Background: an optimization exercise with open tools, aiming at small area and a short achievable clock period. Do not read the settings as production practice. Where RTL was checked, it was by simulation tests only, not by an equivalence proof against the original. Not every run is shown, and edits may drop behaviour that the tests do not exercise. Only the layout flow was run in runs 1 and 8 to 10; the RTL was not checked for function there.

<file path="flow/design.v">
module FloatingPointMultiplierSingle (clk,reset,en,inputA,inputB,result, OF);
input clk,reset,en;
input [31:0] inputA, inputB;
output reg [31:0] result;
output OF;
wire [31:0] A = inputA;
wire [31:0] B = inputB;
wire [23:0] ma = {1'b1, A[22:0]};
wire [23:0] mb = {1'b1, B[22:0]};
wire [25:0] mbx = {2'b00, mb};
wire [24:0] max1 = {1'b0, ma};       
wire [24:0] max2 = {ma, 1'b0};       
wire one0 = mb[0] ^ 1'b0;
wire two0 = (mbx[1] & ~mb[0] & ~1'b0) | (~mbx[1] & mb[0] & 1'b0);
wire neg0 = mbx[1] & (one0 | ~mb[0]);
wire pp1 = ((one0 & max1[0]) | (two0 & max2[0])) ^ neg0;
wire pp2 = ((one0 & max1[1]) | (two0 & max2[1])) ^ neg0;
wire pp3 = ((one0 & max1[2]) | (two0 & max2[2])) ^ neg0;
wire pp4 = ((one0 & max1[3]) | (two0 & max2[3])) ^ neg0;
wire pp5 = ((one0 & max1[4]) | (two0 & max2[4])) ^ neg0;
wire pp6 = ((one0 & max1[5]) | (two0 & max2[5])) ^ neg0;
wire pp7 = ((one0 & max1[6]) | (two0 & max2[6])) ^ neg0;
wire pp8 = ((one0 & max1[7]) | (two0 & max2[7])) ^ neg0;
wire pp9 = ((one0 & max1[8]) | (two0 & max2[8])) ^ neg0;
wire pp10 = ((one0 & max1[9]) | (two0 & max2[9])) ^ neg0;
wire pp11 = ((one0 & max1[10]) | (two0 & max2[10])) ^ neg0;
wire pp12 = ((one0 & max1[11]) | (two0 & max2[11])) ^ neg0;
wire pp13 = ((one0 & max1[12]) | (two0 & max2[12])) ^ neg0;
wire pp14 = ((one0 & max1[13]) | (two0 & max2[13])) ^ neg0;
wire pp15 = ((one0 & max1[14]) | (two0 & max2[14])) ^ neg0;
wire pp16 = ((one0 & max1[15]) | (two0 & max2[15])) ^ neg0;
wire pp17 = ((one0 & max1[16]) | (two0 & max2[16])) ^ neg0;
wire pp18 = ((one0 & max1[17]) | (two0 & max2[17])) ^ neg0;
wire pp19 = ((one0 & max1[18]) | (two0 & max2[18])) ^ neg0;
wire pp20 = ((one0 & max1[19]) | (two0 & max2[19])) ^ neg0;
wire pp21 = ((one0 & max1[20]) | (two0 & max2[20])) ^ neg0;
wire pp22 = ((one0 & max1[21]) | (two0 & max2[21])) ^ neg0;
wire pp23 = ((one0 & max1[22]) | (two0 & max2[22])) ^ neg0;
wire pp24 = ((one0 & max1[23]) | (two0 & max2[23])) ^ neg0;
wire pp25 = ((one0 & max1[24]) | (two0 & max2[24])) ^ neg0;
wire one1 = mb[2] ^ mb[1];
wire two1 = (mbx[3] & ~mb[2] & ~mb[1]) | (~mbx[3] & mb[2] & mb[1]);
wire neg1 = mbx[3] & (one1 | ~mb[2]);
wire pp26 = ((one1 & max1[0]) | (two1 & max2[0])) ^ neg1;
wire pp27 = ((one1 & max1[1]) | (two1 & max2[1])) ^ neg1;
wire pp28 = ((one1 & max1[2]) | (two1 & max2[2])) ^ neg1;
wire pp29 = ((one1 & max1[3]) | (two1 & max2[3])) ^ neg1;
wire pp30 = ((one1 & max1[4]) | (two1 & max2[4])) ^ neg1;
wire pp31 = ((one1 & max1[5]) | (two1 & max2[5])) ^ neg1;
wire pp32 = ((one1 & max1[6]) | (two1 & max2[6])) ^ neg1;
wire pp33 = ((one1 & max1[7]) | (two1 & max2[7])) ^ neg1;
wire pp34 = ((one1 & max1[8]) | (two1 & max2[8])) ^ neg1;
wire pp35 = ((one1 & max1[9]) | (two1 & max2[9])) ^ neg1;
wire pp36 = ((one1 & max1[10]) | (two1 & max2[10])) ^ neg1;
wire pp37 = ((one1 & max1[11]) | (two1 & max2[11])) ^ neg1;
wire pp38 = ((one1 & max1[12]) | (two1 & max2[12])) ^ neg1;
wire pp39 = ((one1 & max1[13]) | (two1 & max2[13])) ^ neg1;
wire pp40 = ((one1 & max1[14]) | (two1 & max2[14])) ^ neg1;
wire pp41 = ((one1 & max1[15]) | (two1 & max2[15])) ^ neg1;
wire pp42 = ((one1 & max1[16]) | (two1 & max2[16])) ^ neg1;
wire pp43 = ((one1 & max1[17]) | (two1 & max2[17])) ^ neg1;
wire pp44 = ((one1 & max1[18]) | (two1 & max2[18])) ^ neg1;
wire pp45 = ((one1 & max1[19]) | (two1 & max2[19])) ^ neg1;
wire pp46 = ((one1 & max1[20]) | (two1 & max2[20])) ^ neg1;
wire pp47 = ((one1 & max1[21]) | (two1 & max2[21])) ^ neg1;
wire pp48 = ((one1 & max1[22]) | (two1 & max2[22])) ^ neg1;
wire pp49 = ((one1 & max1[23]) | (two1 & max2[23])) ^ neg1;
wire pp50 = ((one1 & max1[24]) | (two1 & max2[24])) ^ neg1;
wire one2 = mb[4] ^ mb[3];
wire two2 = (mbx[5] & ~mb[4] & ~mb[3]) | (~mbx[5] & mb[4] & mb[3]);
wire neg2 = mbx[5] & (one2 | ~mb[4]);
wire pp51 = ((one2 & max1[0]) | (two2 & max2[0])) ^ neg2;
wire pp52 = ((one2 & max1[1]) | (two2 & max2[1])) ^ neg2;
wire pp53 = ((one2 & max1[2]) | (two2 & max2[2])) ^ neg2;
wire pp54 = ((one2 & max1[3]) | (two2 & max2[3])) ^ neg2;
wire pp55 = ((one2 & max1[4]) | (two2 & max2[4])) ^ neg2;
wire pp56 = ((one2 & max1[5]) | (two2 & max2[5])) ^ neg2;
wire pp57 = ((one2 & max1[6]) | (two2 & max2[6])) ^ neg2;
wire pp58 = ((one2 & max1[7]) | (two2 & max2[7])) ^ neg2;
wire pp59 = ((one2 & max1[8]) | (two2 & max2[8])) ^ neg2;
wire pp60 = ((one2 & max1[9]) | (two2 & max2[9])) ^ neg2;
wire pp61 = ((one2 & max1[10]) | (two2 & max2[10])) ^ neg2;
wire pp62 = ((one2 & max1[11]) | (two2 & max2[11])) ^ neg2;
wire pp63 = ((one2 & max1[12]) | (two2 & max2[12])) ^ neg2;
wire pp64 = ((one2 & max1[13]) | (two2 & max2[13])) ^ neg2;
wire pp65 = ((one2 & max1[14]) | (two2 & max2[14])) ^ neg2;
wire pp66 = ((one2 & max1[15]) | (two2 & max2[15])) ^ neg2;
wire pp67 = ((one2 & max1[16]) | (two2 & max2[16])) ^ neg2;
wire pp68 = ((one2 & max1[17]) | (two2 & max2[17])) ^ neg2;
wire pp69 = ((one2 & max1[18]) | (two2 & max2[18])) ^ neg2;
wire pp70 = ((one2 & max1[19]) | (two2 & max2[19])) ^ neg2;
wire pp71 = ((one2 & max1[20]) | (two2 & max2[20])) ^ neg2;
wire pp72 = ((one2 & max1[21]) | (two2 & max2[21])) ^ neg2;
wire pp73 = ((one2 & max1[22]) | (two2 & max2[22])) ^ neg2;
wire pp74 = ((one2 & max1[23]) | (two2 & max2[23])) ^ neg2;
wire pp75 = ((one2 & max1[24]) | (two2 & max2[24])) ^ neg2;
wire one3 = mb[6] ^ mb[5];
wire two3 = (mbx[7] & ~mb[6] & ~mb[5]) | (~mbx[7] & mb[6] & mb[5]);
wire neg3 = mbx[7] & (one3 | ~mb[6]);
wire pp76 = ((one3 & max1[0]) | (two3 & max2[0])) ^ neg3;
wire pp77 = ((one3 & max1[1]) | (two3 & max2[1])) ^ neg3;
wire pp78 = ((one3 & max1[2]) | (two3 & max2[2])) ^ neg3;
wire pp79 = ((one3 & max1[3]) | (two3 & max2[3])) ^ neg3;
wire pp80 = ((one3 & max1[4]) | (two3 & max2[4])) ^ neg3;
wire pp81 = ((one3 & max1[5]) | (two3 & max2[5])) ^ neg3;
wire pp82 = ((one3 & max1[6]) | (two3 & max2[6])) ^ neg3;
wire pp83 = ((one3 & max1[7]) | (two3 & max2[7])) ^ neg3;
wire pp84 = ((one3 & max1[8]) | (two3 & max2[8])) ^ neg3;
wire pp85 = ((one3 & max1[9]) | (two3 & max2[9])) ^ neg3;
wire pp86 = ((one3 & max1[10]) | (two3 & max2[10])) ^ neg3;
wire pp87 = ((one3 & max1[11]) | (two3 & max2[11])) ^ neg3;
wire pp88 = ((one3 & max1[12]) | (two3 & max2[12])) ^ neg3;
wire pp89 = ((one3 & max1[13]) | (two3 & max2[13])) ^ neg3;
wire pp90 = ((one3 & max1[14]) | (two3 & max2[14])) ^ neg3;
wire pp91 = ((one3 & max1[15]) | (two3 & max2[15])) ^ neg3;
wire pp92 = ((one3 & max1[16]) | (two3 & max2[16])) ^ neg3;
wire pp93 = ((one3 & max1[17]) | (two3 & max2[17])) ^ neg3;
wire pp94 = ((one3 & max1[18]) | (two3 & max2[18])) ^ neg3;
wire pp95 = ((one3 & max1[19]) | (two3 & max2[19])) ^ neg3;
wire pp96 = ((one3 & max1[20]) | (two3 & max2[20])) ^ neg3;
wire pp97 = ((one3 & max1[21]) | (two3 & max2[21])) ^ neg3;
wire pp98 = ((one3 & max1[22]) | (two3 & max2[22])) ^ neg3;
wire pp99 = ((one3 & max1[23]) | (two3 & max2[23])) ^ neg3;
wire pp100 = ((one3 & max1[24]) | (two3 & max2[24])) ^ neg3;
wire one4 = mb[8] ^ mb[7];
wire two4 = (mbx[9] & ~mb[8] & ~mb[7]) | (~mbx[9] & mb[8] & mb[7]);
wire neg4 = mbx[9] & (one4 | ~mb[8]);
wire pp101 = ((one4 & max1[0]) | (two4 & max2[0])) ^ neg4;
wire pp102 = ((one4 & max1[1]) | (two4 & max2[1])) ^ neg4;
wire pp103 = ((one4 & max1[2]) | (two4 & max2[2])) ^ neg4;
wire pp104 = ((one4 & max1[3]) | (two4 & max2[3])) ^ neg4;
wire pp105 = ((one4 & max1[4]) | (two4 & max2[4])) ^ neg4;
wire pp106 = ((one4 & max1[5]) | (two4 & max2[5])) ^ neg4;
wire pp107 = ((one4 & max1[6]) | (two4 & max2[6])) ^ neg4;
wire pp108 = ((one4 & max1[7]) | (two4 & max2[7])) ^ neg4;
wire pp109 = ((one4 & max1[8]) | (two4 & max2[8])) ^ neg4;
wire pp110 = ((one4 & max1[9]) | (two4 & max2[9])) ^ neg4;
wire pp111 = ((one4 & max1[10]) | (two4 & max2[10])) ^ neg4;
wire pp112 = ((one4 & max1[11]) | (two4 & max2[11])) ^ neg4;
wire pp113 = ((one4 & max1[12]) | (two4 & max2[12])) ^ neg4;
wire pp114 = ((one4 & max1[13]) | (two4 & max2[13])) ^ neg4;
wire pp115 = ((one4 & max1[14]) | (two4 & max2[14])) ^ neg4;
wire pp116 = ((one4 & max1[15]) | (two4 & max2[15])) ^ neg4;
wire pp117 = ((one4 & max1[16]) | (two4 & max2[16])) ^ neg4;
wire pp118 = ((one4 & max1[17]) | (two4 & max2[17])) ^ neg4;
wire pp119 = ((one4 & max1[18]) | (two4 & max2[18])) ^ neg4;
wire pp120 = ((one4 & max1[19]) | (two4 & max2[19])) ^ neg4;
wire pp121 = ((one4 & max1[20]) | (two4 & max2[20])) ^ neg4;
wire pp122 = ((one4 & max1[21]) | (two4 & max2[21])) ^ neg4;
wire pp123 = ((one4 & max1[22]) | (two4 & max2[22])) ^ neg4;
wire pp124 = ((one4 & max1[23]) | (two4 & max2[23])) ^ neg4;
wire pp125 = ((one4 & max1[24]) | (two4 & max2[24])) ^ neg4;
wire one5 = mb[10] ^ mb[9];
wire two5 = (mbx[11] & ~mb[10] & ~mb[9]) | (~mbx[11] & mb[10] & mb[9]);
wire neg5 = mbx[11] & (one5 | ~mb[10]);
wire pp126 = ((one5 & max1[0]) | (two5 & max2[0])) ^ neg5;
wire pp127 = ((one5 & max1[1]) | (two5 & max2[1])) ^ neg5;
wire pp128 = ((one5 & max1[2]) | (two5 & max2[2])) ^ neg5;
wire pp129 = ((one5 & max1[3]) | (two5 & max2[3])) ^ neg5;
wire pp130 = ((one5 & max1[4]) | (two5 & max2[4])) ^ neg5;
wire pp131 = ((one5 & max1[5]) | (two5 & max2[5])) ^ neg5;
wire pp132 = ((one5 & max1[6]) | (two5 & max2[6])) ^ neg5;
wire pp133 = ((one5 & max1[7]) | (two5 & max2[7])) ^ neg5;
wire pp134 = ((one5 & max1[8]) | (two5 & max2[8])) ^ neg5;
wire pp135 = ((one5 & max1[9]) | (two5 & max2[9])) ^ neg5;
wire pp136 = ((one5 & max1[10]) | (two5 & max2[10])) ^ neg5;
wire pp137 = ((one5 & max1[11]) | (two5 & max2[11])) ^ neg5;
wire pp138 = ((one5 & max1[12]) | (two5 & max2[12])) ^ neg5;
wire pp139 = ((one5 & max1[13]) | (two5 & max2[13])) ^ neg5;
wire pp140 = ((one5 & max1[14]) | (two5 & max2[14])) ^ neg5;
wire pp141 = ((one5 & max1[15]) | (two5 & max2[15])) ^ neg5;
wire pp142 = ((one5 & max1[16]) | (two5 & max2[16])) ^ neg5;
wire pp143 = ((one5 & max1[17]) | (two5 & max2[17])) ^ neg5;
wire pp144 = ((one5 & max1[18]) | (two5 & max2[18])) ^ neg5;
wire pp145 = ((one5 & max1[19]) | (two5 & max2[19])) ^ neg5;
wire pp146 = ((one5 & max1[20]) | (two5 & max2[20])) ^ neg5;
wire pp147 = ((one5 & max1[21]) | (two5 & max2[21])) ^ neg5;
wire pp148 = ((one5 & max1[22]) | (two5 & max2[22])) ^ neg5;
wire pp149 = ((one5 & max1[23]) | (two5 & max2[23])) ^ neg5;
wire pp150 = ((one5 & max1[24]) | (two5 & max2[24])) ^ neg5;
wire one6 = mb[12] ^ mb[11];
wire two6 = (mbx[13] & ~mb[12] & ~mb[11]) | (~mbx[13] & mb[12] & mb[11]);
wire neg6 = mbx[13] & (one6 | ~mb[12]);
wire pp151 = ((one6 & max1[0]) | (two6 & max2[0])) ^ neg6;
wire pp152 = ((one6 & max1[1]) | (two6 & max2[1])) ^ neg6;
wire pp153 = ((one6 & max1[2]) | (two6 & max2[2])) ^ neg6;
wire pp154 = ((one6 & max1[3]) | (two6 & max2[3])) ^ neg6;
wire pp155 = ((one6 & max1[4]) | (two6 & max2[4])) ^ neg6;
wire pp156 = ((one6 & max1[5]) | (two6 & max2[5])) ^ neg6;
wire pp157 = ((one6 & max1[6]) | (two6 & max2[6])) ^ neg6;
wire pp158 = ((one6 & max1[7]) | (two6 & max2[7])) ^ neg6;
wire pp159 = ((one6 & max1[8]) | (two6 & max2[8])) ^ neg6;
wire pp160 = ((one6 & max1[9]) | (two6 & max2[9])) ^ neg6;
wire pp161 = ((one6 & max1[10]) | (two6 & max2[10])) ^ neg6;
wire pp162 = ((one6 & max1[11]) | (two6 & max2[11])) ^ neg6;
wire pp163 = ((one6 & max1[12]) | (two6 & max2[12])) ^ neg6;
wire pp164 = ((one6 & max1[13]) | (two6 & max2[13])) ^ neg6;
wire pp165 = ((one6 & max1[14]) | (two6 & max2[14])) ^ neg6;
wire pp166 = ((one6 & max1[15]) | (two6 & max2[15])) ^ neg6;
wire pp167 = ((one6 & max1[16]) | (two6 & max2[16])) ^ neg6;
wire pp168 = ((one6 & max1[17]) | (two6 & max2[17])) ^ neg6;
wire pp169 = ((one6 & max1[18]) | (two6 & max2[18])) ^ neg6;
wire pp170 = ((one6 & max1[19]) | (two6 & max2[19])) ^ neg6;
wire pp171 = ((one6 & max1[20]) | (two6 & max2[20])) ^ neg6;
wire pp172 = ((one6 & max1[21]) | (two6 & max2[21])) ^ neg6;
wire pp173 = ((one6 & max1[22]) | (two6 & max2[22])) ^ neg6;
wire pp174 = ((one6 & max1[23]) | (two6 & max2[23])) ^ neg6;
wire pp175 = ((one6 & max1[24]) | (two6 & max2[24])) ^ neg6;
wire one7 = mb[14] ^ mb[13];
wire two7 = (mbx[15] & ~mb[14] & ~mb[13]) | (~mbx[15] & mb[14] & mb[13]);
wire neg7 = mbx[15] & (one7 | ~mb[14]);
wire pp176 = ((one7 & max1[0]) | (two7 & max2[0])) ^ neg7;
wire pp177 = ((one7 & max1[1]) | (two7 & max2[1])) ^ neg7;
wire pp178 = ((one7 & max1[2]) | (two7 & max2[2])) ^ neg7;
wire pp179 = ((one7 & max1[3]) | (two7 & max2[3])) ^ neg7;
wire pp180 = ((one7 & max1[4]) | (two7 & max2[4])) ^ neg7;
wire pp181 = ((one7 & max1[5]) | (two7 & max2[5])) ^ neg7;
wire pp182 = ((one7 & max1[6]) | (two7 & max2[6])) ^ neg7;
wire pp183 = ((one7 & max1[7]) | (two7 & max2[7])) ^ neg7;
wire pp184 = ((one7 & max1[8]) | (two7 & max2[8])) ^ neg7;
wire pp185 = ((one7 & max1[9]) | (two7 & max2[9])) ^ neg7;
wire pp186 = ((one7 & max1[10]) | (two7 & max2[10])) ^ neg7;
wire pp187 = ((one7 & max1[11]) | (two7 & max2[11])) ^ neg7;
wire pp188 = ((one7 & max1[12]) | (two7 & max2[12])) ^ neg7;
wire pp189 = ((one7 & max1[13]) | (two7 & max2[13])) ^ neg7;
wire pp190 = ((one7 & max1[14]) | (two7 & max2[14])) ^ neg7;
wire pp191 = ((one7 & max1[15]) | (two7 & max2[15])) ^ neg7;
wire pp192 = ((one7 & max1[16]) | (two7 & max2[16])) ^ neg7;
wire pp193 = ((one7 & max1[17]) | (two7 & max2[17])) ^ neg7;
wire pp194 = ((one7 & max1[18]) | (two7 & max2[18])) ^ neg7;
wire pp195 = ((one7 & max1[19]) | (two7 & max2[19])) ^ neg7;
wire pp196 = ((one7 & max1[20]) | (two7 & max2[20])) ^ neg7;
wire pp197 = ((one7 & max1[21]) | (two7 & max2[21])) ^ neg7;
wire pp198 = ((one7 & max1[22]) | (two7 & max2[22])) ^ neg7;
wire pp199 = ((one7 & max1[23]) | (two7 & max2[23])) ^ neg7;
wire pp200 = ((one7 & max1[24]) | (two7 & max2[24])) ^ neg7;
wire one8 = mb[16] ^ mb[15];
wire two8 = (mbx[17] & ~mb[16] & ~mb[15]) | (~mbx[17] & mb[16] & mb[15]);
wire neg8 = mbx[17] & (one8 | ~mb[16]);
wire pp201 = ((one8 & max1[0]) | (two8 & max2[0])) ^ neg8;
wire pp202 = ((one8 & max1[1]) | (two8 & max2[1])) ^ neg8;
wire pp203 = ((one8 & max1[2]) | (two8 & max2[2])) ^ neg8;
wire pp204 = ((one8 & max1[3]) | (two8 & max2[3])) ^ neg8;
wire pp205 = ((one8 & max1[4]) | (two8 & max2[4])) ^ neg8;
wire pp206 = ((one8 & max1[5]) | (two8 & max2[5])) ^ neg8;
wire pp207 = ((one8 & max1[6]) | (two8 & max2[6])) ^ neg8;
wire pp208 = ((one8 & max1[7]) | (two8 & max2[7])) ^ neg8;
wire pp209 = ((one8 & max1[8]) | (two8 & max2[8])) ^ neg8;
wire pp210 = ((one8 & max1[9]) | (two8 & max2[9])) ^ neg8;
wire pp211 = ((one8 & max1[10]) | (two8 & max2[10])) ^ neg8;
wire pp212 = ((one8 & max1[11]) | (two8 & max2[11])) ^ neg8;
wire pp213 = ((one8 & max1[12]) | (two8 & max2[12])) ^ neg8;
wire pp214 = ((one8 & max1[13]) | (two8 & max2[13])) ^ neg8;
wire pp215 = ((one8 & max1[14]) | (two8 & max2[14])) ^ neg8;
wire pp216 = ((one8 & max1[15]) | (two8 & max2[15])) ^ neg8;
wire pp217 = ((one8 & max1[16]) | (two8 & max2[16])) ^ neg8;
wire pp218 = ((one8 & max1[17]) | (two8 & max2[17])) ^ neg8;
wire pp219 = ((one8 & max1[18]) | (two8 & max2[18])) ^ neg8;
wire pp220 = ((one8 & max1[19]) | (two8 & max2[19])) ^ neg8;
wire pp221 = ((one8 & max1[20]) | (two8 & max2[20])) ^ neg8;
wire pp222 = ((one8 & max1[21]) | (two8 & max2[21])) ^ neg8;
wire pp223 = ((one8 & max1[22]) | (two8 & max2[22])) ^ neg8;
wire pp224 = ((one8 & max1[23]) | (two8 & max2[23])) ^ neg8;
wire pp225 = ((one8 & max1[24]) | (two8 & max2[24])) ^ neg8;
wire one9 = mb[18] ^ mb[17];
wire two9 = (mbx[19] & ~mb[18] & ~mb[17]) | (~mbx[19] & mb[18] & mb[17]);
wire neg9 = mbx[19] & (one9 | ~mb[18]);
wire pp226 = ((one9 & max1[0]) | (two9 & max2[0])) ^ neg9;
wire pp227 = ((one9 & max1[1]) | (two9 & max2[1])) ^ neg9;
wire pp228 = ((one9 & max1[2]) | (two9 & max2[2])) ^ neg9;
wire pp229 = ((one9 & max1[3]) | (two9 & max2[3])) ^ neg9;
wire pp230 = ((one9 & max1[4]) | (two9 & max2[4])) ^ neg9;
wire pp231 = ((one9 & max1[5]) | (two9 & max2[5])) ^ neg9;
wire pp232 = ((one9 & max1[6]) | (two9 & max2[6])) ^ neg9;
wire pp233 = ((one9 & max1[7]) | (two9 & max2[7])) ^ neg9;
wire pp234 = ((one9 & max1[8]) | (two9 & max2[8])) ^ neg9;
wire pp235 = ((one9 & max1[9]) | (two9 & max2[9])) ^ neg9;
wire pp236 = ((one9 & max1[10]) | (two9 & max2[10])) ^ neg9;
wire pp237 = ((one9 & max1[11]) | (two9 & max2[11])) ^ neg9;
wire pp238 = ((one9 & max1[12]) | (two9 & max2[12])) ^ neg9;
wire pp239 = ((one9 & max1[13]) | (two9 & max2[13])) ^ neg9;
wire pp240 = ((one9 & max1[14]) | (two9 & max2[14])) ^ neg9;
wire pp241 = ((one9 & max1[15]) | (two9 & max2[15])) ^ neg9;
wire pp242 = ((one9 & max1[16]) | (two9 & max2[16])) ^ neg9;
wire pp243 = ((one9 & max1[17]) | (two9 & max2[17])) ^ neg9;
wire pp244 = ((one9 & max1[18]) | (two9 & max2[18])) ^ neg9;
wire pp245 = ((one9 & max1[19]) | (two9 & max2[19])) ^ neg9;
wire pp246 = ((one9 & max1[20]) | (two9 & max2[20])) ^ neg9;
wire pp247 = ((one9 & max1[21]) | (two9 & max2[21])) ^ neg9;
wire pp248 = ((one9 & max1[22]) | (two9 & max2[22])) ^ neg9;
wire pp249 = ((one9 & max1[23]) | (two9 & max2[23])) ^ neg9;
wire pp250 = ((one9 & max1[24]) | (two9 & max2[24])) ^ neg9;
wire one10 = mb[20] ^ mb[19];
wire two10 = (mbx[21] & ~mb[20] & ~mb[19]) | (~mbx[21] & mb[20] & mb[19]);
wire neg10 = mbx[21] & (one10 | ~mb[20]);
wire pp251 = ((one10 & max1[0]) | (two10 & max2[0])) ^ neg10;
wire pp252 = ((one10 & max1[1]) | (two10 & max2[1])) ^ neg10;
wire pp253 = ((one10 & max1[2]) | (two10 & max2[2])) ^ neg10;
wire pp254 = ((one10 & max1[3]) | (two10 & max2[3])) ^ neg10;
wire pp255 = ((one10 & max1[4]) | (two10 & max2[4])) ^ neg10;
wire pp256 = ((one10 & max1[5]) | (two10 & max2[5])) ^ neg10;
wire pp257 = ((one10 & max1[6]) | (two10 & max2[6])) ^ neg10;
wire pp258 = ((one10 & max1[7]) | (two10 & max2[7])) ^ neg10;
wire pp259 = ((one10 & max1[8]) | (two10 & max2[8])) ^ neg10;
wire pp260 = ((one10 & max1[9]) | (two10 & max2[9])) ^ neg10;
wire pp261 = ((one10 & max1[10]) | (two10 & max2[10])) ^ neg10;
wire pp262 = ((one10 & max1[11]) | (two10 & max2[11])) ^ neg10;
wire pp263 = ((one10 & max1[12]) | (two10 & max2[12])) ^ neg10;
wire pp264 = ((one10 & max1[13]) | (two10 & max2[13])) ^ neg10;
wire pp265 = ((one10 & max1[14]) | (two10 & max2[14])) ^ neg10;
wire pp266 = ((one10 & max1[15]) | (two10 & max2[15])) ^ neg10;
wire pp267 = ((one10 & max1[16]) | (two10 & max2[16])) ^ neg10;
wire pp268 = ((one10 & max1[17]) | (two10 & max2[17])) ^ neg10;
wire pp269 = ((one10 & max1[18]) | (two10 & max2[18])) ^ neg10;
wire pp270 = ((one10 & max1[19]) | (two10 & max2[19])) ^ neg10;
wire pp271 = ((one10 & max1[20]) | (two10 & max2[20])) ^ neg10;
wire pp272 = ((one10 & max1[21]) | (two10 & max2[21])) ^ neg10;
wire pp273 = ((one10 & max1[22]) | (two10 & max2[22])) ^ neg10;
wire pp274 = ((one10 & max1[23]) | (two10 & max2[23])) ^ neg10;
wire pp275 = ((one10 & max1[24]) | (two10 & max2[24])) ^ neg10;
wire one11 = mb[22] ^ mb[21];
wire two11 = (mbx[23] & ~mb[22] & ~mb[21]) | (~mbx[23] & mb[22] & mb[21]);
wire neg11 = mbx[23] & (one11 | ~mb[22]);
wire pp276 = ((one11 & max1[0]) | (two11 & max2[0])) ^ neg11;
wire pp277 = ((one11 & max1[1]) | (two11 & max2[1])) ^ neg11;
wire pp278 = ((one11 & max1[2]) | (two11 & max2[2])) ^ neg11;
wire pp279 = ((one11 & max1[3]) | (two11 & max2[3])) ^ neg11;
wire pp280 = ((one11 & max1[4]) | (two11 & max2[4])) ^ neg11;
wire pp281 = ((one11 & max1[5]) | (two11 & max2[5])) ^ neg11;
wire pp282 = ((one11 & max1[6]) | (two11 & max2[6])) ^ neg11;
wire pp283 = ((one11 & max1[7]) | (two11 & max2[7])) ^ neg11;
wire pp284 = ((one11 & max1[8]) | (two11 & max2[8])) ^ neg11;
wire pp285 = ((one11 & max1[9]) | (two11 & max2[9])) ^ neg11;
wire pp286 = ((one11 & max1[10]) | (two11 & max2[10])) ^ neg11;
wire pp287 = ((one11 & max1[11]) | (two11 & max2[11])) ^ neg11;
wire pp288 = ((one11 & max1[12]) | (two11 & max2[12])) ^ neg11;
wire pp289 = ((one11 & max1[13]) | (two11 & max2[13])) ^ neg11;
wire pp290 = ((one11 & max1[14]) | (two11 & max2[14])) ^ neg11;
wire pp291 = ((one11 & max1[15]) | (two11 & max2[15])) ^ neg11;
wire pp292 = ((one11 & max1[16]) | (two11 & max2[16])) ^ neg11;
wire pp293 = ((one11 & max1[17]) | (two11 & max2[17])) ^ neg11;
wire pp294 = ((one11 & max1[18]) | (two11 & max2[18])) ^ neg11;
wire pp295 = ((one11 & max1[19]) | (two11 & max2[19])) ^ neg11;
wire pp296 = ((one11 & max1[20]) | (two11 & max2[20])) ^ neg11;
wire pp297 = ((one11 & max1[21]) | (two11 & max2[21])) ^ neg11;
wire pp298 = ((one11 & max1[22]) | (two11 & max2[22])) ^ neg11;
wire pp299 = ((one11 & max1[23]) | (two11 & max2[23])) ^ neg11;
wire pp300 = ((one11 & max1[24]) | (two11 & max2[24])) ^ neg11;
wire s301 = neg1 ^ pp3;
wire c302 = neg1 & pp3;
wire s303 = pp4 ^ pp27;
wire c304 = pp4 & pp27;
wire s305 = neg2 ^ pp5 ^ pp28;
wire c306 = (neg2 & pp5) | (neg2 & pp28) | (pp5 & pp28);
wire s307 = pp51 ^ c304;
wire c308 = pp51 & c304;
wire s309 = pp6 ^ pp29 ^ pp52;
wire c310 = (pp6 & pp29) | (pp6 & pp52) | (pp29 & pp52);
wire s311 = c306 ^ c308;
wire c312 = c306 & c308;
wire s313 = neg3 ^ pp7 ^ pp30;
wire c314 = (neg3 & pp7) | (neg3 & pp30) | (pp7 & pp30);
wire s315 = pp53 ^ pp76 ^ c310;
wire c316 = (pp53 & pp76) | (pp53 & c310) | (pp76 & c310);
wire s317 = s313 ^ c312;
wire c318 = s313 & c312;
wire s319 = pp8 ^ pp31 ^ pp54;
wire c320 = (pp8 & pp31) | (pp8 & pp54) | (pp31 & pp54);
wire s321 = pp77 ^ c314 ^ s319;
wire c322 = (pp77 & c314) | (pp77 & s319) | (c314 & s319);
wire s323 = c316 ^ c318;
wire c324 = c316 & c318;
wire s325 = neg4 ^ pp9 ^ pp32;
wire c326 = (neg4 & pp9) | (neg4 & pp32) | (pp9 & pp32);
wire s327 = pp55 ^ pp78 ^ pp101;
wire c328 = (pp55 & pp78) | (pp55 & pp101) | (pp78 & pp101);
wire s329 = c320 ^ s325 ^ s327;
wire c330 = (c320 & s325) | (c320 & s327) | (s325 & s327);
wire s331 = c322 ^ s329;
wire c332 = c322 & s329;
wire s333 = pp10 ^ pp33 ^ pp56;
wire c334 = (pp10 & pp33) | (pp10 & pp56) | (pp33 & pp56);
wire s335 = pp79 ^ pp102 ^ c326;
wire c336 = (pp79 & pp102) | (pp79 & c326) | (pp102 & c326);
wire s337 = c328 ^ s333 ^ s335;
wire c338 = (c328 & s333) | (c328 & s335) | (s333 & s335);
wire s339 = c330 ^ c332;
wire c340 = c330 & c332;
wire s341 = neg5 ^ pp11 ^ pp34;
wire c342 = (neg5 & pp11) | (neg5 & pp34) | (pp11 & pp34);
wire s343 = pp57 ^ pp80 ^ pp103;
wire c344 = (pp57 & pp80) | (pp57 & pp103) | (pp80 & pp103);
wire s345 = pp126 ^ c334 ^ s341;
wire c346 = (pp126 & c334) | (pp126 & s341) | (c334 & s341);
wire s347 = s343 ^ c336 ^ s345;
wire c348 = (s343 & c336) | (s343 & s345) | (c336 & s345);
wire s349 = c338 ^ c340;
wire c350 = c338 & c340;
wire s351 = pp12 ^ pp35 ^ pp58;
wire c352 = (pp12 & pp35) | (pp12 & pp58) | (pp35 & pp58);
wire s353 = pp81 ^ pp104 ^ pp127;
wire c354 = (pp81 & pp104) | (pp81 & pp127) | (pp104 & pp127);
wire s355 = c342 ^ c344 ^ s351;
wire c356 = (c342 & c344) | (c342 & s351) | (c344 & s351);
wire s357 = s353 ^ c346 ^ s355;
wire c358 = (s353 & c346) | (s353 & s355) | (c346 & s355);
wire s359 = c348 ^ s357;
wire c360 = c348 & s357;
wire s361 = neg6 ^ pp13 ^ pp36;
wire c362 = (neg6 & pp13) | (neg6 & pp36) | (pp13 & pp36);
wire s363 = pp59 ^ pp82 ^ pp105;
wire c364 = (pp59 & pp82) | (pp59 & pp105) | (pp82 & pp105);
wire s365 = pp128 ^ pp151 ^ c352;
wire c366 = (pp128 & pp151) | (pp128 & c352) | (pp151 & c352);
wire s367 = c354 ^ s361 ^ s363;
wire c368 = (c354 & s361) | (c354 & s363) | (s361 & s363);
wire s369 = s365 ^ c356 ^ s367;
wire c370 = (s365 & c356) | (s365 & s367) | (c356 & s367);
wire s371 = c358 ^ s369;
wire c372 = c358 & s369;
wire s373 = pp14 ^ pp37 ^ pp60;
wire c374 = (pp14 & pp37) | (pp14 & pp60) | (pp37 & pp60);
wire s375 = pp83 ^ pp106 ^ pp129;
wire c376 = (pp83 & pp106) | (pp83 & pp129) | (pp106 & pp129);
wire s377 = pp152 ^ c362 ^ c364;
wire c378 = (pp152 & c362) | (pp152 & c364) | (c362 & c364);
wire s379 = s373 ^ s375 ^ c366;
wire c380 = (s373 & s375) | (s373 & c366) | (s375 & c366);
wire s381 = s377 ^ c368 ^ s379;
wire c382 = (s377 & c368) | (s377 & s379) | (c368 & s379);
wire s383 = c370 ^ c372;
wire c384 = c370 & c372;
wire s385 = neg7 ^ pp15 ^ pp38;
wire c386 = (neg7 & pp15) | (neg7 & pp38) | (pp15 & pp38);
wire s387 = pp61 ^ pp84 ^ pp107;
wire c388 = (pp61 & pp84) | (pp61 & pp107) | (pp84 & pp107);
wire s389 = pp130 ^ pp153 ^ pp176;
wire c390 = (pp130 & pp153) | (pp130 & pp176) | (pp153 & pp176);
wire s391 = c374 ^ c376 ^ s385;
wire c392 = (c374 & c376) | (c374 & s385) | (c376 & s385);
wire s393 = s387 ^ s389 ^ c378;
wire c394 = (s387 & s389) | (s387 & c378) | (s389 & c378);
wire s395 = s391 ^ c380 ^ s393;
wire c396 = (s391 & c380) | (s391 & s393) | (c380 & s393);
wire s397 = c382 ^ s395;
wire c398 = c382 & s395;
wire s399 = pp16 ^ pp39 ^ pp62;
wire c400 = (pp16 & pp39) | (pp16 & pp62) | (pp39 & pp62);
wire s401 = pp85 ^ pp108 ^ pp131;
wire c402 = (pp85 & pp108) | (pp85 & pp131) | (pp108 & pp131);
wire s403 = pp154 ^ pp177 ^ c386;
wire c404 = (pp154 & pp177) | (pp154 & c386) | (pp177 & c386);
wire s405 = c388 ^ c390 ^ s399;
wire c406 = (c388 & c390) | (c388 & s399) | (c390 & s399);
wire s407 = s401 ^ s403 ^ c392;
wire c408 = (s401 & s403) | (s401 & c392) | (s403 & c392);
wire s409 = s405 ^ c394 ^ s407;
wire c410 = (s405 & c394) | (s405 & s407) | (c394 & s407);
wire s411 = c396 ^ s409;
wire c412 = c396 & s409;
wire s413 = neg8 ^ pp17 ^ pp40;
wire c414 = (neg8 & pp17) | (neg8 & pp40) | (pp17 & pp40);
wire s415 = pp63 ^ pp86 ^ pp109;
wire c416 = (pp63 & pp86) | (pp63 & pp109) | (pp86 & pp109);
wire s417 = pp132 ^ pp155 ^ pp178;
wire c418 = (pp132 & pp155) | (pp132 & pp178) | (pp155 & pp178);
wire s419 = pp201 ^ c400 ^ c402;
wire c420 = (pp201 & c400) | (pp201 & c402) | (c400 & c402);
wire s421 = s413 ^ s415 ^ s417;
wire c422 = (s413 & s415) | (s413 & s417) | (s415 & s417);
wire s423 = c404 ^ s419 ^ c406;
wire c424 = (c404 & s419) | (c404 & c406) | (s419 & c406);
wire s425 = s421 ^ c408 ^ s423;
wire c426 = (s421 & c408) | (s421 & s423) | (c408 & s423);
wire s427 = c410 ^ s425;
wire c428 = c410 & s425;
wire s429 = pp18 ^ pp41 ^ pp64;
wire c430 = (pp18 & pp41) | (pp18 & pp64) | (pp41 & pp64);
wire s431 = pp87 ^ pp110 ^ pp133;
wire c432 = (pp87 & pp110) | (pp87 & pp133) | (pp110 & pp133);
wire s433 = pp156 ^ pp179 ^ pp202;
wire c434 = (pp156 & pp179) | (pp156 & pp202) | (pp179 & pp202);
wire s435 = c414 ^ c416 ^ c418;
wire c436 = (c414 & c416) | (c414 & c418) | (c416 & c418);
wire s437 = s429 ^ s431 ^ s433;
wire c438 = (s429 & s431) | (s429 & s433) | (s431 & s433);
wire s439 = c420 ^ s435 ^ c422;
wire c440 = (c420 & s435) | (c420 & c422) | (s435 & c422);
wire s441 = s437 ^ c424 ^ s439;
wire c442 = (s437 & c424) | (s437 & s439) | (c424 & s439);
wire s443 = c426 ^ s441;
wire c444 = c426 & s441;
wire s445 = neg9 ^ pp19 ^ pp42;
wire c446 = (neg9 & pp19) | (neg9 & pp42) | (pp19 & pp42);
wire s447 = pp65 ^ pp88 ^ pp111;
wire c448 = (pp65 & pp88) | (pp65 & pp111) | (pp88 & pp111);
wire s449 = pp134 ^ pp157 ^ pp180;
wire c450 = (pp134 & pp157) | (pp134 & pp180) | (pp157 & pp180);
wire s451 = pp203 ^ pp226 ^ c430;
wire c452 = (pp203 & pp226) | (pp203 & c430) | (pp226 & c430);
wire s453 = c432 ^ c434 ^ s445;
wire c454 = (c432 & c434) | (c432 & s445) | (c434 & s445);
wire s455 = s447 ^ s449 ^ c436;
wire c456 = (s447 & s449) | (s447 & c436) | (s449 & c436);
wire s457 = s451 ^ c438 ^ s453;
wire c458 = (s451 & c438) | (s451 & s453) | (c438 & s453);
wire s459 = s455 ^ c440 ^ s457;
wire c460 = (s455 & c440) | (s455 & s457) | (c440 & s457);
wire s461 = pp20 ^ pp43 ^ pp66;
wire c462 = (pp20 & pp43) | (pp20 & pp66) | (pp43 & pp66);
wire s463 = pp89 ^ pp112 ^ pp135;
wire c464 = (pp89 & pp112) | (pp89 & pp135) | (pp112 & pp135);
wire s465 = pp158 ^ pp181 ^ pp204;
wire c466 = (pp158 & pp181) | (pp158 & pp204) | (pp181 & pp204);
wire s467 = pp227 ^ c446 ^ c448;
wire c468 = (pp227 & c446) | (pp227 & c448) | (c446 & c448);
wire s469 = c450 ^ s461 ^ s463;
wire c470 = (c450 & s461) | (c450 & s463) | (s461 & s463);
wire s471 = s465 ^ c452 ^ s467;
wire c472 = (s465 & c452) | (s465 & s467) | (c452 & s467);
wire s473 = c454 ^ s469 ^ c456;
wire c474 = (c454 & s469) | (c454 & c456) | (s469 & c456);
wire s475 = c458 ^ s471;
wire c476 = c458 & s471;
wire s477 = s475 ^ s473;
wire c478 = s475 & s473;
wire s479 = neg10 ^ pp21 ^ pp44;
wire c480 = (neg10 & pp21) | (neg10 & pp44) | (pp21 & pp44);
wire s481 = pp67 ^ pp90 ^ pp113;
wire c482 = (pp67 & pp90) | (pp67 & pp113) | (pp90 & pp113);
wire s483 = pp136 ^ pp159 ^ pp182;
wire c484 = (pp136 & pp159) | (pp136 & pp182) | (pp159 & pp182);
wire s485 = pp205 ^ pp228 ^ pp251;
wire c486 = (pp205 & pp228) | (pp205 & pp251) | (pp228 & pp251);
wire s487 = c462 ^ c464 ^ c466;
wire c488 = (c462 & c464) | (c462 & c466) | (c464 & c466);
wire s489 = s479 ^ s481 ^ s483;
wire c490 = (s479 & s481) | (s479 & s483) | (s481 & s483);
wire s491 = s485 ^ c468 ^ s487;
wire c492 = (s485 & c468) | (s485 & s487) | (c468 & s487);
wire s493 = c470 ^ s489 ^ c472;
wire c494 = (c470 & s489) | (c470 & c472) | (s489 & c472);
wire s495 = s491 ^ c476 ^ c474;
wire c496 = (s491 & c476) | (s491 & c474) | (c476 & c474);
wire s497 = pp22 ^ pp45 ^ pp68;
wire c498 = (pp22 & pp45) | (pp22 & pp68) | (pp45 & pp68);
wire s499 = pp91 ^ pp114 ^ pp137;
wire c500 = (pp91 & pp114) | (pp91 & pp137) | (pp114 & pp137);
wire s501 = pp160 ^ pp183 ^ pp206;
wire c502 = (pp160 & pp183) | (pp160 & pp206) | (pp183 & pp206);
wire s503 = pp229 ^ pp252 ^ c480;
wire c504 = (pp229 & pp252) | (pp229 & c480) | (pp252 & c480);
wire s505 = c482 ^ c484 ^ c486;
wire c506 = (c482 & c484) | (c482 & c486) | (c484 & c486);
wire s507 = s497 ^ s499 ^ s501;
wire c508 = (s497 & s499) | (s497 & s501) | (s499 & s501);
wire s509 = c488 ^ s503 ^ s505;
wire c510 = (c488 & s503) | (c488 & s505) | (s503 & s505);
wire s511 = c490 ^ s507 ^ c492;
wire c512 = (c490 & s507) | (c490 & c492) | (s507 & c492);
wire s513 = s509 ^ c494;
wire c514 = s509 & c494;
wire s515 = neg11 ^ pp23 ^ pp46;
wire c516 = (neg11 & pp23) | (neg11 & pp46) | (pp23 & pp46);
wire s517 = pp69 ^ pp92 ^ pp115;
wire c518 = (pp69 & pp92) | (pp69 & pp115) | (pp92 & pp115);
wire s519 = pp138 ^ pp161 ^ pp184;
wire c520 = (pp138 & pp161) | (pp138 & pp184) | (pp161 & pp184);
wire s521 = pp207 ^ pp230 ^ pp253;
wire c522 = (pp207 & pp230) | (pp207 & pp253) | (pp230 & pp253);
wire s523 = pp276 ^ c498 ^ c500;
wire c524 = (pp276 & c498) | (pp276 & c500) | (c498 & c500);
wire s525 = c502 ^ s515 ^ s517;
wire c526 = (c502 & s515) | (c502 & s517) | (s515 & s517);
wire s527 = s519 ^ s521 ^ c504;
wire c528 = (s519 & s521) | (s519 & c504) | (s521 & c504);
wire s529 = c506 ^ s523 ^ c508;
wire c530 = (c506 & s523) | (c506 & c508) | (s523 & c508);
wire s531 = s525 ^ s527 ^ c510;
wire c532 = (s525 & s527) | (s525 & c510) | (s527 & c510);
wire s533 = s529 ^ c512;
wire c534 = s529 & c512;
wire s535 = pp24 ^ pp47 ^ pp70;
wire c536 = (pp24 & pp47) | (pp24 & pp70) | (pp47 & pp70);
wire s537 = pp93 ^ pp116 ^ pp139;
wire c538 = (pp93 & pp116) | (pp93 & pp139) | (pp116 & pp139);
wire s539 = pp162 ^ pp185 ^ pp208;
wire c540 = (pp162 & pp185) | (pp162 & pp208) | (pp185 & pp208);
wire s541 = pp231 ^ pp254 ^ pp277;
wire c542 = (pp231 & pp254) | (pp231 & pp277) | (pp254 & pp277);
wire s543 = c516 ^ c518 ^ c520;
wire c544 = (c516 & c518) | (c516 & c520) | (c518 & c520);
wire s545 = c522 ^ s535 ^ s537;
wire c546 = (c522 & s535) | (c522 & s537) | (s535 & s537);
wire s547 = s539 ^ s541 ^ c524;
wire c548 = (s539 & s541) | (s539 & c524) | (s541 & c524);
wire s549 = s543 ^ c526 ^ s545;
wire c550 = (s543 & c526) | (s543 & s545) | (c526 & s545);
wire s551 = c528 ^ s547 ^ c530;
wire c552 = (c528 & s547) | (c528 & c530) | (s547 & c530);
wire s553 = s549 ^ c532;
wire c554 = s549 & c532;
wire s555 = ma[0] ^ pp25 ^ pp48;
wire c556 = (ma[0] & pp25) | (ma[0] & pp48) | (pp25 & pp48);
wire s557 = pp71 ^ pp94 ^ pp117;
wire c558 = (pp71 & pp94) | (pp71 & pp117) | (pp94 & pp117);
wire s559 = pp140 ^ pp163 ^ pp186;
wire c560 = (pp140 & pp163) | (pp140 & pp186) | (pp163 & pp186);
wire s561 = pp209 ^ pp232 ^ pp255;
wire c562 = (pp209 & pp232) | (pp209 & pp255) | (pp232 & pp255);
wire s563 = pp278 ^ c536 ^ c538;
wire c564 = (pp278 & c536) | (pp278 & c538) | (c536 & c538);
wire s565 = c540 ^ c542 ^ s555;
wire c566 = (c540 & c542) | (c540 & s555) | (c542 & s555);
wire s567 = s557 ^ s559 ^ s561;
wire c568 = (s557 & s559) | (s557 & s561) | (s559 & s561);
wire s569 = c544 ^ s563 ^ c546;
wire c570 = (c544 & s563) | (c544 & c546) | (s563 & c546);
wire s571 = s565 ^ s567 ^ c548;
wire c572 = (s565 & s567) | (s565 & c548) | (s567 & c548);
wire s573 = c550 ^ s569 ^ c552;
wire c574 = (c550 & s569) | (c550 & c552) | (s569 & c552);
wire s575 = 1'b1 ^ ma[1] ^ ~neg0;
wire c576 = (1'b1 & ma[1]) | (1'b1 & ~neg0) | (ma[1] & ~neg0);
wire s577 = pp49 ^ pp72 ^ pp95;
wire c578 = (pp49 & pp72) | (pp49 & pp95) | (pp72 & pp95);
wire s579 = pp118 ^ pp141 ^ pp164;
wire c580 = (pp118 & pp141) | (pp118 & pp164) | (pp141 & pp164);
wire s581 = pp187 ^ pp210 ^ pp233;
wire c582 = (pp187 & pp210) | (pp187 & pp233) | (pp210 & pp233);
wire s583 = pp256 ^ pp279 ^ s575;
wire c584 = (pp256 & pp279) | (pp256 & s575) | (pp279 & s575);
wire s585 = c556 ^ c558 ^ c560;
wire c586 = (c556 & c558) | (c556 & c560) | (c558 & c560);
wire s587 = c562 ^ s577 ^ s579;
wire c588 = (c562 & s577) | (c562 & s579) | (s577 & s579);
wire s589 = s581 ^ s583 ^ c564;
wire c590 = (s581 & s583) | (s581 & c564) | (s583 & c564);
wire s591 = s585 ^ c566 ^ c568;
wire c592 = (s585 & c566) | (s585 & c568) | (c566 & c568);
wire s593 = s587 ^ s589 ^ c570;
wire c594 = (s587 & s589) | (s587 & c570) | (s589 & c570);
wire s595 = s591 ^ c572;
wire c596 = s591 & c572;
wire s597 = 1'b1 ^ ma[2] ^ pp50;
wire c598 = (1'b1 & ma[2]) | (1'b1 & pp50) | (ma[2] & pp50);
wire s599 = pp73 ^ pp96 ^ pp119;
wire c600 = (pp73 & pp96) | (pp73 & pp119) | (pp96 & pp119);
wire s601 = pp142 ^ pp165 ^ pp188;
wire c602 = (pp142 & pp165) | (pp142 & pp188) | (pp165 & pp188);
wire s603 = pp211 ^ pp234 ^ pp257;
wire c604 = (pp211 & pp234) | (pp211 & pp257) | (pp234 & pp257);
wire s605 = pp280 ^ c576 ^ c578;
wire c606 = (pp280 & c576) | (pp280 & c578) | (c576 & c578);
wire s607 = c580 ^ c582 ^ s597;
wire c608 = (c580 & c582) | (c580 & s597) | (c582 & s597);
wire s609 = s599 ^ s601 ^ s603;
wire c610 = (s599 & s601) | (s599 & s603) | (s601 & s603);
wire s611 = c584 ^ c586 ^ s605;
wire c612 = (c584 & c586) | (c584 & s605) | (c586 & s605);
wire s613 = c588 ^ s607 ^ s609;
wire c614 = (c588 & s607) | (c588 & s609) | (s607 & s609);
wire s615 = c590 ^ c592 ^ s611;
wire c616 = (c590 & c592) | (c590 & s611) | (c592 & s611);
wire s617 = s613 ^ c594;
wire c618 = s613 & c594;
wire s619 = ma[3] ^ ~neg1 ^ pp74;
wire c620 = (ma[3] & ~neg1) | (ma[3] & pp74) | (~neg1 & pp74);
wire s621 = pp97 ^ pp120 ^ pp143;
wire c622 = (pp97 & pp120) | (pp97 & pp143) | (pp120 & pp143);
wire s623 = pp166 ^ pp189 ^ pp212;
wire c624 = (pp166 & pp189) | (pp166 & pp212) | (pp189 & pp212);
wire s625 = pp235 ^ pp258 ^ pp281;
wire c626 = (pp235 & pp258) | (pp235 & pp281) | (pp258 & pp281);
wire s627 = c598 ^ c600 ^ c602;
wire c628 = (c598 & c600) | (c598 & c602) | (c600 & c602);
wire s629 = c604 ^ s619 ^ s621;
wire c630 = (c604 & s619) | (c604 & s621) | (s619 & s621);
wire s631 = s623 ^ s625 ^ c606;
wire c632 = (s623 & s625) | (s623 & c606) | (s625 & c606);
wire s633 = s627 ^ c608 ^ c610;
wire c634 = (s627 & c608) | (s627 & c610) | (c608 & c610);
wire s635 = s629 ^ s631 ^ c612;
wire c636 = (s629 & s631) | (s629 & c612) | (s631 & c612);
wire s637 = c614 ^ s633 ^ c616;
wire c638 = (c614 & s633) | (c614 & c616) | (s633 & c616);
wire s639 = 1'b1 ^ ma[4] ^ pp75;
wire c640 = (1'b1 & ma[4]) | (1'b1 & pp75) | (ma[4] & pp75);
wire s641 = pp98 ^ pp121 ^ pp144;
wire c642 = (pp98 & pp121) | (pp98 & pp144) | (pp121 & pp144);
wire s643 = pp167 ^ pp190 ^ pp213;
wire c644 = (pp167 & pp190) | (pp167 & pp213) | (pp190 & pp213);
wire s645 = pp236 ^ pp259 ^ pp282;
wire c646 = (pp236 & pp259) | (pp236 & pp282) | (pp259 & pp282);
wire s647 = c620 ^ c622 ^ c624;
wire c648 = (c620 & c622) | (c620 & c624) | (c622 & c624);
wire s649 = c626 ^ s639 ^ s641;
wire c650 = (c626 & s639) | (c626 & s641) | (s639 & s641);
wire s651 = s643 ^ s645 ^ c628;
wire c652 = (s643 & s645) | (s643 & c628) | (s645 & c628);
wire s653 = s647 ^ c630 ^ s649;
wire c654 = (s647 & c630) | (s647 & s649) | (c630 & s649);
wire s655 = c632 ^ s651 ^ c634;
wire c656 = (c632 & s651) | (c632 & c634) | (s651 & c634);
wire s657 = s653 ^ c636;
wire c658 = s653 & c636;
wire s659 = ma[5] ^ ~neg2 ^ pp99;
wire c660 = (ma[5] & ~neg2) | (ma[5] & pp99) | (~neg2 & pp99);
wire s661 = pp122 ^ pp145 ^ pp168;
wire c662 = (pp122 & pp145) | (pp122 & pp168) | (pp145 & pp168);
wire s663 = pp191 ^ pp214 ^ pp237;
wire c664 = (pp191 & pp214) | (pp191 & pp237) | (pp214 & pp237);
wire s665 = pp260 ^ pp283 ^ c640;
wire c666 = (pp260 & pp283) | (pp260 & c640) | (pp283 & c640);
wire s667 = c642 ^ c644 ^ c646;
wire c668 = (c642 & c644) | (c642 & c646) | (c644 & c646);
wire s669 = s659 ^ s661 ^ s663;
wire c670 = (s659 & s661) | (s659 & s663) | (s661 & s663);
wire s671 = c648 ^ s665 ^ s667;
wire c672 = (c648 & s665) | (c648 & s667) | (s665 & s667);
wire s673 = c650 ^ s669 ^ c652;
wire c674 = (c650 & s669) | (c650 & c652) | (s669 & c652);
wire s675 = c654 ^ s671 ^ c656;
wire c676 = (c654 & s671) | (c654 & c656) | (s671 & c656);
wire s677 = 1'b1 ^ ma[6] ^ pp100;
wire c678 = (1'b1 & ma[6]) | (1'b1 & pp100) | (ma[6] & pp100);
wire s679 = pp123 ^ pp146 ^ pp169;
wire c680 = (pp123 & pp146) | (pp123 & pp169) | (pp146 & pp169);
wire s681 = pp192 ^ pp215 ^ pp238;
wire c682 = (pp192 & pp215) | (pp192 & pp238) | (pp215 & pp238);
wire s683 = pp261 ^ pp284 ^ c660;
wire c684 = (pp261 & pp284) | (pp261 & c660) | (pp284 & c660);
wire s685 = c662 ^ c664 ^ s677;
wire c686 = (c662 & c664) | (c662 & s677) | (c664 & s677);
wire s687 = s679 ^ s681 ^ c666;
wire c688 = (s679 & s681) | (s679 & c666) | (s681 & c666);
wire s689 = c668 ^ s683 ^ c670;
wire c690 = (c668 & s683) | (c668 & c670) | (s683 & c670);
wire s691 = s685 ^ s687 ^ c672;
wire c692 = (s685 & s687) | (s685 & c672) | (s687 & c672);
wire s693 = s689 ^ c674;
wire c694 = s689 & c674;
wire s695 = ma[7] ^ ~neg3 ^ pp124;
wire c696 = (ma[7] & ~neg3) | (ma[7] & pp124) | (~neg3 & pp124);
wire s697 = pp147 ^ pp170 ^ pp193;
wire c698 = (pp147 & pp170) | (pp147 & pp193) | (pp170 & pp193);
wire s699 = pp216 ^ pp239 ^ pp262;
wire c700 = (pp216 & pp239) | (pp216 & pp262) | (pp239 & pp262);
wire s701 = pp285 ^ c678 ^ c680;
wire c702 = (pp285 & c678) | (pp285 & c680) | (c678 & c680);
wire s703 = c682 ^ s695 ^ s697;
wire c704 = (c682 & s695) | (c682 & s697) | (s695 & s697);
wire s705 = s699 ^ c684 ^ s701;
wire c706 = (s699 & c684) | (s699 & s701) | (c684 & s701);
wire s707 = c686 ^ s703 ^ c688;
wire c708 = (c686 & s703) | (c686 & c688) | (s703 & c688);
wire s709 = c690 ^ s705 ^ c692;
wire c710 = (c690 & s705) | (c690 & c692) | (s705 & c692);
wire s711 = 1'b1 ^ ma[8] ^ pp125;
wire c712 = (1'b1 & ma[8]) | (1'b1 & pp125) | (ma[8] & pp125);
wire s713 = pp148 ^ pp171 ^ pp194;
wire c714 = (pp148 & pp171) | (pp148 & pp194) | (pp171 & pp194);
wire s715 = pp217 ^ pp240 ^ pp263;
wire c716 = (pp217 & pp240) | (pp217 & pp263) | (pp240 & pp263);
wire s717 = pp286 ^ c696 ^ c698;
wire c718 = (pp286 & c696) | (pp286 & c698) | (c696 & c698);
wire s719 = c700 ^ s711 ^ s713;
wire c720 = (c700 & s711) | (c700 & s713) | (s711 & s713);
wire s721 = s715 ^ c702 ^ s717;
wire c722 = (s715 & c702) | (s715 & s717) | (c702 & s717);
wire s723 = c704 ^ s719 ^ c706;
wire c724 = (c704 & s719) | (c704 & c706) | (s719 & c706);
wire s725 = s721 ^ c708;
wire c726 = s721 & c708;
wire s727 = ma[9] ^ ~neg4 ^ pp149;
wire c728 = (ma[9] & ~neg4) | (ma[9] & pp149) | (~neg4 & pp149);
wire s729 = pp172 ^ pp195 ^ pp218;
wire c730 = (pp172 & pp195) | (pp172 & pp218) | (pp195 & pp218);
wire s731 = pp241 ^ pp264 ^ pp287;
wire c732 = (pp241 & pp264) | (pp241 & pp287) | (pp264 & pp287);
wire s733 = c712 ^ c714 ^ c716;
wire c734 = (c712 & c714) | (c712 & c716) | (c714 & c716);
wire s735 = s727 ^ s729 ^ s731;
wire c736 = (s727 & s729) | (s727 & s731) | (s729 & s731);
wire s737 = c718 ^ s733 ^ c720;
wire c738 = (c718 & s733) | (c718 & c720) | (s733 & c720);
wire s739 = s735 ^ c722 ^ s737;
wire c740 = (s735 & c722) | (s735 & s737) | (c722 & s737);
wire s741 = c724 ^ s739;
wire c742 = c724 & s739;
wire s743 = 1'b1 ^ ma[10] ^ pp150;
wire c744 = (1'b1 & ma[10]) | (1'b1 & pp150) | (ma[10] & pp150);
wire s745 = pp173 ^ pp196 ^ pp219;
wire c746 = (pp173 & pp196) | (pp173 & pp219) | (pp196 & pp219);
wire s747 = pp242 ^ pp265 ^ pp288;
wire c748 = (pp242 & pp265) | (pp242 & pp288) | (pp265 & pp288);
wire s749 = c728 ^ c730 ^ c732;
wire c750 = (c728 & c730) | (c728 & c732) | (c730 & c732);
wire s751 = s743 ^ s745 ^ s747;
wire c752 = (s743 & s745) | (s743 & s747) | (s745 & s747);
wire s753 = c734 ^ s749 ^ c736;
wire c754 = (c734 & s749) | (c734 & c736) | (s749 & c736);
wire s755 = s751 ^ c738 ^ s753;
wire c756 = (s751 & c738) | (s751 & s753) | (c738 & s753);
wire s757 = c740 ^ s755;
wire c758 = c740 & s755;
wire s759 = ma[11] ^ ~neg5 ^ pp174;
wire c760 = (ma[11] & ~neg5) | (ma[11] & pp174) | (~neg5 & pp174);
wire s761 = pp197 ^ pp220 ^ pp243;
wire c762 = (pp197 & pp220) | (pp197 & pp243) | (pp220 & pp243);
wire s763 = pp266 ^ pp289 ^ c744;
wire c764 = (pp266 & pp289) | (pp266 & c744) | (pp289 & c744);
wire s765 = c746 ^ c748 ^ s759;
wire c766 = (c746 & c748) | (c746 & s759) | (c748 & s759);
wire s767 = s761 ^ c750 ^ s763;
wire c768 = (s761 & c750) | (s761 & s763) | (c750 & s763);
wire s769 = c752 ^ s765 ^ c754;
wire c770 = (c752 & s765) | (c752 & c754) | (s765 & c754);
wire s771 = s767 ^ c756;
wire c772 = s767 & c756;
wire s773 = 1'b1 ^ ma[12] ^ pp175;
wire c774 = (1'b1 & ma[12]) | (1'b1 & pp175) | (ma[12] & pp175);
wire s775 = pp198 ^ pp221 ^ pp244;
wire c776 = (pp198 & pp221) | (pp198 & pp244) | (pp221 & pp244);
wire s777 = pp267 ^ pp290 ^ c760;
wire c778 = (pp267 & pp290) | (pp267 & c760) | (pp290 & c760);
wire s779 = c762 ^ s773 ^ s775;
wire c780 = (c762 & s773) | (c762 & s775) | (s773 & s775);
wire s781 = c764 ^ s777 ^ c766;
wire c782 = (c764 & s777) | (c764 & c766) | (s777 & c766);
wire s783 = s779 ^ c768 ^ s781;
wire c784 = (s779 & c768) | (s779 & s781) | (c768 & s781);
wire s785 = c770 ^ s783;
wire c786 = c770 & s783;
wire s787 = ma[13] ^ ~neg6 ^ pp199;
wire c788 = (ma[13] & ~neg6) | (ma[13] & pp199) | (~neg6 & pp199);
wire s789 = pp222 ^ pp245 ^ pp268;
wire c790 = (pp222 & pp245) | (pp222 & pp268) | (pp245 & pp268);
wire s791 = pp291 ^ c774 ^ c776;
wire c792 = (pp291 & c774) | (pp291 & c776) | (c774 & c776);
wire s793 = s787 ^ s789 ^ c778;
wire c794 = (s787 & s789) | (s787 & c778) | (s789 & c778);
wire s795 = s791 ^ c780 ^ s793;
wire c796 = (s791 & c780) | (s791 & s793) | (c780 & s793);
wire s797 = c782 ^ s795;
wire c798 = c782 & s795;
wire s799 = 1'b1 ^ ma[14] ^ pp200;
wire c800 = (1'b1 & ma[14]) | (1'b1 & pp200) | (ma[14] & pp200);
wire s801 = pp223 ^ pp246 ^ pp269;
wire c802 = (pp223 & pp246) | (pp223 & pp269) | (pp246 & pp269);
wire s803 = pp292 ^ c788 ^ c790;
wire c804 = (pp292 & c788) | (pp292 & c790) | (c788 & c790);
wire s805 = s799 ^ s801 ^ c792;
wire c806 = (s799 & s801) | (s799 & c792) | (s801 & c792);
wire s807 = s803 ^ c794 ^ s805;
wire c808 = (s803 & c794) | (s803 & s805) | (c794 & s805);
wire s809 = c796 ^ s807;
wire c810 = c796 & s807;
wire s811 = ma[15] ^ ~neg7 ^ pp224;
wire c812 = (ma[15] & ~neg7) | (ma[15] & pp224) | (~neg7 & pp224);
wire s813 = pp247 ^ pp270 ^ pp293;
wire c814 = (pp247 & pp270) | (pp247 & pp293) | (pp270 & pp293);
wire s815 = c800 ^ c802 ^ s811;
wire c816 = (c800 & c802) | (c800 & s811) | (c802 & s811);
wire s817 = s813 ^ c804 ^ s815;
wire c818 = (s813 & c804) | (s813 & s815) | (c804 & s815);
wire s819 = c806 ^ s817;
wire c820 = c806 & s817;
wire s821 = s819 ^ c808;
wire c822 = s819 & c808;
wire s823 = 1'b1 ^ ma[16] ^ pp225;
wire c824 = (1'b1 & ma[16]) | (1'b1 & pp225) | (ma[16] & pp225);
wire s825 = pp248 ^ pp271 ^ pp294;
wire c826 = (pp248 & pp271) | (pp248 & pp294) | (pp271 & pp294);
wire s827 = c812 ^ c814 ^ s823;
wire c828 = (c812 & c814) | (c812 & s823) | (c814 & s823);
wire s829 = s825 ^ c816 ^ s827;
wire c830 = (s825 & c816) | (s825 & s827) | (c816 & s827);
wire s831 = c818 ^ s829 ^ c820;
wire c832 = (c818 & s829) | (c818 & c820) | (s829 & c820);
wire s833 = ma[17] ^ ~neg8 ^ pp249;
wire c834 = (ma[17] & ~neg8) | (ma[17] & pp249) | (~neg8 & pp249);
wire s835 = pp272 ^ pp295 ^ c824;
wire c836 = (pp272 & pp295) | (pp272 & c824) | (pp295 & c824);
wire s837 = c826 ^ s833 ^ s835;
wire c838 = (c826 & s833) | (c826 & s835) | (s833 & s835);
wire s839 = c828 ^ c830 ^ s837;
wire c840 = (c828 & c830) | (c828 & s837) | (c830 & s837);
wire s841 = 1'b1 ^ ma[18] ^ pp250;
wire c842 = (1'b1 & ma[18]) | (1'b1 & pp250) | (ma[18] & pp250);
wire s843 = pp273 ^ pp296 ^ c834;
wire c844 = (pp273 & pp296) | (pp273 & c834) | (pp296 & c834);
wire s845 = s841 ^ c836 ^ s843;
wire c846 = (s841 & c836) | (s841 & s843) | (c836 & s843);
wire s847 = c838 ^ s845;
wire c848 = c838 & s845;
wire s849 = ma[19] ^ ~neg9 ^ pp274;
wire c850 = (ma[19] & ~neg9) | (ma[19] & pp274) | (~neg9 & pp274);
wire s851 = pp297 ^ c842 ^ s849;
wire c852 = (pp297 & c842) | (pp297 & s849) | (c842 & s849);
wire s853 = c844 ^ s851 ^ c846;
wire c854 = (c844 & s851) | (c844 & c846) | (s851 & c846);
wire s855 = 1'b1 ^ ma[20] ^ pp275;
wire c856 = (1'b1 & ma[20]) | (1'b1 & pp275) | (ma[20] & pp275);
wire s857 = pp298 ^ c850 ^ s855;
wire c858 = (pp298 & c850) | (pp298 & s855) | (c850 & s855);
wire s859 = c852 ^ s857;
wire c860 = c852 & s857;
wire s861 = ma[21] ^ ~neg10 ^ pp299;
wire c862 = (ma[21] & ~neg10) | (ma[21] & pp299) | (~neg10 & pp299);
wire s863 = c856 ^ s861 ^ c858;
wire c864 = (c856 & s861) | (c856 & c858) | (s861 & c858);
wire s865 = 1'b1 ^ ma[22] ^ pp300;
wire c866 = (1'b1 & ma[22]) | (1'b1 & pp300) | (ma[22] & pp300);
wire s867 = c862 ^ s865;
wire c868 = c862 & s865;
wire s869 = ma[23] ^ ~neg11 ^ c866;
wire c870 = (ma[23] & ~neg11) | (ma[23] & c866) | (~neg11 & c866);
wire [79:0] pp_bits = {s869, c868, s867, c864, s863, c860, s859, c854, s853, c848, s847, c840, s839, c832, s831, c822, s821, c810, s809, c798, s797, c786, c784, s785, c772, s771, c758, s769, s757, c742, s741, c726, s725, c710, s723, s709, c694, s707, s693, c676, s691, s675, c658, s673, s657, c638, s655, s637, c618, s635, s617, c596, s615, s595, c574, s593, s573, c554, s571, s553, c534, s551, s533, c514, s531, s513, c496, s511, s495, c478, s493, s477, c460, s459, c444, c442, s443, c428, s427, c412};
wire [15:0] low0 = {c398, c384, s381, c360, c350, s347, s337, c324, s321, s315, s309, s305, c302, pp26, pp2, pp1};
wire [15:0] low1 = {s411, s397, s383, s371, s359, s349, s339, s331, s323, s317, s311, s307, s303, s301, 1'b0, neg0};
wire [16:0] lowsum = low0 + low1;
wire cK = lowsum[16];    
function [4:0] tz23; input [22:0] m; integer i; begin
  tz23 = 5'd23;
  for (i = 22; i >= 0; i = i - 1) if (m[i]) tz23 = i;
end endfunction
wire [5:0] tzsum = tz23(A[22:0]) + tz23(B[22:0]);
wire sticky = tzsum < 6'd23;
wire [8:0] e0 = {1'b0, A[30:23]} + {1'b0, B[30:23]} - 9'd127;
wire [8:0] e1 = e0 + 9'd1;
wire a_mz = A[22:0] == 23'd0, b_mz = B[22:0] == 23'd0;
wire a_ef = A[30:23] == 8'hff, b_ef = B[30:23] == 8'hff;
wire zf = (a_mz & A[30:23] == 8'h00) | (b_mz & B[30:23] == 8'h00);
wire inf = (a_mz & a_ef) | (b_mz & b_ef);
wire nan = (zf & inf) | (~a_mz & a_ef) | (~b_mz & b_ef);
wire [1:0] cls = nan ? 2'b10 : zf ? 2'b00 : inf ? 2'b01 : 2'b11;
reg [79:0] q_pp;
reg q_cK, q_sticky, q_sign, q_of0, q_of1;
reg [7:0] q_e0;
reg [1:0] q_cls;
always @(posedge clk) begin
  if (reset) begin
    q_sign <= 1'b0; q_cls <= 2'b00;
  end else if (en) begin
    q_sign <= A[31] ^ B[31]; q_cls <= cls;
  end
end
always @(posedge clk) begin
  if (en) begin
    q_pp <= pp_bits; q_cK <= cK; q_sticky <= sticky;
    q_of0 <= e0[8]; q_of1 <= e1[8]; q_e0 <= e0[7:0];
  end
end
wire s871 = q_pp[4] ^ q_pp[5];
wire c872 = q_pp[4] & q_pp[5];
wire s873 = q_pp[7] ^ q_pp[8];
wire c874 = q_pp[7] & q_pp[8];
wire s875 = q_pp[9] ^ q_pp[10] ^ q_pp[11];
wire c876 = (q_pp[9] & q_pp[10]) | (q_pp[9] & q_pp[11]) | (q_pp[10] & q_pp[11]);
wire s877 = q_pp[12] ^ q_pp[13] ^ q_pp[14];
wire c878 = (q_pp[12] & q_pp[13]) | (q_pp[12] & q_pp[14]) | (q_pp[13] & q_pp[14]);
wire s879 = q_pp[15] ^ q_pp[16] ^ q_pp[17];
wire c880 = (q_pp[15] & q_pp[16]) | (q_pp[15] & q_pp[17]) | (q_pp[16] & q_pp[17]);
wire s881 = q_pp[18] ^ q_pp[19] ^ q_pp[20];
wire c882 = (q_pp[18] & q_pp[19]) | (q_pp[18] & q_pp[20]) | (q_pp[19] & q_pp[20]);
wire s883 = q_pp[21] ^ q_pp[22] ^ q_pp[23];
wire c884 = (q_pp[21] & q_pp[22]) | (q_pp[21] & q_pp[23]) | (q_pp[22] & q_pp[23]);
wire s885 = q_pp[24] ^ q_pp[25] ^ q_pp[26];
wire c886 = (q_pp[24] & q_pp[25]) | (q_pp[24] & q_pp[26]) | (q_pp[25] & q_pp[26]);
wire s887 = q_pp[27] ^ q_pp[28] ^ q_pp[29];
wire c888 = (q_pp[27] & q_pp[28]) | (q_pp[27] & q_pp[29]) | (q_pp[28] & q_pp[29]);
wire s889 = q_pp[30] ^ q_pp[31] ^ q_pp[32];
wire c890 = (q_pp[30] & q_pp[31]) | (q_pp[30] & q_pp[32]) | (q_pp[31] & q_pp[32]);
wire s891 = q_pp[33] ^ q_pp[34] ^ q_pp[35];
wire c892 = (q_pp[33] & q_pp[34]) | (q_pp[33] & q_pp[35]) | (q_pp[34] & q_pp[35]);
wire s893 = q_pp[36] ^ q_pp[37] ^ q_pp[38];
wire c894 = (q_pp[36] & q_pp[37]) | (q_pp[36] & q_pp[38]) | (q_pp[37] & q_pp[38]);
wire s895 = q_pp[39] ^ q_pp[40] ^ q_pp[41];
wire c896 = (q_pp[39] & q_pp[40]) | (q_pp[39] & q_pp[41]) | (q_pp[40] & q_pp[41]);
wire s897 = q_pp[42] ^ q_pp[43] ^ q_pp[44];
wire c898 = (q_pp[42] & q_pp[43]) | (q_pp[42] & q_pp[44]) | (q_pp[43] & q_pp[44]);
wire s899 = q_pp[45] ^ q_pp[46] ^ q_pp[47];
wire c900 = (q_pp[45] & q_pp[46]) | (q_pp[45] & q_pp[47]) | (q_pp[46] & q_pp[47]);
wire s901 = q_pp[48] ^ q_pp[49];
wire c902 = q_pp[48] & q_pp[49];
wire s903 = q_pp[50] ^ q_pp[51];
wire c904 = q_pp[50] & q_pp[51];
wire s905 = q_pp[52] ^ q_pp[53] ^ q_pp[54];
wire c906 = (q_pp[52] & q_pp[53]) | (q_pp[52] & q_pp[54]) | (q_pp[53] & q_pp[54]);
wire s907 = q_pp[55] ^ q_pp[56];
wire c908 = q_pp[55] & q_pp[56];
wire s909 = q_pp[57] ^ q_pp[58] ^ q_pp[59];
wire c910 = (q_pp[57] & q_pp[58]) | (q_pp[57] & q_pp[59]) | (q_pp[58] & q_pp[59]);
wire s911 = q_pp[60] ^ q_pp[61];
wire c912 = q_pp[60] & q_pp[61];
wire s913 = q_pp[62] ^ q_pp[63];
wire c914 = q_pp[62] & q_pp[63];
wire s915 = q_pp[64] ^ q_pp[65];
wire c916 = q_pp[64] & q_pp[65];
wire s917 = q_pp[66] ^ q_pp[67];
wire c918 = q_pp[66] & q_pp[67];
wire s919 = q_pp[68] ^ q_pp[69];
wire c920 = q_pp[68] & q_pp[69];
wire s921 = q_pp[70] ^ q_pp[71];
wire c922 = q_pp[70] & q_pp[71];
wire s923 = q_pp[72] ^ q_pp[73];
wire c924 = q_pp[72] & q_pp[73];
wire s925 = q_pp[74] ^ q_pp[75];
wire c926 = q_pp[74] & q_pp[75];
wire s927 = q_pp[76] ^ q_pp[77];
wire c928 = q_pp[76] & q_pp[77];
wire s929 = q_pp[78] ^ q_pp[79];
wire c930 = q_pp[78] & q_pp[79];
wire [31:0] row0 = {c928, c926, c924, c922, c920, c918, c916, c914, c912, c910, c908, c906, c904, c902, c900, c898, c896, c894, c892, c890, c888, c886, c884, c882, c880, c878, c876, c874, c872, q_pp[6], q_pp[2], q_pp[0]};
wire [31:0] row1 = {s929, s927, s925, s923, s921, s919, s917, s915, s913, s911, s909, s907, s905, s903, s901, s899, s897, s895, s893, s891, s889, s887, s885, s883, s881, s879, s877, s875, s873, s871, q_pp[3], q_pp[1]};
wire [31:0] ag = row0 & row1;
wire [31:0] ap = row0 ^ row1;
wire G931 = ag[0] | (ap[0] & q_cK);
wire Pg932 = ap[0] & 1'b0;
wire G933 = ag[2] | (ap[2] & ag[1]);
wire Pg934 = ap[2] & ap[1];
wire G935 = ag[4] | (ap[4] & ag[3]);
wire Pg936 = ap[4] & ap[3];
wire G937 = ag[6] | (ap[6] & ag[5]);
wire Pg938 = ap[6] & ap[5];
wire G939 = ag[8] | (ap[8] & ag[7]);
wire Pg940 = ap[8] & ap[7];
wire G941 = ag[10] | (ap[10] & ag[9]);
wire Pg942 = ap[10] & ap[9];
wire G943 = ag[12] | (ap[12] & ag[11]);
wire Pg944 = ap[12] & ap[11];
wire G945 = ag[14] | (ap[14] & ag[13]);
wire Pg946 = ap[14] & ap[13];
wire G947 = ag[16] | (ap[16] & ag[15]);
wire Pg948 = ap[16] & ap[15];
wire G949 = ag[18] | (ap[18] & ag[17]);
wire Pg950 = ap[18] & ap[17];
wire G951 = ag[20] | (ap[20] & ag[19]);
wire Pg952 = ap[20] & ap[19];
wire G953 = ag[22] | (ap[22] & ag[21]);
wire Pg954 = ap[22] & ap[21];
wire G955 = ag[24] | (ap[24] & ag[23]);
wire Pg956 = ap[24] & ap[23];
wire G957 = ag[26] | (ap[26] & ag[25]);
wire Pg958 = ap[26] & ap[25];
wire G959 = ag[28] | (ap[28] & ag[27]);
wire Pg960 = ap[28] & ap[27];
wire G961 = ag[30] | (ap[30] & ag[29]);
wire Pg962 = ap[30] & ap[29];
wire G963 = G933 | (Pg934 & G931);
wire Pg964 = Pg934 & Pg932;
wire G965 = G937 | (Pg938 & G935);
wire Pg966 = Pg938 & Pg936;
wire G967 = G941 | (Pg942 & G939);
wire Pg968 = Pg942 & Pg940;
wire G969 = G945 | (Pg946 & G943);
wire Pg970 = Pg946 & Pg944;
wire G971 = G949 | (Pg950 & G947);
wire Pg972 = Pg950 & Pg948;
wire G973 = G953 | (Pg954 & G951);
wire Pg974 = Pg954 & Pg952;
wire G975 = G957 | (Pg958 & G955);
wire Pg976 = Pg958 & Pg956;
wire G977 = G961 | (Pg962 & G959);
wire Pg978 = Pg962 & Pg960;
wire G979 = G965 | (Pg966 & G963);
wire Pg980 = Pg966 & Pg964;
wire G981 = G969 | (Pg970 & G967);
wire Pg982 = Pg970 & Pg968;
wire G983 = G973 | (Pg974 & G971);
wire Pg984 = Pg974 & Pg972;
wire G985 = G977 | (Pg978 & G975);
wire Pg986 = Pg978 & Pg976;
wire G987 = G981 | (Pg982 & G979);
wire Pg988 = Pg982 & Pg980;
wire G989 = G985 | (Pg986 & G983);
wire Pg990 = Pg986 & Pg984;
wire G991 = G989 | (Pg990 & G987);
wire Pg992 = Pg990 & Pg988;
wire G993 = G983 | (Pg984 & G987);
wire Pg994 = Pg984 & Pg988;
wire G995 = G967 | (Pg968 & G979);
wire Pg996 = Pg968 & Pg980;
wire G997 = G971 | (Pg972 & G987);
wire Pg998 = Pg972 & Pg988;
wire G999 = G975 | (Pg976 & G993);
wire Pg1000 = Pg976 & Pg994;
wire G1001 = G935 | (Pg936 & G963);
wire Pg1002 = Pg936 & Pg964;
wire G1003 = G939 | (Pg940 & G979);
wire Pg1004 = Pg940 & Pg980;
wire G1005 = G943 | (Pg944 & G995);
wire Pg1006 = Pg944 & Pg996;
wire G1007 = G947 | (Pg948 & G987);
wire Pg1008 = Pg948 & Pg988;
wire G1009 = G951 | (Pg952 & G997);
wire Pg1010 = Pg952 & Pg998;
wire G1011 = G955 | (Pg956 & G993);
wire Pg1012 = Pg956 & Pg994;
wire G1013 = G959 | (Pg960 & G999);
wire Pg1014 = Pg960 & Pg1000;
wire G1015 = ag[1] | (ap[1] & G931);
wire Pg1016 = ap[1] & Pg932;
wire G1017 = ag[3] | (ap[3] & G963);
wire Pg1018 = ap[3] & Pg964;
wire G1019 = ag[5] | (ap[5] & G1001);
wire Pg1020 = ap[5] & Pg1002;
wire G1021 = ag[7] | (ap[7] & G979);
wire Pg1022 = ap[7] & Pg980;
wire G1023 = ag[9] | (ap[9] & G1003);
wire Pg1024 = ap[9] & Pg1004;
wire G1025 = ag[11] | (ap[11] & G995);
wire Pg1026 = ap[11] & Pg996;
wire G1027 = ag[13] | (ap[13] & G1005);
wire Pg1028 = ap[13] & Pg1006;
wire G1029 = ag[15] | (ap[15] & G987);
wire Pg1030 = ap[15] & Pg988;
wire G1031 = ag[17] | (ap[17] & G1007);
wire Pg1032 = ap[17] & Pg1008;
wire G1033 = ag[19] | (ap[19] & G997);
wire Pg1034 = ap[19] & Pg998;
wire G1035 = ag[21] | (ap[21] & G1009);
wire Pg1036 = ap[21] & Pg1010;
wire G1037 = ag[23] | (ap[23] & G993);
wire Pg1038 = ap[23] & Pg994;
wire G1039 = ag[25] | (ap[25] & G1011);
wire Pg1040 = ap[25] & Pg1012;
wire G1041 = ag[27] | (ap[27] & G999);
wire Pg1042 = ap[27] & Pg1000;
wire G1043 = ag[29] | (ap[29] & G1013);
wire Pg1044 = ap[29] & Pg1014;
wire [31:0] carry = {G991, G1043, G1013, G1041, G999, G1039, G1011, G1037, G993, G1035, G1009, G1033, G997, G1031, G1007, G1029, G987, G1027, G1005, G1025, G995, G1023, G1003, G1021, G979, G1019, G1001, G1017, G963, G1015, G931, q_cK};
wire [31:0] P = ap ^ carry;   
wire n = P[31];
wire [22:0] m_sel = n ? P[30:8] : P[29:7];
wire m_inc = n ? (P[7] & q_sticky) : P[6];
wire Ap1045 = m_sel[1] & m_sel[0];
wire Ap1046 = m_sel[3] & m_sel[2];
wire Ap1047 = m_sel[5] & m_sel[4];
wire Ap1048 = m_sel[7] & m_sel[6];
wire Ap1049 = m_sel[9] & m_sel[8];
wire Ap1050 = m_sel[11] & m_sel[10];
wire Ap1051 = m_sel[13] & m_sel[12];
wire Ap1052 = m_sel[15] & m_sel[14];
wire Ap1053 = m_sel[17] & m_sel[16];
wire Ap1054 = m_sel[19] & m_sel[18];
wire Ap1055 = m_sel[21] & m_sel[20];
wire Ap1056 = Ap1046 & Ap1045;
wire Ap1057 = Ap1048 & Ap1047;
wire Ap1058 = Ap1050 & Ap1049;
wire Ap1059 = Ap1052 & Ap1051;
wire Ap1060 = Ap1054 & Ap1053;
wire Ap1061 = Ap1057 & Ap1056;
wire Ap1062 = Ap1059 & Ap1058;
wire Ap1063 = Ap1062 & Ap1061;
wire Ap1064 = Ap1058 & Ap1061;
wire Ap1065 = Ap1060 & Ap1063;
wire Ap1066 = Ap1047 & Ap1056;
wire Ap1067 = Ap1049 & Ap1061;
wire Ap1068 = Ap1051 & Ap1064;
wire Ap1069 = Ap1053 & Ap1063;
wire Ap1070 = Ap1055 & Ap1065;
wire Ap1071 = m_sel[2] & Ap1045;
wire Ap1072 = m_sel[4] & Ap1056;
wire Ap1073 = m_sel[6] & Ap1066;
wire Ap1074 = m_sel[8] & Ap1061;
wire Ap1075 = m_sel[10] & Ap1067;
wire Ap1076 = m_sel[12] & Ap1064;
wire Ap1077 = m_sel[14] & Ap1068;
wire Ap1078 = m_sel[16] & Ap1063;
wire Ap1079 = m_sel[18] & Ap1069;
wire Ap1080 = m_sel[20] & Ap1065;
wire [22:0] ones = {Ap1070, Ap1080, Ap1065, Ap1079, Ap1069, Ap1078, Ap1063, Ap1077, Ap1068, Ap1076, Ap1064, Ap1075, Ap1067, Ap1074, Ap1061, Ap1073, Ap1066, Ap1072, Ap1056, Ap1071, Ap1045, m_sel[0], 1'b1};
wire [22:0] mant = m_sel ^ ({23{m_inc}} & ones);
wire [7:0] expo = q_e0 + n;
wire normal = q_cls == 2'b11;
assign OF = normal & (n ? q_of1 : q_of0);
wire [31:0] O;
assign O[31] = q_sign;
assign O[30:23] = normal ? expo : (q_cls == 2'b00 ? 8'h00 : 8'hff);
assign O[22:0] = normal ? mant : (q_cls == 2'b10 ? 23'h7fffff : 23'h0);
always @(posedge clk) begin
  if (reset) result <= 32'd0;
  else if (en) result <= O;
end
endmodule
</file>
<file path="flow/flow/run.sh">
#!/bin/bash
# Standard ORFS layout with two changes: Yosys's generic ABC pass before
# full-adder extraction is skipped (SYNTH_ARGS=-noabc), so the hand-written
# adder tree maps to full-adder cells without extra inverters; and the port
# buffers are buf_4 cells instead of the default delay-buffer choice.
# Registers are unchanged. ORFS writes each tool's log under orfs/logs.
set -euo pipefail
bash standard.sh SYNTH_ARGS=-noabc "BUFFER_PORTS_ARGS=-buffer_cell sky130_fd_sc_hd__buf_4" finish > standard.log 2>&1
</file>
<file path="flow/standard.sh">
#!/bin/bash
# synth_recipe.tcl (not shown) runs the flow's synth.tcl, then flattens the netlist and writes it again
# the make line also repeats each setting of config.mk as NAME=value (left out here)
make -C /OpenROAD-flow-scripts/flow DESIGN_CONFIG=/design/flow/config.mk WORK_HOME=/design/flow/orfs CLKGATE_MAP_FILE= SYNTH_SCRIPT=/design/flow/synth_recipe.tcl "${@:-finish}"
</file>
<file path="flow/config.mk">
export PLATFORM = sky130hd
export DESIGN_NAME = FloatingPointMultiplierSingle
export DESIGN_NICKNAME = FloatingPointMultiplierSingle
export VERILOG_FILES = /design/flow/design.v
export SDC_FILE = /design/flow/constraint.sdc
export NUM_CORES = 4
export LEC_CHECK = 0
export CAP_MARGIN = 20
export CORE_MARGIN = 2
export CORE_UTILIZATION = 45
export SETUP_SLACK_MARGIN = 5
export SLEW_MARGIN = 20
export TNS_END_PERCENT = 100
</file>
<file path="flow/constraint.sdc">
create_clock -name core_clock -period 11.0 [get_ports {clk}]
set_input_delay 2.2000 -clock core_clock [delete_from_list [all_inputs] [get_ports {clk}]]
set_output_delay 2.2000 -clock core_clock [all_outputs]
set_load 0.01 [all_outputs]
</file>
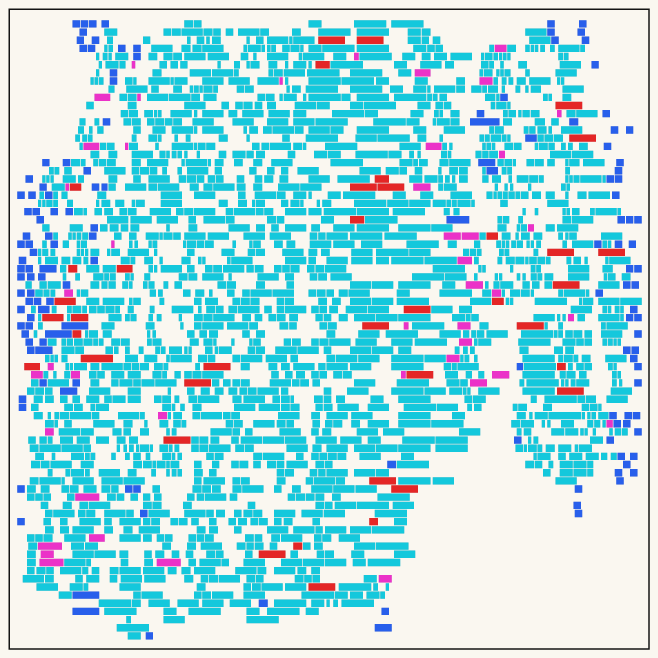
(run_1/sizes.png)
Scale: 3 px per µm.
size	color	cells	share	most used
_6 and larger	red	38	2.0%	clkbuf_16
_0 and _1 cells	cyan	1718	88%	xnor2_1
_3 and _4 cells	blue	143	7.4%	buf_4
_2 cells	magenta	44	2.3%	inv_2

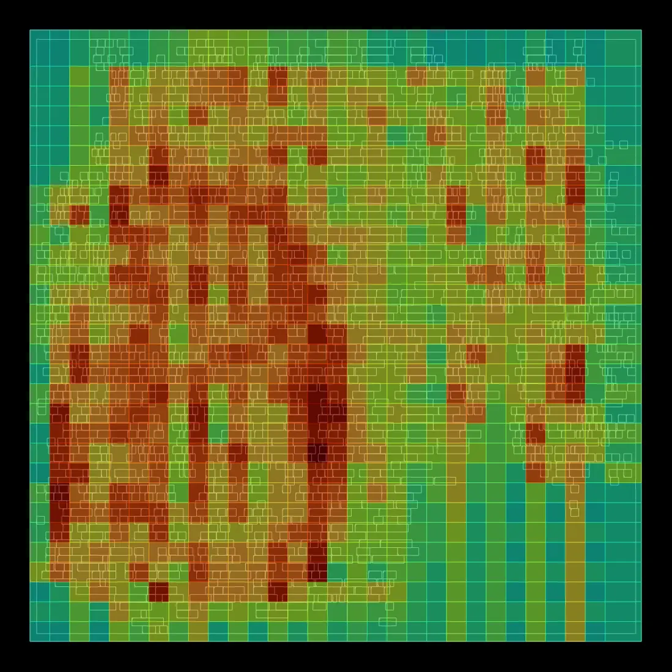
(run_1/congestion.png)
met3 GRT Util: 0.0446
met2 GRT Util: 0.404
met1 global-route usage: 0.349

==> run_summary.xml, run 1 <==
<?xml version="1.0" encoding="UTF-8"?>
<metrics>
  <group name="yosys">
    <metric name="postSynth.asyncResetShare" unit="">0</metric>
    <metric name="synth_xor_area_frac" unit="">0.155</metric>
    <metric name="synth_area_leader_cell" unit="">fa_1</metric>
    <metric name="synth_ff_type" unit="">edfxtp_1</metric>
    <metric name="synth_seq_cells" unit="">127</metric>
    <metric name="synthSimpleGateAreaFrac" unit="">0.0711</metric>
    <metric name="syn_area_per_cell" unit="µm²">10.1</metric>
    <metric name="synth_compound_area_frac" unit="">0.178</metric>
    <metric name="largest_family_of_logic_cells_by_synthesized_area" unit="">adder cells</metric>
    <metric name="netlist_top_cells_count" unit="">xnor2_1, fa_1, a22oi_1</metric>
    <metric name="ys_warn_count" unit="">1</metric>
    <metric name="netlist-cell-type-count" unit="">76</metric>
    <metric name="post_synth_main_area_contributors" unit="">fa_1, edfxtp_1, xnor2_1, a22oi_1, ha_1</metric>
    <metric name="synth_fa_ha_area_frac" unit="">0.362</metric>
    <metric name="synth_top_area_share" unit="">0.270</metric>
    <metric name="synthMuxAreaShare" unit="">0.00549</metric>
    <metric name="syn_inst" unit="">1943</metric>
  </group>
  <group name="setup_path">
    <metric name="worstPathMaxFanout" unit="">25</metric>
    <metric name="critical_path.cell_chain" unit="">buf_4 &gt; ha_1 &gt; nand2b_1 &gt; inv_2 &gt; xnor2_1 &gt; fa_1 &gt; fa_1 &gt; fa_1 &gt; fa_1 &gt; fa_1</metric>
    <metric name="crit_buf_inv" unit="">2</metric>
    <metric name="arrival" unit="ns">6.08</metric>
    <metric name="required_arrival_time_at_the_worst_endpoint" unit="ns">11.18</metric>
    <metric name="path_class" unit="">primary input to register</metric>
    <metric name="worst_path_largest_cell_delay" unit="ns">0.72</metric>
    <metric name="reg2reg_to" unit="">result[18]</metric>
    <metric name="r2r_slack" unit="ns">5.48</metric>
    <metric name="crit_path_end" unit="">q_pp[32]</metric>
    <metric name="worstSetupStartpoint" unit="">inputB[19]</metric>
    <metric name="reg2regPathDepth" unit="">23</metric>
    <metric name="timing.critical_path.from_type" unit="">primary input</metric>
  </group>
  <group name="global_route">
    <metric name="grt_util_all_layers" unit="">0.256</metric>
    <metric name="overflow" unit="">0</metric>
    <metric name="grt.busiest_layer" unit="">met2</metric>
    <metric name="via_count_of_the_first_global_routing_pass" unit="">15700</metric>
    <metric name="antenna_found_initial" unit="">0</metric>
    <metric name="global_route_wire_length_before_repair" unit="mm">88.8</metric>
  </group>
  <group name="placement">
    <metric name="post_dp_cell_area" unit="µm²">20700</metric>
    <metric name="routabilityCongestion" unit="">0.895</metric>
    <metric name="placed_cells" unit="">2483</metric>
    <metric name="placement.setup.worst_slack" unit="ns">3.91</metric>
  </group>
  <group name="floorplan">
    <metric name="floorplan.initialDensity" unit="">0.455</metric>
    <metric name="core.rowCount" unit="">76</metric>
    <metric name="die_w" unit="µm">213</metric>
    <metric name="count_of_boundary_i_o_pins" unit="">100</metric>
    <metric name="floorplan.die.height" unit="µm">213</metric>
    <metric name="coreArea" unit="µm²">43100</metric>
  </group>
  <group name="detailed_routing">
    <metric name="detailed_route_wl" unit="mm">57.1</metric>
    <metric name="detail_route.first_pass.iterations" unit="">6</metric>
    <metric name="wl_met2" unit="mm">26.3</metric>
    <metric name="drtIter0Drc" unit="">1344</metric>
    <metric name="wirelength_met1" unit="mm">24.2</metric>
  </group>
  <group name="worst_hold_path">
    <metric name="worstHoldPathType" unit="">register to register</metric>
    <metric name="min-delay-start" unit="">result[17]</metric>
    <metric name="hold_depth" unit="">2</metric>
    <metric name="timing.hold.worst_endpoint" unit="">result[17]</metric>
  </group>
  <group name="timing">
    <metric name="timing.final.ws_setup" unit="ns">5.10</metric>
    <metric name="timing.clock.skew" unit="ns">0.0109</metric>
    <metric name="max_clock_freq" unit="MHz">169</metric>
    <metric name="grt_setup_unrepaired" unit="">false</metric>
    <metric name="tightest_slew" unit="ns">0.949</metric>
    <metric name="hold_viol" unit="">0</metric>
    <metric name="final_setup_violating_endpoints" unit="">0</metric>
    <metric name="timing.setup.tns" unit="ns">0</metric>
    <metric name="finalCritPeriodShare" unit="">0.537</metric>
    <metric name="layout_min_cycle_time" unit="ns">5.90</metric>
    <metric name="slew-limit-headroom" unit="">0.365</metric>
    <metric name="timing_max_transition_violations_final" unit="">0</metric>
  </group>
  <group name="cells_and_area">
    <metric name="largest-register" unit="">q_pp</metric>
    <metric name="nonClockBufferCount" unit="">133</metric>
    <metric name="signal_buffer_area_fraction" unit="">0.0509</metric>
    <metric name="nFillCells" unit="">3947</metric>
    <metric name="non_filler_cells_final" unit="">2528</metric>
    <metric name="antennaDiodeCount" unit="">0</metric>
    <metric name="inverters_excl_clock" unit="">106</metric>
    <metric name="n_sequential_cell" unit="">127</metric>
    <metric name="layout.area.top_class" unit="">multi-input combinational cells</metric>
    <metric name="layout.cells.most_common_list" unit="">xnor2_1, fa_1, a22oi_1</metric>
    <metric name="final_common_cell" unit="">xnor2_1</metric>
    <metric name="multi_in_gates" unit="">1545</metric>
    <metric name="largest_reg_flops" unit="">80</metric>
    <metric name="syn_to_final_growth" unit="%">10.1</metric>
    <metric name="layout-drive-gt1-share" unit="">0.116</metric>
    <metric name="proportion_of_cell_area_occupied_by_multi_input_gates" unit="">0.707</metric>
    <metric name="finalInstanceArea" unit="µm²">21600</metric>
  </group>
  <group name="clock_tree">
    <metric name="clock_tree_from_tritoncts" unit="">done</metric>
    <metric name="post_cts_hold_buffer_count" unit="">0</metric>
    <metric name="clk_pin_slew_worst_paths" unit="ns">0.06</metric>
    <metric name="cts-buffers-inserted" unit="">17</metric>
    <metric name="cts_htree_levels" unit="">4</metric>
    <metric name="post-cts-setup-buffer-count" unit="">2</metric>
    <metric name="post_cts.resized_instances" unit="">13</metric>
    <metric name="skew_pair_late_insertion_delay" unit="ns">0.44</metric>
    <metric name="clock-root-buffer" unit="">clkbuf_16</metric>
    <metric name="cts.path.max_buffers" unit="">2</metric>
    <metric name="numClockSinks" unit="">127</metric>
  </group>
  <group name="run">
    <metric name="cap_violations" unit="">0</metric>
  </group>
  <group name="status">
    <metric name="run_status" unit="">finished clean</metric>
  </group>
</metrics>
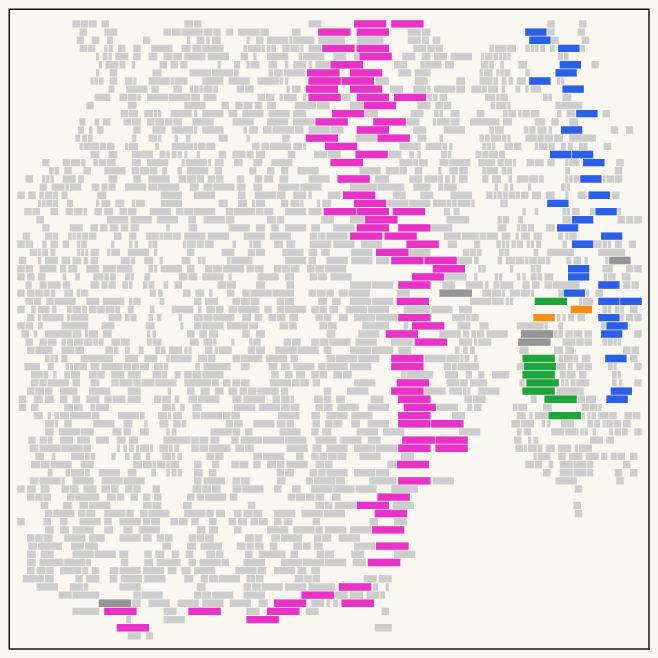
(run_1/flops_by_reg.png)
Scale: 3 px per µm. Other sequential cells in the stronger gray, the rest of the logic in the fainter gray.
name in the netlist	color	flops
q_cls	orange	2
q_e0	green	8
q_pp	magenta	80
result	blue	32
not colored	5
fraction of area in registers: 0.160
core utilization of the finished layout: 0.501
register area: 3460 µm²

==> run_1/metal_density.png <==
Scale: 2 px per µm. 21 x 21 tiles, from white (low) to dark blue (high), scaled to the fullest tile. Values are wire area over tile area, all layers added.
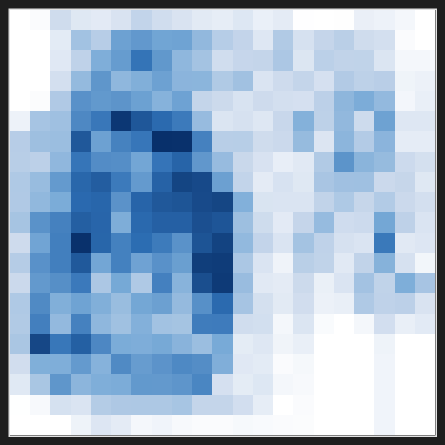

==> run 2: a larger rewrite; changed files in full <==
==> flow/design.v <==
module FloatingPointMultiplierSingle (clk,reset,en,inputA,inputB,result, OF);
input clk,reset,en;
input [31:0] inputA, inputB;
output reg [31:0] result;
output OF;
wire [31:0] A = inputA;
wire [31:0] B = inputB;
wire [23:0] ma = {1'b1, A[22:0]};
wire [23:0] mb = {1'b1, B[22:0]};
wire [25:0] mbx = {2'b00, mb};
wire [24:0] max1 = {1'b0, ma};       
wire [24:0] max2 = {ma, 1'b0};       
wire one0 = mb[0] ^ 1'b0;
wire two0 = (mbx[1] & ~mb[0] & ~1'b0) | (~mbx[1] & mb[0] & 1'b0);
wire neg0 = mbx[1] & (one0 | ~mb[0]);
wire pp1 = ((one0 & max1[0]) | (two0 & max2[0])) ^ neg0;
wire pp2 = ((one0 & max1[1]) | (two0 & max2[1])) ^ neg0;
wire pp3 = ((one0 & max1[2]) | (two0 & max2[2])) ^ neg0;
wire pp4 = ((one0 & max1[3]) | (two0 & max2[3])) ^ neg0;
wire pp5 = ((one0 & max1[4]) | (two0 & max2[4])) ^ neg0;
wire pp6 = ((one0 & max1[5]) | (two0 & max2[5])) ^ neg0;
wire pp7 = ((one0 & max1[6]) | (two0 & max2[6])) ^ neg0;
wire pp8 = ((one0 & max1[7]) | (two0 & max2[7])) ^ neg0;
wire pp9 = ((one0 & max1[8]) | (two0 & max2[8])) ^ neg0;
wire pp10 = ((one0 & max1[9]) | (two0 & max2[9])) ^ neg0;
wire pp11 = ((one0 & max1[10]) | (two0 & max2[10])) ^ neg0;
wire pp12 = ((one0 & max1[11]) | (two0 & max2[11])) ^ neg0;
wire pp13 = ((one0 & max1[12]) | (two0 & max2[12])) ^ neg0;
wire pp14 = ((one0 & max1[13]) | (two0 & max2[13])) ^ neg0;
wire pp15 = ((one0 & max1[14]) | (two0 & max2[14])) ^ neg0;
wire pp16 = ((one0 & max1[15]) | (two0 & max2[15])) ^ neg0;
wire pp17 = ((one0 & max1[16]) | (two0 & max2[16])) ^ neg0;
wire pp18 = ((one0 & max1[17]) | (two0 & max2[17])) ^ neg0;
wire pp19 = ((one0 & max1[18]) | (two0 & max2[18])) ^ neg0;
wire pp20 = ((one0 & max1[19]) | (two0 & max2[19])) ^ neg0;
wire pp21 = ((one0 & max1[20]) | (two0 & max2[20])) ^ neg0;
wire pp22 = ((one0 & max1[21]) | (two0 & max2[21])) ^ neg0;
wire pp23 = ((one0 & max1[22]) | (two0 & max2[22])) ^ neg0;
wire pp24 = ((one0 & max1[23]) | (two0 & max2[23])) ^ neg0;
wire pp25 = ((one0 & max1[24]) | (two0 & max2[24])) ^ neg0;
wire one1 = mb[2] ^ mb[1];
wire two1 = (mbx[3] & ~mb[2] & ~mb[1]) | (~mbx[3] & mb[2] & mb[1]);
wire neg1 = mbx[3] & (one1 | ~mb[2]);
wire pp26 = ((one1 & max1[0]) | (two1 & max2[0])) ^ neg1;
wire pp27 = ((one1 & max1[1]) | (two1 & max2[1])) ^ neg1;
wire pp28 = ((one1 & max1[2]) | (two1 & max2[2])) ^ neg1;
wire pp29 = ((one1 & max1[3]) | (two1 & max2[3])) ^ neg1;
wire pp30 = ((one1 & max1[4]) | (two1 & max2[4])) ^ neg1;
wire pp31 = ((one1 & max1[5]) | (two1 & max2[5])) ^ neg1;
wire pp32 = ((one1 & max1[6]) | (two1 & max2[6])) ^ neg1;
wire pp33 = ((one1 & max1[7]) | (two1 & max2[7])) ^ neg1;
wire pp34 = ((one1 & max1[8]) | (two1 & max2[8])) ^ neg1;
wire pp35 = ((one1 & max1[9]) | (two1 & max2[9])) ^ neg1;
wire pp36 = ((one1 & max1[10]) | (two1 & max2[10])) ^ neg1;
wire pp37 = ((one1 & max1[11]) | (two1 & max2[11])) ^ neg1;
wire pp38 = ((one1 & max1[12]) | (two1 & max2[12])) ^ neg1;
wire pp39 = ((one1 & max1[13]) | (two1 & max2[13])) ^ neg1;
wire pp40 = ((one1 & max1[14]) | (two1 & max2[14])) ^ neg1;
wire pp41 = ((one1 & max1[15]) | (two1 & max2[15])) ^ neg1;
wire pp42 = ((one1 & max1[16]) | (two1 & max2[16])) ^ neg1;
wire pp43 = ((one1 & max1[17]) | (two1 & max2[17])) ^ neg1;
wire pp44 = ((one1 & max1[18]) | (two1 & max2[18])) ^ neg1;
wire pp45 = ((one1 & max1[19]) | (two1 & max2[19])) ^ neg1;
wire pp46 = ((one1 & max1[20]) | (two1 & max2[20])) ^ neg1;
wire pp47 = ((one1 & max1[21]) | (two1 & max2[21])) ^ neg1;
wire pp48 = ((one1 & max1[22]) | (two1 & max2[22])) ^ neg1;
wire pp49 = ((one1 & max1[23]) | (two1 & max2[23])) ^ neg1;
wire pp50 = ((one1 & max1[24]) | (two1 & max2[24])) ^ neg1;
wire one2 = mb[4] ^ mb[3];
wire two2 = (mbx[5] & ~mb[4] & ~mb[3]) | (~mbx[5] & mb[4] & mb[3]);
wire neg2 = mbx[5] & (one2 | ~mb[4]);
wire pp51 = ((one2 & max1[0]) | (two2 & max2[0])) ^ neg2;
wire pp52 = ((one2 & max1[1]) | (two2 & max2[1])) ^ neg2;
wire pp53 = ((one2 & max1[2]) | (two2 & max2[2])) ^ neg2;
wire pp54 = ((one2 & max1[3]) | (two2 & max2[3])) ^ neg2;
wire pp55 = ((one2 & max1[4]) | (two2 & max2[4])) ^ neg2;
wire pp56 = ((one2 & max1[5]) | (two2 & max2[5])) ^ neg2;
wire pp57 = ((one2 & max1[6]) | (two2 & max2[6])) ^ neg2;
wire pp58 = ((one2 & max1[7]) | (two2 & max2[7])) ^ neg2;
wire pp59 = ((one2 & max1[8]) | (two2 & max2[8])) ^ neg2;
wire pp60 = ((one2 & max1[9]) | (two2 & max2[9])) ^ neg2;
wire pp61 = ((one2 & max1[10]) | (two2 & max2[10])) ^ neg2;
wire pp62 = ((one2 & max1[11]) | (two2 & max2[11])) ^ neg2;
wire pp63 = ((one2 & max1[12]) | (two2 & max2[12])) ^ neg2;
wire pp64 = ((one2 & max1[13]) | (two2 & max2[13])) ^ neg2;
wire pp65 = ((one2 & max1[14]) | (two2 & max2[14])) ^ neg2;
wire pp66 = ((one2 & max1[15]) | (two2 & max2[15])) ^ neg2;
wire pp67 = ((one2 & max1[16]) | (two2 & max2[16])) ^ neg2;
wire pp68 = ((one2 & max1[17]) | (two2 & max2[17])) ^ neg2;
wire pp69 = ((one2 & max1[18]) | (two2 & max2[18])) ^ neg2;
wire pp70 = ((one2 & max1[19]) | (two2 & max2[19])) ^ neg2;
wire pp71 = ((one2 & max1[20]) | (two2 & max2[20])) ^ neg2;
wire pp72 = ((one2 & max1[21]) | (two2 & max2[21])) ^ neg2;
wire pp73 = ((one2 & max1[22]) | (two2 & max2[22])) ^ neg2;
wire pp74 = ((one2 & max1[23]) | (two2 & max2[23])) ^ neg2;
wire pp75 = ((one2 & max1[24]) | (two2 & max2[24])) ^ neg2;
wire one3 = mb[6] ^ mb[5];
wire two3 = (mbx[7] & ~mb[6] & ~mb[5]) | (~mbx[7] & mb[6] & mb[5]);
wire neg3 = mbx[7] & (one3 | ~mb[6]);
wire pp76 = ((one3 & max1[0]) | (two3 & max2[0])) ^ neg3;
wire pp77 = ((one3 & max1[1]) | (two3 & max2[1])) ^ neg3;
wire pp78 = ((one3 & max1[2]) | (two3 & max2[2])) ^ neg3;
wire pp79 = ((one3 & max1[3]) | (two3 & max2[3])) ^ neg3;
wire pp80 = ((one3 & max1[4]) | (two3 & max2[4])) ^ neg3;
wire pp81 = ((one3 & max1[5]) | (two3 & max2[5])) ^ neg3;
wire pp82 = ((one3 & max1[6]) | (two3 & max2[6])) ^ neg3;
wire pp83 = ((one3 & max1[7]) | (two3 & max2[7])) ^ neg3;
wire pp84 = ((one3 & max1[8]) | (two3 & max2[8])) ^ neg3;
wire pp85 = ((one3 & max1[9]) | (two3 & max2[9])) ^ neg3;
wire pp86 = ((one3 & max1[10]) | (two3 & max2[10])) ^ neg3;
wire pp87 = ((one3 & max1[11]) | (two3 & max2[11])) ^ neg3;
wire pp88 = ((one3 & max1[12]) | (two3 & max2[12])) ^ neg3;
wire pp89 = ((one3 & max1[13]) | (two3 & max2[13])) ^ neg3;
wire pp90 = ((one3 & max1[14]) | (two3 & max2[14])) ^ neg3;
wire pp91 = ((one3 & max1[15]) | (two3 & max2[15])) ^ neg3;
wire pp92 = ((one3 & max1[16]) | (two3 & max2[16])) ^ neg3;
wire pp93 = ((one3 & max1[17]) | (two3 & max2[17])) ^ neg3;
wire pp94 = ((one3 & max1[18]) | (two3 & max2[18])) ^ neg3;
wire pp95 = ((one3 & max1[19]) | (two3 & max2[19])) ^ neg3;
wire pp96 = ((one3 & max1[20]) | (two3 & max2[20])) ^ neg3;
wire pp97 = ((one3 & max1[21]) | (two3 & max2[21])) ^ neg3;
wire pp98 = ((one3 & max1[22]) | (two3 & max2[22])) ^ neg3;
wire pp99 = ((one3 & max1[23]) | (two3 & max2[23])) ^ neg3;
wire pp100 = ((one3 & max1[24]) | (two3 & max2[24])) ^ neg3;
wire one4 = mb[8] ^ mb[7];
wire two4 = (mbx[9] & ~mb[8] & ~mb[7]) | (~mbx[9] & mb[8] & mb[7]);
wire neg4 = mbx[9] & (one4 | ~mb[8]);
wire pp101 = ((one4 & max1[0]) | (two4 & max2[0])) ^ neg4;
wire pp102 = ((one4 & max1[1]) | (two4 & max2[1])) ^ neg4;
wire pp103 = ((one4 & max1[2]) | (two4 & max2[2])) ^ neg4;
wire pp104 = ((one4 & max1[3]) | (two4 & max2[3])) ^ neg4;
wire pp105 = ((one4 & max1[4]) | (two4 & max2[4])) ^ neg4;
wire pp106 = ((one4 & max1[5]) | (two4 & max2[5])) ^ neg4;
wire pp107 = ((one4 & max1[6]) | (two4 & max2[6])) ^ neg4;
wire pp108 = ((one4 & max1[7]) | (two4 & max2[7])) ^ neg4;
wire pp109 = ((one4 & max1[8]) | (two4 & max2[8])) ^ neg4;
wire pp110 = ((one4 & max1[9]) | (two4 & max2[9])) ^ neg4;
wire pp111 = ((one4 & max1[10]) | (two4 & max2[10])) ^ neg4;
wire pp112 = ((one4 & max1[11]) | (two4 & max2[11])) ^ neg4;
wire pp113 = ((one4 & max1[12]) | (two4 & max2[12])) ^ neg4;
wire pp114 = ((one4 & max1[13]) | (two4 & max2[13])) ^ neg4;
wire pp115 = ((one4 & max1[14]) | (two4 & max2[14])) ^ neg4;
wire pp116 = ((one4 & max1[15]) | (two4 & max2[15])) ^ neg4;
wire pp117 = ((one4 & max1[16]) | (two4 & max2[16])) ^ neg4;
wire pp118 = ((one4 & max1[17]) | (two4 & max2[17])) ^ neg4;
wire pp119 = ((one4 & max1[18]) | (two4 & max2[18])) ^ neg4;
wire pp120 = ((one4 & max1[19]) | (two4 & max2[19])) ^ neg4;
wire pp121 = ((one4 & max1[20]) | (two4 & max2[20])) ^ neg4;
wire pp122 = ((one4 & max1[21]) | (two4 & max2[21])) ^ neg4;
wire pp123 = ((one4 & max1[22]) | (two4 & max2[22])) ^ neg4;
wire pp124 = ((one4 & max1[23]) | (two4 & max2[23])) ^ neg4;
wire pp125 = ((one4 & max1[24]) | (two4 & max2[24])) ^ neg4;
wire one5 = mb[10] ^ mb[9];
wire two5 = (mbx[11] & ~mb[10] & ~mb[9]) | (~mbx[11] & mb[10] & mb[9]);
wire neg5 = mbx[11] & (one5 | ~mb[10]);
wire pp126 = ((one5 & max1[0]) | (two5 & max2[0])) ^ neg5;
wire pp127 = ((one5 & max1[1]) | (two5 & max2[1])) ^ neg5;
wire pp128 = ((one5 & max1[2]) | (two5 & max2[2])) ^ neg5;
wire pp129 = ((one5 & max1[3]) | (two5 & max2[3])) ^ neg5;
wire pp130 = ((one5 & max1[4]) | (two5 & max2[4])) ^ neg5;
wire pp131 = ((one5 & max1[5]) | (two5 & max2[5])) ^ neg5;
wire pp132 = ((one5 & max1[6]) | (two5 & max2[6])) ^ neg5;
wire pp133 = ((one5 & max1[7]) | (two5 & max2[7])) ^ neg5;
wire pp134 = ((one5 & max1[8]) | (two5 & max2[8])) ^ neg5;
wire pp135 = ((one5 & max1[9]) | (two5 & max2[9])) ^ neg5;
wire pp136 = ((one5 & max1[10]) | (two5 & max2[10])) ^ neg5;
wire pp137 = ((one5 & max1[11]) | (two5 & max2[11])) ^ neg5;
wire pp138 = ((one5 & max1[12]) | (two5 & max2[12])) ^ neg5;
wire pp139 = ((one5 & max1[13]) | (two5 & max2[13])) ^ neg5;
wire pp140 = ((one5 & max1[14]) | (two5 & max2[14])) ^ neg5;
wire pp141 = ((one5 & max1[15]) | (two5 & max2[15])) ^ neg5;
wire pp142 = ((one5 & max1[16]) | (two5 & max2[16])) ^ neg5;
wire pp143 = ((one5 & max1[17]) | (two5 & max2[17])) ^ neg5;
wire pp144 = ((one5 & max1[18]) | (two5 & max2[18])) ^ neg5;
wire pp145 = ((one5 & max1[19]) | (two5 & max2[19])) ^ neg5;
wire pp146 = ((one5 & max1[20]) | (two5 & max2[20])) ^ neg5;
wire pp147 = ((one5 & max1[21]) | (two5 & max2[21])) ^ neg5;
wire pp148 = ((one5 & max1[22]) | (two5 & max2[22])) ^ neg5;
wire pp149 = ((one5 & max1[23]) | (two5 & max2[23])) ^ neg5;
wire pp150 = ((one5 & max1[24]) | (two5 & max2[24])) ^ neg5;
wire one6 = mb[12] ^ mb[11];
wire two6 = (mbx[13] & ~mb[12] & ~mb[11]) | (~mbx[13] & mb[12] & mb[11]);
wire neg6 = mbx[13] & (one6 | ~mb[12]);
wire pp151 = ((one6 & max1[0]) | (two6 & max2[0])) ^ neg6;
wire pp152 = ((one6 & max1[1]) | (two6 & max2[1])) ^ neg6;
wire pp153 = ((one6 & max1[2]) | (two6 & max2[2])) ^ neg6;
wire pp154 = ((one6 & max1[3]) | (two6 & max2[3])) ^ neg6;
wire pp155 = ((one6 & max1[4]) | (two6 & max2[4])) ^ neg6;
wire pp156 = ((one6 & max1[5]) | (two6 & max2[5])) ^ neg6;
wire pp157 = ((one6 & max1[6]) | (two6 & max2[6])) ^ neg6;
wire pp158 = ((one6 & max1[7]) | (two6 & max2[7])) ^ neg6;
wire pp159 = ((one6 & max1[8]) | (two6 & max2[8])) ^ neg6;
wire pp160 = ((one6 & max1[9]) | (two6 & max2[9])) ^ neg6;
wire pp161 = ((one6 & max1[10]) | (two6 & max2[10])) ^ neg6;
wire pp162 = ((one6 & max1[11]) | (two6 & max2[11])) ^ neg6;
wire pp163 = ((one6 & max1[12]) | (two6 & max2[12])) ^ neg6;
wire pp164 = ((one6 & max1[13]) | (two6 & max2[13])) ^ neg6;
wire pp165 = ((one6 & max1[14]) | (two6 & max2[14])) ^ neg6;
wire pp166 = ((one6 & max1[15]) | (two6 & max2[15])) ^ neg6;
wire pp167 = ((one6 & max1[16]) | (two6 & max2[16])) ^ neg6;
wire pp168 = ((one6 & max1[17]) | (two6 & max2[17])) ^ neg6;
wire pp169 = ((one6 & max1[18]) | (two6 & max2[18])) ^ neg6;
wire pp170 = ((one6 & max1[19]) | (two6 & max2[19])) ^ neg6;
wire pp171 = ((one6 & max1[20]) | (two6 & max2[20])) ^ neg6;
wire pp172 = ((one6 & max1[21]) | (two6 & max2[21])) ^ neg6;
wire pp173 = ((one6 & max1[22]) | (two6 & max2[22])) ^ neg6;
wire pp174 = ((one6 & max1[23]) | (two6 & max2[23])) ^ neg6;
wire pp175 = ((one6 & max1[24]) | (two6 & max2[24])) ^ neg6;
wire one7 = mb[14] ^ mb[13];
wire two7 = (mbx[15] & ~mb[14] & ~mb[13]) | (~mbx[15] & mb[14] & mb[13]);
wire neg7 = mbx[15] & (one7 | ~mb[14]);
wire pp176 = ((one7 & max1[0]) | (two7 & max2[0])) ^ neg7;
wire pp177 = ((one7 & max1[1]) | (two7 & max2[1])) ^ neg7;
wire pp178 = ((one7 & max1[2]) | (two7 & max2[2])) ^ neg7;
wire pp179 = ((one7 & max1[3]) | (two7 & max2[3])) ^ neg7;
wire pp180 = ((one7 & max1[4]) | (two7 & max2[4])) ^ neg7;
wire pp181 = ((one7 & max1[5]) | (two7 & max2[5])) ^ neg7;
wire pp182 = ((one7 & max1[6]) | (two7 & max2[6])) ^ neg7;
wire pp183 = ((one7 & max1[7]) | (two7 & max2[7])) ^ neg7;
wire pp184 = ((one7 & max1[8]) | (two7 & max2[8])) ^ neg7;
wire pp185 = ((one7 & max1[9]) | (two7 & max2[9])) ^ neg7;
wire pp186 = ((one7 & max1[10]) | (two7 & max2[10])) ^ neg7;
wire pp187 = ((one7 & max1[11]) | (two7 & max2[11])) ^ neg7;
wire pp188 = ((one7 & max1[12]) | (two7 & max2[12])) ^ neg7;
wire pp189 = ((one7 & max1[13]) | (two7 & max2[13])) ^ neg7;
wire pp190 = ((one7 & max1[14]) | (two7 & max2[14])) ^ neg7;
wire pp191 = ((one7 & max1[15]) | (two7 & max2[15])) ^ neg7;
wire pp192 = ((one7 & max1[16]) | (two7 & max2[16])) ^ neg7;
wire pp193 = ((one7 & max1[17]) | (two7 & max2[17])) ^ neg7;
wire pp194 = ((one7 & max1[18]) | (two7 & max2[18])) ^ neg7;
wire pp195 = ((one7 & max1[19]) | (two7 & max2[19])) ^ neg7;
wire pp196 = ((one7 & max1[20]) | (two7 & max2[20])) ^ neg7;
wire pp197 = ((one7 & max1[21]) | (two7 & max2[21])) ^ neg7;
wire pp198 = ((one7 & max1[22]) | (two7 & max2[22])) ^ neg7;
wire pp199 = ((one7 & max1[23]) | (two7 & max2[23])) ^ neg7;
wire pp200 = ((one7 & max1[24]) | (two7 & max2[24])) ^ neg7;
wire one8 = mb[16] ^ mb[15];
wire two8 = (mbx[17] & ~mb[16] & ~mb[15]) | (~mbx[17] & mb[16] & mb[15]);
wire neg8 = mbx[17] & (one8 | ~mb[16]);
wire pp201 = ((one8 & max1[0]) | (two8 & max2[0])) ^ neg8;
wire pp202 = ((one8 & max1[1]) | (two8 & max2[1])) ^ neg8;
wire pp203 = ((one8 & max1[2]) | (two8 & max2[2])) ^ neg8;
wire pp204 = ((one8 & max1[3]) | (two8 & max2[3])) ^ neg8;
wire pp205 = ((one8 & max1[4]) | (two8 & max2[4])) ^ neg8;
wire pp206 = ((one8 & max1[5]) | (two8 & max2[5])) ^ neg8;
wire pp207 = ((one8 & max1[6]) | (two8 & max2[6])) ^ neg8;
wire pp208 = ((one8 & max1[7]) | (two8 & max2[7])) ^ neg8;
wire pp209 = ((one8 & max1[8]) | (two8 & max2[8])) ^ neg8;
wire pp210 = ((one8 & max1[9]) | (two8 & max2[9])) ^ neg8;
wire pp211 = ((one8 & max1[10]) | (two8 & max2[10])) ^ neg8;
wire pp212 = ((one8 & max1[11]) | (two8 & max2[11])) ^ neg8;
wire pp213 = ((one8 & max1[12]) | (two8 & max2[12])) ^ neg8;
wire pp214 = ((one8 & max1[13]) | (two8 & max2[13])) ^ neg8;
wire pp215 = ((one8 & max1[14]) | (two8 & max2[14])) ^ neg8;
wire pp216 = ((one8 & max1[15]) | (two8 & max2[15])) ^ neg8;
wire pp217 = ((one8 & max1[16]) | (two8 & max2[16])) ^ neg8;
wire pp218 = ((one8 & max1[17]) | (two8 & max2[17])) ^ neg8;
wire pp219 = ((one8 & max1[18]) | (two8 & max2[18])) ^ neg8;
wire pp220 = ((one8 & max1[19]) | (two8 & max2[19])) ^ neg8;
wire pp221 = ((one8 & max1[20]) | (two8 & max2[20])) ^ neg8;
wire pp222 = ((one8 & max1[21]) | (two8 & max2[21])) ^ neg8;
wire pp223 = ((one8 & max1[22]) | (two8 & max2[22])) ^ neg8;
wire pp224 = ((one8 & max1[23]) | (two8 & max2[23])) ^ neg8;
wire pp225 = ((one8 & max1[24]) | (two8 & max2[24])) ^ neg8;
wire one9 = mb[18] ^ mb[17];
wire two9 = (mbx[19] & ~mb[18] & ~mb[17]) | (~mbx[19] & mb[18] & mb[17]);
wire neg9 = mbx[19] & (one9 | ~mb[18]);
wire pp226 = ((one9 & max1[0]) | (two9 & max2[0])) ^ neg9;
wire pp227 = ((one9 & max1[1]) | (two9 & max2[1])) ^ neg9;
wire pp228 = ((one9 & max1[2]) | (two9 & max2[2])) ^ neg9;
wire pp229 = ((one9 & max1[3]) | (two9 & max2[3])) ^ neg9;
wire pp230 = ((one9 & max1[4]) | (two9 & max2[4])) ^ neg9;
wire pp231 = ((one9 & max1[5]) | (two9 & max2[5])) ^ neg9;
wire pp232 = ((one9 & max1[6]) | (two9 & max2[6])) ^ neg9;
wire pp233 = ((one9 & max1[7]) | (two9 & max2[7])) ^ neg9;
wire pp234 = ((one9 & max1[8]) | (two9 & max2[8])) ^ neg9;
wire pp235 = ((one9 & max1[9]) | (two9 & max2[9])) ^ neg9;
wire pp236 = ((one9 & max1[10]) | (two9 & max2[10])) ^ neg9;
wire pp237 = ((one9 & max1[11]) | (two9 & max2[11])) ^ neg9;
wire pp238 = ((one9 & max1[12]) | (two9 & max2[12])) ^ neg9;
wire pp239 = ((one9 & max1[13]) | (two9 & max2[13])) ^ neg9;
wire pp240 = ((one9 & max1[14]) | (two9 & max2[14])) ^ neg9;
wire pp241 = ((one9 & max1[15]) | (two9 & max2[15])) ^ neg9;
wire pp242 = ((one9 & max1[16]) | (two9 & max2[16])) ^ neg9;
wire pp243 = ((one9 & max1[17]) | (two9 & max2[17])) ^ neg9;
wire pp244 = ((one9 & max1[18]) | (two9 & max2[18])) ^ neg9;
wire pp245 = ((one9 & max1[19]) | (two9 & max2[19])) ^ neg9;
wire pp246 = ((one9 & max1[20]) | (two9 & max2[20])) ^ neg9;
wire pp247 = ((one9 & max1[21]) | (two9 & max2[21])) ^ neg9;
wire pp248 = ((one9 & max1[22]) | (two9 & max2[22])) ^ neg9;
wire pp249 = ((one9 & max1[23]) | (two9 & max2[23])) ^ neg9;
wire pp250 = ((one9 & max1[24]) | (two9 & max2[24])) ^ neg9;
wire one10 = mb[20] ^ mb[19];
wire two10 = (mbx[21] & ~mb[20] & ~mb[19]) | (~mbx[21] & mb[20] & mb[19]);
wire neg10 = mbx[21] & (one10 | ~mb[20]);
wire pp251 = ((one10 & max1[0]) | (two10 & max2[0])) ^ neg10;
wire pp252 = ((one10 & max1[1]) | (two10 & max2[1])) ^ neg10;
wire pp253 = ((one10 & max1[2]) | (two10 & max2[2])) ^ neg10;
wire pp254 = ((one10 & max1[3]) | (two10 & max2[3])) ^ neg10;
wire pp255 = ((one10 & max1[4]) | (two10 & max2[4])) ^ neg10;
wire pp256 = ((one10 & max1[5]) | (two10 & max2[5])) ^ neg10;
wire pp257 = ((one10 & max1[6]) | (two10 & max2[6])) ^ neg10;
wire pp258 = ((one10 & max1[7]) | (two10 & max2[7])) ^ neg10;
wire pp259 = ((one10 & max1[8]) | (two10 & max2[8])) ^ neg10;
wire pp260 = ((one10 & max1[9]) | (two10 & max2[9])) ^ neg10;
wire pp261 = ((one10 & max1[10]) | (two10 & max2[10])) ^ neg10;
wire pp262 = ((one10 & max1[11]) | (two10 & max2[11])) ^ neg10;
wire pp263 = ((one10 & max1[12]) | (two10 & max2[12])) ^ neg10;
wire pp264 = ((one10 & max1[13]) | (two10 & max2[13])) ^ neg10;
wire pp265 = ((one10 & max1[14]) | (two10 & max2[14])) ^ neg10;
wire pp266 = ((one10 & max1[15]) | (two10 & max2[15])) ^ neg10;
wire pp267 = ((one10 & max1[16]) | (two10 & max2[16])) ^ neg10;
wire pp268 = ((one10 & max1[17]) | (two10 & max2[17])) ^ neg10;
wire pp269 = ((one10 & max1[18]) | (two10 & max2[18])) ^ neg10;
wire pp270 = ((one10 & max1[19]) | (two10 & max2[19])) ^ neg10;
wire pp271 = ((one10 & max1[20]) | (two10 & max2[20])) ^ neg10;
wire pp272 = ((one10 & max1[21]) | (two10 & max2[21])) ^ neg10;
wire pp273 = ((one10 & max1[22]) | (two10 & max2[22])) ^ neg10;
wire pp274 = ((one10 & max1[23]) | (two10 & max2[23])) ^ neg10;
wire pp275 = ((one10 & max1[24]) | (two10 & max2[24])) ^ neg10;
wire one11 = mb[22] ^ mb[21];
wire two11 = (mbx[23] & ~mb[22] & ~mb[21]) | (~mbx[23] & mb[22] & mb[21]);
wire neg11 = mbx[23] & (one11 | ~mb[22]);
wire pp276 = ((one11 & max1[0]) | (two11 & max2[0])) ^ neg11;
wire pp277 = ((one11 & max1[1]) | (two11 & max2[1])) ^ neg11;
wire pp278 = ((one11 & max1[2]) | (two11 & max2[2])) ^ neg11;
wire pp279 = ((one11 & max1[3]) | (two11 & max2[3])) ^ neg11;
wire pp280 = ((one11 & max1[4]) | (two11 & max2[4])) ^ neg11;
wire pp281 = ((one11 & max1[5]) | (two11 & max2[5])) ^ neg11;
wire pp282 = ((one11 & max1[6]) | (two11 & max2[6])) ^ neg11;
wire pp283 = ((one11 & max1[7]) | (two11 & max2[7])) ^ neg11;
wire pp284 = ((one11 & max1[8]) | (two11 & max2[8])) ^ neg11;
wire pp285 = ((one11 & max1[9]) | (two11 & max2[9])) ^ neg11;
wire pp286 = ((one11 & max1[10]) | (two11 & max2[10])) ^ neg11;
wire pp287 = ((one11 & max1[11]) | (two11 & max2[11])) ^ neg11;
wire pp288 = ((one11 & max1[12]) | (two11 & max2[12])) ^ neg11;
wire pp289 = ((one11 & max1[13]) | (two11 & max2[13])) ^ neg11;
wire pp290 = ((one11 & max1[14]) | (two11 & max2[14])) ^ neg11;
wire pp291 = ((one11 & max1[15]) | (two11 & max2[15])) ^ neg11;
wire pp292 = ((one11 & max1[16]) | (two11 & max2[16])) ^ neg11;
wire pp293 = ((one11 & max1[17]) | (two11 & max2[17])) ^ neg11;
wire pp294 = ((one11 & max1[18]) | (two11 & max2[18])) ^ neg11;
wire pp295 = ((one11 & max1[19]) | (two11 & max2[19])) ^ neg11;
wire pp296 = ((one11 & max1[20]) | (two11 & max2[20])) ^ neg11;
wire pp297 = ((one11 & max1[21]) | (two11 & max2[21])) ^ neg11;
wire pp298 = ((one11 & max1[22]) | (two11 & max2[22])) ^ neg11;
wire pp299 = ((one11 & max1[23]) | (two11 & max2[23])) ^ neg11;
wire pp300 = ((one11 & max1[24]) | (two11 & max2[24])) ^ neg11;
wire s301 = neg1 ^ pp3;
wire c302 = neg1 & pp3;
wire s303 = pp4 ^ pp27;
wire c304 = pp4 & pp27;
wire s305 = neg2 ^ pp5 ^ pp28;
wire c306 = (neg2 & pp5) | (neg2 & pp28) | (pp5 & pp28);
wire s307 = pp51 ^ c304;
wire c308 = pp51 & c304;
wire s309 = pp6 ^ pp29 ^ pp52;
wire c310 = (pp6 & pp29) | (pp6 & pp52) | (pp29 & pp52);
wire s311 = c306 ^ c308;
wire c312 = c306 & c308;
wire s313 = neg3 ^ pp7 ^ pp30;
wire c314 = (neg3 & pp7) | (neg3 & pp30) | (pp7 & pp30);
wire s315 = pp53 ^ pp76 ^ c310;
wire c316 = (pp53 & pp76) | (pp53 & c310) | (pp76 & c310);
wire s317 = s313 ^ c312;
wire c318 = s313 & c312;
wire s319 = pp8 ^ pp31 ^ pp54;
wire c320 = (pp8 & pp31) | (pp8 & pp54) | (pp31 & pp54);
wire s321 = pp77 ^ c314 ^ s319;
wire c322 = (pp77 & c314) | (pp77 & s319) | (c314 & s319);
wire s323 = c316 ^ c318;
wire c324 = c316 & c318;
wire s325 = neg4 ^ pp9 ^ pp32;
wire c326 = (neg4 & pp9) | (neg4 & pp32) | (pp9 & pp32);
wire s327 = pp55 ^ pp78 ^ pp101;
wire c328 = (pp55 & pp78) | (pp55 & pp101) | (pp78 & pp101);
wire s329 = c320 ^ s325 ^ s327;
wire c330 = (c320 & s325) | (c320 & s327) | (s325 & s327);
wire s331 = c322 ^ s329;
wire c332 = c322 & s329;
wire s333 = pp10 ^ pp33 ^ pp56;
wire c334 = (pp10 & pp33) | (pp10 & pp56) | (pp33 & pp56);
wire s335 = pp79 ^ pp102 ^ c326;
wire c336 = (pp79 & pp102) | (pp79 & c326) | (pp102 & c326);
wire s337 = c328 ^ s333 ^ s335;
wire c338 = (c328 & s333) | (c328 & s335) | (s333 & s335);
wire s339 = c330 ^ c332;
wire c340 = c330 & c332;
wire s341 = neg5 ^ pp11 ^ pp34;
wire c342 = (neg5 & pp11) | (neg5 & pp34) | (pp11 & pp34);
wire s343 = pp57 ^ pp80 ^ pp103;
wire c344 = (pp57 & pp80) | (pp57 & pp103) | (pp80 & pp103);
wire s345 = pp126 ^ c334 ^ s341;
wire c346 = (pp126 & c334) | (pp126 & s341) | (c334 & s341);
wire s347 = s343 ^ c336 ^ s345;
wire c348 = (s343 & c336) | (s343 & s345) | (c336 & s345);
wire s349 = c338 ^ c340;
wire c350 = c338 & c340;
wire s351 = pp12 ^ pp35 ^ pp58;
wire c352 = (pp12 & pp35) | (pp12 & pp58) | (pp35 & pp58);
wire s353 = pp81 ^ pp104 ^ pp127;
wire c354 = (pp81 & pp104) | (pp81 & pp127) | (pp104 & pp127);
wire s355 = c342 ^ c344 ^ s351;
wire c356 = (c342 & c344) | (c342 & s351) | (c344 & s351);
wire s357 = s353 ^ c346 ^ s355;
wire c358 = (s353 & c346) | (s353 & s355) | (c346 & s355);
wire s359 = c348 ^ s357;
wire c360 = c348 & s357;
wire s361 = neg6 ^ pp13 ^ pp36;
wire c362 = (neg6 & pp13) | (neg6 & pp36) | (pp13 & pp36);
wire s363 = pp59 ^ pp82 ^ pp105;
wire c364 = (pp59 & pp82) | (pp59 & pp105) | (pp82 & pp105);
wire s365 = pp128 ^ pp151 ^ c352;
wire c366 = (pp128 & pp151) | (pp128 & c352) | (pp151 & c352);
wire s367 = c354 ^ s361 ^ s363;
wire c368 = (c354 & s361) | (c354 & s363) | (s361 & s363);
wire s369 = s365 ^ c356 ^ s367;
wire c370 = (s365 & c356) | (s365 & s367) | (c356 & s367);
wire s371 = c358 ^ s369;
wire c372 = c358 & s369;
wire s373 = pp14 ^ pp37 ^ pp60;
wire c374 = (pp14 & pp37) | (pp14 & pp60) | (pp37 & pp60);
wire s375 = pp83 ^ pp106 ^ pp129;
wire c376 = (pp83 & pp106) | (pp83 & pp129) | (pp106 & pp129);
wire s377 = pp152 ^ c362 ^ c364;
wire c378 = (pp152 & c362) | (pp152 & c364) | (c362 & c364);
wire s379 = s373 ^ s375 ^ c366;
wire c380 = (s373 & s375) | (s373 & c366) | (s375 & c366);
wire s381 = s377 ^ c368 ^ s379;
wire c382 = (s377 & c368) | (s377 & s379) | (c368 & s379);
wire s383 = c370 ^ c372;
wire c384 = c370 & c372;
wire s385 = neg7 ^ pp15 ^ pp38;
wire c386 = (neg7 & pp15) | (neg7 & pp38) | (pp15 & pp38);
wire s387 = pp61 ^ pp84 ^ pp107;
wire c388 = (pp61 & pp84) | (pp61 & pp107) | (pp84 & pp107);
wire s389 = pp130 ^ pp153 ^ pp176;
wire c390 = (pp130 & pp153) | (pp130 & pp176) | (pp153 & pp176);
wire s391 = c374 ^ c376 ^ s385;
wire c392 = (c374 & c376) | (c374 & s385) | (c376 & s385);
wire s393 = s387 ^ s389 ^ c378;
wire c394 = (s387 & s389) | (s387 & c378) | (s389 & c378);
wire s395 = s391 ^ c380 ^ s393;
wire c396 = (s391 & c380) | (s391 & s393) | (c380 & s393);
wire s397 = c382 ^ s395;
wire c398 = c382 & s395;
wire s399 = pp16 ^ pp39 ^ pp62;
wire c400 = (pp16 & pp39) | (pp16 & pp62) | (pp39 & pp62);
wire s401 = pp85 ^ pp108 ^ pp131;
wire c402 = (pp85 & pp108) | (pp85 & pp131) | (pp108 & pp131);
wire s403 = pp154 ^ pp177 ^ c386;
wire c404 = (pp154 & pp177) | (pp154 & c386) | (pp177 & c386);
wire s405 = c388 ^ c390 ^ s399;
wire c406 = (c388 & c390) | (c388 & s399) | (c390 & s399);
wire s407 = s401 ^ s403 ^ c392;
wire c408 = (s401 & s403) | (s401 & c392) | (s403 & c392);
wire s409 = s405 ^ c394 ^ s407;
wire c410 = (s405 & c394) | (s405 & s407) | (c394 & s407);
wire s411 = c396 ^ s409;
wire c412 = c396 & s409;
wire s413 = neg8 ^ pp17 ^ pp40;
wire c414 = (neg8 & pp17) | (neg8 & pp40) | (pp17 & pp40);
wire s415 = pp63 ^ pp86 ^ pp109;
wire c416 = (pp63 & pp86) | (pp63 & pp109) | (pp86 & pp109);
wire s417 = pp132 ^ pp155 ^ pp178;
wire c418 = (pp132 & pp155) | (pp132 & pp178) | (pp155 & pp178);
wire s419 = pp201 ^ c400 ^ c402;
wire c420 = (pp201 & c400) | (pp201 & c402) | (c400 & c402);
wire s421 = s413 ^ s415 ^ s417;
wire c422 = (s413 & s415) | (s413 & s417) | (s415 & s417);
wire s423 = c404 ^ s419 ^ c406;
wire c424 = (c404 & s419) | (c404 & c406) | (s419 & c406);
wire s425 = s421 ^ c408 ^ s423;
wire c426 = (s421 & c408) | (s421 & s423) | (c408 & s423);
wire s427 = c410 ^ s425;
wire c428 = c410 & s425;
wire s429 = pp18 ^ pp41 ^ pp64;
wire c430 = (pp18 & pp41) | (pp18 & pp64) | (pp41 & pp64);
wire s431 = pp87 ^ pp110 ^ pp133;
wire c432 = (pp87 & pp110) | (pp87 & pp133) | (pp110 & pp133);
wire s433 = pp156 ^ pp179 ^ pp202;
wire c434 = (pp156 & pp179) | (pp156 & pp202) | (pp179 & pp202);
wire s435 = c414 ^ c416 ^ c418;
wire c436 = (c414 & c416) | (c414 & c418) | (c416 & c418);
wire s437 = s429 ^ s431 ^ s433;
wire c438 = (s429 & s431) | (s429 & s433) | (s431 & s433);
wire s439 = c420 ^ s435 ^ c422;
wire c440 = (c420 & s435) | (c420 & c422) | (s435 & c422);
wire s441 = s437 ^ c424 ^ s439;
wire c442 = (s437 & c424) | (s437 & s439) | (c424 & s439);
wire s443 = c426 ^ s441;
wire c444 = c426 & s441;
wire s445 = neg9 ^ pp19 ^ pp42;
wire c446 = (neg9 & pp19) | (neg9 & pp42) | (pp19 & pp42);
wire s447 = pp65 ^ pp88 ^ pp111;
wire c448 = (pp65 & pp88) | (pp65 & pp111) | (pp88 & pp111);
wire s449 = pp134 ^ pp157 ^ pp180;
wire c450 = (pp134 & pp157) | (pp134 & pp180) | (pp157 & pp180);
wire s451 = pp203 ^ pp226 ^ c430;
wire c452 = (pp203 & pp226) | (pp203 & c430) | (pp226 & c430);
wire s453 = c432 ^ c434 ^ s445;
wire c454 = (c432 & c434) | (c432 & s445) | (c434 & s445);
wire s455 = s447 ^ s449 ^ c436;
wire c456 = (s447 & s449) | (s447 & c436) | (s449 & c436);
wire s457 = s451 ^ c438 ^ s453;
wire c458 = (s451 & c438) | (s451 & s453) | (c438 & s453);
wire s459 = s455 ^ c440 ^ s457;
wire c460 = (s455 & c440) | (s455 & s457) | (c440 & s457);
wire s461 = c442 ^ s459;
wire c462 = c442 & s459;
wire s463 = pp20 ^ pp43 ^ pp66;
wire c464 = (pp20 & pp43) | (pp20 & pp66) | (pp43 & pp66);
wire s465 = pp89 ^ pp112 ^ pp135;
wire c466 = (pp89 & pp112) | (pp89 & pp135) | (pp112 & pp135);
wire s467 = pp158 ^ pp181 ^ pp204;
wire c468 = (pp158 & pp181) | (pp158 & pp204) | (pp181 & pp204);
wire s469 = pp227 ^ c446 ^ c448;
wire c470 = (pp227 & c446) | (pp227 & c448) | (c446 & c448);
wire s471 = c450 ^ s463 ^ s465;
wire c472 = (c450 & s463) | (c450 & s465) | (s463 & s465);
wire s473 = s467 ^ c452 ^ s469;
wire c474 = (s467 & c452) | (s467 & s469) | (c452 & s469);
wire s475 = c454 ^ s471 ^ c456;
wire c476 = (c454 & s471) | (c454 & c456) | (s471 & c456);
wire s477 = c458 ^ s473 ^ s475;
wire c478 = (c458 & s473) | (c458 & s475) | (s473 & s475);
wire s479 = neg10 ^ pp21 ^ pp44;
wire c480 = (neg10 & pp21) | (neg10 & pp44) | (pp21 & pp44);
wire s481 = pp67 ^ pp90 ^ pp113;
wire c482 = (pp67 & pp90) | (pp67 & pp113) | (pp90 & pp113);
wire s483 = pp136 ^ pp159 ^ pp182;
wire c484 = (pp136 & pp159) | (pp136 & pp182) | (pp159 & pp182);
wire s485 = pp205 ^ pp228 ^ pp251;
wire c486 = (pp205 & pp228) | (pp205 & pp251) | (pp228 & pp251);
wire s487 = c464 ^ c466 ^ c468;
wire c488 = (c464 & c466) | (c464 & c468) | (c466 & c468);
wire s489 = s479 ^ s481 ^ s483;
wire c490 = (s479 & s481) | (s479 & s483) | (s481 & s483);
wire s491 = s485 ^ c470 ^ s487;
wire c492 = (s485 & c470) | (s485 & s487) | (c470 & s487);
wire s493 = c472 ^ s489 ^ c474;
wire c494 = (c472 & s489) | (c472 & c474) | (s489 & c474);
wire s495 = s491 ^ c476 ^ s493;
wire c496 = (s491 & c476) | (s491 & s493) | (c476 & s493);
wire s497 = pp22 ^ pp45 ^ pp68;
wire c498 = (pp22 & pp45) | (pp22 & pp68) | (pp45 & pp68);
wire s499 = pp91 ^ pp114 ^ pp137;
wire c500 = (pp91 & pp114) | (pp91 & pp137) | (pp114 & pp137);
wire s501 = pp160 ^ pp183 ^ pp206;
wire c502 = (pp160 & pp183) | (pp160 & pp206) | (pp183 & pp206);
wire s503 = pp229 ^ pp252 ^ c480;
wire c504 = (pp229 & pp252) | (pp229 & c480) | (pp252 & c480);
wire s505 = c482 ^ c484 ^ c486;
wire c506 = (c482 & c484) | (c482 & c486) | (c484 & c486);
wire s507 = s497 ^ s499 ^ s501;
wire c508 = (s497 & s499) | (s497 & s501) | (s499 & s501);
wire s509 = c488 ^ s503 ^ s505;
wire c510 = (c488 & s503) | (c488 & s505) | (s503 & s505);
wire s511 = c490 ^ s507 ^ c492;
wire c512 = (c490 & s507) | (c490 & c492) | (s507 & c492);
wire s513 = s509 ^ c494 ^ s511;
wire c514 = (s509 & c494) | (s509 & s511) | (c494 & s511);
wire s515 = neg11 ^ pp23 ^ pp46;
wire c516 = (neg11 & pp23) | (neg11 & pp46) | (pp23 & pp46);
wire s517 = pp69 ^ pp92 ^ pp115;
wire c518 = (pp69 & pp92) | (pp69 & pp115) | (pp92 & pp115);
wire s519 = pp138 ^ pp161 ^ pp184;
wire c520 = (pp138 & pp161) | (pp138 & pp184) | (pp161 & pp184);
wire s521 = pp207 ^ pp230 ^ pp253;
wire c522 = (pp207 & pp230) | (pp207 & pp253) | (pp230 & pp253);
wire s523 = pp276 ^ c498 ^ c500;
wire c524 = (pp276 & c498) | (pp276 & c500) | (c498 & c500);
wire s525 = c502 ^ s515 ^ s517;
wire c526 = (c502 & s515) | (c502 & s517) | (s515 & s517);
wire s527 = s519 ^ s521 ^ c504;
wire c528 = (s519 & s521) | (s519 & c504) | (s521 & c504);
wire s529 = c506 ^ s523 ^ c508;
wire c530 = (c506 & s523) | (c506 & c508) | (s523 & c508);
wire s531 = s525 ^ s527 ^ c510;
wire c532 = (s525 & s527) | (s525 & c510) | (s527 & c510);
wire s533 = s529 ^ c512 ^ s531;
wire c534 = (s529 & c512) | (s529 & s531) | (c512 & s531);
wire s535 = pp24 ^ pp47 ^ pp70;
wire c536 = (pp24 & pp47) | (pp24 & pp70) | (pp47 & pp70);
wire s537 = pp93 ^ pp116 ^ pp139;
wire c538 = (pp93 & pp116) | (pp93 & pp139) | (pp116 & pp139);
wire s539 = pp162 ^ pp185 ^ pp208;
wire c540 = (pp162 & pp185) | (pp162 & pp208) | (pp185 & pp208);
wire s541 = pp231 ^ pp254 ^ pp277;
wire c542 = (pp231 & pp254) | (pp231 & pp277) | (pp254 & pp277);
wire s543 = c516 ^ c518 ^ c520;
wire c544 = (c516 & c518) | (c516 & c520) | (c518 & c520);
wire s545 = c522 ^ s535 ^ s537;
wire c546 = (c522 & s535) | (c522 & s537) | (s535 & s537);
wire s547 = s539 ^ s541 ^ c524;
wire c548 = (s539 & s541) | (s539 & c524) | (s541 & c524);
wire s549 = s543 ^ c526 ^ s545;
wire c550 = (s543 & c526) | (s543 & s545) | (c526 & s545);
wire s551 = c528 ^ s547 ^ c530;
wire c552 = (c528 & s547) | (c528 & c530) | (s547 & c530);
wire s553 = s549 ^ c532 ^ s551;
wire c554 = (s549 & c532) | (s549 & s551) | (c532 & s551);
wire s555 = ma[0] ^ pp25 ^ pp48;
wire c556 = (ma[0] & pp25) | (ma[0] & pp48) | (pp25 & pp48);
wire s557 = pp71 ^ pp94 ^ pp117;
wire c558 = (pp71 & pp94) | (pp71 & pp117) | (pp94 & pp117);
wire s559 = pp140 ^ pp163 ^ pp186;
wire c560 = (pp140 & pp163) | (pp140 & pp186) | (pp163 & pp186);
wire s561 = pp209 ^ pp232 ^ pp255;
wire c562 = (pp209 & pp232) | (pp209 & pp255) | (pp232 & pp255);
wire s563 = pp278 ^ c536 ^ c538;
wire c564 = (pp278 & c536) | (pp278 & c538) | (c536 & c538);
wire s565 = c540 ^ c542 ^ s555;
wire c566 = (c540 & c542) | (c540 & s555) | (c542 & s555);
wire s567 = s557 ^ s559 ^ s561;
wire c568 = (s557 & s559) | (s557 & s561) | (s559 & s561);
wire s569 = c544 ^ s563 ^ c546;
wire c570 = (c544 & s563) | (c544 & c546) | (s563 & c546);
wire s571 = s565 ^ s567 ^ c548;
wire c572 = (s565 & s567) | (s565 & c548) | (s567 & c548);
wire s573 = c550 ^ s569 ^ c552;
wire c574 = (c550 & s569) | (c550 & c552) | (s569 & c552);
wire s575 = 1'b1 ^ ma[1] ^ ~neg0;
wire c576 = (1'b1 & ma[1]) | (1'b1 & ~neg0) | (ma[1] & ~neg0);
wire s577 = pp49 ^ pp72 ^ pp95;
wire c578 = (pp49 & pp72) | (pp49 & pp95) | (pp72 & pp95);
wire s579 = pp118 ^ pp141 ^ pp164;
wire c580 = (pp118 & pp141) | (pp118 & pp164) | (pp141 & pp164);
wire s581 = pp187 ^ pp210 ^ pp233;
wire c582 = (pp187 & pp210) | (pp187 & pp233) | (pp210 & pp233);
wire s583 = pp256 ^ pp279 ^ s575;
wire c584 = (pp256 & pp279) | (pp256 & s575) | (pp279 & s575);
wire s585 = c556 ^ c558 ^ c560;
wire c586 = (c556 & c558) | (c556 & c560) | (c558 & c560);
wire s587 = c562 ^ s577 ^ s579;
wire c588 = (c562 & s577) | (c562 & s579) | (s577 & s579);
wire s589 = s581 ^ s583 ^ c564;
wire c590 = (s581 & s583) | (s581 & c564) | (s583 & c564);
wire s591 = s585 ^ c566 ^ c568;
wire c592 = (s585 & c566) | (s585 & c568) | (c566 & c568);
wire s593 = s587 ^ s589 ^ c570;
wire c594 = (s587 & s589) | (s587 & c570) | (s589 & c570);
wire s595 = s591 ^ c572 ^ s593;
wire c596 = (s591 & c572) | (s591 & s593) | (c572 & s593);
wire s597 = 1'b1 ^ ma[2] ^ pp50;
wire c598 = (1'b1 & ma[2]) | (1'b1 & pp50) | (ma[2] & pp50);
wire s599 = pp73 ^ pp96 ^ pp119;
wire c600 = (pp73 & pp96) | (pp73 & pp119) | (pp96 & pp119);
wire s601 = pp142 ^ pp165 ^ pp188;
wire c602 = (pp142 & pp165) | (pp142 & pp188) | (pp165 & pp188);
wire s603 = pp211 ^ pp234 ^ pp257;
wire c604 = (pp211 & pp234) | (pp211 & pp257) | (pp234 & pp257);
wire s605 = pp280 ^ c576 ^ c578;
wire c606 = (pp280 & c576) | (pp280 & c578) | (c576 & c578);
wire s607 = c580 ^ c582 ^ s597;
wire c608 = (c580 & c582) | (c580 & s597) | (c582 & s597);
wire s609 = s599 ^ s601 ^ s603;
wire c610 = (s599 & s601) | (s599 & s603) | (s601 & s603);
wire s611 = c584 ^ c586 ^ s605;
wire c612 = (c584 & c586) | (c584 & s605) | (c586 & s605);
wire s613 = c588 ^ s607 ^ s609;
wire c614 = (c588 & s607) | (c588 & s609) | (s607 & s609);
wire s615 = c590 ^ c592 ^ s611;
wire c616 = (c590 & c592) | (c590 & s611) | (c592 & s611);
wire s617 = s613 ^ c594;
wire c618 = s613 & c594;
wire s619 = s615 ^ s617;
wire c620 = s615 & s617;
wire s621 = ma[3] ^ ~neg1 ^ pp74;
wire c622 = (ma[3] & ~neg1) | (ma[3] & pp74) | (~neg1 & pp74);
wire s623 = pp97 ^ pp120 ^ pp143;
wire c624 = (pp97 & pp120) | (pp97 & pp143) | (pp120 & pp143);
wire s625 = pp166 ^ pp189 ^ pp212;
wire c626 = (pp166 & pp189) | (pp166 & pp212) | (pp189 & pp212);
wire s627 = pp235 ^ pp258 ^ pp281;
wire c628 = (pp235 & pp258) | (pp235 & pp281) | (pp258 & pp281);
wire s629 = c598 ^ c600 ^ c602;
wire c630 = (c598 & c600) | (c598 & c602) | (c600 & c602);
wire s631 = c604 ^ s621 ^ s623;
wire c632 = (c604 & s621) | (c604 & s623) | (s621 & s623);
wire s633 = s625 ^ s627 ^ c606;
wire c634 = (s625 & s627) | (s625 & c606) | (s627 & c606);
wire s635 = s629 ^ c608 ^ c610;
wire c636 = (s629 & c608) | (s629 & c610) | (c608 & c610);
wire s637 = s631 ^ s633 ^ c612;
wire c638 = (s631 & s633) | (s631 & c612) | (s633 & c612);
wire s639 = c614 ^ s635 ^ c616;
wire c640 = (c614 & s635) | (c614 & c616) | (s635 & c616);
wire s641 = s637 ^ c618;
wire c642 = s637 & c618;
wire s643 = 1'b1 ^ ma[4] ^ pp75;
wire c644 = (1'b1 & ma[4]) | (1'b1 & pp75) | (ma[4] & pp75);
wire s645 = pp98 ^ pp121 ^ pp144;
wire c646 = (pp98 & pp121) | (pp98 & pp144) | (pp121 & pp144);
wire s647 = pp167 ^ pp190 ^ pp213;
wire c648 = (pp167 & pp190) | (pp167 & pp213) | (pp190 & pp213);
wire s649 = pp236 ^ pp259 ^ pp282;
wire c650 = (pp236 & pp259) | (pp236 & pp282) | (pp259 & pp282);
wire s651 = c622 ^ c624 ^ c626;
wire c652 = (c622 & c624) | (c622 & c626) | (c624 & c626);
wire s653 = c628 ^ s643 ^ s645;
wire c654 = (c628 & s643) | (c628 & s645) | (s643 & s645);
wire s655 = s647 ^ s649 ^ c630;
wire c656 = (s647 & s649) | (s647 & c630) | (s649 & c630);
wire s657 = s651 ^ c632 ^ s653;
wire c658 = (s651 & c632) | (s651 & s653) | (c632 & s653);
wire s659 = c634 ^ s655 ^ c636;
wire c660 = (c634 & s655) | (c634 & c636) | (s655 & c636);
wire s661 = s657 ^ c638 ^ s659;
wire c662 = (s657 & c638) | (s657 & s659) | (c638 & s659);
wire s663 = ma[5] ^ ~neg2 ^ pp99;
wire c664 = (ma[5] & ~neg2) | (ma[5] & pp99) | (~neg2 & pp99);
wire s665 = pp122 ^ pp145 ^ pp168;
wire c666 = (pp122 & pp145) | (pp122 & pp168) | (pp145 & pp168);
wire s667 = pp191 ^ pp214 ^ pp237;
wire c668 = (pp191 & pp214) | (pp191 & pp237) | (pp214 & pp237);
wire s669 = pp260 ^ pp283 ^ c644;
wire c670 = (pp260 & pp283) | (pp260 & c644) | (pp283 & c644);
wire s671 = c646 ^ c648 ^ c650;
wire c672 = (c646 & c648) | (c646 & c650) | (c648 & c650);
wire s673 = s663 ^ s665 ^ s667;
wire c674 = (s663 & s665) | (s663 & s667) | (s665 & s667);
wire s675 = c652 ^ s669 ^ s671;
wire c676 = (c652 & s669) | (c652 & s671) | (s669 & s671);
wire s677 = c654 ^ s673 ^ c656;
wire c678 = (c654 & s673) | (c654 & c656) | (s673 & c656);
wire s679 = c658 ^ s675 ^ c660;
wire c680 = (c658 & s675) | (c658 & c660) | (s675 & c660);
wire s681 = 1'b1 ^ ma[6] ^ pp100;
wire c682 = (1'b1 & ma[6]) | (1'b1 & pp100) | (ma[6] & pp100);
wire s683 = pp123 ^ pp146 ^ pp169;
wire c684 = (pp123 & pp146) | (pp123 & pp169) | (pp146 & pp169);
wire s685 = pp192 ^ pp215 ^ pp238;
wire c686 = (pp192 & pp215) | (pp192 & pp238) | (pp215 & pp238);
wire s687 = pp261 ^ pp284 ^ c664;
wire c688 = (pp261 & pp284) | (pp261 & c664) | (pp284 & c664);
wire s689 = c666 ^ c668 ^ s681;
wire c690 = (c666 & c668) | (c666 & s681) | (c668 & s681);
wire s691 = s683 ^ s685 ^ c670;
wire c692 = (s683 & s685) | (s683 & c670) | (s685 & c670);
wire s693 = c672 ^ s687 ^ c674;
wire c694 = (c672 & s687) | (c672 & c674) | (s687 & c674);
wire s695 = s689 ^ s691 ^ c676;
wire c696 = (s689 & s691) | (s689 & c676) | (s691 & c676);
wire s697 = s693 ^ c678 ^ s695;
wire c698 = (s693 & c678) | (s693 & s695) | (c678 & s695);
wire s699 = ma[7] ^ ~neg3 ^ pp124;
wire c700 = (ma[7] & ~neg3) | (ma[7] & pp124) | (~neg3 & pp124);
wire s701 = pp147 ^ pp170 ^ pp193;
wire c702 = (pp147 & pp170) | (pp147 & pp193) | (pp170 & pp193);
wire s703 = pp216 ^ pp239 ^ pp262;
wire c704 = (pp216 & pp239) | (pp216 & pp262) | (pp239 & pp262);
wire s705 = pp285 ^ c682 ^ c684;
wire c706 = (pp285 & c682) | (pp285 & c684) | (c682 & c684);
wire s707 = c686 ^ s699 ^ s701;
wire c708 = (c686 & s699) | (c686 & s701) | (s699 & s701);
wire s709 = s703 ^ c688 ^ s705;
wire c710 = (s703 & c688) | (s703 & s705) | (c688 & s705);
wire s711 = c690 ^ s707 ^ c692;
wire c712 = (c690 & s707) | (c690 & c692) | (s707 & c692);
wire s713 = c694 ^ s709 ^ c696;
wire c714 = (c694 & s709) | (c694 & c696) | (s709 & c696);
wire s715 = 1'b1 ^ ma[8] ^ pp125;
wire c716 = (1'b1 & ma[8]) | (1'b1 & pp125) | (ma[8] & pp125);
wire s717 = pp148 ^ pp171 ^ pp194;
wire c718 = (pp148 & pp171) | (pp148 & pp194) | (pp171 & pp194);
wire s719 = pp217 ^ pp240 ^ pp263;
wire c720 = (pp217 & pp240) | (pp217 & pp263) | (pp240 & pp263);
wire s721 = pp286 ^ c700 ^ c702;
wire c722 = (pp286 & c700) | (pp286 & c702) | (c700 & c702);
wire s723 = c704 ^ s715 ^ s717;
wire c724 = (c704 & s715) | (c704 & s717) | (s715 & s717);
wire s725 = s719 ^ c706 ^ s721;
wire c726 = (s719 & c706) | (s719 & s721) | (c706 & s721);
wire s727 = c708 ^ s723 ^ c710;
wire c728 = (c708 & s723) | (c708 & c710) | (s723 & c710);
wire s729 = s725 ^ c712 ^ s727;
wire c730 = (s725 & c712) | (s725 & s727) | (c712 & s727);
wire s731 = ma[9] ^ ~neg4 ^ pp149;
wire c732 = (ma[9] & ~neg4) | (ma[9] & pp149) | (~neg4 & pp149);
wire s733 = pp172 ^ pp195 ^ pp218;
wire c734 = (pp172 & pp195) | (pp172 & pp218) | (pp195 & pp218);
wire s735 = pp241 ^ pp264 ^ pp287;
wire c736 = (pp241 & pp264) | (pp241 & pp287) | (pp264 & pp287);
wire s737 = c716 ^ c718 ^ c720;
wire c738 = (c716 & c718) | (c716 & c720) | (c718 & c720);
wire s739 = s731 ^ s733 ^ s735;
wire c740 = (s731 & s733) | (s731 & s735) | (s733 & s735);
wire s741 = c722 ^ s737 ^ c724;
wire c742 = (c722 & s737) | (c722 & c724) | (s737 & c724);
wire s743 = s739 ^ c726 ^ s741;
wire c744 = (s739 & c726) | (s739 & s741) | (c726 & s741);
wire s745 = c728 ^ s743;
wire c746 = c728 & s743;
wire s747 = 1'b1 ^ ma[10] ^ pp150;
wire c748 = (1'b1 & ma[10]) | (1'b1 & pp150) | (ma[10] & pp150);
wire s749 = pp173 ^ pp196 ^ pp219;
wire c750 = (pp173 & pp196) | (pp173 & pp219) | (pp196 & pp219);
wire s751 = pp242 ^ pp265 ^ pp288;
wire c752 = (pp242 & pp265) | (pp242 & pp288) | (pp265 & pp288);
wire s753 = c732 ^ c734 ^ c736;
wire c754 = (c732 & c734) | (c732 & c736) | (c734 & c736);
wire s755 = s747 ^ s749 ^ s751;
wire c756 = (s747 & s749) | (s747 & s751) | (s749 & s751);
wire s757 = c738 ^ s753 ^ c740;
wire c758 = (c738 & s753) | (c738 & c740) | (s753 & c740);
wire s759 = s755 ^ c742 ^ s757;
wire c760 = (s755 & c742) | (s755 & s757) | (c742 & s757);
wire s761 = c744 ^ s759;
wire c762 = c744 & s759;
wire s763 = ma[11] ^ ~neg5 ^ pp174;
wire c764 = (ma[11] & ~neg5) | (ma[11] & pp174) | (~neg5 & pp174);
wire s765 = pp197 ^ pp220 ^ pp243;
wire c766 = (pp197 & pp220) | (pp197 & pp243) | (pp220 & pp243);
wire s767 = pp266 ^ pp289 ^ c748;
wire c768 = (pp266 & pp289) | (pp266 & c748) | (pp289 & c748);
wire s769 = c750 ^ c752 ^ s763;
wire c770 = (c750 & c752) | (c750 & s763) | (c752 & s763);
wire s771 = s765 ^ c754 ^ s767;
wire c772 = (s765 & c754) | (s765 & s767) | (c754 & s767);
wire s773 = c756 ^ s769 ^ c758;
wire c774 = (c756 & s769) | (c756 & c758) | (s769 & c758);
wire s775 = s771 ^ c760 ^ s773;
wire c776 = (s771 & c760) | (s771 & s773) | (c760 & s773);
wire s777 = 1'b1 ^ ma[12] ^ pp175;
wire c778 = (1'b1 & ma[12]) | (1'b1 & pp175) | (ma[12] & pp175);
wire s779 = pp198 ^ pp221 ^ pp244;
wire c780 = (pp198 & pp221) | (pp198 & pp244) | (pp221 & pp244);
wire s781 = pp267 ^ pp290 ^ c764;
wire c782 = (pp267 & pp290) | (pp267 & c764) | (pp290 & c764);
wire s783 = c766 ^ s777 ^ s779;
wire c784 = (c766 & s777) | (c766 & s779) | (s777 & s779);
wire s785 = c768 ^ s781 ^ c770;
wire c786 = (c768 & s781) | (c768 & c770) | (s781 & c770);
wire s787 = s783 ^ c772 ^ s785;
wire c788 = (s783 & c772) | (s783 & s785) | (c772 & s785);
wire s789 = c774 ^ s787;
wire c790 = c774 & s787;
wire s791 = ma[13] ^ ~neg6 ^ pp199;
wire c792 = (ma[13] & ~neg6) | (ma[13] & pp199) | (~neg6 & pp199);
wire s793 = pp222 ^ pp245 ^ pp268;
wire c794 = (pp222 & pp245) | (pp222 & pp268) | (pp245 & pp268);
wire s795 = pp291 ^ c778 ^ c780;
wire c796 = (pp291 & c778) | (pp291 & c780) | (c778 & c780);
wire s797 = s791 ^ s793 ^ c782;
wire c798 = (s791 & s793) | (s791 & c782) | (s793 & c782);
wire s799 = s795 ^ c784 ^ s797;
wire c800 = (s795 & c784) | (s795 & s797) | (c784 & s797);
wire s801 = c786 ^ s799 ^ c788;
wire c802 = (c786 & s799) | (c786 & c788) | (s799 & c788);
wire s803 = 1'b1 ^ ma[14] ^ pp200;
wire c804 = (1'b1 & ma[14]) | (1'b1 & pp200) | (ma[14] & pp200);
wire s805 = pp223 ^ pp246 ^ pp269;
wire c806 = (pp223 & pp246) | (pp223 & pp269) | (pp246 & pp269);
wire s807 = pp292 ^ c792 ^ c794;
wire c808 = (pp292 & c792) | (pp292 & c794) | (c792 & c794);
wire s809 = s803 ^ s805 ^ c796;
wire c810 = (s803 & s805) | (s803 & c796) | (s805 & c796);
wire s811 = s807 ^ c798 ^ s809;
wire c812 = (s807 & c798) | (s807 & s809) | (c798 & s809);
wire s813 = c800 ^ s811;
wire c814 = c800 & s811;
wire s815 = ma[15] ^ ~neg7 ^ pp224;
wire c816 = (ma[15] & ~neg7) | (ma[15] & pp224) | (~neg7 & pp224);
wire s817 = pp247 ^ pp270 ^ pp293;
wire c818 = (pp247 & pp270) | (pp247 & pp293) | (pp270 & pp293);
wire s819 = c804 ^ c806 ^ s815;
wire c820 = (c804 & c806) | (c804 & s815) | (c806 & s815);
wire s821 = s817 ^ c808 ^ s819;
wire c822 = (s817 & c808) | (s817 & s819) | (c808 & s819);
wire s823 = c810 ^ s821 ^ c812;
wire c824 = (c810 & s821) | (c810 & c812) | (s821 & c812);
wire s825 = 1'b1 ^ ma[16] ^ pp225;
wire c826 = (1'b1 & ma[16]) | (1'b1 & pp225) | (ma[16] & pp225);
wire s827 = pp248 ^ pp271 ^ pp294;
wire c828 = (pp248 & pp271) | (pp248 & pp294) | (pp271 & pp294);
wire s829 = c816 ^ c818 ^ s825;
wire c830 = (c816 & c818) | (c816 & s825) | (c818 & s825);
wire s831 = s827 ^ c820 ^ s829;
wire c832 = (s827 & c820) | (s827 & s829) | (c820 & s829);
wire s833 = c822 ^ s831;
wire c834 = c822 & s831;
wire s835 = ma[17] ^ ~neg8 ^ pp249;
wire c836 = (ma[17] & ~neg8) | (ma[17] & pp249) | (~neg8 & pp249);
wire s837 = pp272 ^ pp295 ^ c826;
wire c838 = (pp272 & pp295) | (pp272 & c826) | (pp295 & c826);
wire s839 = c828 ^ s835 ^ s837;
wire c840 = (c828 & s835) | (c828 & s837) | (s835 & s837);
wire s841 = c830 ^ c832 ^ s839;
wire c842 = (c830 & c832) | (c830 & s839) | (c832 & s839);
wire s843 = 1'b1 ^ ma[18] ^ pp250;
wire c844 = (1'b1 & ma[18]) | (1'b1 & pp250) | (ma[18] & pp250);
wire s845 = pp273 ^ pp296 ^ c836;
wire c846 = (pp273 & pp296) | (pp273 & c836) | (pp296 & c836);
wire s847 = s843 ^ c838 ^ s845;
wire c848 = (s843 & c838) | (s843 & s845) | (c838 & s845);
wire s849 = c840 ^ s847;
wire c850 = c840 & s847;
wire s851 = ma[19] ^ ~neg9 ^ pp274;
wire c852 = (ma[19] & ~neg9) | (ma[19] & pp274) | (~neg9 & pp274);
wire s853 = pp297 ^ c844 ^ s851;
wire c854 = (pp297 & c844) | (pp297 & s851) | (c844 & s851);
wire s855 = c846 ^ s853 ^ c848;
wire c856 = (c846 & s853) | (c846 & c848) | (s853 & c848);
wire s857 = 1'b1 ^ ma[20] ^ pp275;
wire c858 = (1'b1 & ma[20]) | (1'b1 & pp275) | (ma[20] & pp275);
wire s859 = pp298 ^ c852 ^ s857;
wire c860 = (pp298 & c852) | (pp298 & s857) | (c852 & s857);
wire s861 = c854 ^ s859;
wire c862 = c854 & s859;
wire s863 = ma[21] ^ ~neg10 ^ pp299;
wire c864 = (ma[21] & ~neg10) | (ma[21] & pp299) | (~neg10 & pp299);
wire s865 = c858 ^ s863 ^ c860;
wire c866 = (c858 & s863) | (c858 & c860) | (s863 & c860);
wire s867 = 1'b1 ^ ma[22] ^ pp300;
wire c868 = (1'b1 & ma[22]) | (1'b1 & pp300) | (ma[22] & pp300);
wire s869 = c864 ^ s867;
wire c870 = c864 & s867;
wire s871 = ma[23] ^ ~neg11 ^ c868;
wire c872 = (ma[23] & ~neg11) | (ma[23] & c868) | (~neg11 & c868);
wire [69:0] pp_bits = {s871, c870, s869, c866, s865, c862, s861, c856, s855, c850, s849, c842, s841, c834, s833, c824, s823, c814, s813, c802, s801, c790, s789, c776, s775, c762, s761, c746, s745, c730, s729, c714, s713, c698, s711, s697, c680, s679, c662, s677, s661, c640, c642, s641, s639, c620, s619, c596, s595, c574, s573, c554, s571, s553, c534, s533, c514, s513, c496, s495, c478, s477, c462, c460, s461, c444, s443, c428, s427, c412};
wire [15:0] low0 = {c398, c384, s381, c360, c350, s347, s337, c324, s321, s315, s309, s305, c302, pp26, pp2, pp1};
wire [15:0] low1 = {s411, s397, s383, s371, s359, s349, s339, s331, s323, s317, s311, s307, s303, s301, 1'b0, neg0};
wire [16:0] lowsum = low0 + low1;
wire cK = lowsum[16];    
function [4:0] tz23; input [22:0] m; integer i; begin
  tz23 = 5'd23;
  for (i = 22; i >= 0; i = i - 1) if (m[i]) tz23 = i;
end endfunction
wire [5:0] tzsum = tz23(A[22:0]) + tz23(B[22:0]);
wire sticky = tzsum < 6'd23;
wire [8:0] e0 = {1'b0, A[30:23]} + {1'b0, B[30:23]} - 9'd127;
wire [8:0] e1 = e0 + 9'd1;
wire a_mz = A[22:0] == 23'd0, b_mz = B[22:0] == 23'd0;
wire a_ef = A[30:23] == 8'hff, b_ef = B[30:23] == 8'hff;
wire zf = (a_mz & A[30:23] == 8'h00) | (b_mz & B[30:23] == 8'h00);
wire inf = (a_mz & a_ef) | (b_mz & b_ef);
wire nan = (zf & inf) | (~a_mz & a_ef) | (~b_mz & b_ef);
wire [1:0] cls = nan ? 2'b10 : zf ? 2'b00 : inf ? 2'b01 : 2'b11;
reg [69:0] q_pp;
reg q_cK, q_sticky, q_sign, q_of0, q_of1;
reg [7:0] q_e0;
reg [1:0] q_cls;
always @(posedge clk) begin
  if (reset) begin
    q_sign <= 1'b0; q_cls <= 2'b00;
  end else if (en) begin
    q_sign <= A[31] ^ B[31]; q_cls <= cls;
  end
end
always @(posedge clk) begin
  if (en) begin
    q_pp <= pp_bits; q_cK <= cK; q_sticky <= sticky;
    q_of0 <= e0[8]; q_of1 <= e1[8]; q_e0 <= e0[7:0];
  end
end
wire s873 = q_pp[6] ^ q_pp[7];
wire c874 = q_pp[6] & q_pp[7];
wire s875 = q_pp[9] ^ q_pp[10];
wire c876 = q_pp[9] & q_pp[10];
wire s877 = q_pp[11] ^ q_pp[12];
wire c878 = q_pp[11] & q_pp[12];
wire s879 = q_pp[13] ^ q_pp[14];
wire c880 = q_pp[13] & q_pp[14];
wire s881 = q_pp[15] ^ q_pp[16];
wire c882 = q_pp[15] & q_pp[16];
wire s883 = q_pp[17] ^ q_pp[18] ^ q_pp[19];
wire c884 = (q_pp[17] & q_pp[18]) | (q_pp[17] & q_pp[19]) | (q_pp[18] & q_pp[19]);
wire s885 = q_pp[20] ^ q_pp[21];
wire c886 = q_pp[20] & q_pp[21];
wire s887 = q_pp[22] ^ q_pp[23];
wire c888 = q_pp[22] & q_pp[23];
wire s889 = q_pp[24] ^ q_pp[25] ^ q_pp[26];
wire c890 = (q_pp[24] & q_pp[25]) | (q_pp[24] & q_pp[26]) | (q_pp[25] & q_pp[26]);
wire s891 = q_pp[27] ^ q_pp[28] ^ q_pp[29];
wire c892 = (q_pp[27] & q_pp[28]) | (q_pp[27] & q_pp[29]) | (q_pp[28] & q_pp[29]);
wire s893 = q_pp[30] ^ q_pp[31] ^ q_pp[32];
wire c894 = (q_pp[30] & q_pp[31]) | (q_pp[30] & q_pp[32]) | (q_pp[31] & q_pp[32]);
wire s895 = q_pp[33] ^ q_pp[34];
wire c896 = q_pp[33] & q_pp[34];
wire s897 = q_pp[35] ^ q_pp[36] ^ q_pp[37];
wire c898 = (q_pp[35] & q_pp[36]) | (q_pp[35] & q_pp[37]) | (q_pp[36] & q_pp[37]);
wire s899 = q_pp[38] ^ q_pp[39];
wire c900 = q_pp[38] & q_pp[39];
wire s901 = q_pp[40] ^ q_pp[41];
wire c902 = q_pp[40] & q_pp[41];
wire s903 = q_pp[42] ^ q_pp[43];
wire c904 = q_pp[42] & q_pp[43];
wire s905 = q_pp[44] ^ q_pp[45];
wire c906 = q_pp[44] & q_pp[45];
wire s907 = q_pp[46] ^ q_pp[47];
wire c908 = q_pp[46] & q_pp[47];
wire s909 = q_pp[48] ^ q_pp[49];
wire c910 = q_pp[48] & q_pp[49];
wire s911 = q_pp[50] ^ q_pp[51];
wire c912 = q_pp[50] & q_pp[51];
wire s913 = q_pp[52] ^ q_pp[53];
wire c914 = q_pp[52] & q_pp[53];
wire s915 = q_pp[54] ^ q_pp[55];
wire c916 = q_pp[54] & q_pp[55];
wire s917 = q_pp[56] ^ q_pp[57];
wire c918 = q_pp[56] & q_pp[57];
wire s919 = q_pp[58] ^ q_pp[59];
wire c920 = q_pp[58] & q_pp[59];
wire s921 = q_pp[60] ^ q_pp[61];
wire c922 = q_pp[60] & q_pp[61];
wire s923 = q_pp[62] ^ q_pp[63];
wire c924 = q_pp[62] & q_pp[63];
wire s925 = q_pp[64] ^ q_pp[65];
wire c926 = q_pp[64] & q_pp[65];
wire s927 = q_pp[66] ^ q_pp[67];
wire c928 = q_pp[66] & q_pp[67];
wire s929 = q_pp[68] ^ q_pp[69];
wire c930 = q_pp[68] & q_pp[69];
wire [31:0] row0 = {c928, c926, c924, c922, c920, c918, c916, c914, c912, c910, c908, c906, c904, c902, c900, c898, c896, c894, c892, c890, c888, c886, c884, c882, c880, c878, c876, c874, q_pp[8], q_pp[4], q_pp[2], q_pp[0]};
wire [31:0] row1 = {s929, s927, s925, s923, s921, s919, s917, s915, s913, s911, s909, s907, s905, s903, s901, s899, s897, s895, s893, s891, s889, s887, s885, s883, s881, s879, s877, s875, s873, q_pp[5], q_pp[3], q_pp[1]};
wire [31:0] ag = row0 & row1;
wire [31:0] ap = row0 ^ row1;
wire G931 = ag[0] | (ap[0] & q_cK);
wire Pg932 = ap[0] & 1'b0;
wire G933 = ag[2] | (ap[2] & ag[1]);
wire Pg934 = ap[2] & ap[1];
wire G935 = ag[4] | (ap[4] & ag[3]);
wire Pg936 = ap[4] & ap[3];
wire G937 = ag[6] | (ap[6] & ag[5]);
wire Pg938 = ap[6] & ap[5];
wire G939 = ag[8] | (ap[8] & ag[7]);
wire Pg940 = ap[8] & ap[7];
wire G941 = ag[10] | (ap[10] & ag[9]);
wire Pg942 = ap[10] & ap[9];
wire G943 = ag[12] | (ap[12] & ag[11]);
wire Pg944 = ap[12] & ap[11];
wire G945 = ag[14] | (ap[14] & ag[13]);
wire Pg946 = ap[14] & ap[13];
wire G947 = ag[16] | (ap[16] & ag[15]);
wire Pg948 = ap[16] & ap[15];
wire G949 = ag[18] | (ap[18] & ag[17]);
wire Pg950 = ap[18] & ap[17];
wire G951 = ag[20] | (ap[20] & ag[19]);
wire Pg952 = ap[20] & ap[19];
wire G953 = ag[22] | (ap[22] & ag[21]);
wire Pg954 = ap[22] & ap[21];
wire G955 = ag[24] | (ap[24] & ag[23]);
wire Pg956 = ap[24] & ap[23];
wire G957 = ag[26] | (ap[26] & ag[25]);
wire Pg958 = ap[26] & ap[25];
wire G959 = ag[28] | (ap[28] & ag[27]);
wire Pg960 = ap[28] & ap[27];
wire G961 = ag[30] | (ap[30] & ag[29]);
wire Pg962 = ap[30] & ap[29];
wire G963 = G933 | (Pg934 & G931);
wire Pg964 = Pg934 & Pg932;
wire G965 = G937 | (Pg938 & G935);
wire Pg966 = Pg938 & Pg936;
wire G967 = G941 | (Pg942 & G939);
wire Pg968 = Pg942 & Pg940;
wire G969 = G945 | (Pg946 & G943);
wire Pg970 = Pg946 & Pg944;
wire G971 = G949 | (Pg950 & G947);
wire Pg972 = Pg950 & Pg948;
wire G973 = G953 | (Pg954 & G951);
wire Pg974 = Pg954 & Pg952;
wire G975 = G957 | (Pg958 & G955);
wire Pg976 = Pg958 & Pg956;
wire G977 = G961 | (Pg962 & G959);
wire Pg978 = Pg962 & Pg960;
wire G979 = G965 | (Pg966 & G963);
wire Pg980 = Pg966 & Pg964;
wire G981 = G969 | (Pg970 & G967);
wire Pg982 = Pg970 & Pg968;
wire G983 = G973 | (Pg974 & G971);
wire Pg984 = Pg974 & Pg972;
wire G985 = G977 | (Pg978 & G975);
wire Pg986 = Pg978 & Pg976;
wire G987 = G981 | (Pg982 & G979);
wire Pg988 = Pg982 & Pg980;
wire G989 = G985 | (Pg986 & G983);
wire Pg990 = Pg986 & Pg984;
wire G991 = G989 | (Pg990 & G987);
wire Pg992 = Pg990 & Pg988;
wire G993 = G983 | (Pg984 & G987);
wire Pg994 = Pg984 & Pg988;
wire G995 = G967 | (Pg968 & G979);
wire Pg996 = Pg968 & Pg980;
wire G997 = G971 | (Pg972 & G987);
wire Pg998 = Pg972 & Pg988;
wire G999 = G975 | (Pg976 & G993);
wire Pg1000 = Pg976 & Pg994;
wire G1001 = G935 | (Pg936 & G963);
wire Pg1002 = Pg936 & Pg964;
wire G1003 = G939 | (Pg940 & G979);
wire Pg1004 = Pg940 & Pg980;
wire G1005 = G943 | (Pg944 & G995);
wire Pg1006 = Pg944 & Pg996;
wire G1007 = G947 | (Pg948 & G987);
wire Pg1008 = Pg948 & Pg988;
wire G1009 = G951 | (Pg952 & G997);
wire Pg1010 = Pg952 & Pg998;
wire G1011 = G955 | (Pg956 & G993);
wire Pg1012 = Pg956 & Pg994;
wire G1013 = G959 | (Pg960 & G999);
wire Pg1014 = Pg960 & Pg1000;
wire G1015 = ag[1] | (ap[1] & G931);
wire Pg1016 = ap[1] & Pg932;
wire G1017 = ag[3] | (ap[3] & G963);
wire Pg1018 = ap[3] & Pg964;
wire G1019 = ag[5] | (ap[5] & G1001);
wire Pg1020 = ap[5] & Pg1002;
wire G1021 = ag[7] | (ap[7] & G979);
wire Pg1022 = ap[7] & Pg980;
wire G1023 = ag[9] | (ap[9] & G1003);
wire Pg1024 = ap[9] & Pg1004;
wire G1025 = ag[11] | (ap[11] & G995);
wire Pg1026 = ap[11] & Pg996;
wire G1027 = ag[13] | (ap[13] & G1005);
wire Pg1028 = ap[13] & Pg1006;
wire G1029 = ag[15] | (ap[15] & G987);
wire Pg1030 = ap[15] & Pg988;
wire G1031 = ag[17] | (ap[17] & G1007);
wire Pg1032 = ap[17] & Pg1008;
wire G1033 = ag[19] | (ap[19] & G997);
wire Pg1034 = ap[19] & Pg998;
wire G1035 = ag[21] | (ap[21] & G1009);
wire Pg1036 = ap[21] & Pg1010;
wire G1037 = ag[23] | (ap[23] & G993);
wire Pg1038 = ap[23] & Pg994;
wire G1039 = ag[25] | (ap[25] & G1011);
wire Pg1040 = ap[25] & Pg1012;
wire G1041 = ag[27] | (ap[27] & G999);
wire Pg1042 = ap[27] & Pg1000;
wire G1043 = ag[29] | (ap[29] & G1013);
wire Pg1044 = ap[29] & Pg1014;
wire [31:0] carry = {G991, G1043, G1013, G1041, G999, G1039, G1011, G1037, G993, G1035, G1009, G1033, G997, G1031, G1007, G1029, G987, G1027, G1005, G1025, G995, G1023, G1003, G1021, G979, G1019, G1001, G1017, G963, G1015, G931, q_cK};
wire [31:0] P = ap ^ carry;   
wire n = P[31];
wire [22:0] m_sel = n ? P[30:8] : P[29:7];
wire m_inc = n ? (P[7] & q_sticky) : P[6];
wire Ap1045 = m_sel[1] & m_sel[0];
wire Ap1046 = m_sel[3] & m_sel[2];
wire Ap1047 = m_sel[5] & m_sel[4];
wire Ap1048 = m_sel[7] & m_sel[6];
wire Ap1049 = m_sel[9] & m_sel[8];
wire Ap1050 = m_sel[11] & m_sel[10];
wire Ap1051 = m_sel[13] & m_sel[12];
wire Ap1052 = m_sel[15] & m_sel[14];
wire Ap1053 = m_sel[17] & m_sel[16];
wire Ap1054 = m_sel[19] & m_sel[18];
wire Ap1055 = m_sel[21] & m_sel[20];
wire Ap1056 = Ap1046 & Ap1045;
wire Ap1057 = Ap1048 & Ap1047;
wire Ap1058 = Ap1050 & Ap1049;
wire Ap1059 = Ap1052 & Ap1051;
wire Ap1060 = Ap1054 & Ap1053;
wire Ap1061 = Ap1057 & Ap1056;
wire Ap1062 = Ap1059 & Ap1058;
wire Ap1063 = Ap1062 & Ap1061;
wire Ap1064 = Ap1058 & Ap1061;
wire Ap1065 = Ap1060 & Ap1063;
wire Ap1066 = Ap1047 & Ap1056;
wire Ap1067 = Ap1049 & Ap1061;
wire Ap1068 = Ap1051 & Ap1064;
wire Ap1069 = Ap1053 & Ap1063;
wire Ap1070 = Ap1055 & Ap1065;
wire Ap1071 = m_sel[2] & Ap1045;
wire Ap1072 = m_sel[4] & Ap1056;
wire Ap1073 = m_sel[6] & Ap1066;
wire Ap1074 = m_sel[8] & Ap1061;
wire Ap1075 = m_sel[10] & Ap1067;
wire Ap1076 = m_sel[12] & Ap1064;
wire Ap1077 = m_sel[14] & Ap1068;
wire Ap1078 = m_sel[16] & Ap1063;
wire Ap1079 = m_sel[18] & Ap1069;
wire Ap1080 = m_sel[20] & Ap1065;
wire [22:0] ones = {Ap1070, Ap1080, Ap1065, Ap1079, Ap1069, Ap1078, Ap1063, Ap1077, Ap1068, Ap1076, Ap1064, Ap1075, Ap1067, Ap1074, Ap1061, Ap1073, Ap1066, Ap1072, Ap1056, Ap1071, Ap1045, m_sel[0], 1'b1};
wire [22:0] mant = m_sel ^ ({23{m_inc}} & ones);
wire [7:0] expo = q_e0 + n;
wire normal = q_cls == 2'b11;
assign OF = normal & (n ? q_of1 : q_of0);
wire [31:0] O;
assign O[31] = q_sign;
assign O[30:23] = normal ? expo : (q_cls == 2'b00 ? 8'h00 : 8'hff);
assign O[22:0] = normal ? mant : (q_cls == 2'b10 ? 23'h7fffff : 23'h0);
always @(posedge clk) begin
  if (reset) result <= 32'd0;
  else if (en) result <= O;
end
endmodule
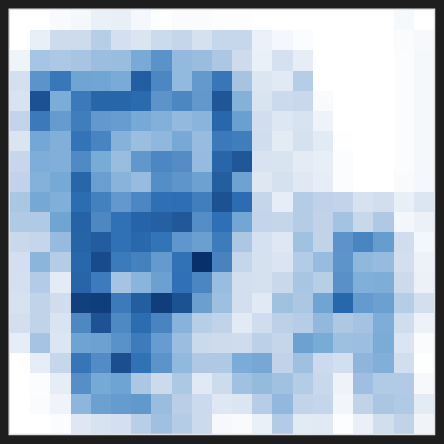
(run_2/metal_density.png)
Scale: 2 px per µm. 21 x 21 tiles, from white (low) to dark blue (high), scaled to the fullest tile. Values are wire area over tile area, all layers added.
fullest tile	0.66
tiles over half the peak	29%
mean over tiles	0.22
emptiest ninth of the die	top right
global-route total usage across every layer: 0.269
drt wl/cell: 23.5 µm
Vias: 15600

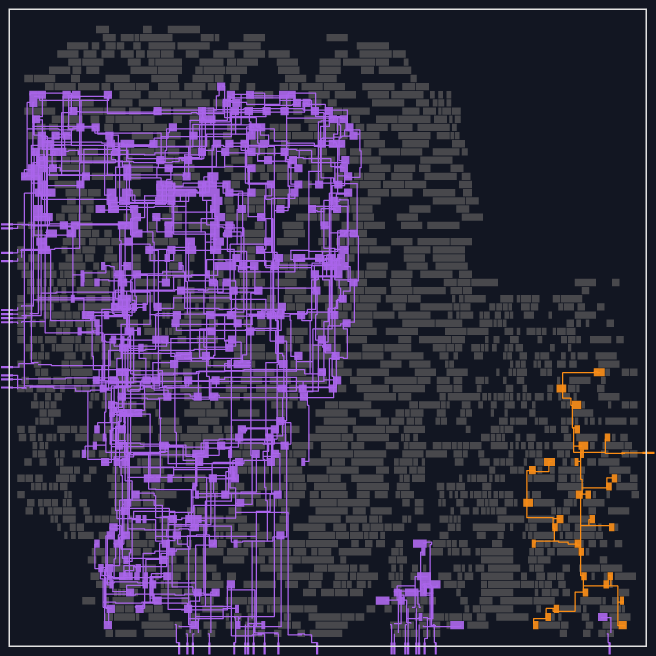
(run_2/io_fan.png)
Scale: 3 px per µm.
port	color	bits	direction	edge	end cells	buffers	wire
inputA	purple	32	input	20 bottom, 12 left	371	32	11100 µm
reset	orange	1	input	right	32	1	283 µm
number of buffers inserted by port buffering: 99
count of boundary I/O pins: 100

==> run_summary.xml, run 2 <==
<?xml version="1.0" encoding="UTF-8"?>
<metrics>
  <group name="cells_and_area">
    <metric name="final-seq-area" unit="µm²">3160</metric>
    <metric name="finalInstanceArea" unit="µm²">21500</metric>
    <metric name="n_sequential_cell" unit="">117</metric>
    <metric name="antennaDiodeCount" unit="">0</metric>
    <metric name="nFillCells" unit="">3922</metric>
    <metric name="non_filler_cells_final" unit="">2543</metric>
    <metric name="multi_in_gates" unit="">1567</metric>
    <metric name="layout.cells.most_common_list" unit="">xnor2_1, fa_1, a22oi_1</metric>
    <metric name="layout.area.top_class" unit="">multi-input combinational cells</metric>
    <metric name="finish.utilization" unit="">0.501</metric>
  </group>
  <group name="yosys">
    <metric name="synth_xor_area_frac" unit="">0.146</metric>
    <metric name="synthMuxAreaShare" unit="">0.0144</metric>
    <metric name="syn_inst" unit="">1953</metric>
    <metric name="synth_ff_type" unit="">edfxtp_1</metric>
    <metric name="netlist-cell-type-count" unit="">68</metric>
    <metric name="synth_area_leader_cell" unit="">fa_1</metric>
    <metric name="netlist_top_cells_count" unit="">xnor2_1, fa_1, a22oi_1</metric>
    <metric name="synth_compound_area_frac" unit="">0.185</metric>
    <metric name="postSynth.asyncResetShare" unit="">0</metric>
  </group>
  <group name="clock_tree">
    <metric name="clk_pin_slew_worst_paths" unit="ns">0.06</metric>
    <metric name="cts-buffers-inserted" unit="">17</metric>
    <metric name="cts.path.max_buffers" unit="">2</metric>
    <metric name="numClockSinks" unit="">117</metric>
    <metric name="clock_tree_from_tritoncts" unit="">done</metric>
    <metric name="post-cts-setup-buffer-count" unit="">6</metric>
    <metric name="clock-root-buffer" unit="">clkbuf_16</metric>
    <metric name="cts_htree_levels" unit="">4</metric>
  </group>
  <group name="floorplan">
    <metric name="coreArea" unit="µm²">42900</metric>
    <metric name="core.rowCount" unit="">76</metric>
    <metric name="floorplan.die.height" unit="µm">212</metric>
  </group>
  <group name="global_route">
    <metric name="via_count_of_the_first_global_routing_pass" unit="">15900</metric>
    <metric name="grt_util_met2" unit="">0.434</metric>
    <metric name="groute.layer.met3.usage" unit="">0.0568</metric>
    <metric name="grt.met1_usage" unit="">0.355</metric>
    <metric name="overflow" unit="">0</metric>
    <metric name="global_route_wire_length_before_repair" unit="mm">91.9</metric>
    <metric name="antenna_found_initial" unit="">0</metric>
  </group>
  <group name="setup_path">
    <metric name="path_class" unit="">primary input to register</metric>
    <metric name="timing.critical_path.from_type" unit="">primary input</metric>
    <metric name="r2r_slack" unit="ns">5.33</metric>
    <metric name="worst_path_largest_cell_delay" unit="ns">0.67</metric>
    <metric name="worstPathMaxFanout" unit="">25</metric>
    <metric name="reg2regPathDepth" unit="">19</metric>
    <metric name="required_arrival_time_at_the_worst_endpoint" unit="ns">11.17</metric>
  </group>
  <group name="timing">
    <metric name="timing.clock.skew" unit="ns">0.0156</metric>
    <metric name="timing_max_transition_violations_final" unit="">0</metric>
    <metric name="max_clock_freq" unit="MHz">170</metric>
    <metric name="finalCritPeriodShare" unit="">0.536</metric>
    <metric name="timing.setup.tns" unit="ns">0</metric>
    <metric name="timing.final.ws_setup" unit="ns">5.10</metric>
    <metric name="final_setup_violating_endpoints" unit="">0</metric>
    <metric name="layout_min_cycle_time" unit="ns">5.90</metric>
    <metric name="hold_viol" unit="">0</metric>
    <metric name="slew-limit-headroom" unit="">0.338</metric>
  </group>
  <group name="status">
    <metric name="run_status" unit="">finished clean</metric>
  </group>
  <group name="detailed_routing">
    <metric name="detailed_route_wl" unit="mm">59.9</metric>
  </group>
  <group name="worst_hold_path">
    <metric name="hold_depth" unit="">2</metric>
    <metric name="timing.hold.worst_endpoint" unit="">result[10]</metric>
  </group>
  <group name="placement">
    <metric name="post_dp_cell_area" unit="µm²">20500</metric>
    <metric name="placement.setup.worst_slack" unit="ns">3.95</metric>
    <metric name="placed_cells" unit="">2494</metric>
  </group>
</metrics>
==> run_2/sizes.png <==
Scale: 3 px per µm.
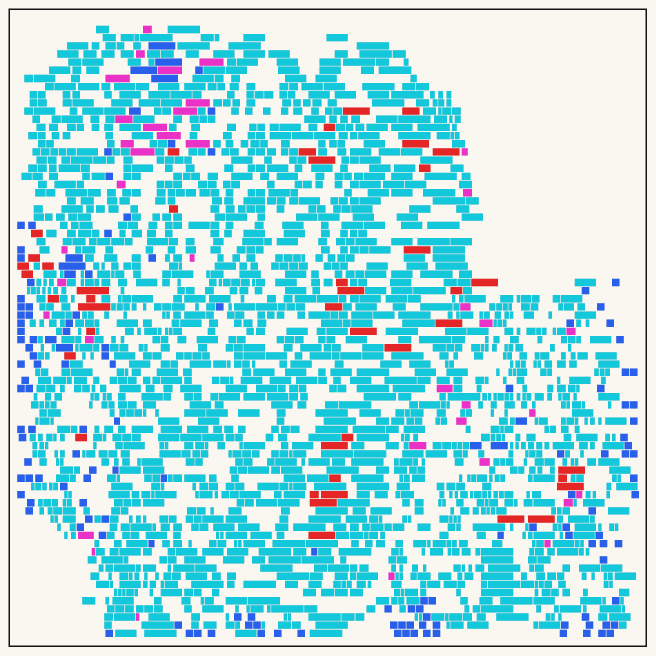

--- run 3 (diff from run 2) ---
==> flow/flow/run.sh (replaced) <==
#!/bin/bash
# Standard ORFS layout with two changes: Yosys's generic ABC pass before
# full-adder extraction is skipped (SYNTH_ARGS=-noabc), so the hand-written
# adder tree maps to full-adder cells without extra inverters; and the port
# buffers are buf_1 cells instead of the default delay-buffer choice.
# Registers are unchanged. ORFS writes each tool's log under orfs/logs.
set -euo pipefail
bash standard.sh SYNTH_ARGS=-noabc "BUFFER_PORTS_ARGS=-buffer_cell sky130_fd_sc_hd__buf_1" finish > standard.log 2>&1
--- a/flow/config.mk
+++ b/flow/config.mk
@@ -8,6 +8,7 @@
 export CAP_MARGIN = 20
 export CORE_MARGIN = 2
 export CORE_UTILIZATION = 45
+export CTS_BUF_LIST = sky130_fd_sc_hd__clkbuf_4 sky130_fd_sc_hd__clkbuf_8
 export SETUP_SLACK_MARGIN = 5
 export SLEW_MARGIN = 20
 export TNS_END_PERCENT = 100
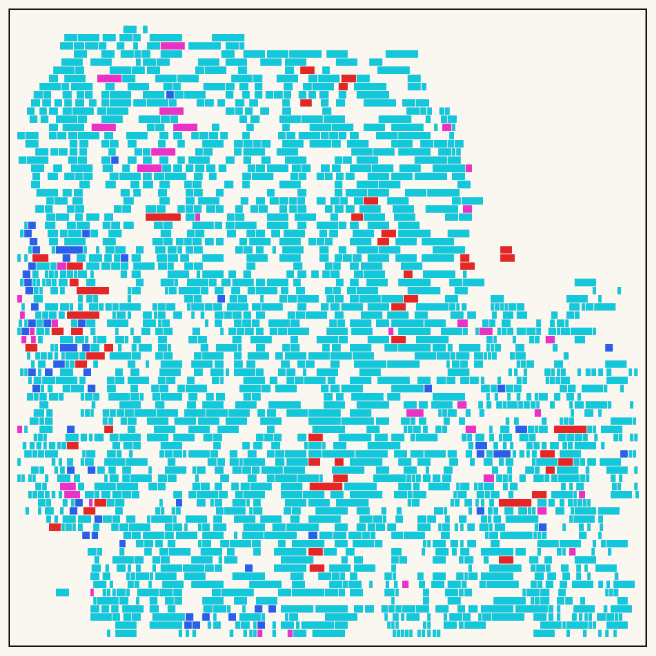
(run_3/sizes.png)
Scale: 3 px per µm.
count of buffers not belonging to the clock network in the layout: 155
final worst-path setup slack: 5.07 ns
final non-filler cell area: 21100 µm²

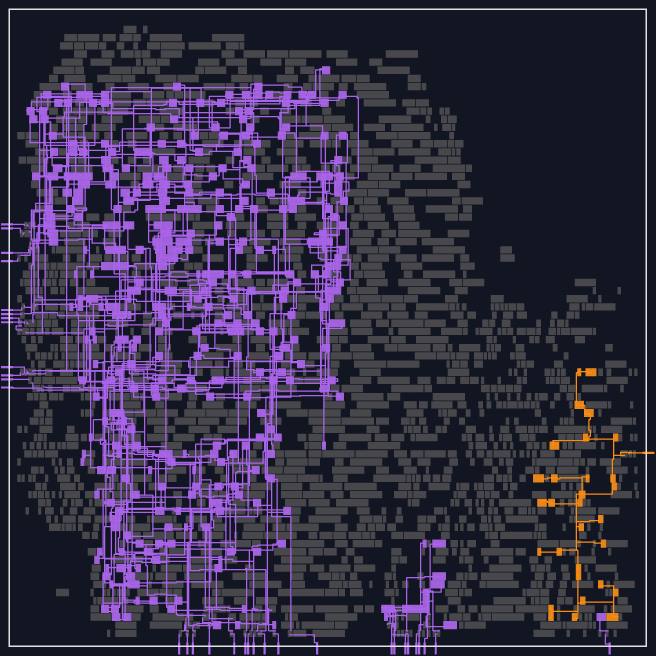
(run_3/io_fan.png)
Scale: 3 px per µm.
port	color	bits	direction	edge	end cells	buffers	wire
inputA	purple	32	input	20 bottom, 12 left	371	52	11000 µm
reset	orange	1	input	right	32	2	258 µm

==> run_summary.xml, run 3 <==
<?xml version="1.0" encoding="UTF-8"?>
<metrics>
  <group name="cells_and_area">
    <metric name="proportion_of_cell_area_occupied_by_multi_input_gates" unit="">0.729</metric>
    <metric name="antennaDiodeCount" unit="">0</metric>
    <metric name="largest_reg_flops" unit="">70</metric>
    <metric name="finish.utilization" unit="">0.491</metric>
    <metric name="area_share_clock_buf_inv" unit="">0.0208</metric>
    <metric name="non_filler_cells_final" unit="">2560</metric>
    <metric name="syn_to_final_growth" unit="%">8.31</metric>
    <metric name="layout.area.top_class" unit="">multi-input combinational cells</metric>
    <metric name="multiInputGateArea" unit="µm²">15400</metric>
    <metric name="nFillCells" unit="">4005</metric>
    <metric name="layout.cells.most_common_list" unit="">xnor2_1, fa_1, a22oi_1</metric>
    <metric name="n_sequential_cell" unit="">117</metric>
    <metric name="final_common_cell" unit="">xnor2_1</metric>
    <metric name="multi_in_gates" unit="">1566</metric>
    <metric name="final.clkbuf_count" unit="">17</metric>
    <metric name="final-seq-area" unit="µm²">3160</metric>
  </group>
  <group name="timing">
    <metric name="timing_max_transition_violations_final" unit="">0</metric>
    <metric name="hold_viol" unit="">0</metric>
    <metric name="timing.setup.tns" unit="ns">0</metric>
    <metric name="finalCritPeriodShare" unit="">0.539</metric>
    <metric name="final_setup_violating_endpoints" unit="">0</metric>
    <metric name="hold_ws" unit="ns">0.463</metric>
    <metric name="grt_setup_unrepaired" unit="">true</metric>
    <metric name="layout_min_cycle_time" unit="ns">5.93</metric>
    <metric name="slew-limit-headroom" unit="">0.397</metric>
    <metric name="max_clock_freq" unit="MHz">169</metric>
    <metric name="timing.clock.skew" unit="ns">0.0232</metric>
  </group>
  <group name="yosys">
    <metric name="syn_area_per_cell" unit="µm²">9.96</metric>
    <metric name="netlist-cell-type-count" unit="">68</metric>
    <metric name="netlist_top_cells_count" unit="">xnor2_1, fa_1, a22oi_1</metric>
    <metric name="synth_ff_type" unit="">edfxtp_1</metric>
    <metric name="synth_fp_nets" unit="">2428</metric>
    <metric name="synthMuxAreaShare" unit="">0.0144</metric>
    <metric name="post_synth_main_area_contributors" unit="">fa_1, xnor2_1, edfxtp_1, a22oi_1, ha_1</metric>
    <metric name="synth_xor_area_frac" unit="">0.146</metric>
    <metric name="postSynth.asyncResetShare" unit="">0</metric>
    <metric name="syn_inst" unit="">1953</metric>
    <metric name="synth_area_leader_cell" unit="">fa_1</metric>
    <metric name="synth_compound_area_frac" unit="">0.185</metric>
    <metric name="synth_fa_ha_area_frac" unit="">0.365</metric>
  </group>
  <group name="global_route">
    <metric name="via_count_of_the_first_global_routing_pass" unit="">16300</metric>
    <metric name="grt_util_met2" unit="">0.429</metric>
    <metric name="global_route_wire_length_before_repair" unit="mm">92.5</metric>
    <metric name="antenna_found_initial" unit="">0</metric>
    <metric name="grt.met1_usage" unit="">0.357</metric>
    <metric name="groute.layer.met3.usage" unit="">0.0510</metric>
    <metric name="overflow" unit="">0</metric>
    <metric name="grt_util_all_layers" unit="">0.268</metric>
  </group>
  <group name="worst_hold_path">
    <metric name="timing.hold.worst_endpoint" unit="">result[4]</metric>
    <metric name="hold_depth" unit="">2</metric>
    <metric name="worstHoldPathType" unit="">register to register</metric>
  </group>
  <group name="setup_path">
    <metric name="worst_path_largest_cell_delay" unit="ns">0.55</metric>
    <metric name="path_class" unit="">primary input to register</metric>
    <metric name="reg2regPathDepth" unit="">19</metric>
    <metric name="worstPathMaxFanout" unit="">24</metric>
    <metric name="regToRegStartpoint" unit="">q_pp[17]</metric>
    <metric name="endpoint_kind" unit="">register</metric>
    <metric name="timing.critical_path.from_type" unit="">primary input</metric>
    <metric name="cell_mode_on_critical_path" unit="">ha_1</metric>
    <metric name="worstSetupStartpoint" unit="">inputB[5]</metric>
    <metric name="r2r_slack" unit="ns">5.41</metric>
    <metric name="reg2reg_to" unit="">result[21]</metric>
    <metric name="required_arrival_time_at_the_worst_endpoint" unit="ns">11.20</metric>
  </group>
  <group name="floorplan">
    <metric name="dieArea" unit="µm²">44900</metric>
    <metric name="count_of_boundary_i_o_pins" unit="">100</metric>
    <metric name="coreArea" unit="µm²">42900</metric>
    <metric name="core.rowCount" unit="">76</metric>
    <metric name="floorplan.die.height" unit="µm">212</metric>
    <metric name="die_w" unit="µm">212</metric>
  </group>
  <group name="clock_tree">
    <metric name="numClockSinks" unit="">117</metric>
    <metric name="cts-buffers-inserted" unit="">17</metric>
    <metric name="post_cts_hold_buffer_count" unit="">0</metric>
    <metric name="clk_pin_slew_worst_paths" unit="ns">0.09</metric>
    <metric name="cts.path.max_buffers" unit="">2</metric>
    <metric name="post-cts-setup-buffer-count" unit="">4</metric>
    <metric name="clock_tree_from_tritoncts" unit="">done</metric>
    <metric name="clock-root-buffer" unit="">clkbuf_8</metric>
    <metric name="post_cts.resized_instances" unit="">24</metric>
    <metric name="cts_htree_levels" unit="">4</metric>
  </group>
  <group name="detailed_routing">
    <metric name="wl_met2" unit="mm">26.6</metric>
    <metric name="detailed_route_wl" unit="mm">59.0</metric>
    <metric name="detail_route.first_pass.iterations" unit="">6</metric>
    <metric name="post-route-drc-count" unit="">0</metric>
    <metric name="routed-via-count" unit="">15700</metric>
    <metric name="routed-wl-met3" unit="mm">5.29</metric>
    <metric name="route.detailed.wl_per_inst" unit="µm">23.1</metric>
  </group>
  <group name="placement">
    <metric name="portBuffers" unit="">99</metric>
    <metric name="post_dp_cell_area" unit="µm²">20300</metric>
    <metric name="routabilityCongestion" unit="">0.855</metric>
    <metric name="placed_cells" unit="">2517</metric>
    <metric name="dp_hpwl" unit="mm">41.3</metric>
    <metric name="placement.setup.worst_slack" unit="ns">4.09</metric>
  </group>
  <group name="run">
    <metric name="cap_violations" unit="">0</metric>
  </group>
  <group name="status">
    <metric name="run_status" unit="">finished clean</metric>
  </group>
</metrics>
==> run_3/congestion.png <==
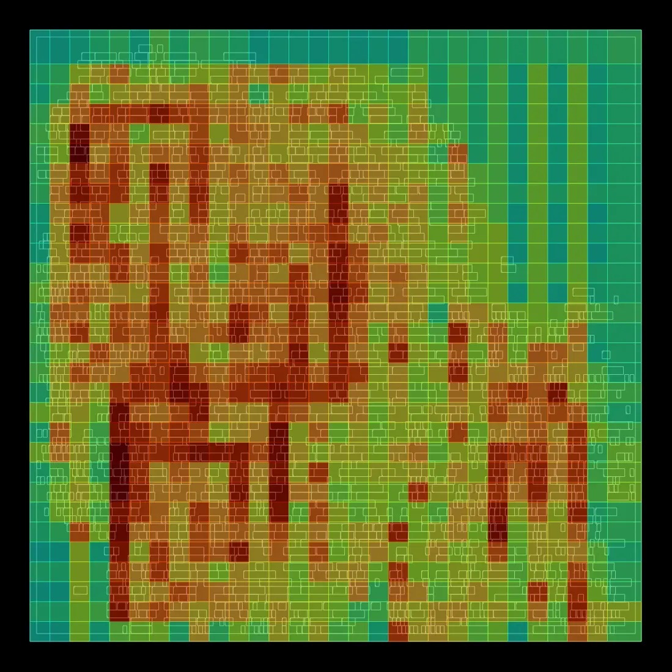

--- run 4 (diff from run 3) ---
==> flow/flow/run.sh (replaced) <==
#!/bin/bash
# Standard ORFS layout with two changes: Yosys's generic ABC pass before
# full-adder extraction is skipped (SYNTH_ARGS=-noabc), so the hand-written
# adder tree maps to full-adder cells without extra inverters; and the port
# buffers are buf_2 cells instead of the default delay-buffer choice.
# Registers are unchanged. ORFS writes each tool's log under orfs/logs.
set -euo pipefail
bash standard.sh SYNTH_ARGS=-noabc "BUFFER_PORTS_ARGS=-buffer_cell sky130_fd_sc_hd__buf_2" finish > standard.log 2>&1
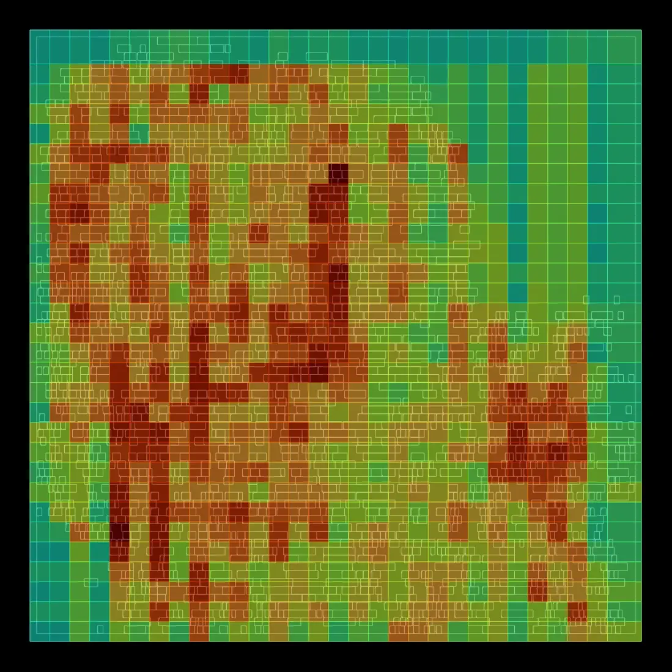
(run_4/congestion.png)
met3 GRT Util: 0.0448
core utilization of the finished layout: 0.492

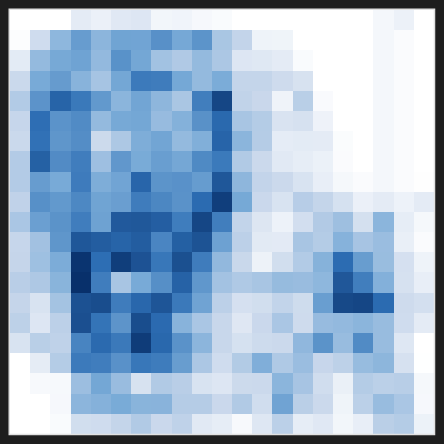
(run_4/metal_density.png)
Scale: 2 px per µm. 21 x 21 tiles, from white (low) to dark blue (high), scaled to the fullest tile. Values are wire area over tile area, all layers added.
densest ninth of the die	left middle
emptiest ninth of the die	top right
fullest tile	0.62
nearly empty tiles	10%

==> run_summary.xml, run 4 <==
<?xml version="1.0" encoding="UTF-8"?>
<metrics>
  <group name="cells_and_area">
    <metric name="non_filler_cells_final" unit="">2548</metric>
    <metric name="largest_reg_flops" unit="">70</metric>
    <metric name="finalInstanceArea" unit="µm²">21100</metric>
    <metric name="area_share_clock_buf_inv" unit="">0.0183</metric>
    <metric name="layout.cells.most_common_list" unit="">xnor2_1, fa_1, a22oi_1</metric>
    <metric name="layout.area.top_class" unit="">multi-input combinational cells</metric>
    <metric name="nonClockBufferCount" unit="">143</metric>
    <metric name="multiInputGateArea" unit="µm²">15400</metric>
    <metric name="multi_in_gates" unit="">1566</metric>
    <metric name="proportion_of_cell_area_occupied_by_multi_input_gates" unit="">0.731</metric>
  </group>
  <group name="setup_path">
    <metric name="worst_path_largest_cell_delay" unit="ns">0.57</metric>
    <metric name="endpoint_kind" unit="">register</metric>
    <metric name="worstSetupStartpoint" unit="">inputB[9]</metric>
    <metric name="regToRegStartpoint" unit="">q_pp[30]</metric>
    <metric name="reg2regPathDepth" unit="">18</metric>
    <metric name="path_class" unit="">primary input to register</metric>
    <metric name="timing.critical_path.from_type" unit="">primary input</metric>
    <metric name="required_arrival_time_at_the_worst_endpoint" unit="ns">11.20</metric>
  </group>
  <group name="yosys">
    <metric name="synthMuxAreaShare" unit="">0.0144</metric>
    <metric name="postSynth.asyncResetShare" unit="">0</metric>
    <metric name="post_synth_main_area_contributors" unit="">fa_1, xnor2_1, edfxtp_1, a22oi_1, ha_1</metric>
    <metric name="netlist_top_cells_count" unit="">xnor2_1, fa_1, a22oi_1</metric>
    <metric name="synth_fa_ha_area_frac" unit="">0.365</metric>
    <metric name="synth_area_leader_cell" unit="">fa_1</metric>
    <metric name="netlist-cell-type-count" unit="">68</metric>
  </group>
  <group name="global_route">
    <metric name="antenna_found_initial" unit="">0</metric>
    <metric name="via_count_of_the_first_global_routing_pass" unit="">16000</metric>
    <metric name="grt_util_met2" unit="">0.428</metric>
    <metric name="global_route_wire_length_before_repair" unit="mm">92.2</metric>
    <metric name="overflow" unit="">0</metric>
    <metric name="grt.met1_usage" unit="">0.361</metric>
  </group>
  <group name="worst_hold_path">
    <metric name="worstHoldPathType" unit="">register to register</metric>
  </group>
  <group name="run">
    <metric name="cap_violations" unit="">0</metric>
  </group>
  <group name="timing">
    <metric name="finalCritPeriodShare" unit="">0.535</metric>
    <metric name="final_setup_violating_endpoints" unit="">0</metric>
    <metric name="slew-limit-headroom" unit="">0.341</metric>
    <metric name="timing_max_transition_violations_final" unit="">0</metric>
    <metric name="timing.setup.tns" unit="ns">0</metric>
    <metric name="timing.final.ws_setup" unit="ns">5.12</metric>
    <metric name="timing.clock.skew" unit="ns">0.0238</metric>
  </group>
  <group name="placement">
    <metric name="placement.setup.worst_slack" unit="ns">3.93</metric>
    <metric name="dp_hpwl" unit="mm">41.1</metric>
  </group>
  <group name="floorplan">
    <metric name="dieArea" unit="µm²">44900</metric>
    <metric name="core.rowCount" unit="">76</metric>
    <metric name="floorplan.die.height" unit="µm">212</metric>
  </group>
  <group name="detailed_routing">
    <metric name="detailed_route_wl" unit="mm">58.9</metric>
    <metric name="wl_met2" unit="mm">26.9</metric>
  </group>
  <group name="clock_tree">
    <metric name="numClockSinks" unit="">117</metric>
    <metric name="post-cts-setup-buffer-count" unit="">9</metric>
    <metric name="clock_tree_from_tritoncts" unit="">done</metric>
  </group>
  <group name="status">
    <metric name="run_status" unit="">finished clean</metric>
  </group>
</metrics>
==> run_4/sizes.png <==
Scale: 3 px per µm.
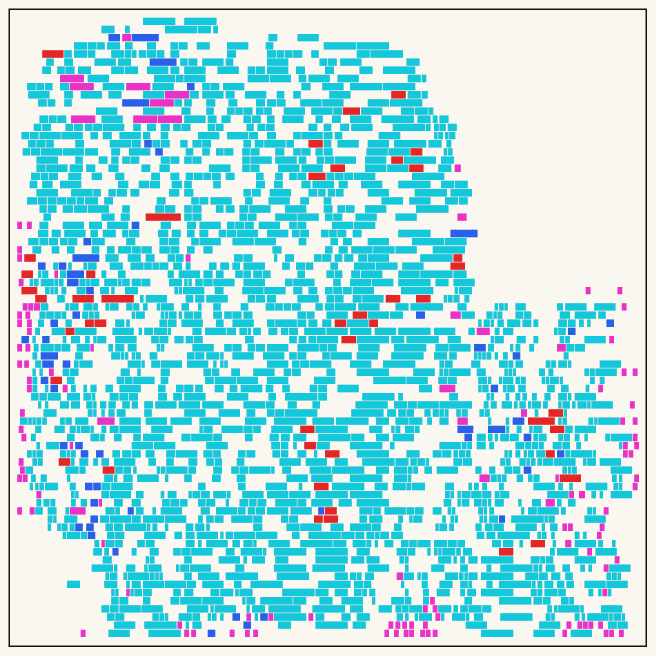

--- run 5 (diff from run 4) ---
--- a/flow/config.mk
+++ b/flow/config.mk
@@ -8,7 +8,9 @@
 export CAP_MARGIN = 20
 export CORE_MARGIN = 2
 export CORE_UTILIZATION = 45
-export CTS_BUF_LIST = sky130_fd_sc_hd__clkbuf_4 sky130_fd_sc_hd__clkbuf_8
+export CTS_BUF_LIST = sky130_fd_sc_hd__clkbuf_8 sky130_fd_sc_hd__clkbuf_16
+export CTS_CLUSTER_DIAMETER = 150
+export CTS_CLUSTER_SIZE = 30
 export SETUP_SLACK_MARGIN = 5
 export SLEW_MARGIN = 20
 export TNS_END_PERCENT = 100
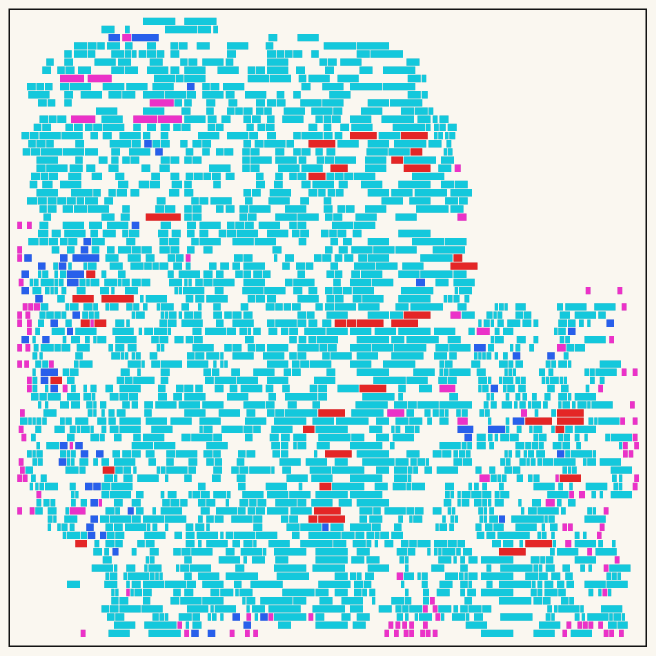
(run_5/sizes.png)
Scale: 3 px per µm.
final non-filler cell area: 21200 µm²
count of buffers not belonging to the clock network in the layout: 141
Area growth, synth to finish: 9.09%
final worst-path setup slack: 4.98 ns

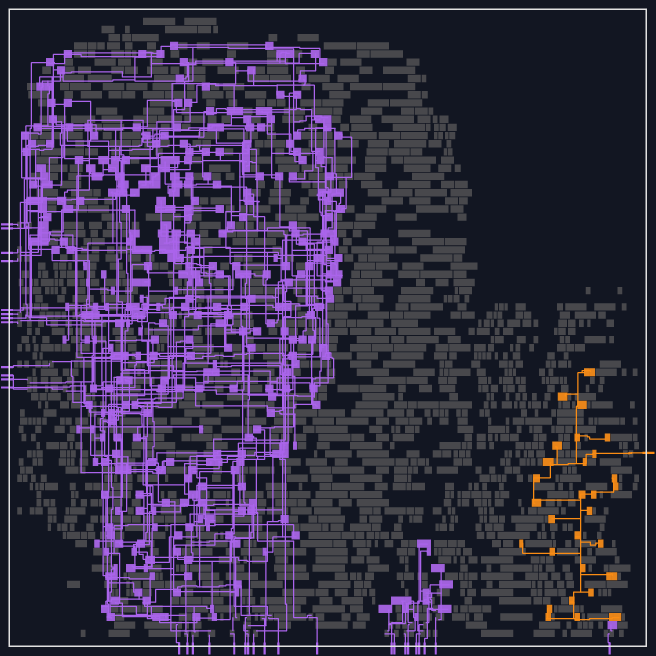
(run_5/io_fan.png)
Scale: 3 px per µm.
port	color	bits	direction	edge	end cells	buffers	wire
reset	orange	1	input	right	32	1	281 µm
inputA	purple	32	input	20 bottom, 12 left	371	34	10900 µm

==> run_summary.xml, run 5 <==
<?xml version="1.0" encoding="UTF-8"?>
<metrics>
  <group name="status">
    <metric name="run_status" unit="">finished clean</metric>
  </group>
  <group name="timing">
    <metric name="slew-limit-headroom" unit="">0.331</metric>
    <metric name="grt_setup_unrepaired" unit="">true</metric>
    <metric name="timing.setup.tns" unit="ns">0</metric>
    <metric name="timing.clock.skew" unit="ns">0.0138</metric>
    <metric name="timing_max_transition_violations_final" unit="">0</metric>
    <metric name="finalCritPeriodShare" unit="">0.547</metric>
    <metric name="final_setup_violating_endpoints" unit="">0</metric>
    <metric name="max_clock_freq" unit="MHz">166</metric>
    <metric name="hold_ws" unit="ns">0.452</metric>
  </group>
  <group name="yosys">
    <metric name="synth_xor_area_frac" unit="">0.146</metric>
    <metric name="syn_area_per_cell" unit="µm²">9.96</metric>
    <metric name="synth_area_leader_cell" unit="">fa_1</metric>
    <metric name="synth_fa_ha_area_frac" unit="">0.365</metric>
    <metric name="synthMostInstantiatedCell" unit="">xnor2_1</metric>
    <metric name="largest_family_of_logic_cells_by_synthesized_area" unit="">adder cells</metric>
    <metric name="synth_compound_area_frac" unit="">0.185</metric>
    <metric name="postSynth.asyncResetShare" unit="">0</metric>
    <metric name="synthMuxAreaShare" unit="">0.0144</metric>
    <metric name="netlist_top_cells_count" unit="">xnor2_1, fa_1, a22oi_1</metric>
    <metric name="syn_inst" unit="">1953</metric>
    <metric name="post_synth_main_area_contributors" unit="">fa_1, xnor2_1, edfxtp_1, a22oi_1, ha_1</metric>
    <metric name="ys_warn_count" unit="">1</metric>
    <metric name="netlist-cell-type-count" unit="">68</metric>
    <metric name="synthSimpleGateAreaFrac" unit="">0.0747</metric>
    <metric name="synth_seq_cells" unit="">117</metric>
  </group>
  <group name="cells_and_area">
    <metric name="largest_reg_flops" unit="">70</metric>
    <metric name="multiInputGateArea" unit="µm²">15400</metric>
    <metric name="signal_buffer_area_fraction" unit="">0.0429</metric>
    <metric name="final_common_cell" unit="">xnor2_1</metric>
    <metric name="largest-register" unit="">q_pp</metric>
    <metric name="area_share_clock_buf_inv" unit="">0.0273</metric>
    <metric name="proportion_of_cell_area_occupied_by_multi_input_gates" unit="">0.725</metric>
    <metric name="layout.area.top_class" unit="">multi-input combinational cells</metric>
    <metric name="non_filler_cells_final" unit="">2546</metric>
    <metric name="layout.cells.most_common_list" unit="">xnor2_1, fa_1, a22oi_1</metric>
    <metric name="final-seq-area" unit="µm²">3160</metric>
    <metric name="finish.utilization" unit="">0.495</metric>
    <metric name="multi_in_gates" unit="">1566</metric>
    <metric name="layout-drive-gt1-share" unit="">0.111</metric>
  </group>
  <group name="clock_tree">
    <metric name="skew_pair_late_insertion_delay" unit="ns">0.43</metric>
    <metric name="post-cts-setup-buffer-count" unit="">10</metric>
    <metric name="cts-buffers-inserted" unit="">17</metric>
    <metric name="cts_htree_levels" unit="">4</metric>
    <metric name="post_cts_hold_buffer_count" unit="">0</metric>
    <metric name="clock_tree_from_tritoncts" unit="">done</metric>
    <metric name="numClockSinks" unit="">117</metric>
  </group>
  <group name="detailed_routing">
    <metric name="drtIter0Drc" unit="">1520</metric>
    <metric name="detailed_route_wl" unit="mm">59.0</metric>
    <metric name="post-route-drc-count" unit="">0</metric>
    <metric name="wl_met2" unit="mm">27.0</metric>
    <metric name="dr.max_layer_used" unit="">met4</metric>
    <metric name="routed-via-count" unit="">15500</metric>
    <metric name="route.detailed.wl_per_inst" unit="µm">23.2</metric>
    <metric name="antenna_violating_nets_post_route" unit="">0</metric>
  </group>
  <group name="setup_path">
    <metric name="reg2reg_to" unit="">result[21]</metric>
    <metric name="timing.critical_path.from_type" unit="">primary input</metric>
    <metric name="reg2regPathDepth" unit="">19</metric>
    <metric name="regToRegStartpoint" unit="">q_pp[17]</metric>
    <metric name="required_arrival_time_at_the_worst_endpoint" unit="ns">11.27</metric>
    <metric name="crit_path_end" unit="">q_cK</metric>
    <metric name="cp_top_family" unit="">adder cells</metric>
    <metric name="worstPathMaxFanout" unit="">8</metric>
    <metric name="critical-path-slowest-cell" unit="">fa_1</metric>
    <metric name="arrival" unit="ns">6.29</metric>
    <metric name="worstSetupStartpoint" unit="">inputB[3]</metric>
    <metric name="path_class" unit="">primary input to register</metric>
    <metric name="endpoint_kind" unit="">register</metric>
    <metric name="worst_path_largest_cell_delay" unit="ns">0.56</metric>
  </group>
  <group name="global_route">
    <metric name="overflow" unit="">0</metric>
    <metric name="via_count_of_the_first_global_routing_pass" unit="">16100</metric>
    <metric name="grt.met1_usage" unit="">0.360</metric>
    <metric name="grt_util_met2" unit="">0.429</metric>
    <metric name="grt_util_all_layers" unit="">0.268</metric>
    <metric name="global_route_wire_length_before_repair" unit="mm">92.6</metric>
    <metric name="antenna_found_initial" unit="">0</metric>
    <metric name="groute.layer.met3.usage" unit="">0.0464</metric>
  </group>
  <group name="placement">
    <metric name="routabilityCongestion" unit="">0.867</metric>
    <metric name="placement.setup.worst_slack" unit="ns">3.93</metric>
    <metric name="portBuffers" unit="">99</metric>
    <metric name="dp_hpwl" unit="mm">41.1</metric>
  </group>
  <group name="floorplan">
    <metric name="dieArea" unit="µm²">44900</metric>
    <metric name="floorplan.die.height" unit="µm">212</metric>
    <metric name="core.rowCount" unit="">76</metric>
  </group>
  <group name="run">
    <metric name="cap_violations" unit="">0</metric>
  </group>
  <group name="worst_hold_path">
    <metric name="worstHoldPathType" unit="">register to register</metric>
  </group>
</metrics>
==> run_5/flops_by_reg.png <==
Scale: 3 px per µm. Other sequential cells in the stronger gray, the rest of the logic in the fainter gray.
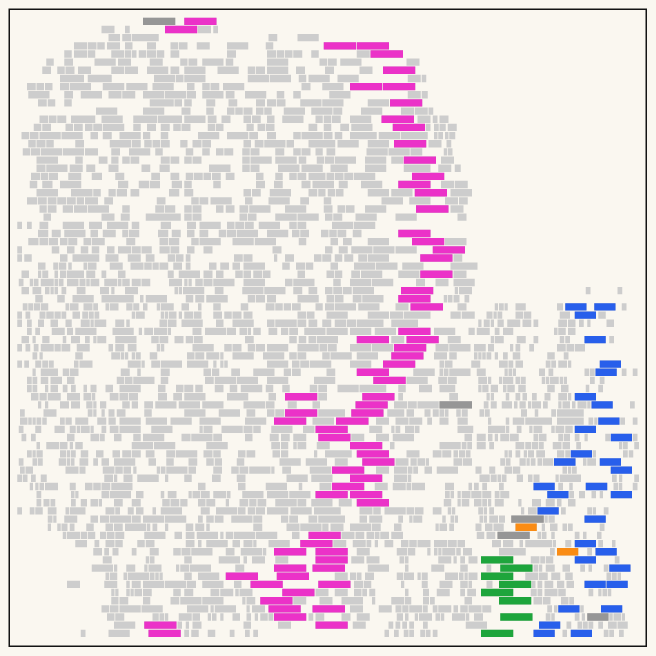

--- run 6 (diff from run 5) ---
==> flow/flow/run.sh (replaced) <==
#!/bin/bash
# Standard ORFS layout with two changes: Yosys's generic ABC pass before
# full-adder extraction is skipped (SYNTH_ARGS=-noabc), so the hand-written
# adder tree maps to full-adder cells without extra inverters; and the port
# buffers are buf_2 cells instead of the default delay-buffer choice.
# The timing repair aims for 5.6 ns of setup slack (SETUP_SLACK_MARGIN).
# Registers are unchanged. ORFS writes each tool's log under orfs/logs.
set -euo pipefail
bash standard.sh SYNTH_ARGS=-noabc "BUFFER_PORTS_ARGS=-buffer_cell sky130_fd_sc_hd__buf_2" SETUP_SLACK_MARGIN=5.6 finish > standard.log 2>&1
--- a/flow/config.mk
+++ b/flow/config.mk
@@ -8,9 +8,7 @@
 export CAP_MARGIN = 20
 export CORE_MARGIN = 2
 export CORE_UTILIZATION = 45
-export CTS_BUF_LIST = sky130_fd_sc_hd__clkbuf_8 sky130_fd_sc_hd__clkbuf_16
-export CTS_CLUSTER_DIAMETER = 150
-export CTS_CLUSTER_SIZE = 30
+export CTS_BUF_LIST = sky130_fd_sc_hd__clkbuf_4 sky130_fd_sc_hd__clkbuf_8
 export SETUP_SLACK_MARGIN = 5
 export SLEW_MARGIN = 20
 export TNS_END_PERCENT = 100
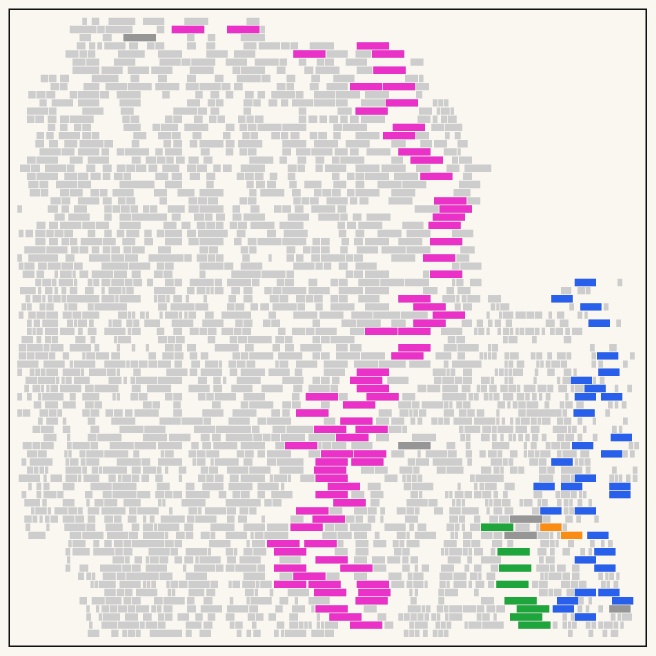
(run_6/flops_by_reg.png)
Scale: 3 px per µm. Other sequential cells in the stronger gray, the rest of the logic in the fainter gray.
name in the netlist	color	flops
q_e0	green	8
q_pp	magenta	70
result	blue	32
q_cls	orange	2
not colored	5

==> run_summary.xml, run 6 <==
<?xml version="1.0" encoding="UTF-8"?>
<metrics>
  <group name="status">
    <metric name="run_status" unit="">finished clean</metric>
  </group>
  <group name="placement">
    <metric name="dp_hpwl" unit="mm">41.8</metric>
    <metric name="placement.setup.worst_slack" unit="ns">4.06</metric>
    <metric name="portBuffers" unit="">99</metric>
  </group>
  <group name="timing">
    <metric name="timing.setup.tns" unit="ns">0</metric>
    <metric name="hold_ws" unit="ns">0.454</metric>
    <metric name="slew-limit-headroom" unit="">0.282</metric>
    <metric name="timing.clock.skew" unit="ns">0.0174</metric>
    <metric name="grt_setup_unrepaired" unit="">true</metric>
  </group>
  <group name="setup_path">
    <metric name="critical-path-slowest-cell" unit="">fa_1</metric>
    <metric name="arrival" unit="ns">6.12</metric>
    <metric name="path_class" unit="">primary input to register</metric>
    <metric name="required_arrival_time_at_the_worst_endpoint" unit="ns">11.31</metric>
    <metric name="reg2reg_to" unit="">result[22]</metric>
    <metric name="crit_path_end" unit="">q_cK</metric>
    <metric name="worst_path_largest_cell_delay" unit="ns">0.56</metric>
    <metric name="regToRegStartpoint" unit="">q_pp[17]</metric>
  </group>
  <group name="yosys">
    <metric name="ys_warn_count" unit="">1</metric>
    <metric name="netlist-cell-type-count" unit="">68</metric>
    <metric name="postSynth.asyncResetShare" unit="">0</metric>
    <metric name="synth_fa_ha_area_frac" unit="">0.365</metric>
    <metric name="synth_seq_cells" unit="">117</metric>
    <metric name="synthMuxAreaShare" unit="">0.0144</metric>
    <metric name="synth_area_leader_cell" unit="">fa_1</metric>
    <metric name="post_synth_main_area_contributors" unit="">fa_1, xnor2_1, edfxtp_1, a22oi_1, ha_1</metric>
    <metric name="syn_inst" unit="">1953</metric>
    <metric name="synthSimpleGateAreaFrac" unit="">0.0747</metric>
    <metric name="netlist_top_cells_count" unit="">xnor2_1, fa_1, a22oi_1</metric>
    <metric name="synthMostInstantiatedCell" unit="">xnor2_1</metric>
  </group>
  <group name="clock_tree">
    <metric name="clock_tree_from_tritoncts" unit="">done</metric>
    <metric name="skew_pair_late_insertion_delay" unit="ns">0.47</metric>
    <metric name="cts_htree_levels" unit="">4</metric>
    <metric name="cts-buffers-inserted" unit="">17</metric>
  </group>
  <group name="global_route">
    <metric name="overflow" unit="">0</metric>
    <metric name="grt.met1_usage" unit="">0.374</metric>
    <metric name="grt_util_all_layers" unit="">0.282</metric>
    <metric name="antenna_found_initial" unit="">0</metric>
    <metric name="grt_util_met2" unit="">0.453</metric>
  </group>
  <group name="cells_and_area">
    <metric name="largest-register" unit="">q_pp</metric>
    <metric name="finalInstanceArea" unit="µm²">23200</metric>
    <metric name="layout.cells.most_common_list" unit="">xnor2_1, a22oi_1, fa_1</metric>
    <metric name="proportion_of_cell_area_occupied_by_multi_input_gates" unit="">0.706</metric>
    <metric name="area_share_clock_buf_inv" unit="">0.0166</metric>
    <metric name="finish.utilization" unit="">0.542</metric>
    <metric name="final_common_cell" unit="">xnor2_1</metric>
    <metric name="multiInputGateArea" unit="µm²">16400</metric>
    <metric name="final-seq-area" unit="µm²">3160</metric>
    <metric name="non_filler_cells_final" unit="">2611</metric>
    <metric name="layout.area.top_class" unit="">multi-input combinational cells</metric>
    <metric name="nonClockBufferCount" unit="">201</metric>
  </group>
  <group name="detailed_routing">
    <metric name="antenna_violating_nets_post_route" unit="">0</metric>
    <metric name="route.detailed.wl_per_inst" unit="µm">24.3</metric>
    <metric name="wl_met2" unit="mm">29.2</metric>
  </group>
  <group name="floorplan">
    <metric name="dieArea" unit="µm²">44900</metric>
  </group>
  <group name="worst_hold_path">
    <metric name="worstHoldPathType" unit="">register to register</metric>
  </group>
</metrics>
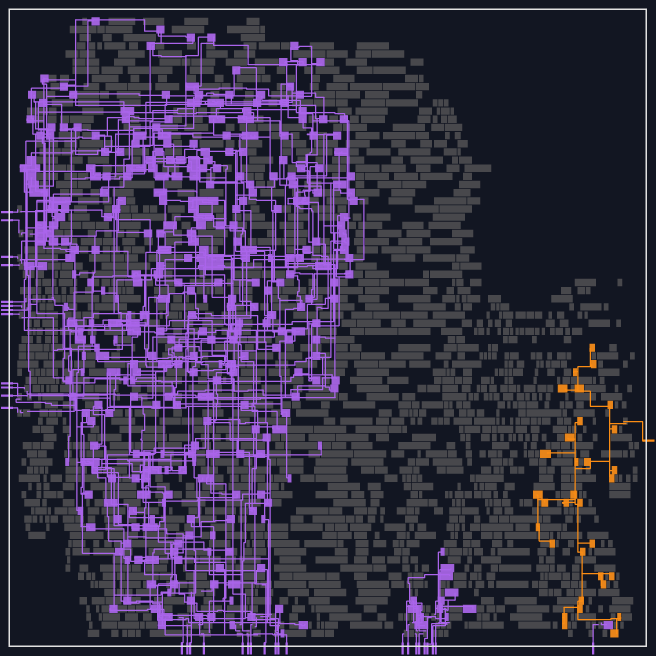
(run_6/io_fan.png)
Scale: 3 px per µm.
port	color	bits	direction	edge	end cells	buffers	wire
inputA	purple	32	input	20 bottom, 12 left	371	37	10900 µm
reset	orange	1	input	right	32	1	272 µm

==> run_6/sizes.png <==
Scale: 3 px per µm.
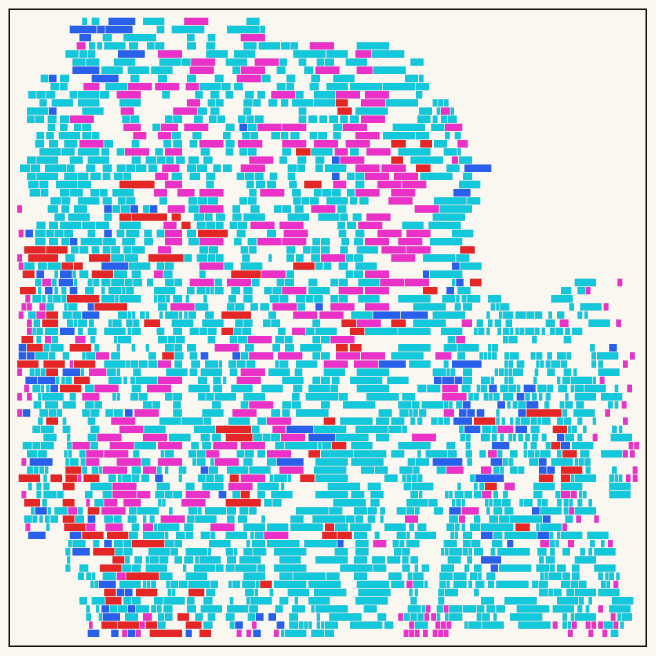

--- run 7 (diff from run 6) ---
==> flow/flow/run.sh (replaced) <==
#!/bin/bash
# Standard ORFS layout with two changes: Yosys's generic ABC pass before
# full-adder extraction is skipped (SYNTH_ARGS=-noabc), so the hand-written
# adder tree maps to full-adder cells without extra inverters; and the port
# buffers are buf_2 cells instead of the default delay-buffer choice.
# The timing repair aims for 5.3 ns of setup slack (SETUP_SLACK_MARGIN).
# Registers are unchanged. ORFS writes each tool's log under orfs/logs.
set -euo pipefail
bash standard.sh SYNTH_ARGS=-noabc "BUFFER_PORTS_ARGS=-buffer_cell sky130_fd_sc_hd__buf_2" SETUP_SLACK_MARGIN=5.3 finish > standard.log 2>&1
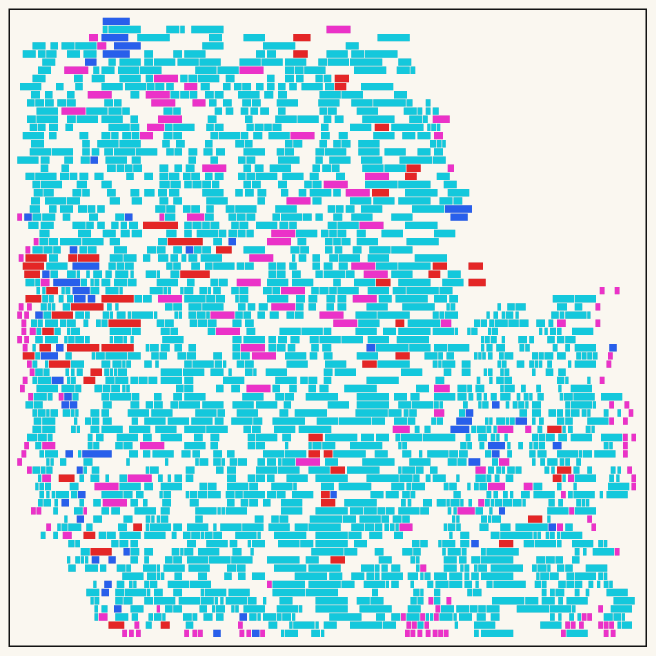
(run_7/sizes.png)
Scale: 3 px per µm.
size	color	cells	share	most used
_2 cells	magenta	164	8.4%	buf_2
_6 and larger	red	57	2.9%	clkbuf_8
_3 and _4 cells	blue	56	2.9%	buf_4
_0 and _1 cells	cyan	1686	86%	xnor2_1
count of buffers not belonging to the clock network in the layout: 143
final worst-path setup slack: 5.12 ns
Area growth, synth to finish: 10.8%

==> run_summary.xml, run 7 <==
<?xml version="1.0" encoding="UTF-8"?>
<metrics>
  <group name="yosys">
    <metric name="post_synth_main_area_contributors" unit="">fa_1, xnor2_1, edfxtp_1, a22oi_1, ha_1</metric>
    <metric name="synthMuxAreaShare" unit="">0.0144</metric>
    <metric name="synth_area_leader_cell" unit="">fa_1</metric>
    <metric name="syn_inst" unit="">1953</metric>
    <metric name="synth_compound_area_frac" unit="">0.185</metric>
    <metric name="netlist_top_cells_count" unit="">xnor2_1, fa_1, a22oi_1</metric>
    <metric name="synth.yosys.seq_area_share" unit="">0.163</metric>
    <metric name="netlist-cell-type-count" unit="">68</metric>
    <metric name="postSynth.asyncResetShare" unit="">0</metric>
    <metric name="synthSimpleGateAreaFrac" unit="">0.0747</metric>
    <metric name="synthMostInstantiatedCell" unit="">xnor2_1</metric>
    <metric name="synth_seq_cells" unit="">117</metric>
    <metric name="ys_warn_count" unit="">1</metric>
  </group>
  <group name="clock_tree">
    <metric name="clock-root-buffer" unit="">clkbuf_8</metric>
    <metric name="clock_tree_from_tritoncts" unit="">done</metric>
    <metric name="post_cts_hold_buffer_count" unit="">0</metric>
    <metric name="cts_htree_levels" unit="">4</metric>
    <metric name="cts-buffers-inserted" unit="">17</metric>
    <metric name="skew_pair_late_insertion_delay" unit="ns">0.48</metric>
  </group>
  <group name="worst_hold_path">
    <metric name="worstHoldPathType" unit="">register to register</metric>
    <metric name="min-delay-start" unit="">result[12]</metric>
    <metric name="timing.hold.worst_endpoint" unit="">result[12]</metric>
  </group>
  <group name="cells_and_area">
    <metric name="multiInputGateArea" unit="µm²">15700</metric>
    <metric name="finalInstanceArea" unit="µm²">21500</metric>
    <metric name="largest-register" unit="">q_pp</metric>
    <metric name="finish.utilization" unit="">0.502</metric>
    <metric name="layout.cells.most_common_list" unit="">xnor2_1, a22oi_1, fa_1</metric>
    <metric name="non_filler_cells_final" unit="">2549</metric>
    <metric name="area_share_clock_buf_inv" unit="">0.0182</metric>
    <metric name="final-seq-area" unit="µm²">3160</metric>
    <metric name="layout.area.top_class" unit="">multi-input combinational cells</metric>
    <metric name="final_common_cell" unit="">xnor2_1</metric>
    <metric name="final.clkbuf_count" unit="">17</metric>
    <metric name="proportion_of_cell_area_occupied_by_multi_input_gates" unit="">0.727</metric>
  </group>
  <group name="global_route">
    <metric name="grt_util_all_layers" unit="">0.266</metric>
    <metric name="grt_util_met2" unit="">0.435</metric>
    <metric name="via_count_of_the_first_global_routing_pass" unit="">16200</metric>
    <metric name="global_route_wire_length_before_repair" unit="mm">92.0</metric>
    <metric name="grt.met1_usage" unit="">0.351</metric>
    <metric name="antenna_found_initial" unit="">1</metric>
    <metric name="overflow" unit="">0</metric>
  </group>
  <group name="timing">
    <metric name="slew-limit-headroom" unit="">0.267</metric>
    <metric name="layout_min_cycle_time" unit="ns">5.88</metric>
    <metric name="grt_setup_unrepaired" unit="">true</metric>
    <metric name="hold_viol" unit="">0</metric>
    <metric name="timing.setup.tns" unit="ns">0</metric>
    <metric name="hold_ws" unit="ns">0.458</metric>
  </group>
  <group name="setup_path">
    <metric name="arrival" unit="ns">6.19</metric>
    <metric name="regToRegStartpoint" unit="">q_pp[17]</metric>
    <metric name="path_class" unit="">primary input to register</metric>
    <metric name="critical-path-slowest-cell" unit="">fa_1</metric>
    <metric name="crit_path_end" unit="">q_cK</metric>
    <metric name="worst_path_largest_cell_delay" unit="ns">0.58</metric>
    <metric name="required_arrival_time_at_the_worst_endpoint" unit="ns">11.31</metric>
  </group>
  <group name="detailed_routing">
    <metric name="wirelength_met1" unit="mm">24.5</metric>
    <metric name="route.detailed.wl_per_inst" unit="µm">22.9</metric>
    <metric name="drtIter0Drc" unit="">1462</metric>
    <metric name="antenna_violating_nets_post_route" unit="">0</metric>
    <metric name="wl_met2" unit="mm">27.6</metric>
  </group>
  <group name="placement">
    <metric name="post_dp_cell_area" unit="µm²">20300</metric>
    <metric name="placement.setup.worst_slack" unit="ns">3.93</metric>
    <metric name="portBuffers" unit="">99</metric>
    <metric name="dp_hpwl" unit="mm">41.0</metric>
    <metric name="routabilityCongestion" unit="">0.870</metric>
  </group>
  <group name="floorplan">
    <metric name="floorplan.die.height" unit="µm">212</metric>
  </group>
  <group name="status">
    <metric name="run_status" unit="">finished clean</metric>
  </group>
</metrics>
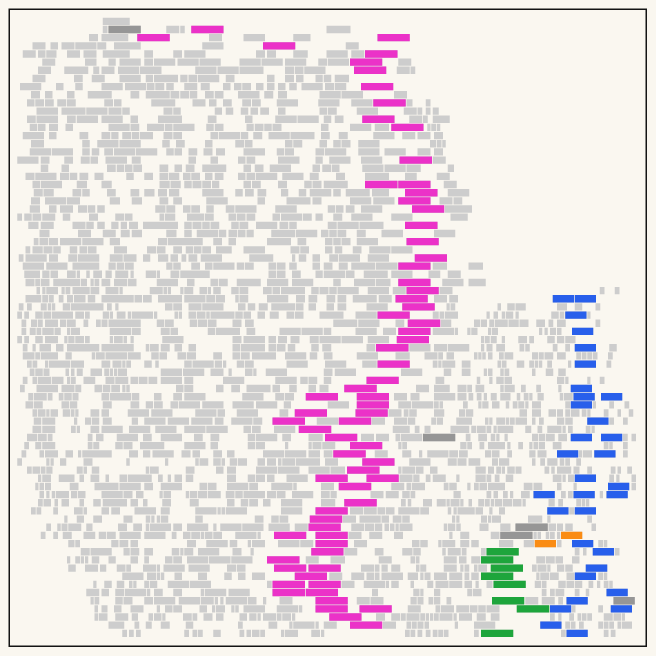
(run_7/flops_by_reg.png)
Scale: 3 px per µm. Other sequential cells in the stronger gray, the rest of the logic in the fainter gray.
name in the netlist	color	flops
q_pp	magenta	70
q_e0	green	8
q_cls	orange	2
result	blue	32

==> run_7/io_fan.png <==
Scale: 3 px per µm.
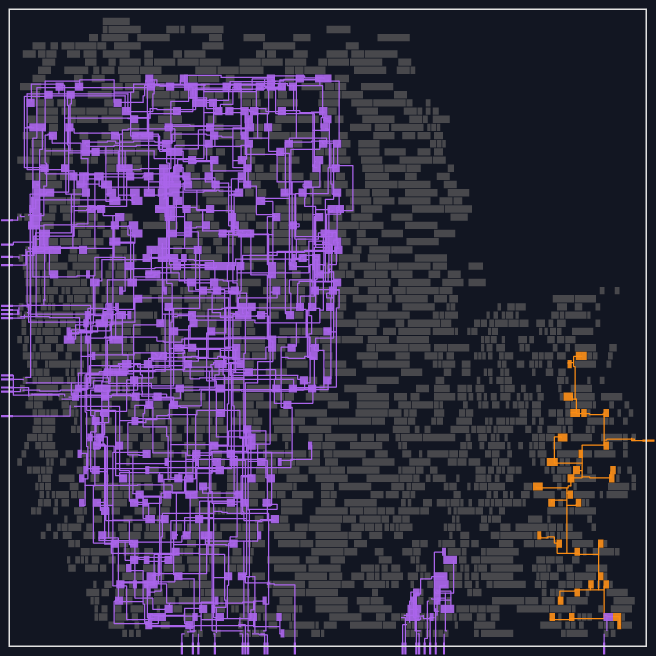

--- run 8 (diff from run 7) ---
--- a/flow/design.v
+++ b/flow/design.v
@@ -930,7 +930,6 @@
 wire [5:0] tzsum = tz23(A[22:0]) + tz23(B[22:0]);
 wire sticky = tzsum < 6'd23;
 wire [8:0] e0 = {1'b0, A[30:23]} + {1'b0, B[30:23]} - 9'd127;
-wire [8:0] e1 = e0 + 9'd1;
 wire a_mz = A[22:0] == 23'd0, b_mz = B[22:0] == 23'd0;
 wire a_ef = A[30:23] == 8'hff, b_ef = B[30:23] == 8'hff;
 wire zf = (a_mz & A[30:23] == 8'h00) | (b_mz & B[30:23] == 8'h00);
@@ -938,7 +937,7 @@
 wire nan = (zf & inf) | (~a_mz & a_ef) | (~b_mz & b_ef);
 wire [1:0] cls = nan ? 2'b10 : zf ? 2'b00 : inf ? 2'b01 : 2'b11;
 reg [69:0] q_pp;
-reg q_cK, q_sticky, q_sign, q_of0, q_of1;
+reg q_cK, q_sticky, q_sign, q_of0;
 reg [7:0] q_e0;
 reg [1:0] q_cls;
 always @(posedge clk) begin
@@ -951,7 +950,7 @@
 always @(posedge clk) begin
   if (en) begin
     q_pp <= pp_bits; q_cK <= cK; q_sticky <= sticky;
-    q_of0 <= e0[8]; q_of1 <= e1[8]; q_e0 <= e0[7:0];
+    q_of0 <= e0[8]; q_e0 <= e0[7:0];
   end
 end
 wire s873 = q_pp[6] ^ q_pp[7];
@@ -1175,7 +1174,7 @@
 wire [22:0] mant = m_sel ^ ({23{m_inc}} & ones);
 wire [7:0] expo = q_e0 + n;
 wire normal = q_cls == 2'b11;
-assign OF = normal & (n ? q_of1 : q_of0);
+assign OF = normal & (q_of0 ^ (n & (&q_e0)));
 wire [31:0] O;
 assign O[31] = q_sign;
 assign O[30:23] = normal ? expo : (q_cls == 2'b00 ? 8'h00 : 8'hff);
==> flow/flow/run.sh (replaced) <==
#!/bin/bash
# Standard ORFS layout with two changes: Yosys's generic ABC pass before
# full-adder extraction is skipped (SYNTH_ARGS=-noabc), so the hand-written
# adder tree maps to full-adder cells without extra inverters; and the port
# buffers are buf_2 cells instead of the default delay-buffer choice.
# Registers are unchanged. ORFS writes each tool's log under orfs/logs.
set -euo pipefail
bash standard.sh SYNTH_ARGS=-noabc "BUFFER_PORTS_ARGS=-buffer_cell sky130_fd_sc_hd__buf_2" finish > standard.log 2>&1
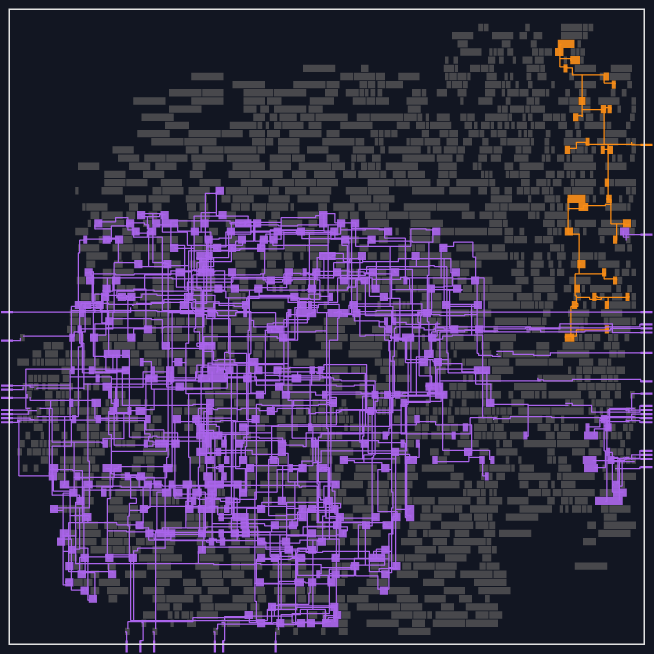
(run_8/io_fan.png)
Scale: 3 px per µm.

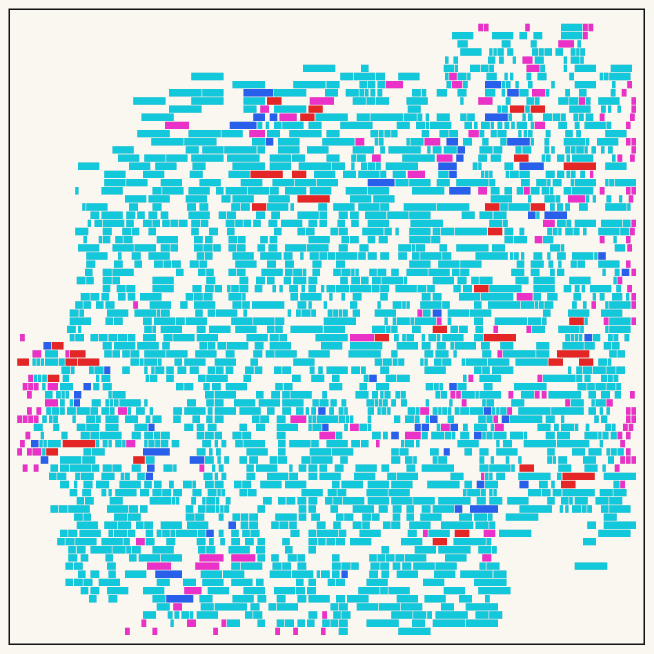
(run_8/sizes.png)
Scale: 3 px per µm.
final non-filler cell area: 21000 µm²
final worst-path setup slack: 5.08 ns
Area growth, synth to finish: 8.55%

==> run_summary.xml, run 8 <==
<?xml version="1.0" encoding="UTF-8"?>
<metrics>
  <group name="yosys">
    <metric name="syn_inst" unit="">1929</metric>
    <metric name="postSynth.asyncResetShare" unit="">0</metric>
    <metric name="synth_seq_cells" unit="">116</metric>
    <metric name="synth_area_leader_cell" unit="">fa_1</metric>
    <metric name="synth_compound_area_frac" unit="">0.177</metric>
    <metric name="synthMuxAreaShare" unit="">0.00939</metric>
    <metric name="netlist-cell-type-count" unit="">83</metric>
    <metric name="synth.yosys.seq_area_share" unit="">0.162</metric>
    <metric name="ys_warn_count" unit="">1</metric>
  </group>
  <group name="setup_path">
    <metric name="crit_path_end" unit="">q_cK</metric>
    <metric name="worst_path_largest_cell_delay" unit="ns">0.57</metric>
    <metric name="critical-path-slowest-cell" unit="">fa_1</metric>
    <metric name="regToRegStartpoint" unit="">q_pp[9]</metric>
    <metric name="required_arrival_time_at_the_worst_endpoint" unit="ns">11.23</metric>
  </group>
  <group name="timing">
    <metric name="timing.setup.tns" unit="ns">0</metric>
    <metric name="slew-limit-headroom" unit="">0.239</metric>
  </group>
  <group name="placement">
    <metric name="dp_hpwl" unit="mm">42.4</metric>
    <metric name="portBuffers" unit="">99</metric>
    <metric name="routabilityCongestion" unit="">0.858</metric>
  </group>
  <group name="cells_and_area">
    <metric name="final.clkbuf_count" unit="">24</metric>
    <metric name="final-seq-area" unit="µm²">3130</metric>
    <metric name="layout.cells.most_common_list" unit="">xnor2_1, fa_1, a22oi_1</metric>
    <metric name="area_share_clock_buf_inv" unit="">0.0231</metric>
    <metric name="non_filler_cells_final" unit="">2473</metric>
    <metric name="layout.area.top_class" unit="">multi-input combinational cells</metric>
  </group>
  <group name="floorplan">
    <metric name="floorplan.die.height" unit="µm">211</metric>
  </group>
  <group name="detailed_routing">
    <metric name="drtIter0Drc" unit="">1630</metric>
    <metric name="antenna_violating_nets_post_route" unit="">0</metric>
  </group>
  <group name="clock_tree">
    <metric name="post_cts_hold_buffer_count" unit="">0</metric>
    <metric name="clock_tree_from_tritoncts" unit="">done</metric>
    <metric name="cts-buffers-inserted" unit="">17</metric>
    <metric name="cts_htree_levels" unit="">4</metric>
    <metric name="skew_pair_late_insertion_delay" unit="ns">0.48</metric>
  </group>
  <group name="global_route">
    <metric name="grt_util_met2" unit="">0.440</metric>
    <metric name="antenna_found_initial" unit="">5</metric>
    <metric name="grt.met1_usage" unit="">0.374</metric>
    <metric name="global_route_wire_length_before_repair" unit="mm">93.6</metric>
    <metric name="via_count_of_the_first_global_routing_pass" unit="">15800</metric>
    <metric name="grt_util_all_layers" unit="">0.277</metric>
  </group>
  <group name="status">
    <metric name="run_status" unit="">finished clean</metric>
  </group>
  <group name="worst_hold_path">
    <metric name="worstHoldPathType" unit="">register to register</metric>
    <metric name="min-delay-start" unit="">result[17]</metric>
  </group>
</metrics>
==> run_8/metal_density.png <==
Scale: 2 px per µm. 21 x 21 tiles, from white (low) to dark blue (high), scaled to the fullest tile. Values are wire area over tile area, all layers added.
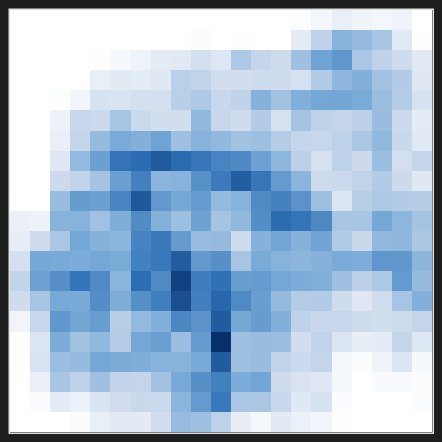

--- run 9 (diff from run 8) ---
--- a/flow/design.v
+++ b/flow/design.v
@@ -923,13 +923,11 @@
 wire [15:0] low1 = {s411, s397, s383, s371, s359, s349, s339, s331, s323, s317, s311, s307, s303, s301, 1'b0, neg0};
 wire [16:0] lowsum = low0 + low1;
 wire cK = lowsum[16];    
-function [4:0] tz23; input [22:0] m; integer i; begin
-  tz23 = 5'd23;
-  for (i = 22; i >= 0; i = i - 1) if (m[i]) tz23 = i;
-end endfunction
-wire [5:0] tzsum = tz23(A[22:0]) + tz23(B[22:0]);
-wire sticky = tzsum < 6'd23;
+wire [15:0] lowp = low0 ^ low1;
+wire [15:0] lowo = low0 | low1;
+wire lowzero = ~lowp[0] & (lowp[15:1] == lowo[14:0]);
 wire [8:0] e0 = {1'b0, A[30:23]} + {1'b0, B[30:23]} - 9'd127;
+wire [8:0] e1 = e0 + 9'd1;
 wire a_mz = A[22:0] == 23'd0, b_mz = B[22:0] == 23'd0;
 wire a_ef = A[30:23] == 8'hff, b_ef = B[30:23] == 8'hff;
 wire zf = (a_mz & A[30:23] == 8'h00) | (b_mz & B[30:23] == 8'h00);
@@ -937,7 +935,7 @@
 wire nan = (zf & inf) | (~a_mz & a_ef) | (~b_mz & b_ef);
 wire [1:0] cls = nan ? 2'b10 : zf ? 2'b00 : inf ? 2'b01 : 2'b11;
 reg [69:0] q_pp;
-reg q_cK, q_sticky, q_sign, q_of0;
+reg q_cK, q_lowzero, q_sign, q_of0, q_of1;
 reg [7:0] q_e0;
 reg [1:0] q_cls;
 always @(posedge clk) begin
@@ -949,8 +947,8 @@
 end
 always @(posedge clk) begin
   if (en) begin
-    q_pp <= pp_bits; q_cK <= cK; q_sticky <= sticky;
-    q_of0 <= e0[8]; q_e0 <= e0[7:0];
+    q_pp <= pp_bits; q_cK <= cK; q_lowzero <= lowzero;
+    q_of0 <= e0[8]; q_of1 <= e1[8]; q_e0 <= e0[7:0];
   end
 end
 wire s873 = q_pp[6] ^ q_pp[7];
@@ -1133,7 +1131,9 @@
 wire [31:0] P = ap ^ carry;   
 wire n = P[31];
 wire [22:0] m_sel = n ? P[30:8] : P[29:7];
-wire m_inc = n ? (P[7] & q_sticky) : P[6];
+wire hizero = (ap[0] == q_cK) & (ap[6:1] == (ag[5:0] | ap[5:0]));
+wire sticky = ~(q_lowzero & hizero);    
+wire m_inc = n ? (P[7] & sticky) : P[6];
 wire Ap1045 = m_sel[1] & m_sel[0];
 wire Ap1046 = m_sel[3] & m_sel[2];
 wire Ap1047 = m_sel[5] & m_sel[4];
@@ -1174,7 +1174,7 @@
 wire [22:0] mant = m_sel ^ ({23{m_inc}} & ones);
 wire [7:0] expo = q_e0 + n;
 wire normal = q_cls == 2'b11;
-assign OF = normal & (q_of0 ^ (n & (&q_e0)));
+assign OF = normal & (n ? q_of1 : q_of0);
 wire [31:0] O;
 assign O[31] = q_sign;
 assign O[30:23] = normal ? expo : (q_cls == 2'b00 ? 8'h00 : 8'hff);
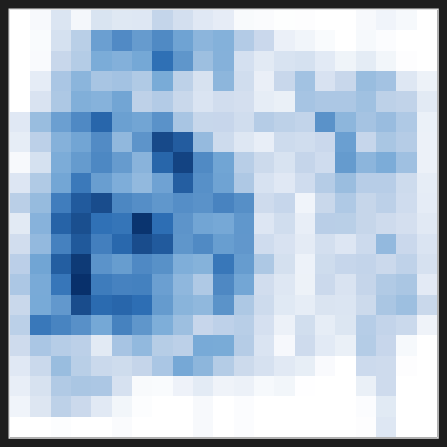
(run_9/metal_density.png)
Scale: 2 px per µm. 21 x 21 tiles, from white (low) to dark blue (high), scaled to the fullest tile. Values are wire area over tile area, all layers added.
emptiest ninth of the die	bottom right
mean over tiles	0.23
densest ninth of the die	left middle
tiles over half the peak	22%
global-route total usage across every layer: 0.267
Detailed Route WL: 61.4 mm
drt wl/cell: 24.0 µm

==> run_summary.xml, run 9 <==
<?xml version="1.0" encoding="UTF-8"?>
<metrics>
  <group name="status">
    <metric name="run_status" unit="">finished clean</metric>
  </group>
  <group name="yosys">
    <metric name="synthMuxAreaShare" unit="">0.0165</metric>
    <metric name="synth_area_leader_cell" unit="">fa_1</metric>
    <metric name="ys_warn_count" unit="">1</metric>
    <metric name="netlist_top_cells_count" unit="">xnor2_1, fa_1, a22oi_1</metric>
    <metric name="synth_compound_area_frac" unit="">0.178</metric>
    <metric name="synth.yosys.seq_area_share" unit="">0.160</metric>
    <metric name="synth_fa_ha_area_frac" unit="">0.368</metric>
    <metric name="synthSimpleGateAreaFrac" unit="">0.0680</metric>
    <metric name="synth_fp_nets" unit="">2453</metric>
    <metric name="synth_seq_cells" unit="">117</metric>
    <metric name="netlist-cell-type-count" unit="">75</metric>
    <metric name="syn_inst" unit="">1963</metric>
    <metric name="postSynth.asyncResetShare" unit="">0</metric>
  </group>
  <group name="clock_tree">
    <metric name="post_cts_hold_buffer_count" unit="">0</metric>
    <metric name="cts.path.max_buffers" unit="">2</metric>
    <metric name="post_cts.resized_instances" unit="">61</metric>
    <metric name="cts_htree_levels" unit="">4</metric>
    <metric name="skew_pair_late_insertion_delay" unit="ns">0.45</metric>
    <metric name="cts-buffers-inserted" unit="">17</metric>
    <metric name="clock_tree_from_tritoncts" unit="">done</metric>
  </group>
  <group name="global_route">
    <metric name="grt_util_met2" unit="">0.435</metric>
    <metric name="antenna_found_initial" unit="">0</metric>
    <metric name="global_route_wire_length_before_repair" unit="mm">92.7</metric>
    <metric name="groute.layer.met3.usage" unit="">0.0567</metric>
    <metric name="overflow" unit="">0</metric>
    <metric name="via_count_of_the_first_global_routing_pass" unit="">16100</metric>
    <metric name="grt.met1_usage" unit="">0.349</metric>
  </group>
  <group name="detailed_routing">
    <metric name="wl_met2" unit="mm">28.5</metric>
    <metric name="vias_per_cell" unit="">6.21</metric>
    <metric name="antenna_violating_nets_post_route" unit="">0</metric>
    <metric name="detail_route.first_pass.iterations" unit="">6</metric>
    <metric name="drtIter0Drc" unit="">1493</metric>
    <metric name="wirelength_met1" unit="mm">24.7</metric>
    <metric name="dr.max_layer_used" unit="">met4</metric>
  </group>
  <group name="placement">
    <metric name="portBuffers" unit="">99</metric>
    <metric name="dp_hpwl" unit="mm">42.1</metric>
    <metric name="routabilityCongestion" unit="">0.864</metric>
  </group>
  <group name="worst_hold_path">
    <metric name="worstHoldPathType" unit="">register to register</metric>
    <metric name="min-delay-start" unit="">result[24]</metric>
  </group>
  <group name="cells_and_area">
    <metric name="layout_top_registers" unit="">q_pp (70), result (32), q_e0 (8)</metric>
    <metric name="layout.area.top_class" unit="">multi-input combinational cells</metric>
    <metric name="finalInstanceArea" unit="µm²">21800</metric>
    <metric name="non_filler_cells_final" unit="">2565</metric>
    <metric name="nonClockBufferCount" unit="">146</metric>
    <metric name="final.clkbuf_count" unit="">23</metric>
    <metric name="final-seq-area" unit="µm²">3160</metric>
    <metric name="sh_seq_area" unit="">0.145</metric>
    <metric name="syn_to_final_growth" unit="%">10.2</metric>
    <metric name="finish.utilization" unit="">0.504</metric>
    <metric name="layout.cells.most_common_list" unit="">xnor2_1, fa_1, a22oi_1</metric>
    <metric name="area_share_clock_buf_inv" unit="">0.0170</metric>
    <metric name="final_common_cell" unit="">xnor2_1</metric>
    <metric name="layout-drive-gt1-share" unit="">0.137</metric>
    <metric name="signal_buffer_area_fraction" unit="">0.0502</metric>
  </group>
  <group name="floorplan">
    <metric name="dieArea" unit="µm²">45600</metric>
    <metric name="coreArea" unit="µm²">43300</metric>
    <metric name="floorplan.die.height" unit="µm">214</metric>
    <metric name="inserted_tap_cell_count" unit="">585</metric>
  </group>
  <group name="setup_path">
    <metric name="worstSetupStartpoint" unit="">inputA[9]</metric>
    <metric name="crit_path_end" unit="">q_lowzero</metric>
    <metric name="path_class" unit="">primary input to register</metric>
    <metric name="regToRegStartpoint" unit="">q_pp[0]</metric>
    <metric name="critical-path-slowest-cell" unit="">buf_2</metric>
    <metric name="crit_buf_inv" unit="">1</metric>
    <metric name="cp_top_family" unit="">adder cells</metric>
    <metric name="required_arrival_time_at_the_worst_endpoint" unit="ns">11.31</metric>
    <metric name="arrival" unit="ns">6.23</metric>
    <metric name="worst_path_largest_cell_delay" unit="ns">0.63</metric>
  </group>
  <group name="timing">
    <metric name="timing.final.ws_setup" unit="ns">5.08</metric>
    <metric name="timing.setup.tns" unit="ns">0</metric>
    <metric name="tightest_slew" unit="ns">0.892</metric>
    <metric name="layout_min_cycle_time" unit="ns">5.92</metric>
    <metric name="slew-limit-headroom" unit="">0.405</metric>
    <metric name="timing.clock.skew" unit="ns">0.0153</metric>
  </group>
</metrics>
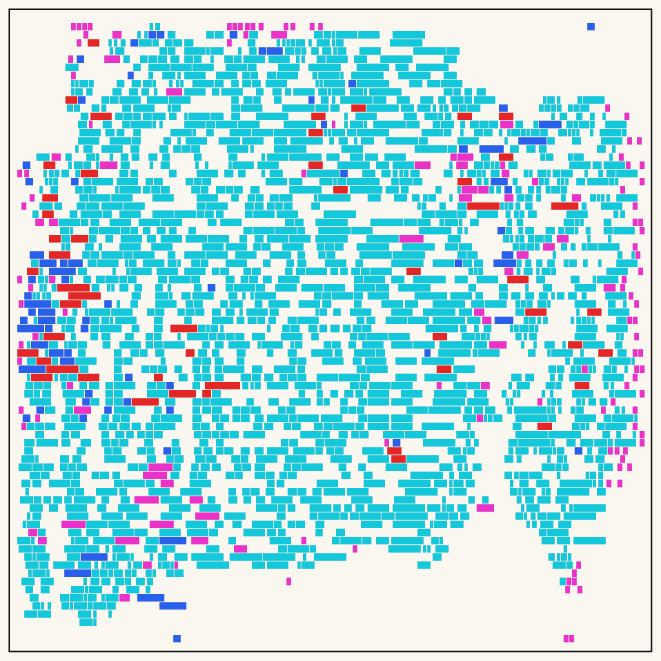
(run_9/sizes.png)
Scale: 3 px per µm.
size	color	cells	share	most used
_2 cells	magenta	148	7.5%	buf_2
_0 and _1 cells	cyan	1709	86%	xnor2_1
_6 and larger	red	50	2.5%	clkbuf_8
_3 and _4 cells	blue	73	3.7%	buf_4

==> run_9/congestion.png <==
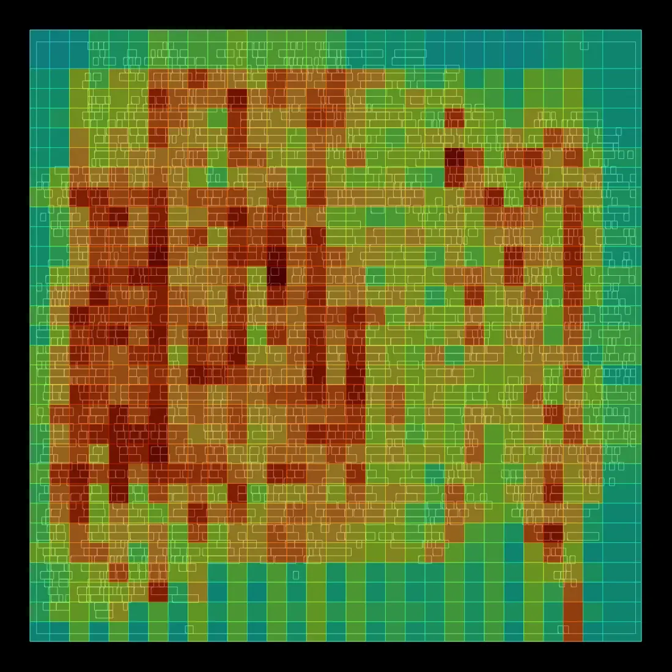

--- run 10 (diff from run 9) ---
--- a/flow/design.v
+++ b/flow/design.v
@@ -923,9 +923,12 @@
 wire [15:0] low1 = {s411, s397, s383, s371, s359, s349, s339, s331, s323, s317, s311, s307, s303, s301, 1'b0, neg0};
 wire [16:0] lowsum = low0 + low1;
 wire cK = lowsum[16];    
-wire [15:0] lowp = low0 ^ low1;
-wire [15:0] lowo = low0 | low1;
-wire lowzero = ~lowp[0] & (lowp[15:1] == lowo[14:0]);
+function [4:0] tz23; input [22:0] m; integer i; begin
+  tz23 = 5'd23;
+  for (i = 22; i >= 0; i = i - 1) if (m[i]) tz23 = i;
+end endfunction
+wire [5:0] tzsum = tz23(A[22:0]) + tz23(B[22:0]);
+wire sticky = tzsum < 6'd23;
 wire [8:0] e0 = {1'b0, A[30:23]} + {1'b0, B[30:23]} - 9'd127;
 wire [8:0] e1 = e0 + 9'd1;
 wire a_mz = A[22:0] == 23'd0, b_mz = B[22:0] == 23'd0;
@@ -935,7 +938,7 @@
 wire nan = (zf & inf) | (~a_mz & a_ef) | (~b_mz & b_ef);
 wire [1:0] cls = nan ? 2'b10 : zf ? 2'b00 : inf ? 2'b01 : 2'b11;
 reg [69:0] q_pp;
-reg q_cK, q_lowzero, q_sign, q_of0, q_of1;
+reg q_cK, q_sticky, q_sign, q_of0, q_of1;
 reg [7:0] q_e0;
 reg [1:0] q_cls;
 always @(posedge clk) begin
@@ -947,7 +950,7 @@
 end
 always @(posedge clk) begin
   if (en) begin
-    q_pp <= pp_bits; q_cK <= cK; q_lowzero <= lowzero;
+    q_pp <= pp_bits; q_cK <= cK; q_sticky <= sticky;
     q_of0 <= e0[8]; q_of1 <= e1[8]; q_e0 <= e0[7:0];
   end
 end
@@ -1131,9 +1134,7 @@
 wire [31:0] P = ap ^ carry;   
 wire n = P[31];
 wire [22:0] m_sel = n ? P[30:8] : P[29:7];
-wire hizero = (ap[0] == q_cK) & (ap[6:1] == (ag[5:0] | ap[5:0]));
-wire sticky = ~(q_lowzero & hizero);    
-wire m_inc = n ? (P[7] & sticky) : P[6];
+wire m_inc = n ? (P[7] & q_sticky) : P[6];
 wire Ap1045 = m_sel[1] & m_sel[0];
 wire Ap1046 = m_sel[3] & m_sel[2];
 wire Ap1047 = m_sel[5] & m_sel[4];
@@ -1175,12 +1176,13 @@
 wire [7:0] expo = q_e0 + n;
 wire normal = q_cls == 2'b11;
 assign OF = normal & (n ? q_of1 : q_of0);
+wire [1:0] r_cls = reset ? 2'b00 : q_cls;
+wire r_normal = r_cls == 2'b11;
 wire [31:0] O;
-assign O[31] = q_sign;
-assign O[30:23] = normal ? expo : (q_cls == 2'b00 ? 8'h00 : 8'hff);
-assign O[22:0] = normal ? mant : (q_cls == 2'b10 ? 23'h7fffff : 23'h0);
+assign O[31] = q_sign & ~reset;
+assign O[30:23] = r_normal ? expo : (r_cls == 2'b00 ? 8'h00 : 8'hff);
+assign O[22:0] = r_normal ? mant : (r_cls == 2'b10 ? 23'h7fffff : 23'h0);
 always @(posedge clk) begin
-  if (reset) result <= 32'd0;
-  else if (en) result <= O;
+  if (en | reset) result <= O;
 end
 endmodule
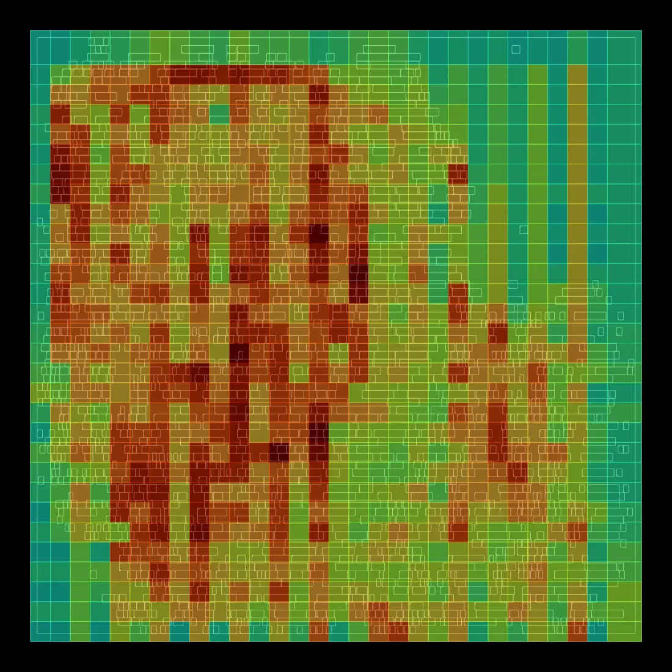
(run_10/congestion.png)
met3 GRT Util: 0.0549
drt wl/cell: 23.2 µm
met2 GRT Util: 0.415

==> run_summary.xml, run 10 <==
<?xml version="1.0" encoding="UTF-8"?>
<metrics>
  <group name="status">
    <metric name="run_status" unit="">finished clean</metric>
  </group>
  <group name="global_route">
    <metric name="overflow" unit="">0</metric>
    <metric name="global_route_wire_length_before_repair" unit="mm">89.2</metric>
    <metric name="grt.met1_usage" unit="">0.339</metric>
    <metric name="grt_util_all_layers" unit="">0.261</metric>
    <metric name="antenna_found_initial" unit="">0</metric>
    <metric name="via_count_of_the_first_global_routing_pass" unit="">15800</metric>
  </group>
  <group name="yosys">
    <metric name="synth_top_area_share" unit="">0.272</metric>
    <metric name="synthSimpleGateAreaFrac" unit="">0.0713</metric>
    <metric name="netlist-cell-type-count" unit="">76</metric>
    <metric name="synth.yosys.seq_area_share" unit="">0.179</metric>
    <metric name="synth_fp_nets" unit="">2363</metric>
    <metric name="synth_compound_area_frac" unit="">0.177</metric>
    <metric name="synth_seq_cells" unit="">117</metric>
    <metric name="netlist_top_cells_count" unit="">xnor2_1, fa_1, a22oi_1</metric>
    <metric name="synth_ff_type" unit="">edfxtp_1</metric>
    <metric name="synth_area_leader_cell" unit="">fa_1</metric>
    <metric name="ys_warn_count" unit="">1</metric>
    <metric name="synth_fa_ha_area_frac" unit="">0.364</metric>
    <metric name="postSynth.asyncResetShare" unit="">0</metric>
    <metric name="syn_inst" unit="">1888</metric>
    <metric name="synthMostInstantiatedCell" unit="">xnor2_1</metric>
    <metric name="largest_family_of_logic_cells_by_synthesized_area" unit="">adder cells</metric>
    <metric name="synthMuxAreaShare" unit="">0.0124</metric>
  </group>
  <group name="worst_hold_path">
    <metric name="min-delay-start" unit="">q_sign</metric>
    <metric name="worstHoldPathType" unit="">register to register</metric>
  </group>
  <group name="setup_path">
    <metric name="crit_path_end" unit="">q_pp[45]</metric>
    <metric name="critical-path-slowest-cell" unit="">inv_2</metric>
    <metric name="path_class" unit="">primary input to register</metric>
    <metric name="timing.critical_path.from_type" unit="">primary input</metric>
    <metric name="regToRegStartpoint" unit="">q_pp[17]</metric>
    <metric name="crit_buf_inv" unit="">2</metric>
    <metric name="worstSetupStartpoint" unit="">inputB[19]</metric>
    <metric name="worstPathMaxFanout" unit="">25</metric>
    <metric name="reg2reg_to" unit="">result[14]</metric>
    <metric name="required_arrival_time_at_the_worst_endpoint" unit="ns">11.19</metric>
    <metric name="worst_path_largest_cell_delay" unit="ns">0.65</metric>
    <metric name="arrival" unit="ns">6.11</metric>
    <metric name="cp_top_family" unit="">adder cells</metric>
  </group>
  <group name="timing">
    <metric name="hold_ws" unit="ns">0.495</metric>
    <metric name="timing.setup.tns" unit="ns">0</metric>
    <metric name="tightest_slew" unit="ns">1.06</metric>
    <metric name="slew-limit-headroom" unit="">0.289</metric>
    <metric name="layout_min_cycle_time" unit="ns">5.91</metric>
    <metric name="final_setup_violating_endpoints" unit="">0</metric>
    <metric name="timing.final.ws_setup" unit="ns">5.09</metric>
    <metric name="timing.clock.skew" unit="ns">0.0318</metric>
    <metric name="hold_viol" unit="">0</metric>
  </group>
  <group name="placement">
    <metric name="routabilityCongestion" unit="">0.866</metric>
    <metric name="placement.setup.worst_slack" unit="ns">3.91</metric>
    <metric name="dp_hpwl" unit="mm">40.0</metric>
    <metric name="portBuffers" unit="">99</metric>
  </group>
  <group name="cells_and_area">
    <metric name="non_filler_cells_final" unit="">2481</metric>
    <metric name="layout-drive-gt1-share" unit="">0.122</metric>
    <metric name="nonClockBufferCount" unit="">135</metric>
    <metric name="finish.utilization" unit="">0.493</metric>
    <metric name="layout.area.top_class" unit="">multi-input combinational cells</metric>
    <metric name="sh_seq_area" unit="">0.165</metric>
    <metric name="multi_in_gates" unit="">1507</metric>
    <metric name="layout_top_registers" unit="">q_pp (70), result (32), q_e0 (8)</metric>
    <metric name="signal_buffer_area_fraction" unit="">0.0391</metric>
    <metric name="inverters_excl_clock" unit="">105</metric>
    <metric name="finalInstanceArea" unit="µm²">21200</metric>
    <metric name="area_share_clock_buf_inv" unit="">0.0196</metric>
    <metric name="final.clkbuf_count" unit="">17</metric>
    <metric name="final-seq-area" unit="µm²">3480</metric>
    <metric name="syn_to_final_growth" unit="%">8.79</metric>
    <metric name="nFillCells" unit="">3931</metric>
    <metric name="final_common_cell" unit="">xnor2_1</metric>
    <metric name="layout.cells.most_common_list" unit="">xnor2_1, fa_1, a22oi_1</metric>
  </group>
  <group name="detailed_routing">
    <metric name="drtIter0Drc" unit="">1163</metric>
    <metric name="routed-via-count" unit="">15100</metric>
    <metric name="detail_route.first_pass.iterations" unit="">6</metric>
    <metric name="wl_met2" unit="mm">26.3</metric>
    <metric name="vias_per_cell" unit="">6.07</metric>
    <metric name="antenna_violating_nets_post_route" unit="">0</metric>
    <metric name="wirelength_met1" unit="mm">23.7</metric>
    <metric name="detailed_route_wl" unit="mm">57.5</metric>
    <metric name="dr.max_layer_used" unit="">met4</metric>
    <metric name="post-route-drc-count" unit="">0</metric>
  </group>
  <group name="floorplan">
    <metric name="coreArea" unit="µm²">42900</metric>
    <metric name="dieArea" unit="µm²">44900</metric>
    <metric name="inserted_tap_cell_count" unit="">585</metric>
    <metric name="floorplan.die.height" unit="µm">212</metric>
    <metric name="core.rowCount" unit="">76</metric>
  </group>
  <group name="clock_tree">
    <metric name="clock_tree_from_tritoncts" unit="">done</metric>
    <metric name="cts_htree_levels" unit="">4</metric>
    <metric name="cts-buffers-inserted" unit="">17</metric>
    <metric name="clock-root-buffer" unit="">clkbuf_8</metric>
    <metric name="post_cts.resized_instances" unit="">29</metric>
    <metric name="skew_pair_late_insertion_delay" unit="ns">0.48</metric>
    <metric name="post_cts_hold_buffer_count" unit="">0</metric>
    <metric name="numClockSinks" unit="">117</metric>
    <metric name="cts.path.max_buffers" unit="">2</metric>
  </group>
</metrics>
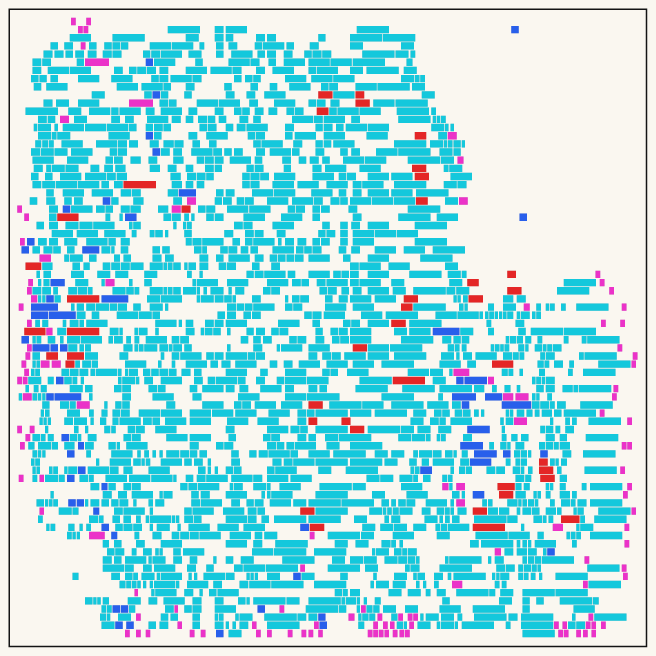
(run_10/sizes.png)
Scale: 3 px per µm.
size	color	cells	share	most used
_0 and _1 cells	cyan	1664	88%	xnor2_1
_3 and _4 cells	blue	63	3.3%	buf_4
_6 and larger	red	42	2.2%	clkbuf_8
_2 cells	magenta	127	6.7%	buf_2

==> run_10/io_fan.png <==
Scale: 3 px per µm.
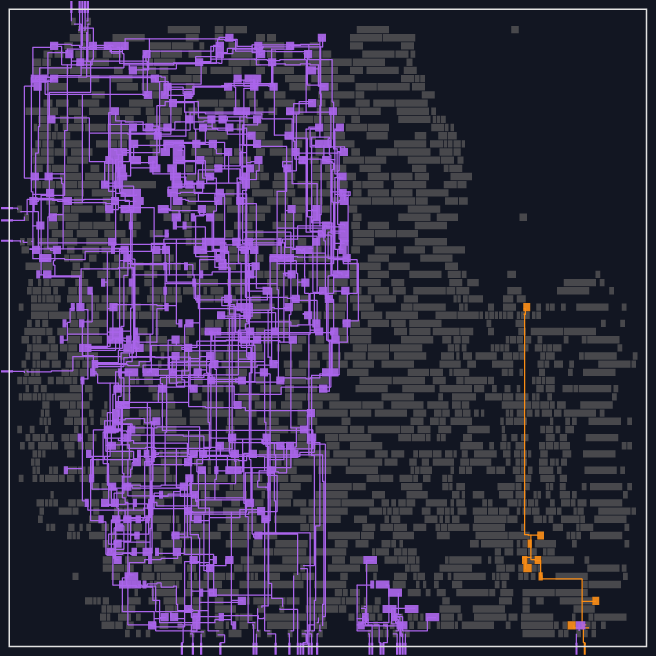

## Run 11: large edit since run 10, in outline
flow/design.v: 1188 -> 1230 lines; modules unchanged: 0
  FloatingPointMultiplierSingle: edited, 1188 -> 1230 lines
--- a/flow/config.mk
+++ b/flow/config.mk
@@ -10,5 +10,5 @@
 export CORE_UTILIZATION = 45
 export CTS_BUF_LIST = sky130_fd_sc_hd__clkbuf_4 sky130_fd_sc_hd__clkbuf_8
-export SETUP_SLACK_MARGIN = 5
+export SETUP_SLACK_MARGIN = 4.7
 export SLEW_MARGIN = 20
 export TNS_END_PERCENT = 100
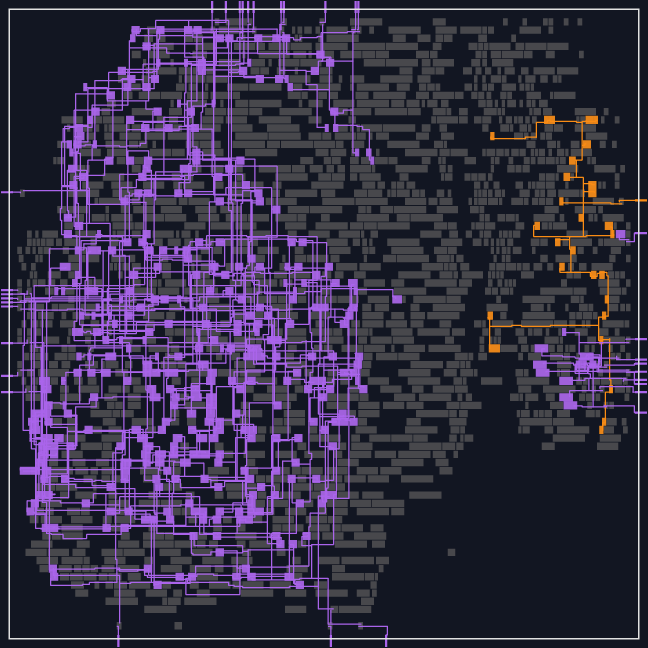
(run_11/io_fan.png)
Scale: 3 px per µm.
port	color	bits	direction	edge	end cells	buffers	wire
inputA	purple	32	input	11 top, 9 left, 9 right, 3 bottom	366	33	11100 µm
reset	orange	1	input	right	28	1	312 µm

==> run_summary.xml, run 11 <==
<?xml version="1.0" encoding="UTF-8"?>
<metrics>
  <group name="status">
    <metric name="run_status" unit="">finished clean</metric>
  </group>
  <group name="yosys">
    <metric name="synth.yosys.seq_area_share" unit="">0.165</metric>
    <metric name="ys_warn_count" unit="">1</metric>
    <metric name="synth_fp_nets" unit="">2337</metric>
    <metric name="netlist_top_cells_count" unit="">xnor2_1, fa_1, a22oi_1</metric>
    <metric name="synth_top_area_share" unit="">0.278</metric>
    <metric name="synth_seq_cells" unit="">116</metric>
    <metric name="synth_compound_area_frac" unit="">0.178</metric>
    <metric name="syn_inst" unit="">1868</metric>
    <metric name="synth_area_leader_cell" unit="">fa_1</metric>
    <metric name="synthMuxAreaShare" unit="">0.0180</metric>
    <metric name="synth_fa_ha_area_frac" unit="">0.369</metric>
  </group>
  <group name="worst_hold_path">
    <metric name="min-delay-start" unit="">result[7]</metric>
  </group>
  <group name="clock_tree">
    <metric name="numClockSinks" unit="">116</metric>
    <metric name="cts.path.max_buffers" unit="">2</metric>
    <metric name="clock_tree_from_tritoncts" unit="">done</metric>
    <metric name="skew_pair_late_insertion_delay" unit="ns">0.47</metric>
    <metric name="post_cts_hold_buffer_count" unit="">0</metric>
    <metric name="post_cts.resized_instances" unit="">3</metric>
    <metric name="cts_htree_levels" unit="">4</metric>
  </group>
  <group name="detailed_routing">
    <metric name="post-route-drc-count" unit="">0</metric>
    <metric name="drtIter0Drc" unit="">1417</metric>
    <metric name="vias_per_cell" unit="">6.18</metric>
    <metric name="route.detailed.wl_per_inst" unit="µm">23.7</metric>
    <metric name="dr.max_layer_used" unit="">met4</metric>
    <metric name="routed-via-count" unit="">14800</metric>
  </group>
  <group name="cells_and_area">
    <metric name="final_common_cell" unit="">xnor2_1</metric>
    <metric name="layout.area.top_class" unit="">multi-input combinational cells</metric>
    <metric name="non_filler_cells_final" unit="">2394</metric>
    <metric name="area_share_clock_buf_inv" unit="">0.0197</metric>
    <metric name="layout_top_registers" unit="">q_pp (70), result (32), q_e0 (8)</metric>
    <metric name="signal_buffer_area_fraction" unit="">0.0329</metric>
    <metric name="finalInstanceArea" unit="µm²">20100</metric>
    <metric name="layout.cells.most_common_list" unit="">xnor2_1, fa_1, a22oi_1</metric>
    <metric name="sh_seq_area" unit="">0.156</metric>
    <metric name="multi_in_gates" unit="">1491</metric>
    <metric name="inverters_excl_clock" unit="">96</metric>
    <metric name="final.clkbuf_count" unit="">17</metric>
  </group>
  <group name="global_route">
    <metric name="overflow" unit="">0</metric>
    <metric name="grt_util_all_layers" unit="">0.264</metric>
    <metric name="global_route_wire_length_before_repair" unit="mm">89.2</metric>
  </group>
  <group name="setup_path">
    <metric name="regToRegStartpoint" unit="">q_pp[17]</metric>
    <metric name="timing.critical_path.from_type" unit="">primary input</metric>
    <metric name="worstPathMaxFanout" unit="">24</metric>
    <metric name="path_class" unit="">primary input to register</metric>
    <metric name="worst_path_largest_cell_delay" unit="ns">1.10</metric>
  </group>
  <group name="timing">
    <metric name="tightest_slew" unit="ns">1.17</metric>
    <metric name="timing.clock.skew" unit="ns">0.0202</metric>
  </group>
  <group name="placement">
    <metric name="dp_hpwl" unit="mm">39.8</metric>
    <metric name="portBuffers" unit="">99</metric>
  </group>
</metrics>
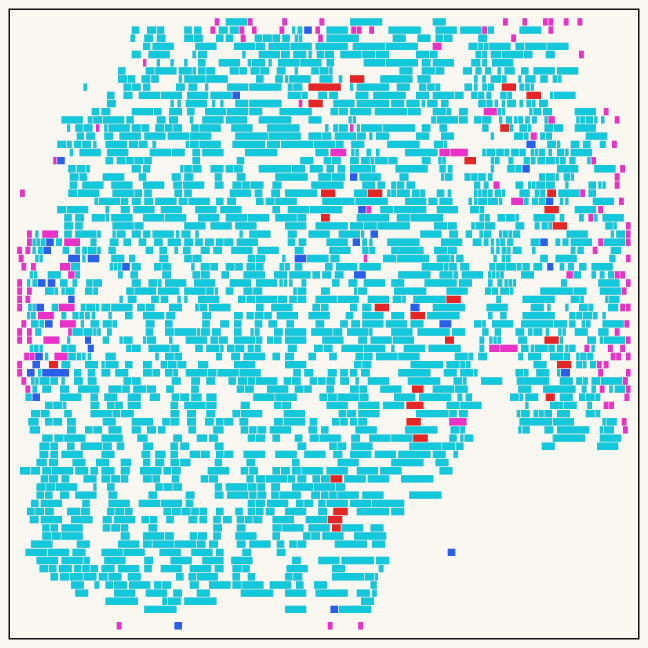
(run_11/sizes.png)
Scale: 3 px per µm.
count of buffers not belonging to the clock network in the layout: 120
Area growth, synth to finish: 6.17%

-- afterwards: timing with drivers on the ports --
The flow's constraints put no driver on any port. The routed layouts listed below were extracted and timed again, unchanged, in two steps.
Step 1 (the two cells are an assumption about what drives the block):
set clk [get_ports {clk}]
set_driving_cell -lib_cell sky130_fd_sc_hd__clkbuf_16 $clk
set_driving_cell -lib_cell sky130_fd_sc_hd__buf_2 [delete_from_list [all_inputs] $clk]
Step 2 moves the port delays by t, midway between the first and last clock arrival at a register: inputs arrive t later, outputs are due t later. That takes back most of the time a late clock gives input paths.
a / b / c = ideal ports / drivers / drivers and shift; a / b = the first two.
run | t, ns | setup slack, ns | hold WS [ns] | worst data-port slew with drivers (ns) | cell pins on the clock port's net
run 1 | 0.489 | 5.098 / 5.127 / 4.637 | 0.446 / 0.446 / 0.446 | 0.06 | 1
run 2 | 0.483 | 5.102 / 5.132 / 4.649 | 0.457 / 0.457 / 0.457 | 0.07 | 1
run 3 | 0.502 | 5.071 / 5.093 / 4.591 | 0.463 / 0.463 / 0.463 | 0.07 | 1
run 4 | 0.506 | 5.120 / 5.136 / 4.630 | 0.458 / 0.458 / 0.458 | 0.07 | 1
run 5 | 0.476 | 4.979 / 5.003 / 4.527 | 0.452 / 0.452 / 0.452 | 0.07 | 1
run 6 | 0.508 | 5.190 / 5.168 / 4.660 | 0.454 / 0.454 / 0.454 | 0.14 | 1
run 7 | 0.520 | 5.123 / 5.108 / 4.588 | 0.458 / 0.458 / 0.458 | 0.08 | 1
run 8 | 0.522 | 5.079 / 5.112 / 4.591 | 0.460 / 0.460 / 0.460 | 0.09 | 1
run 9 | 0.481 | 5.080 / 5.088 / 4.606 | 0.459 / 0.459 / 0.459 | 0.06 | 1
run 10 | 0.512 | 5.089 / 5.098 / 4.605 | 0.495 / 0.495 / 0.495 | 0.05 | 1
run 11 | 0.514 | 4.835 / 4.854 / 4.349 | 0.461 / 0.461 / 0.461 | 0.06 | 1
After both steps setup and hold are still met in every run listed. The setup slack of run 7, which loses most, moves by -0.015 ns with the drivers and by -0.535 ns with both steps.
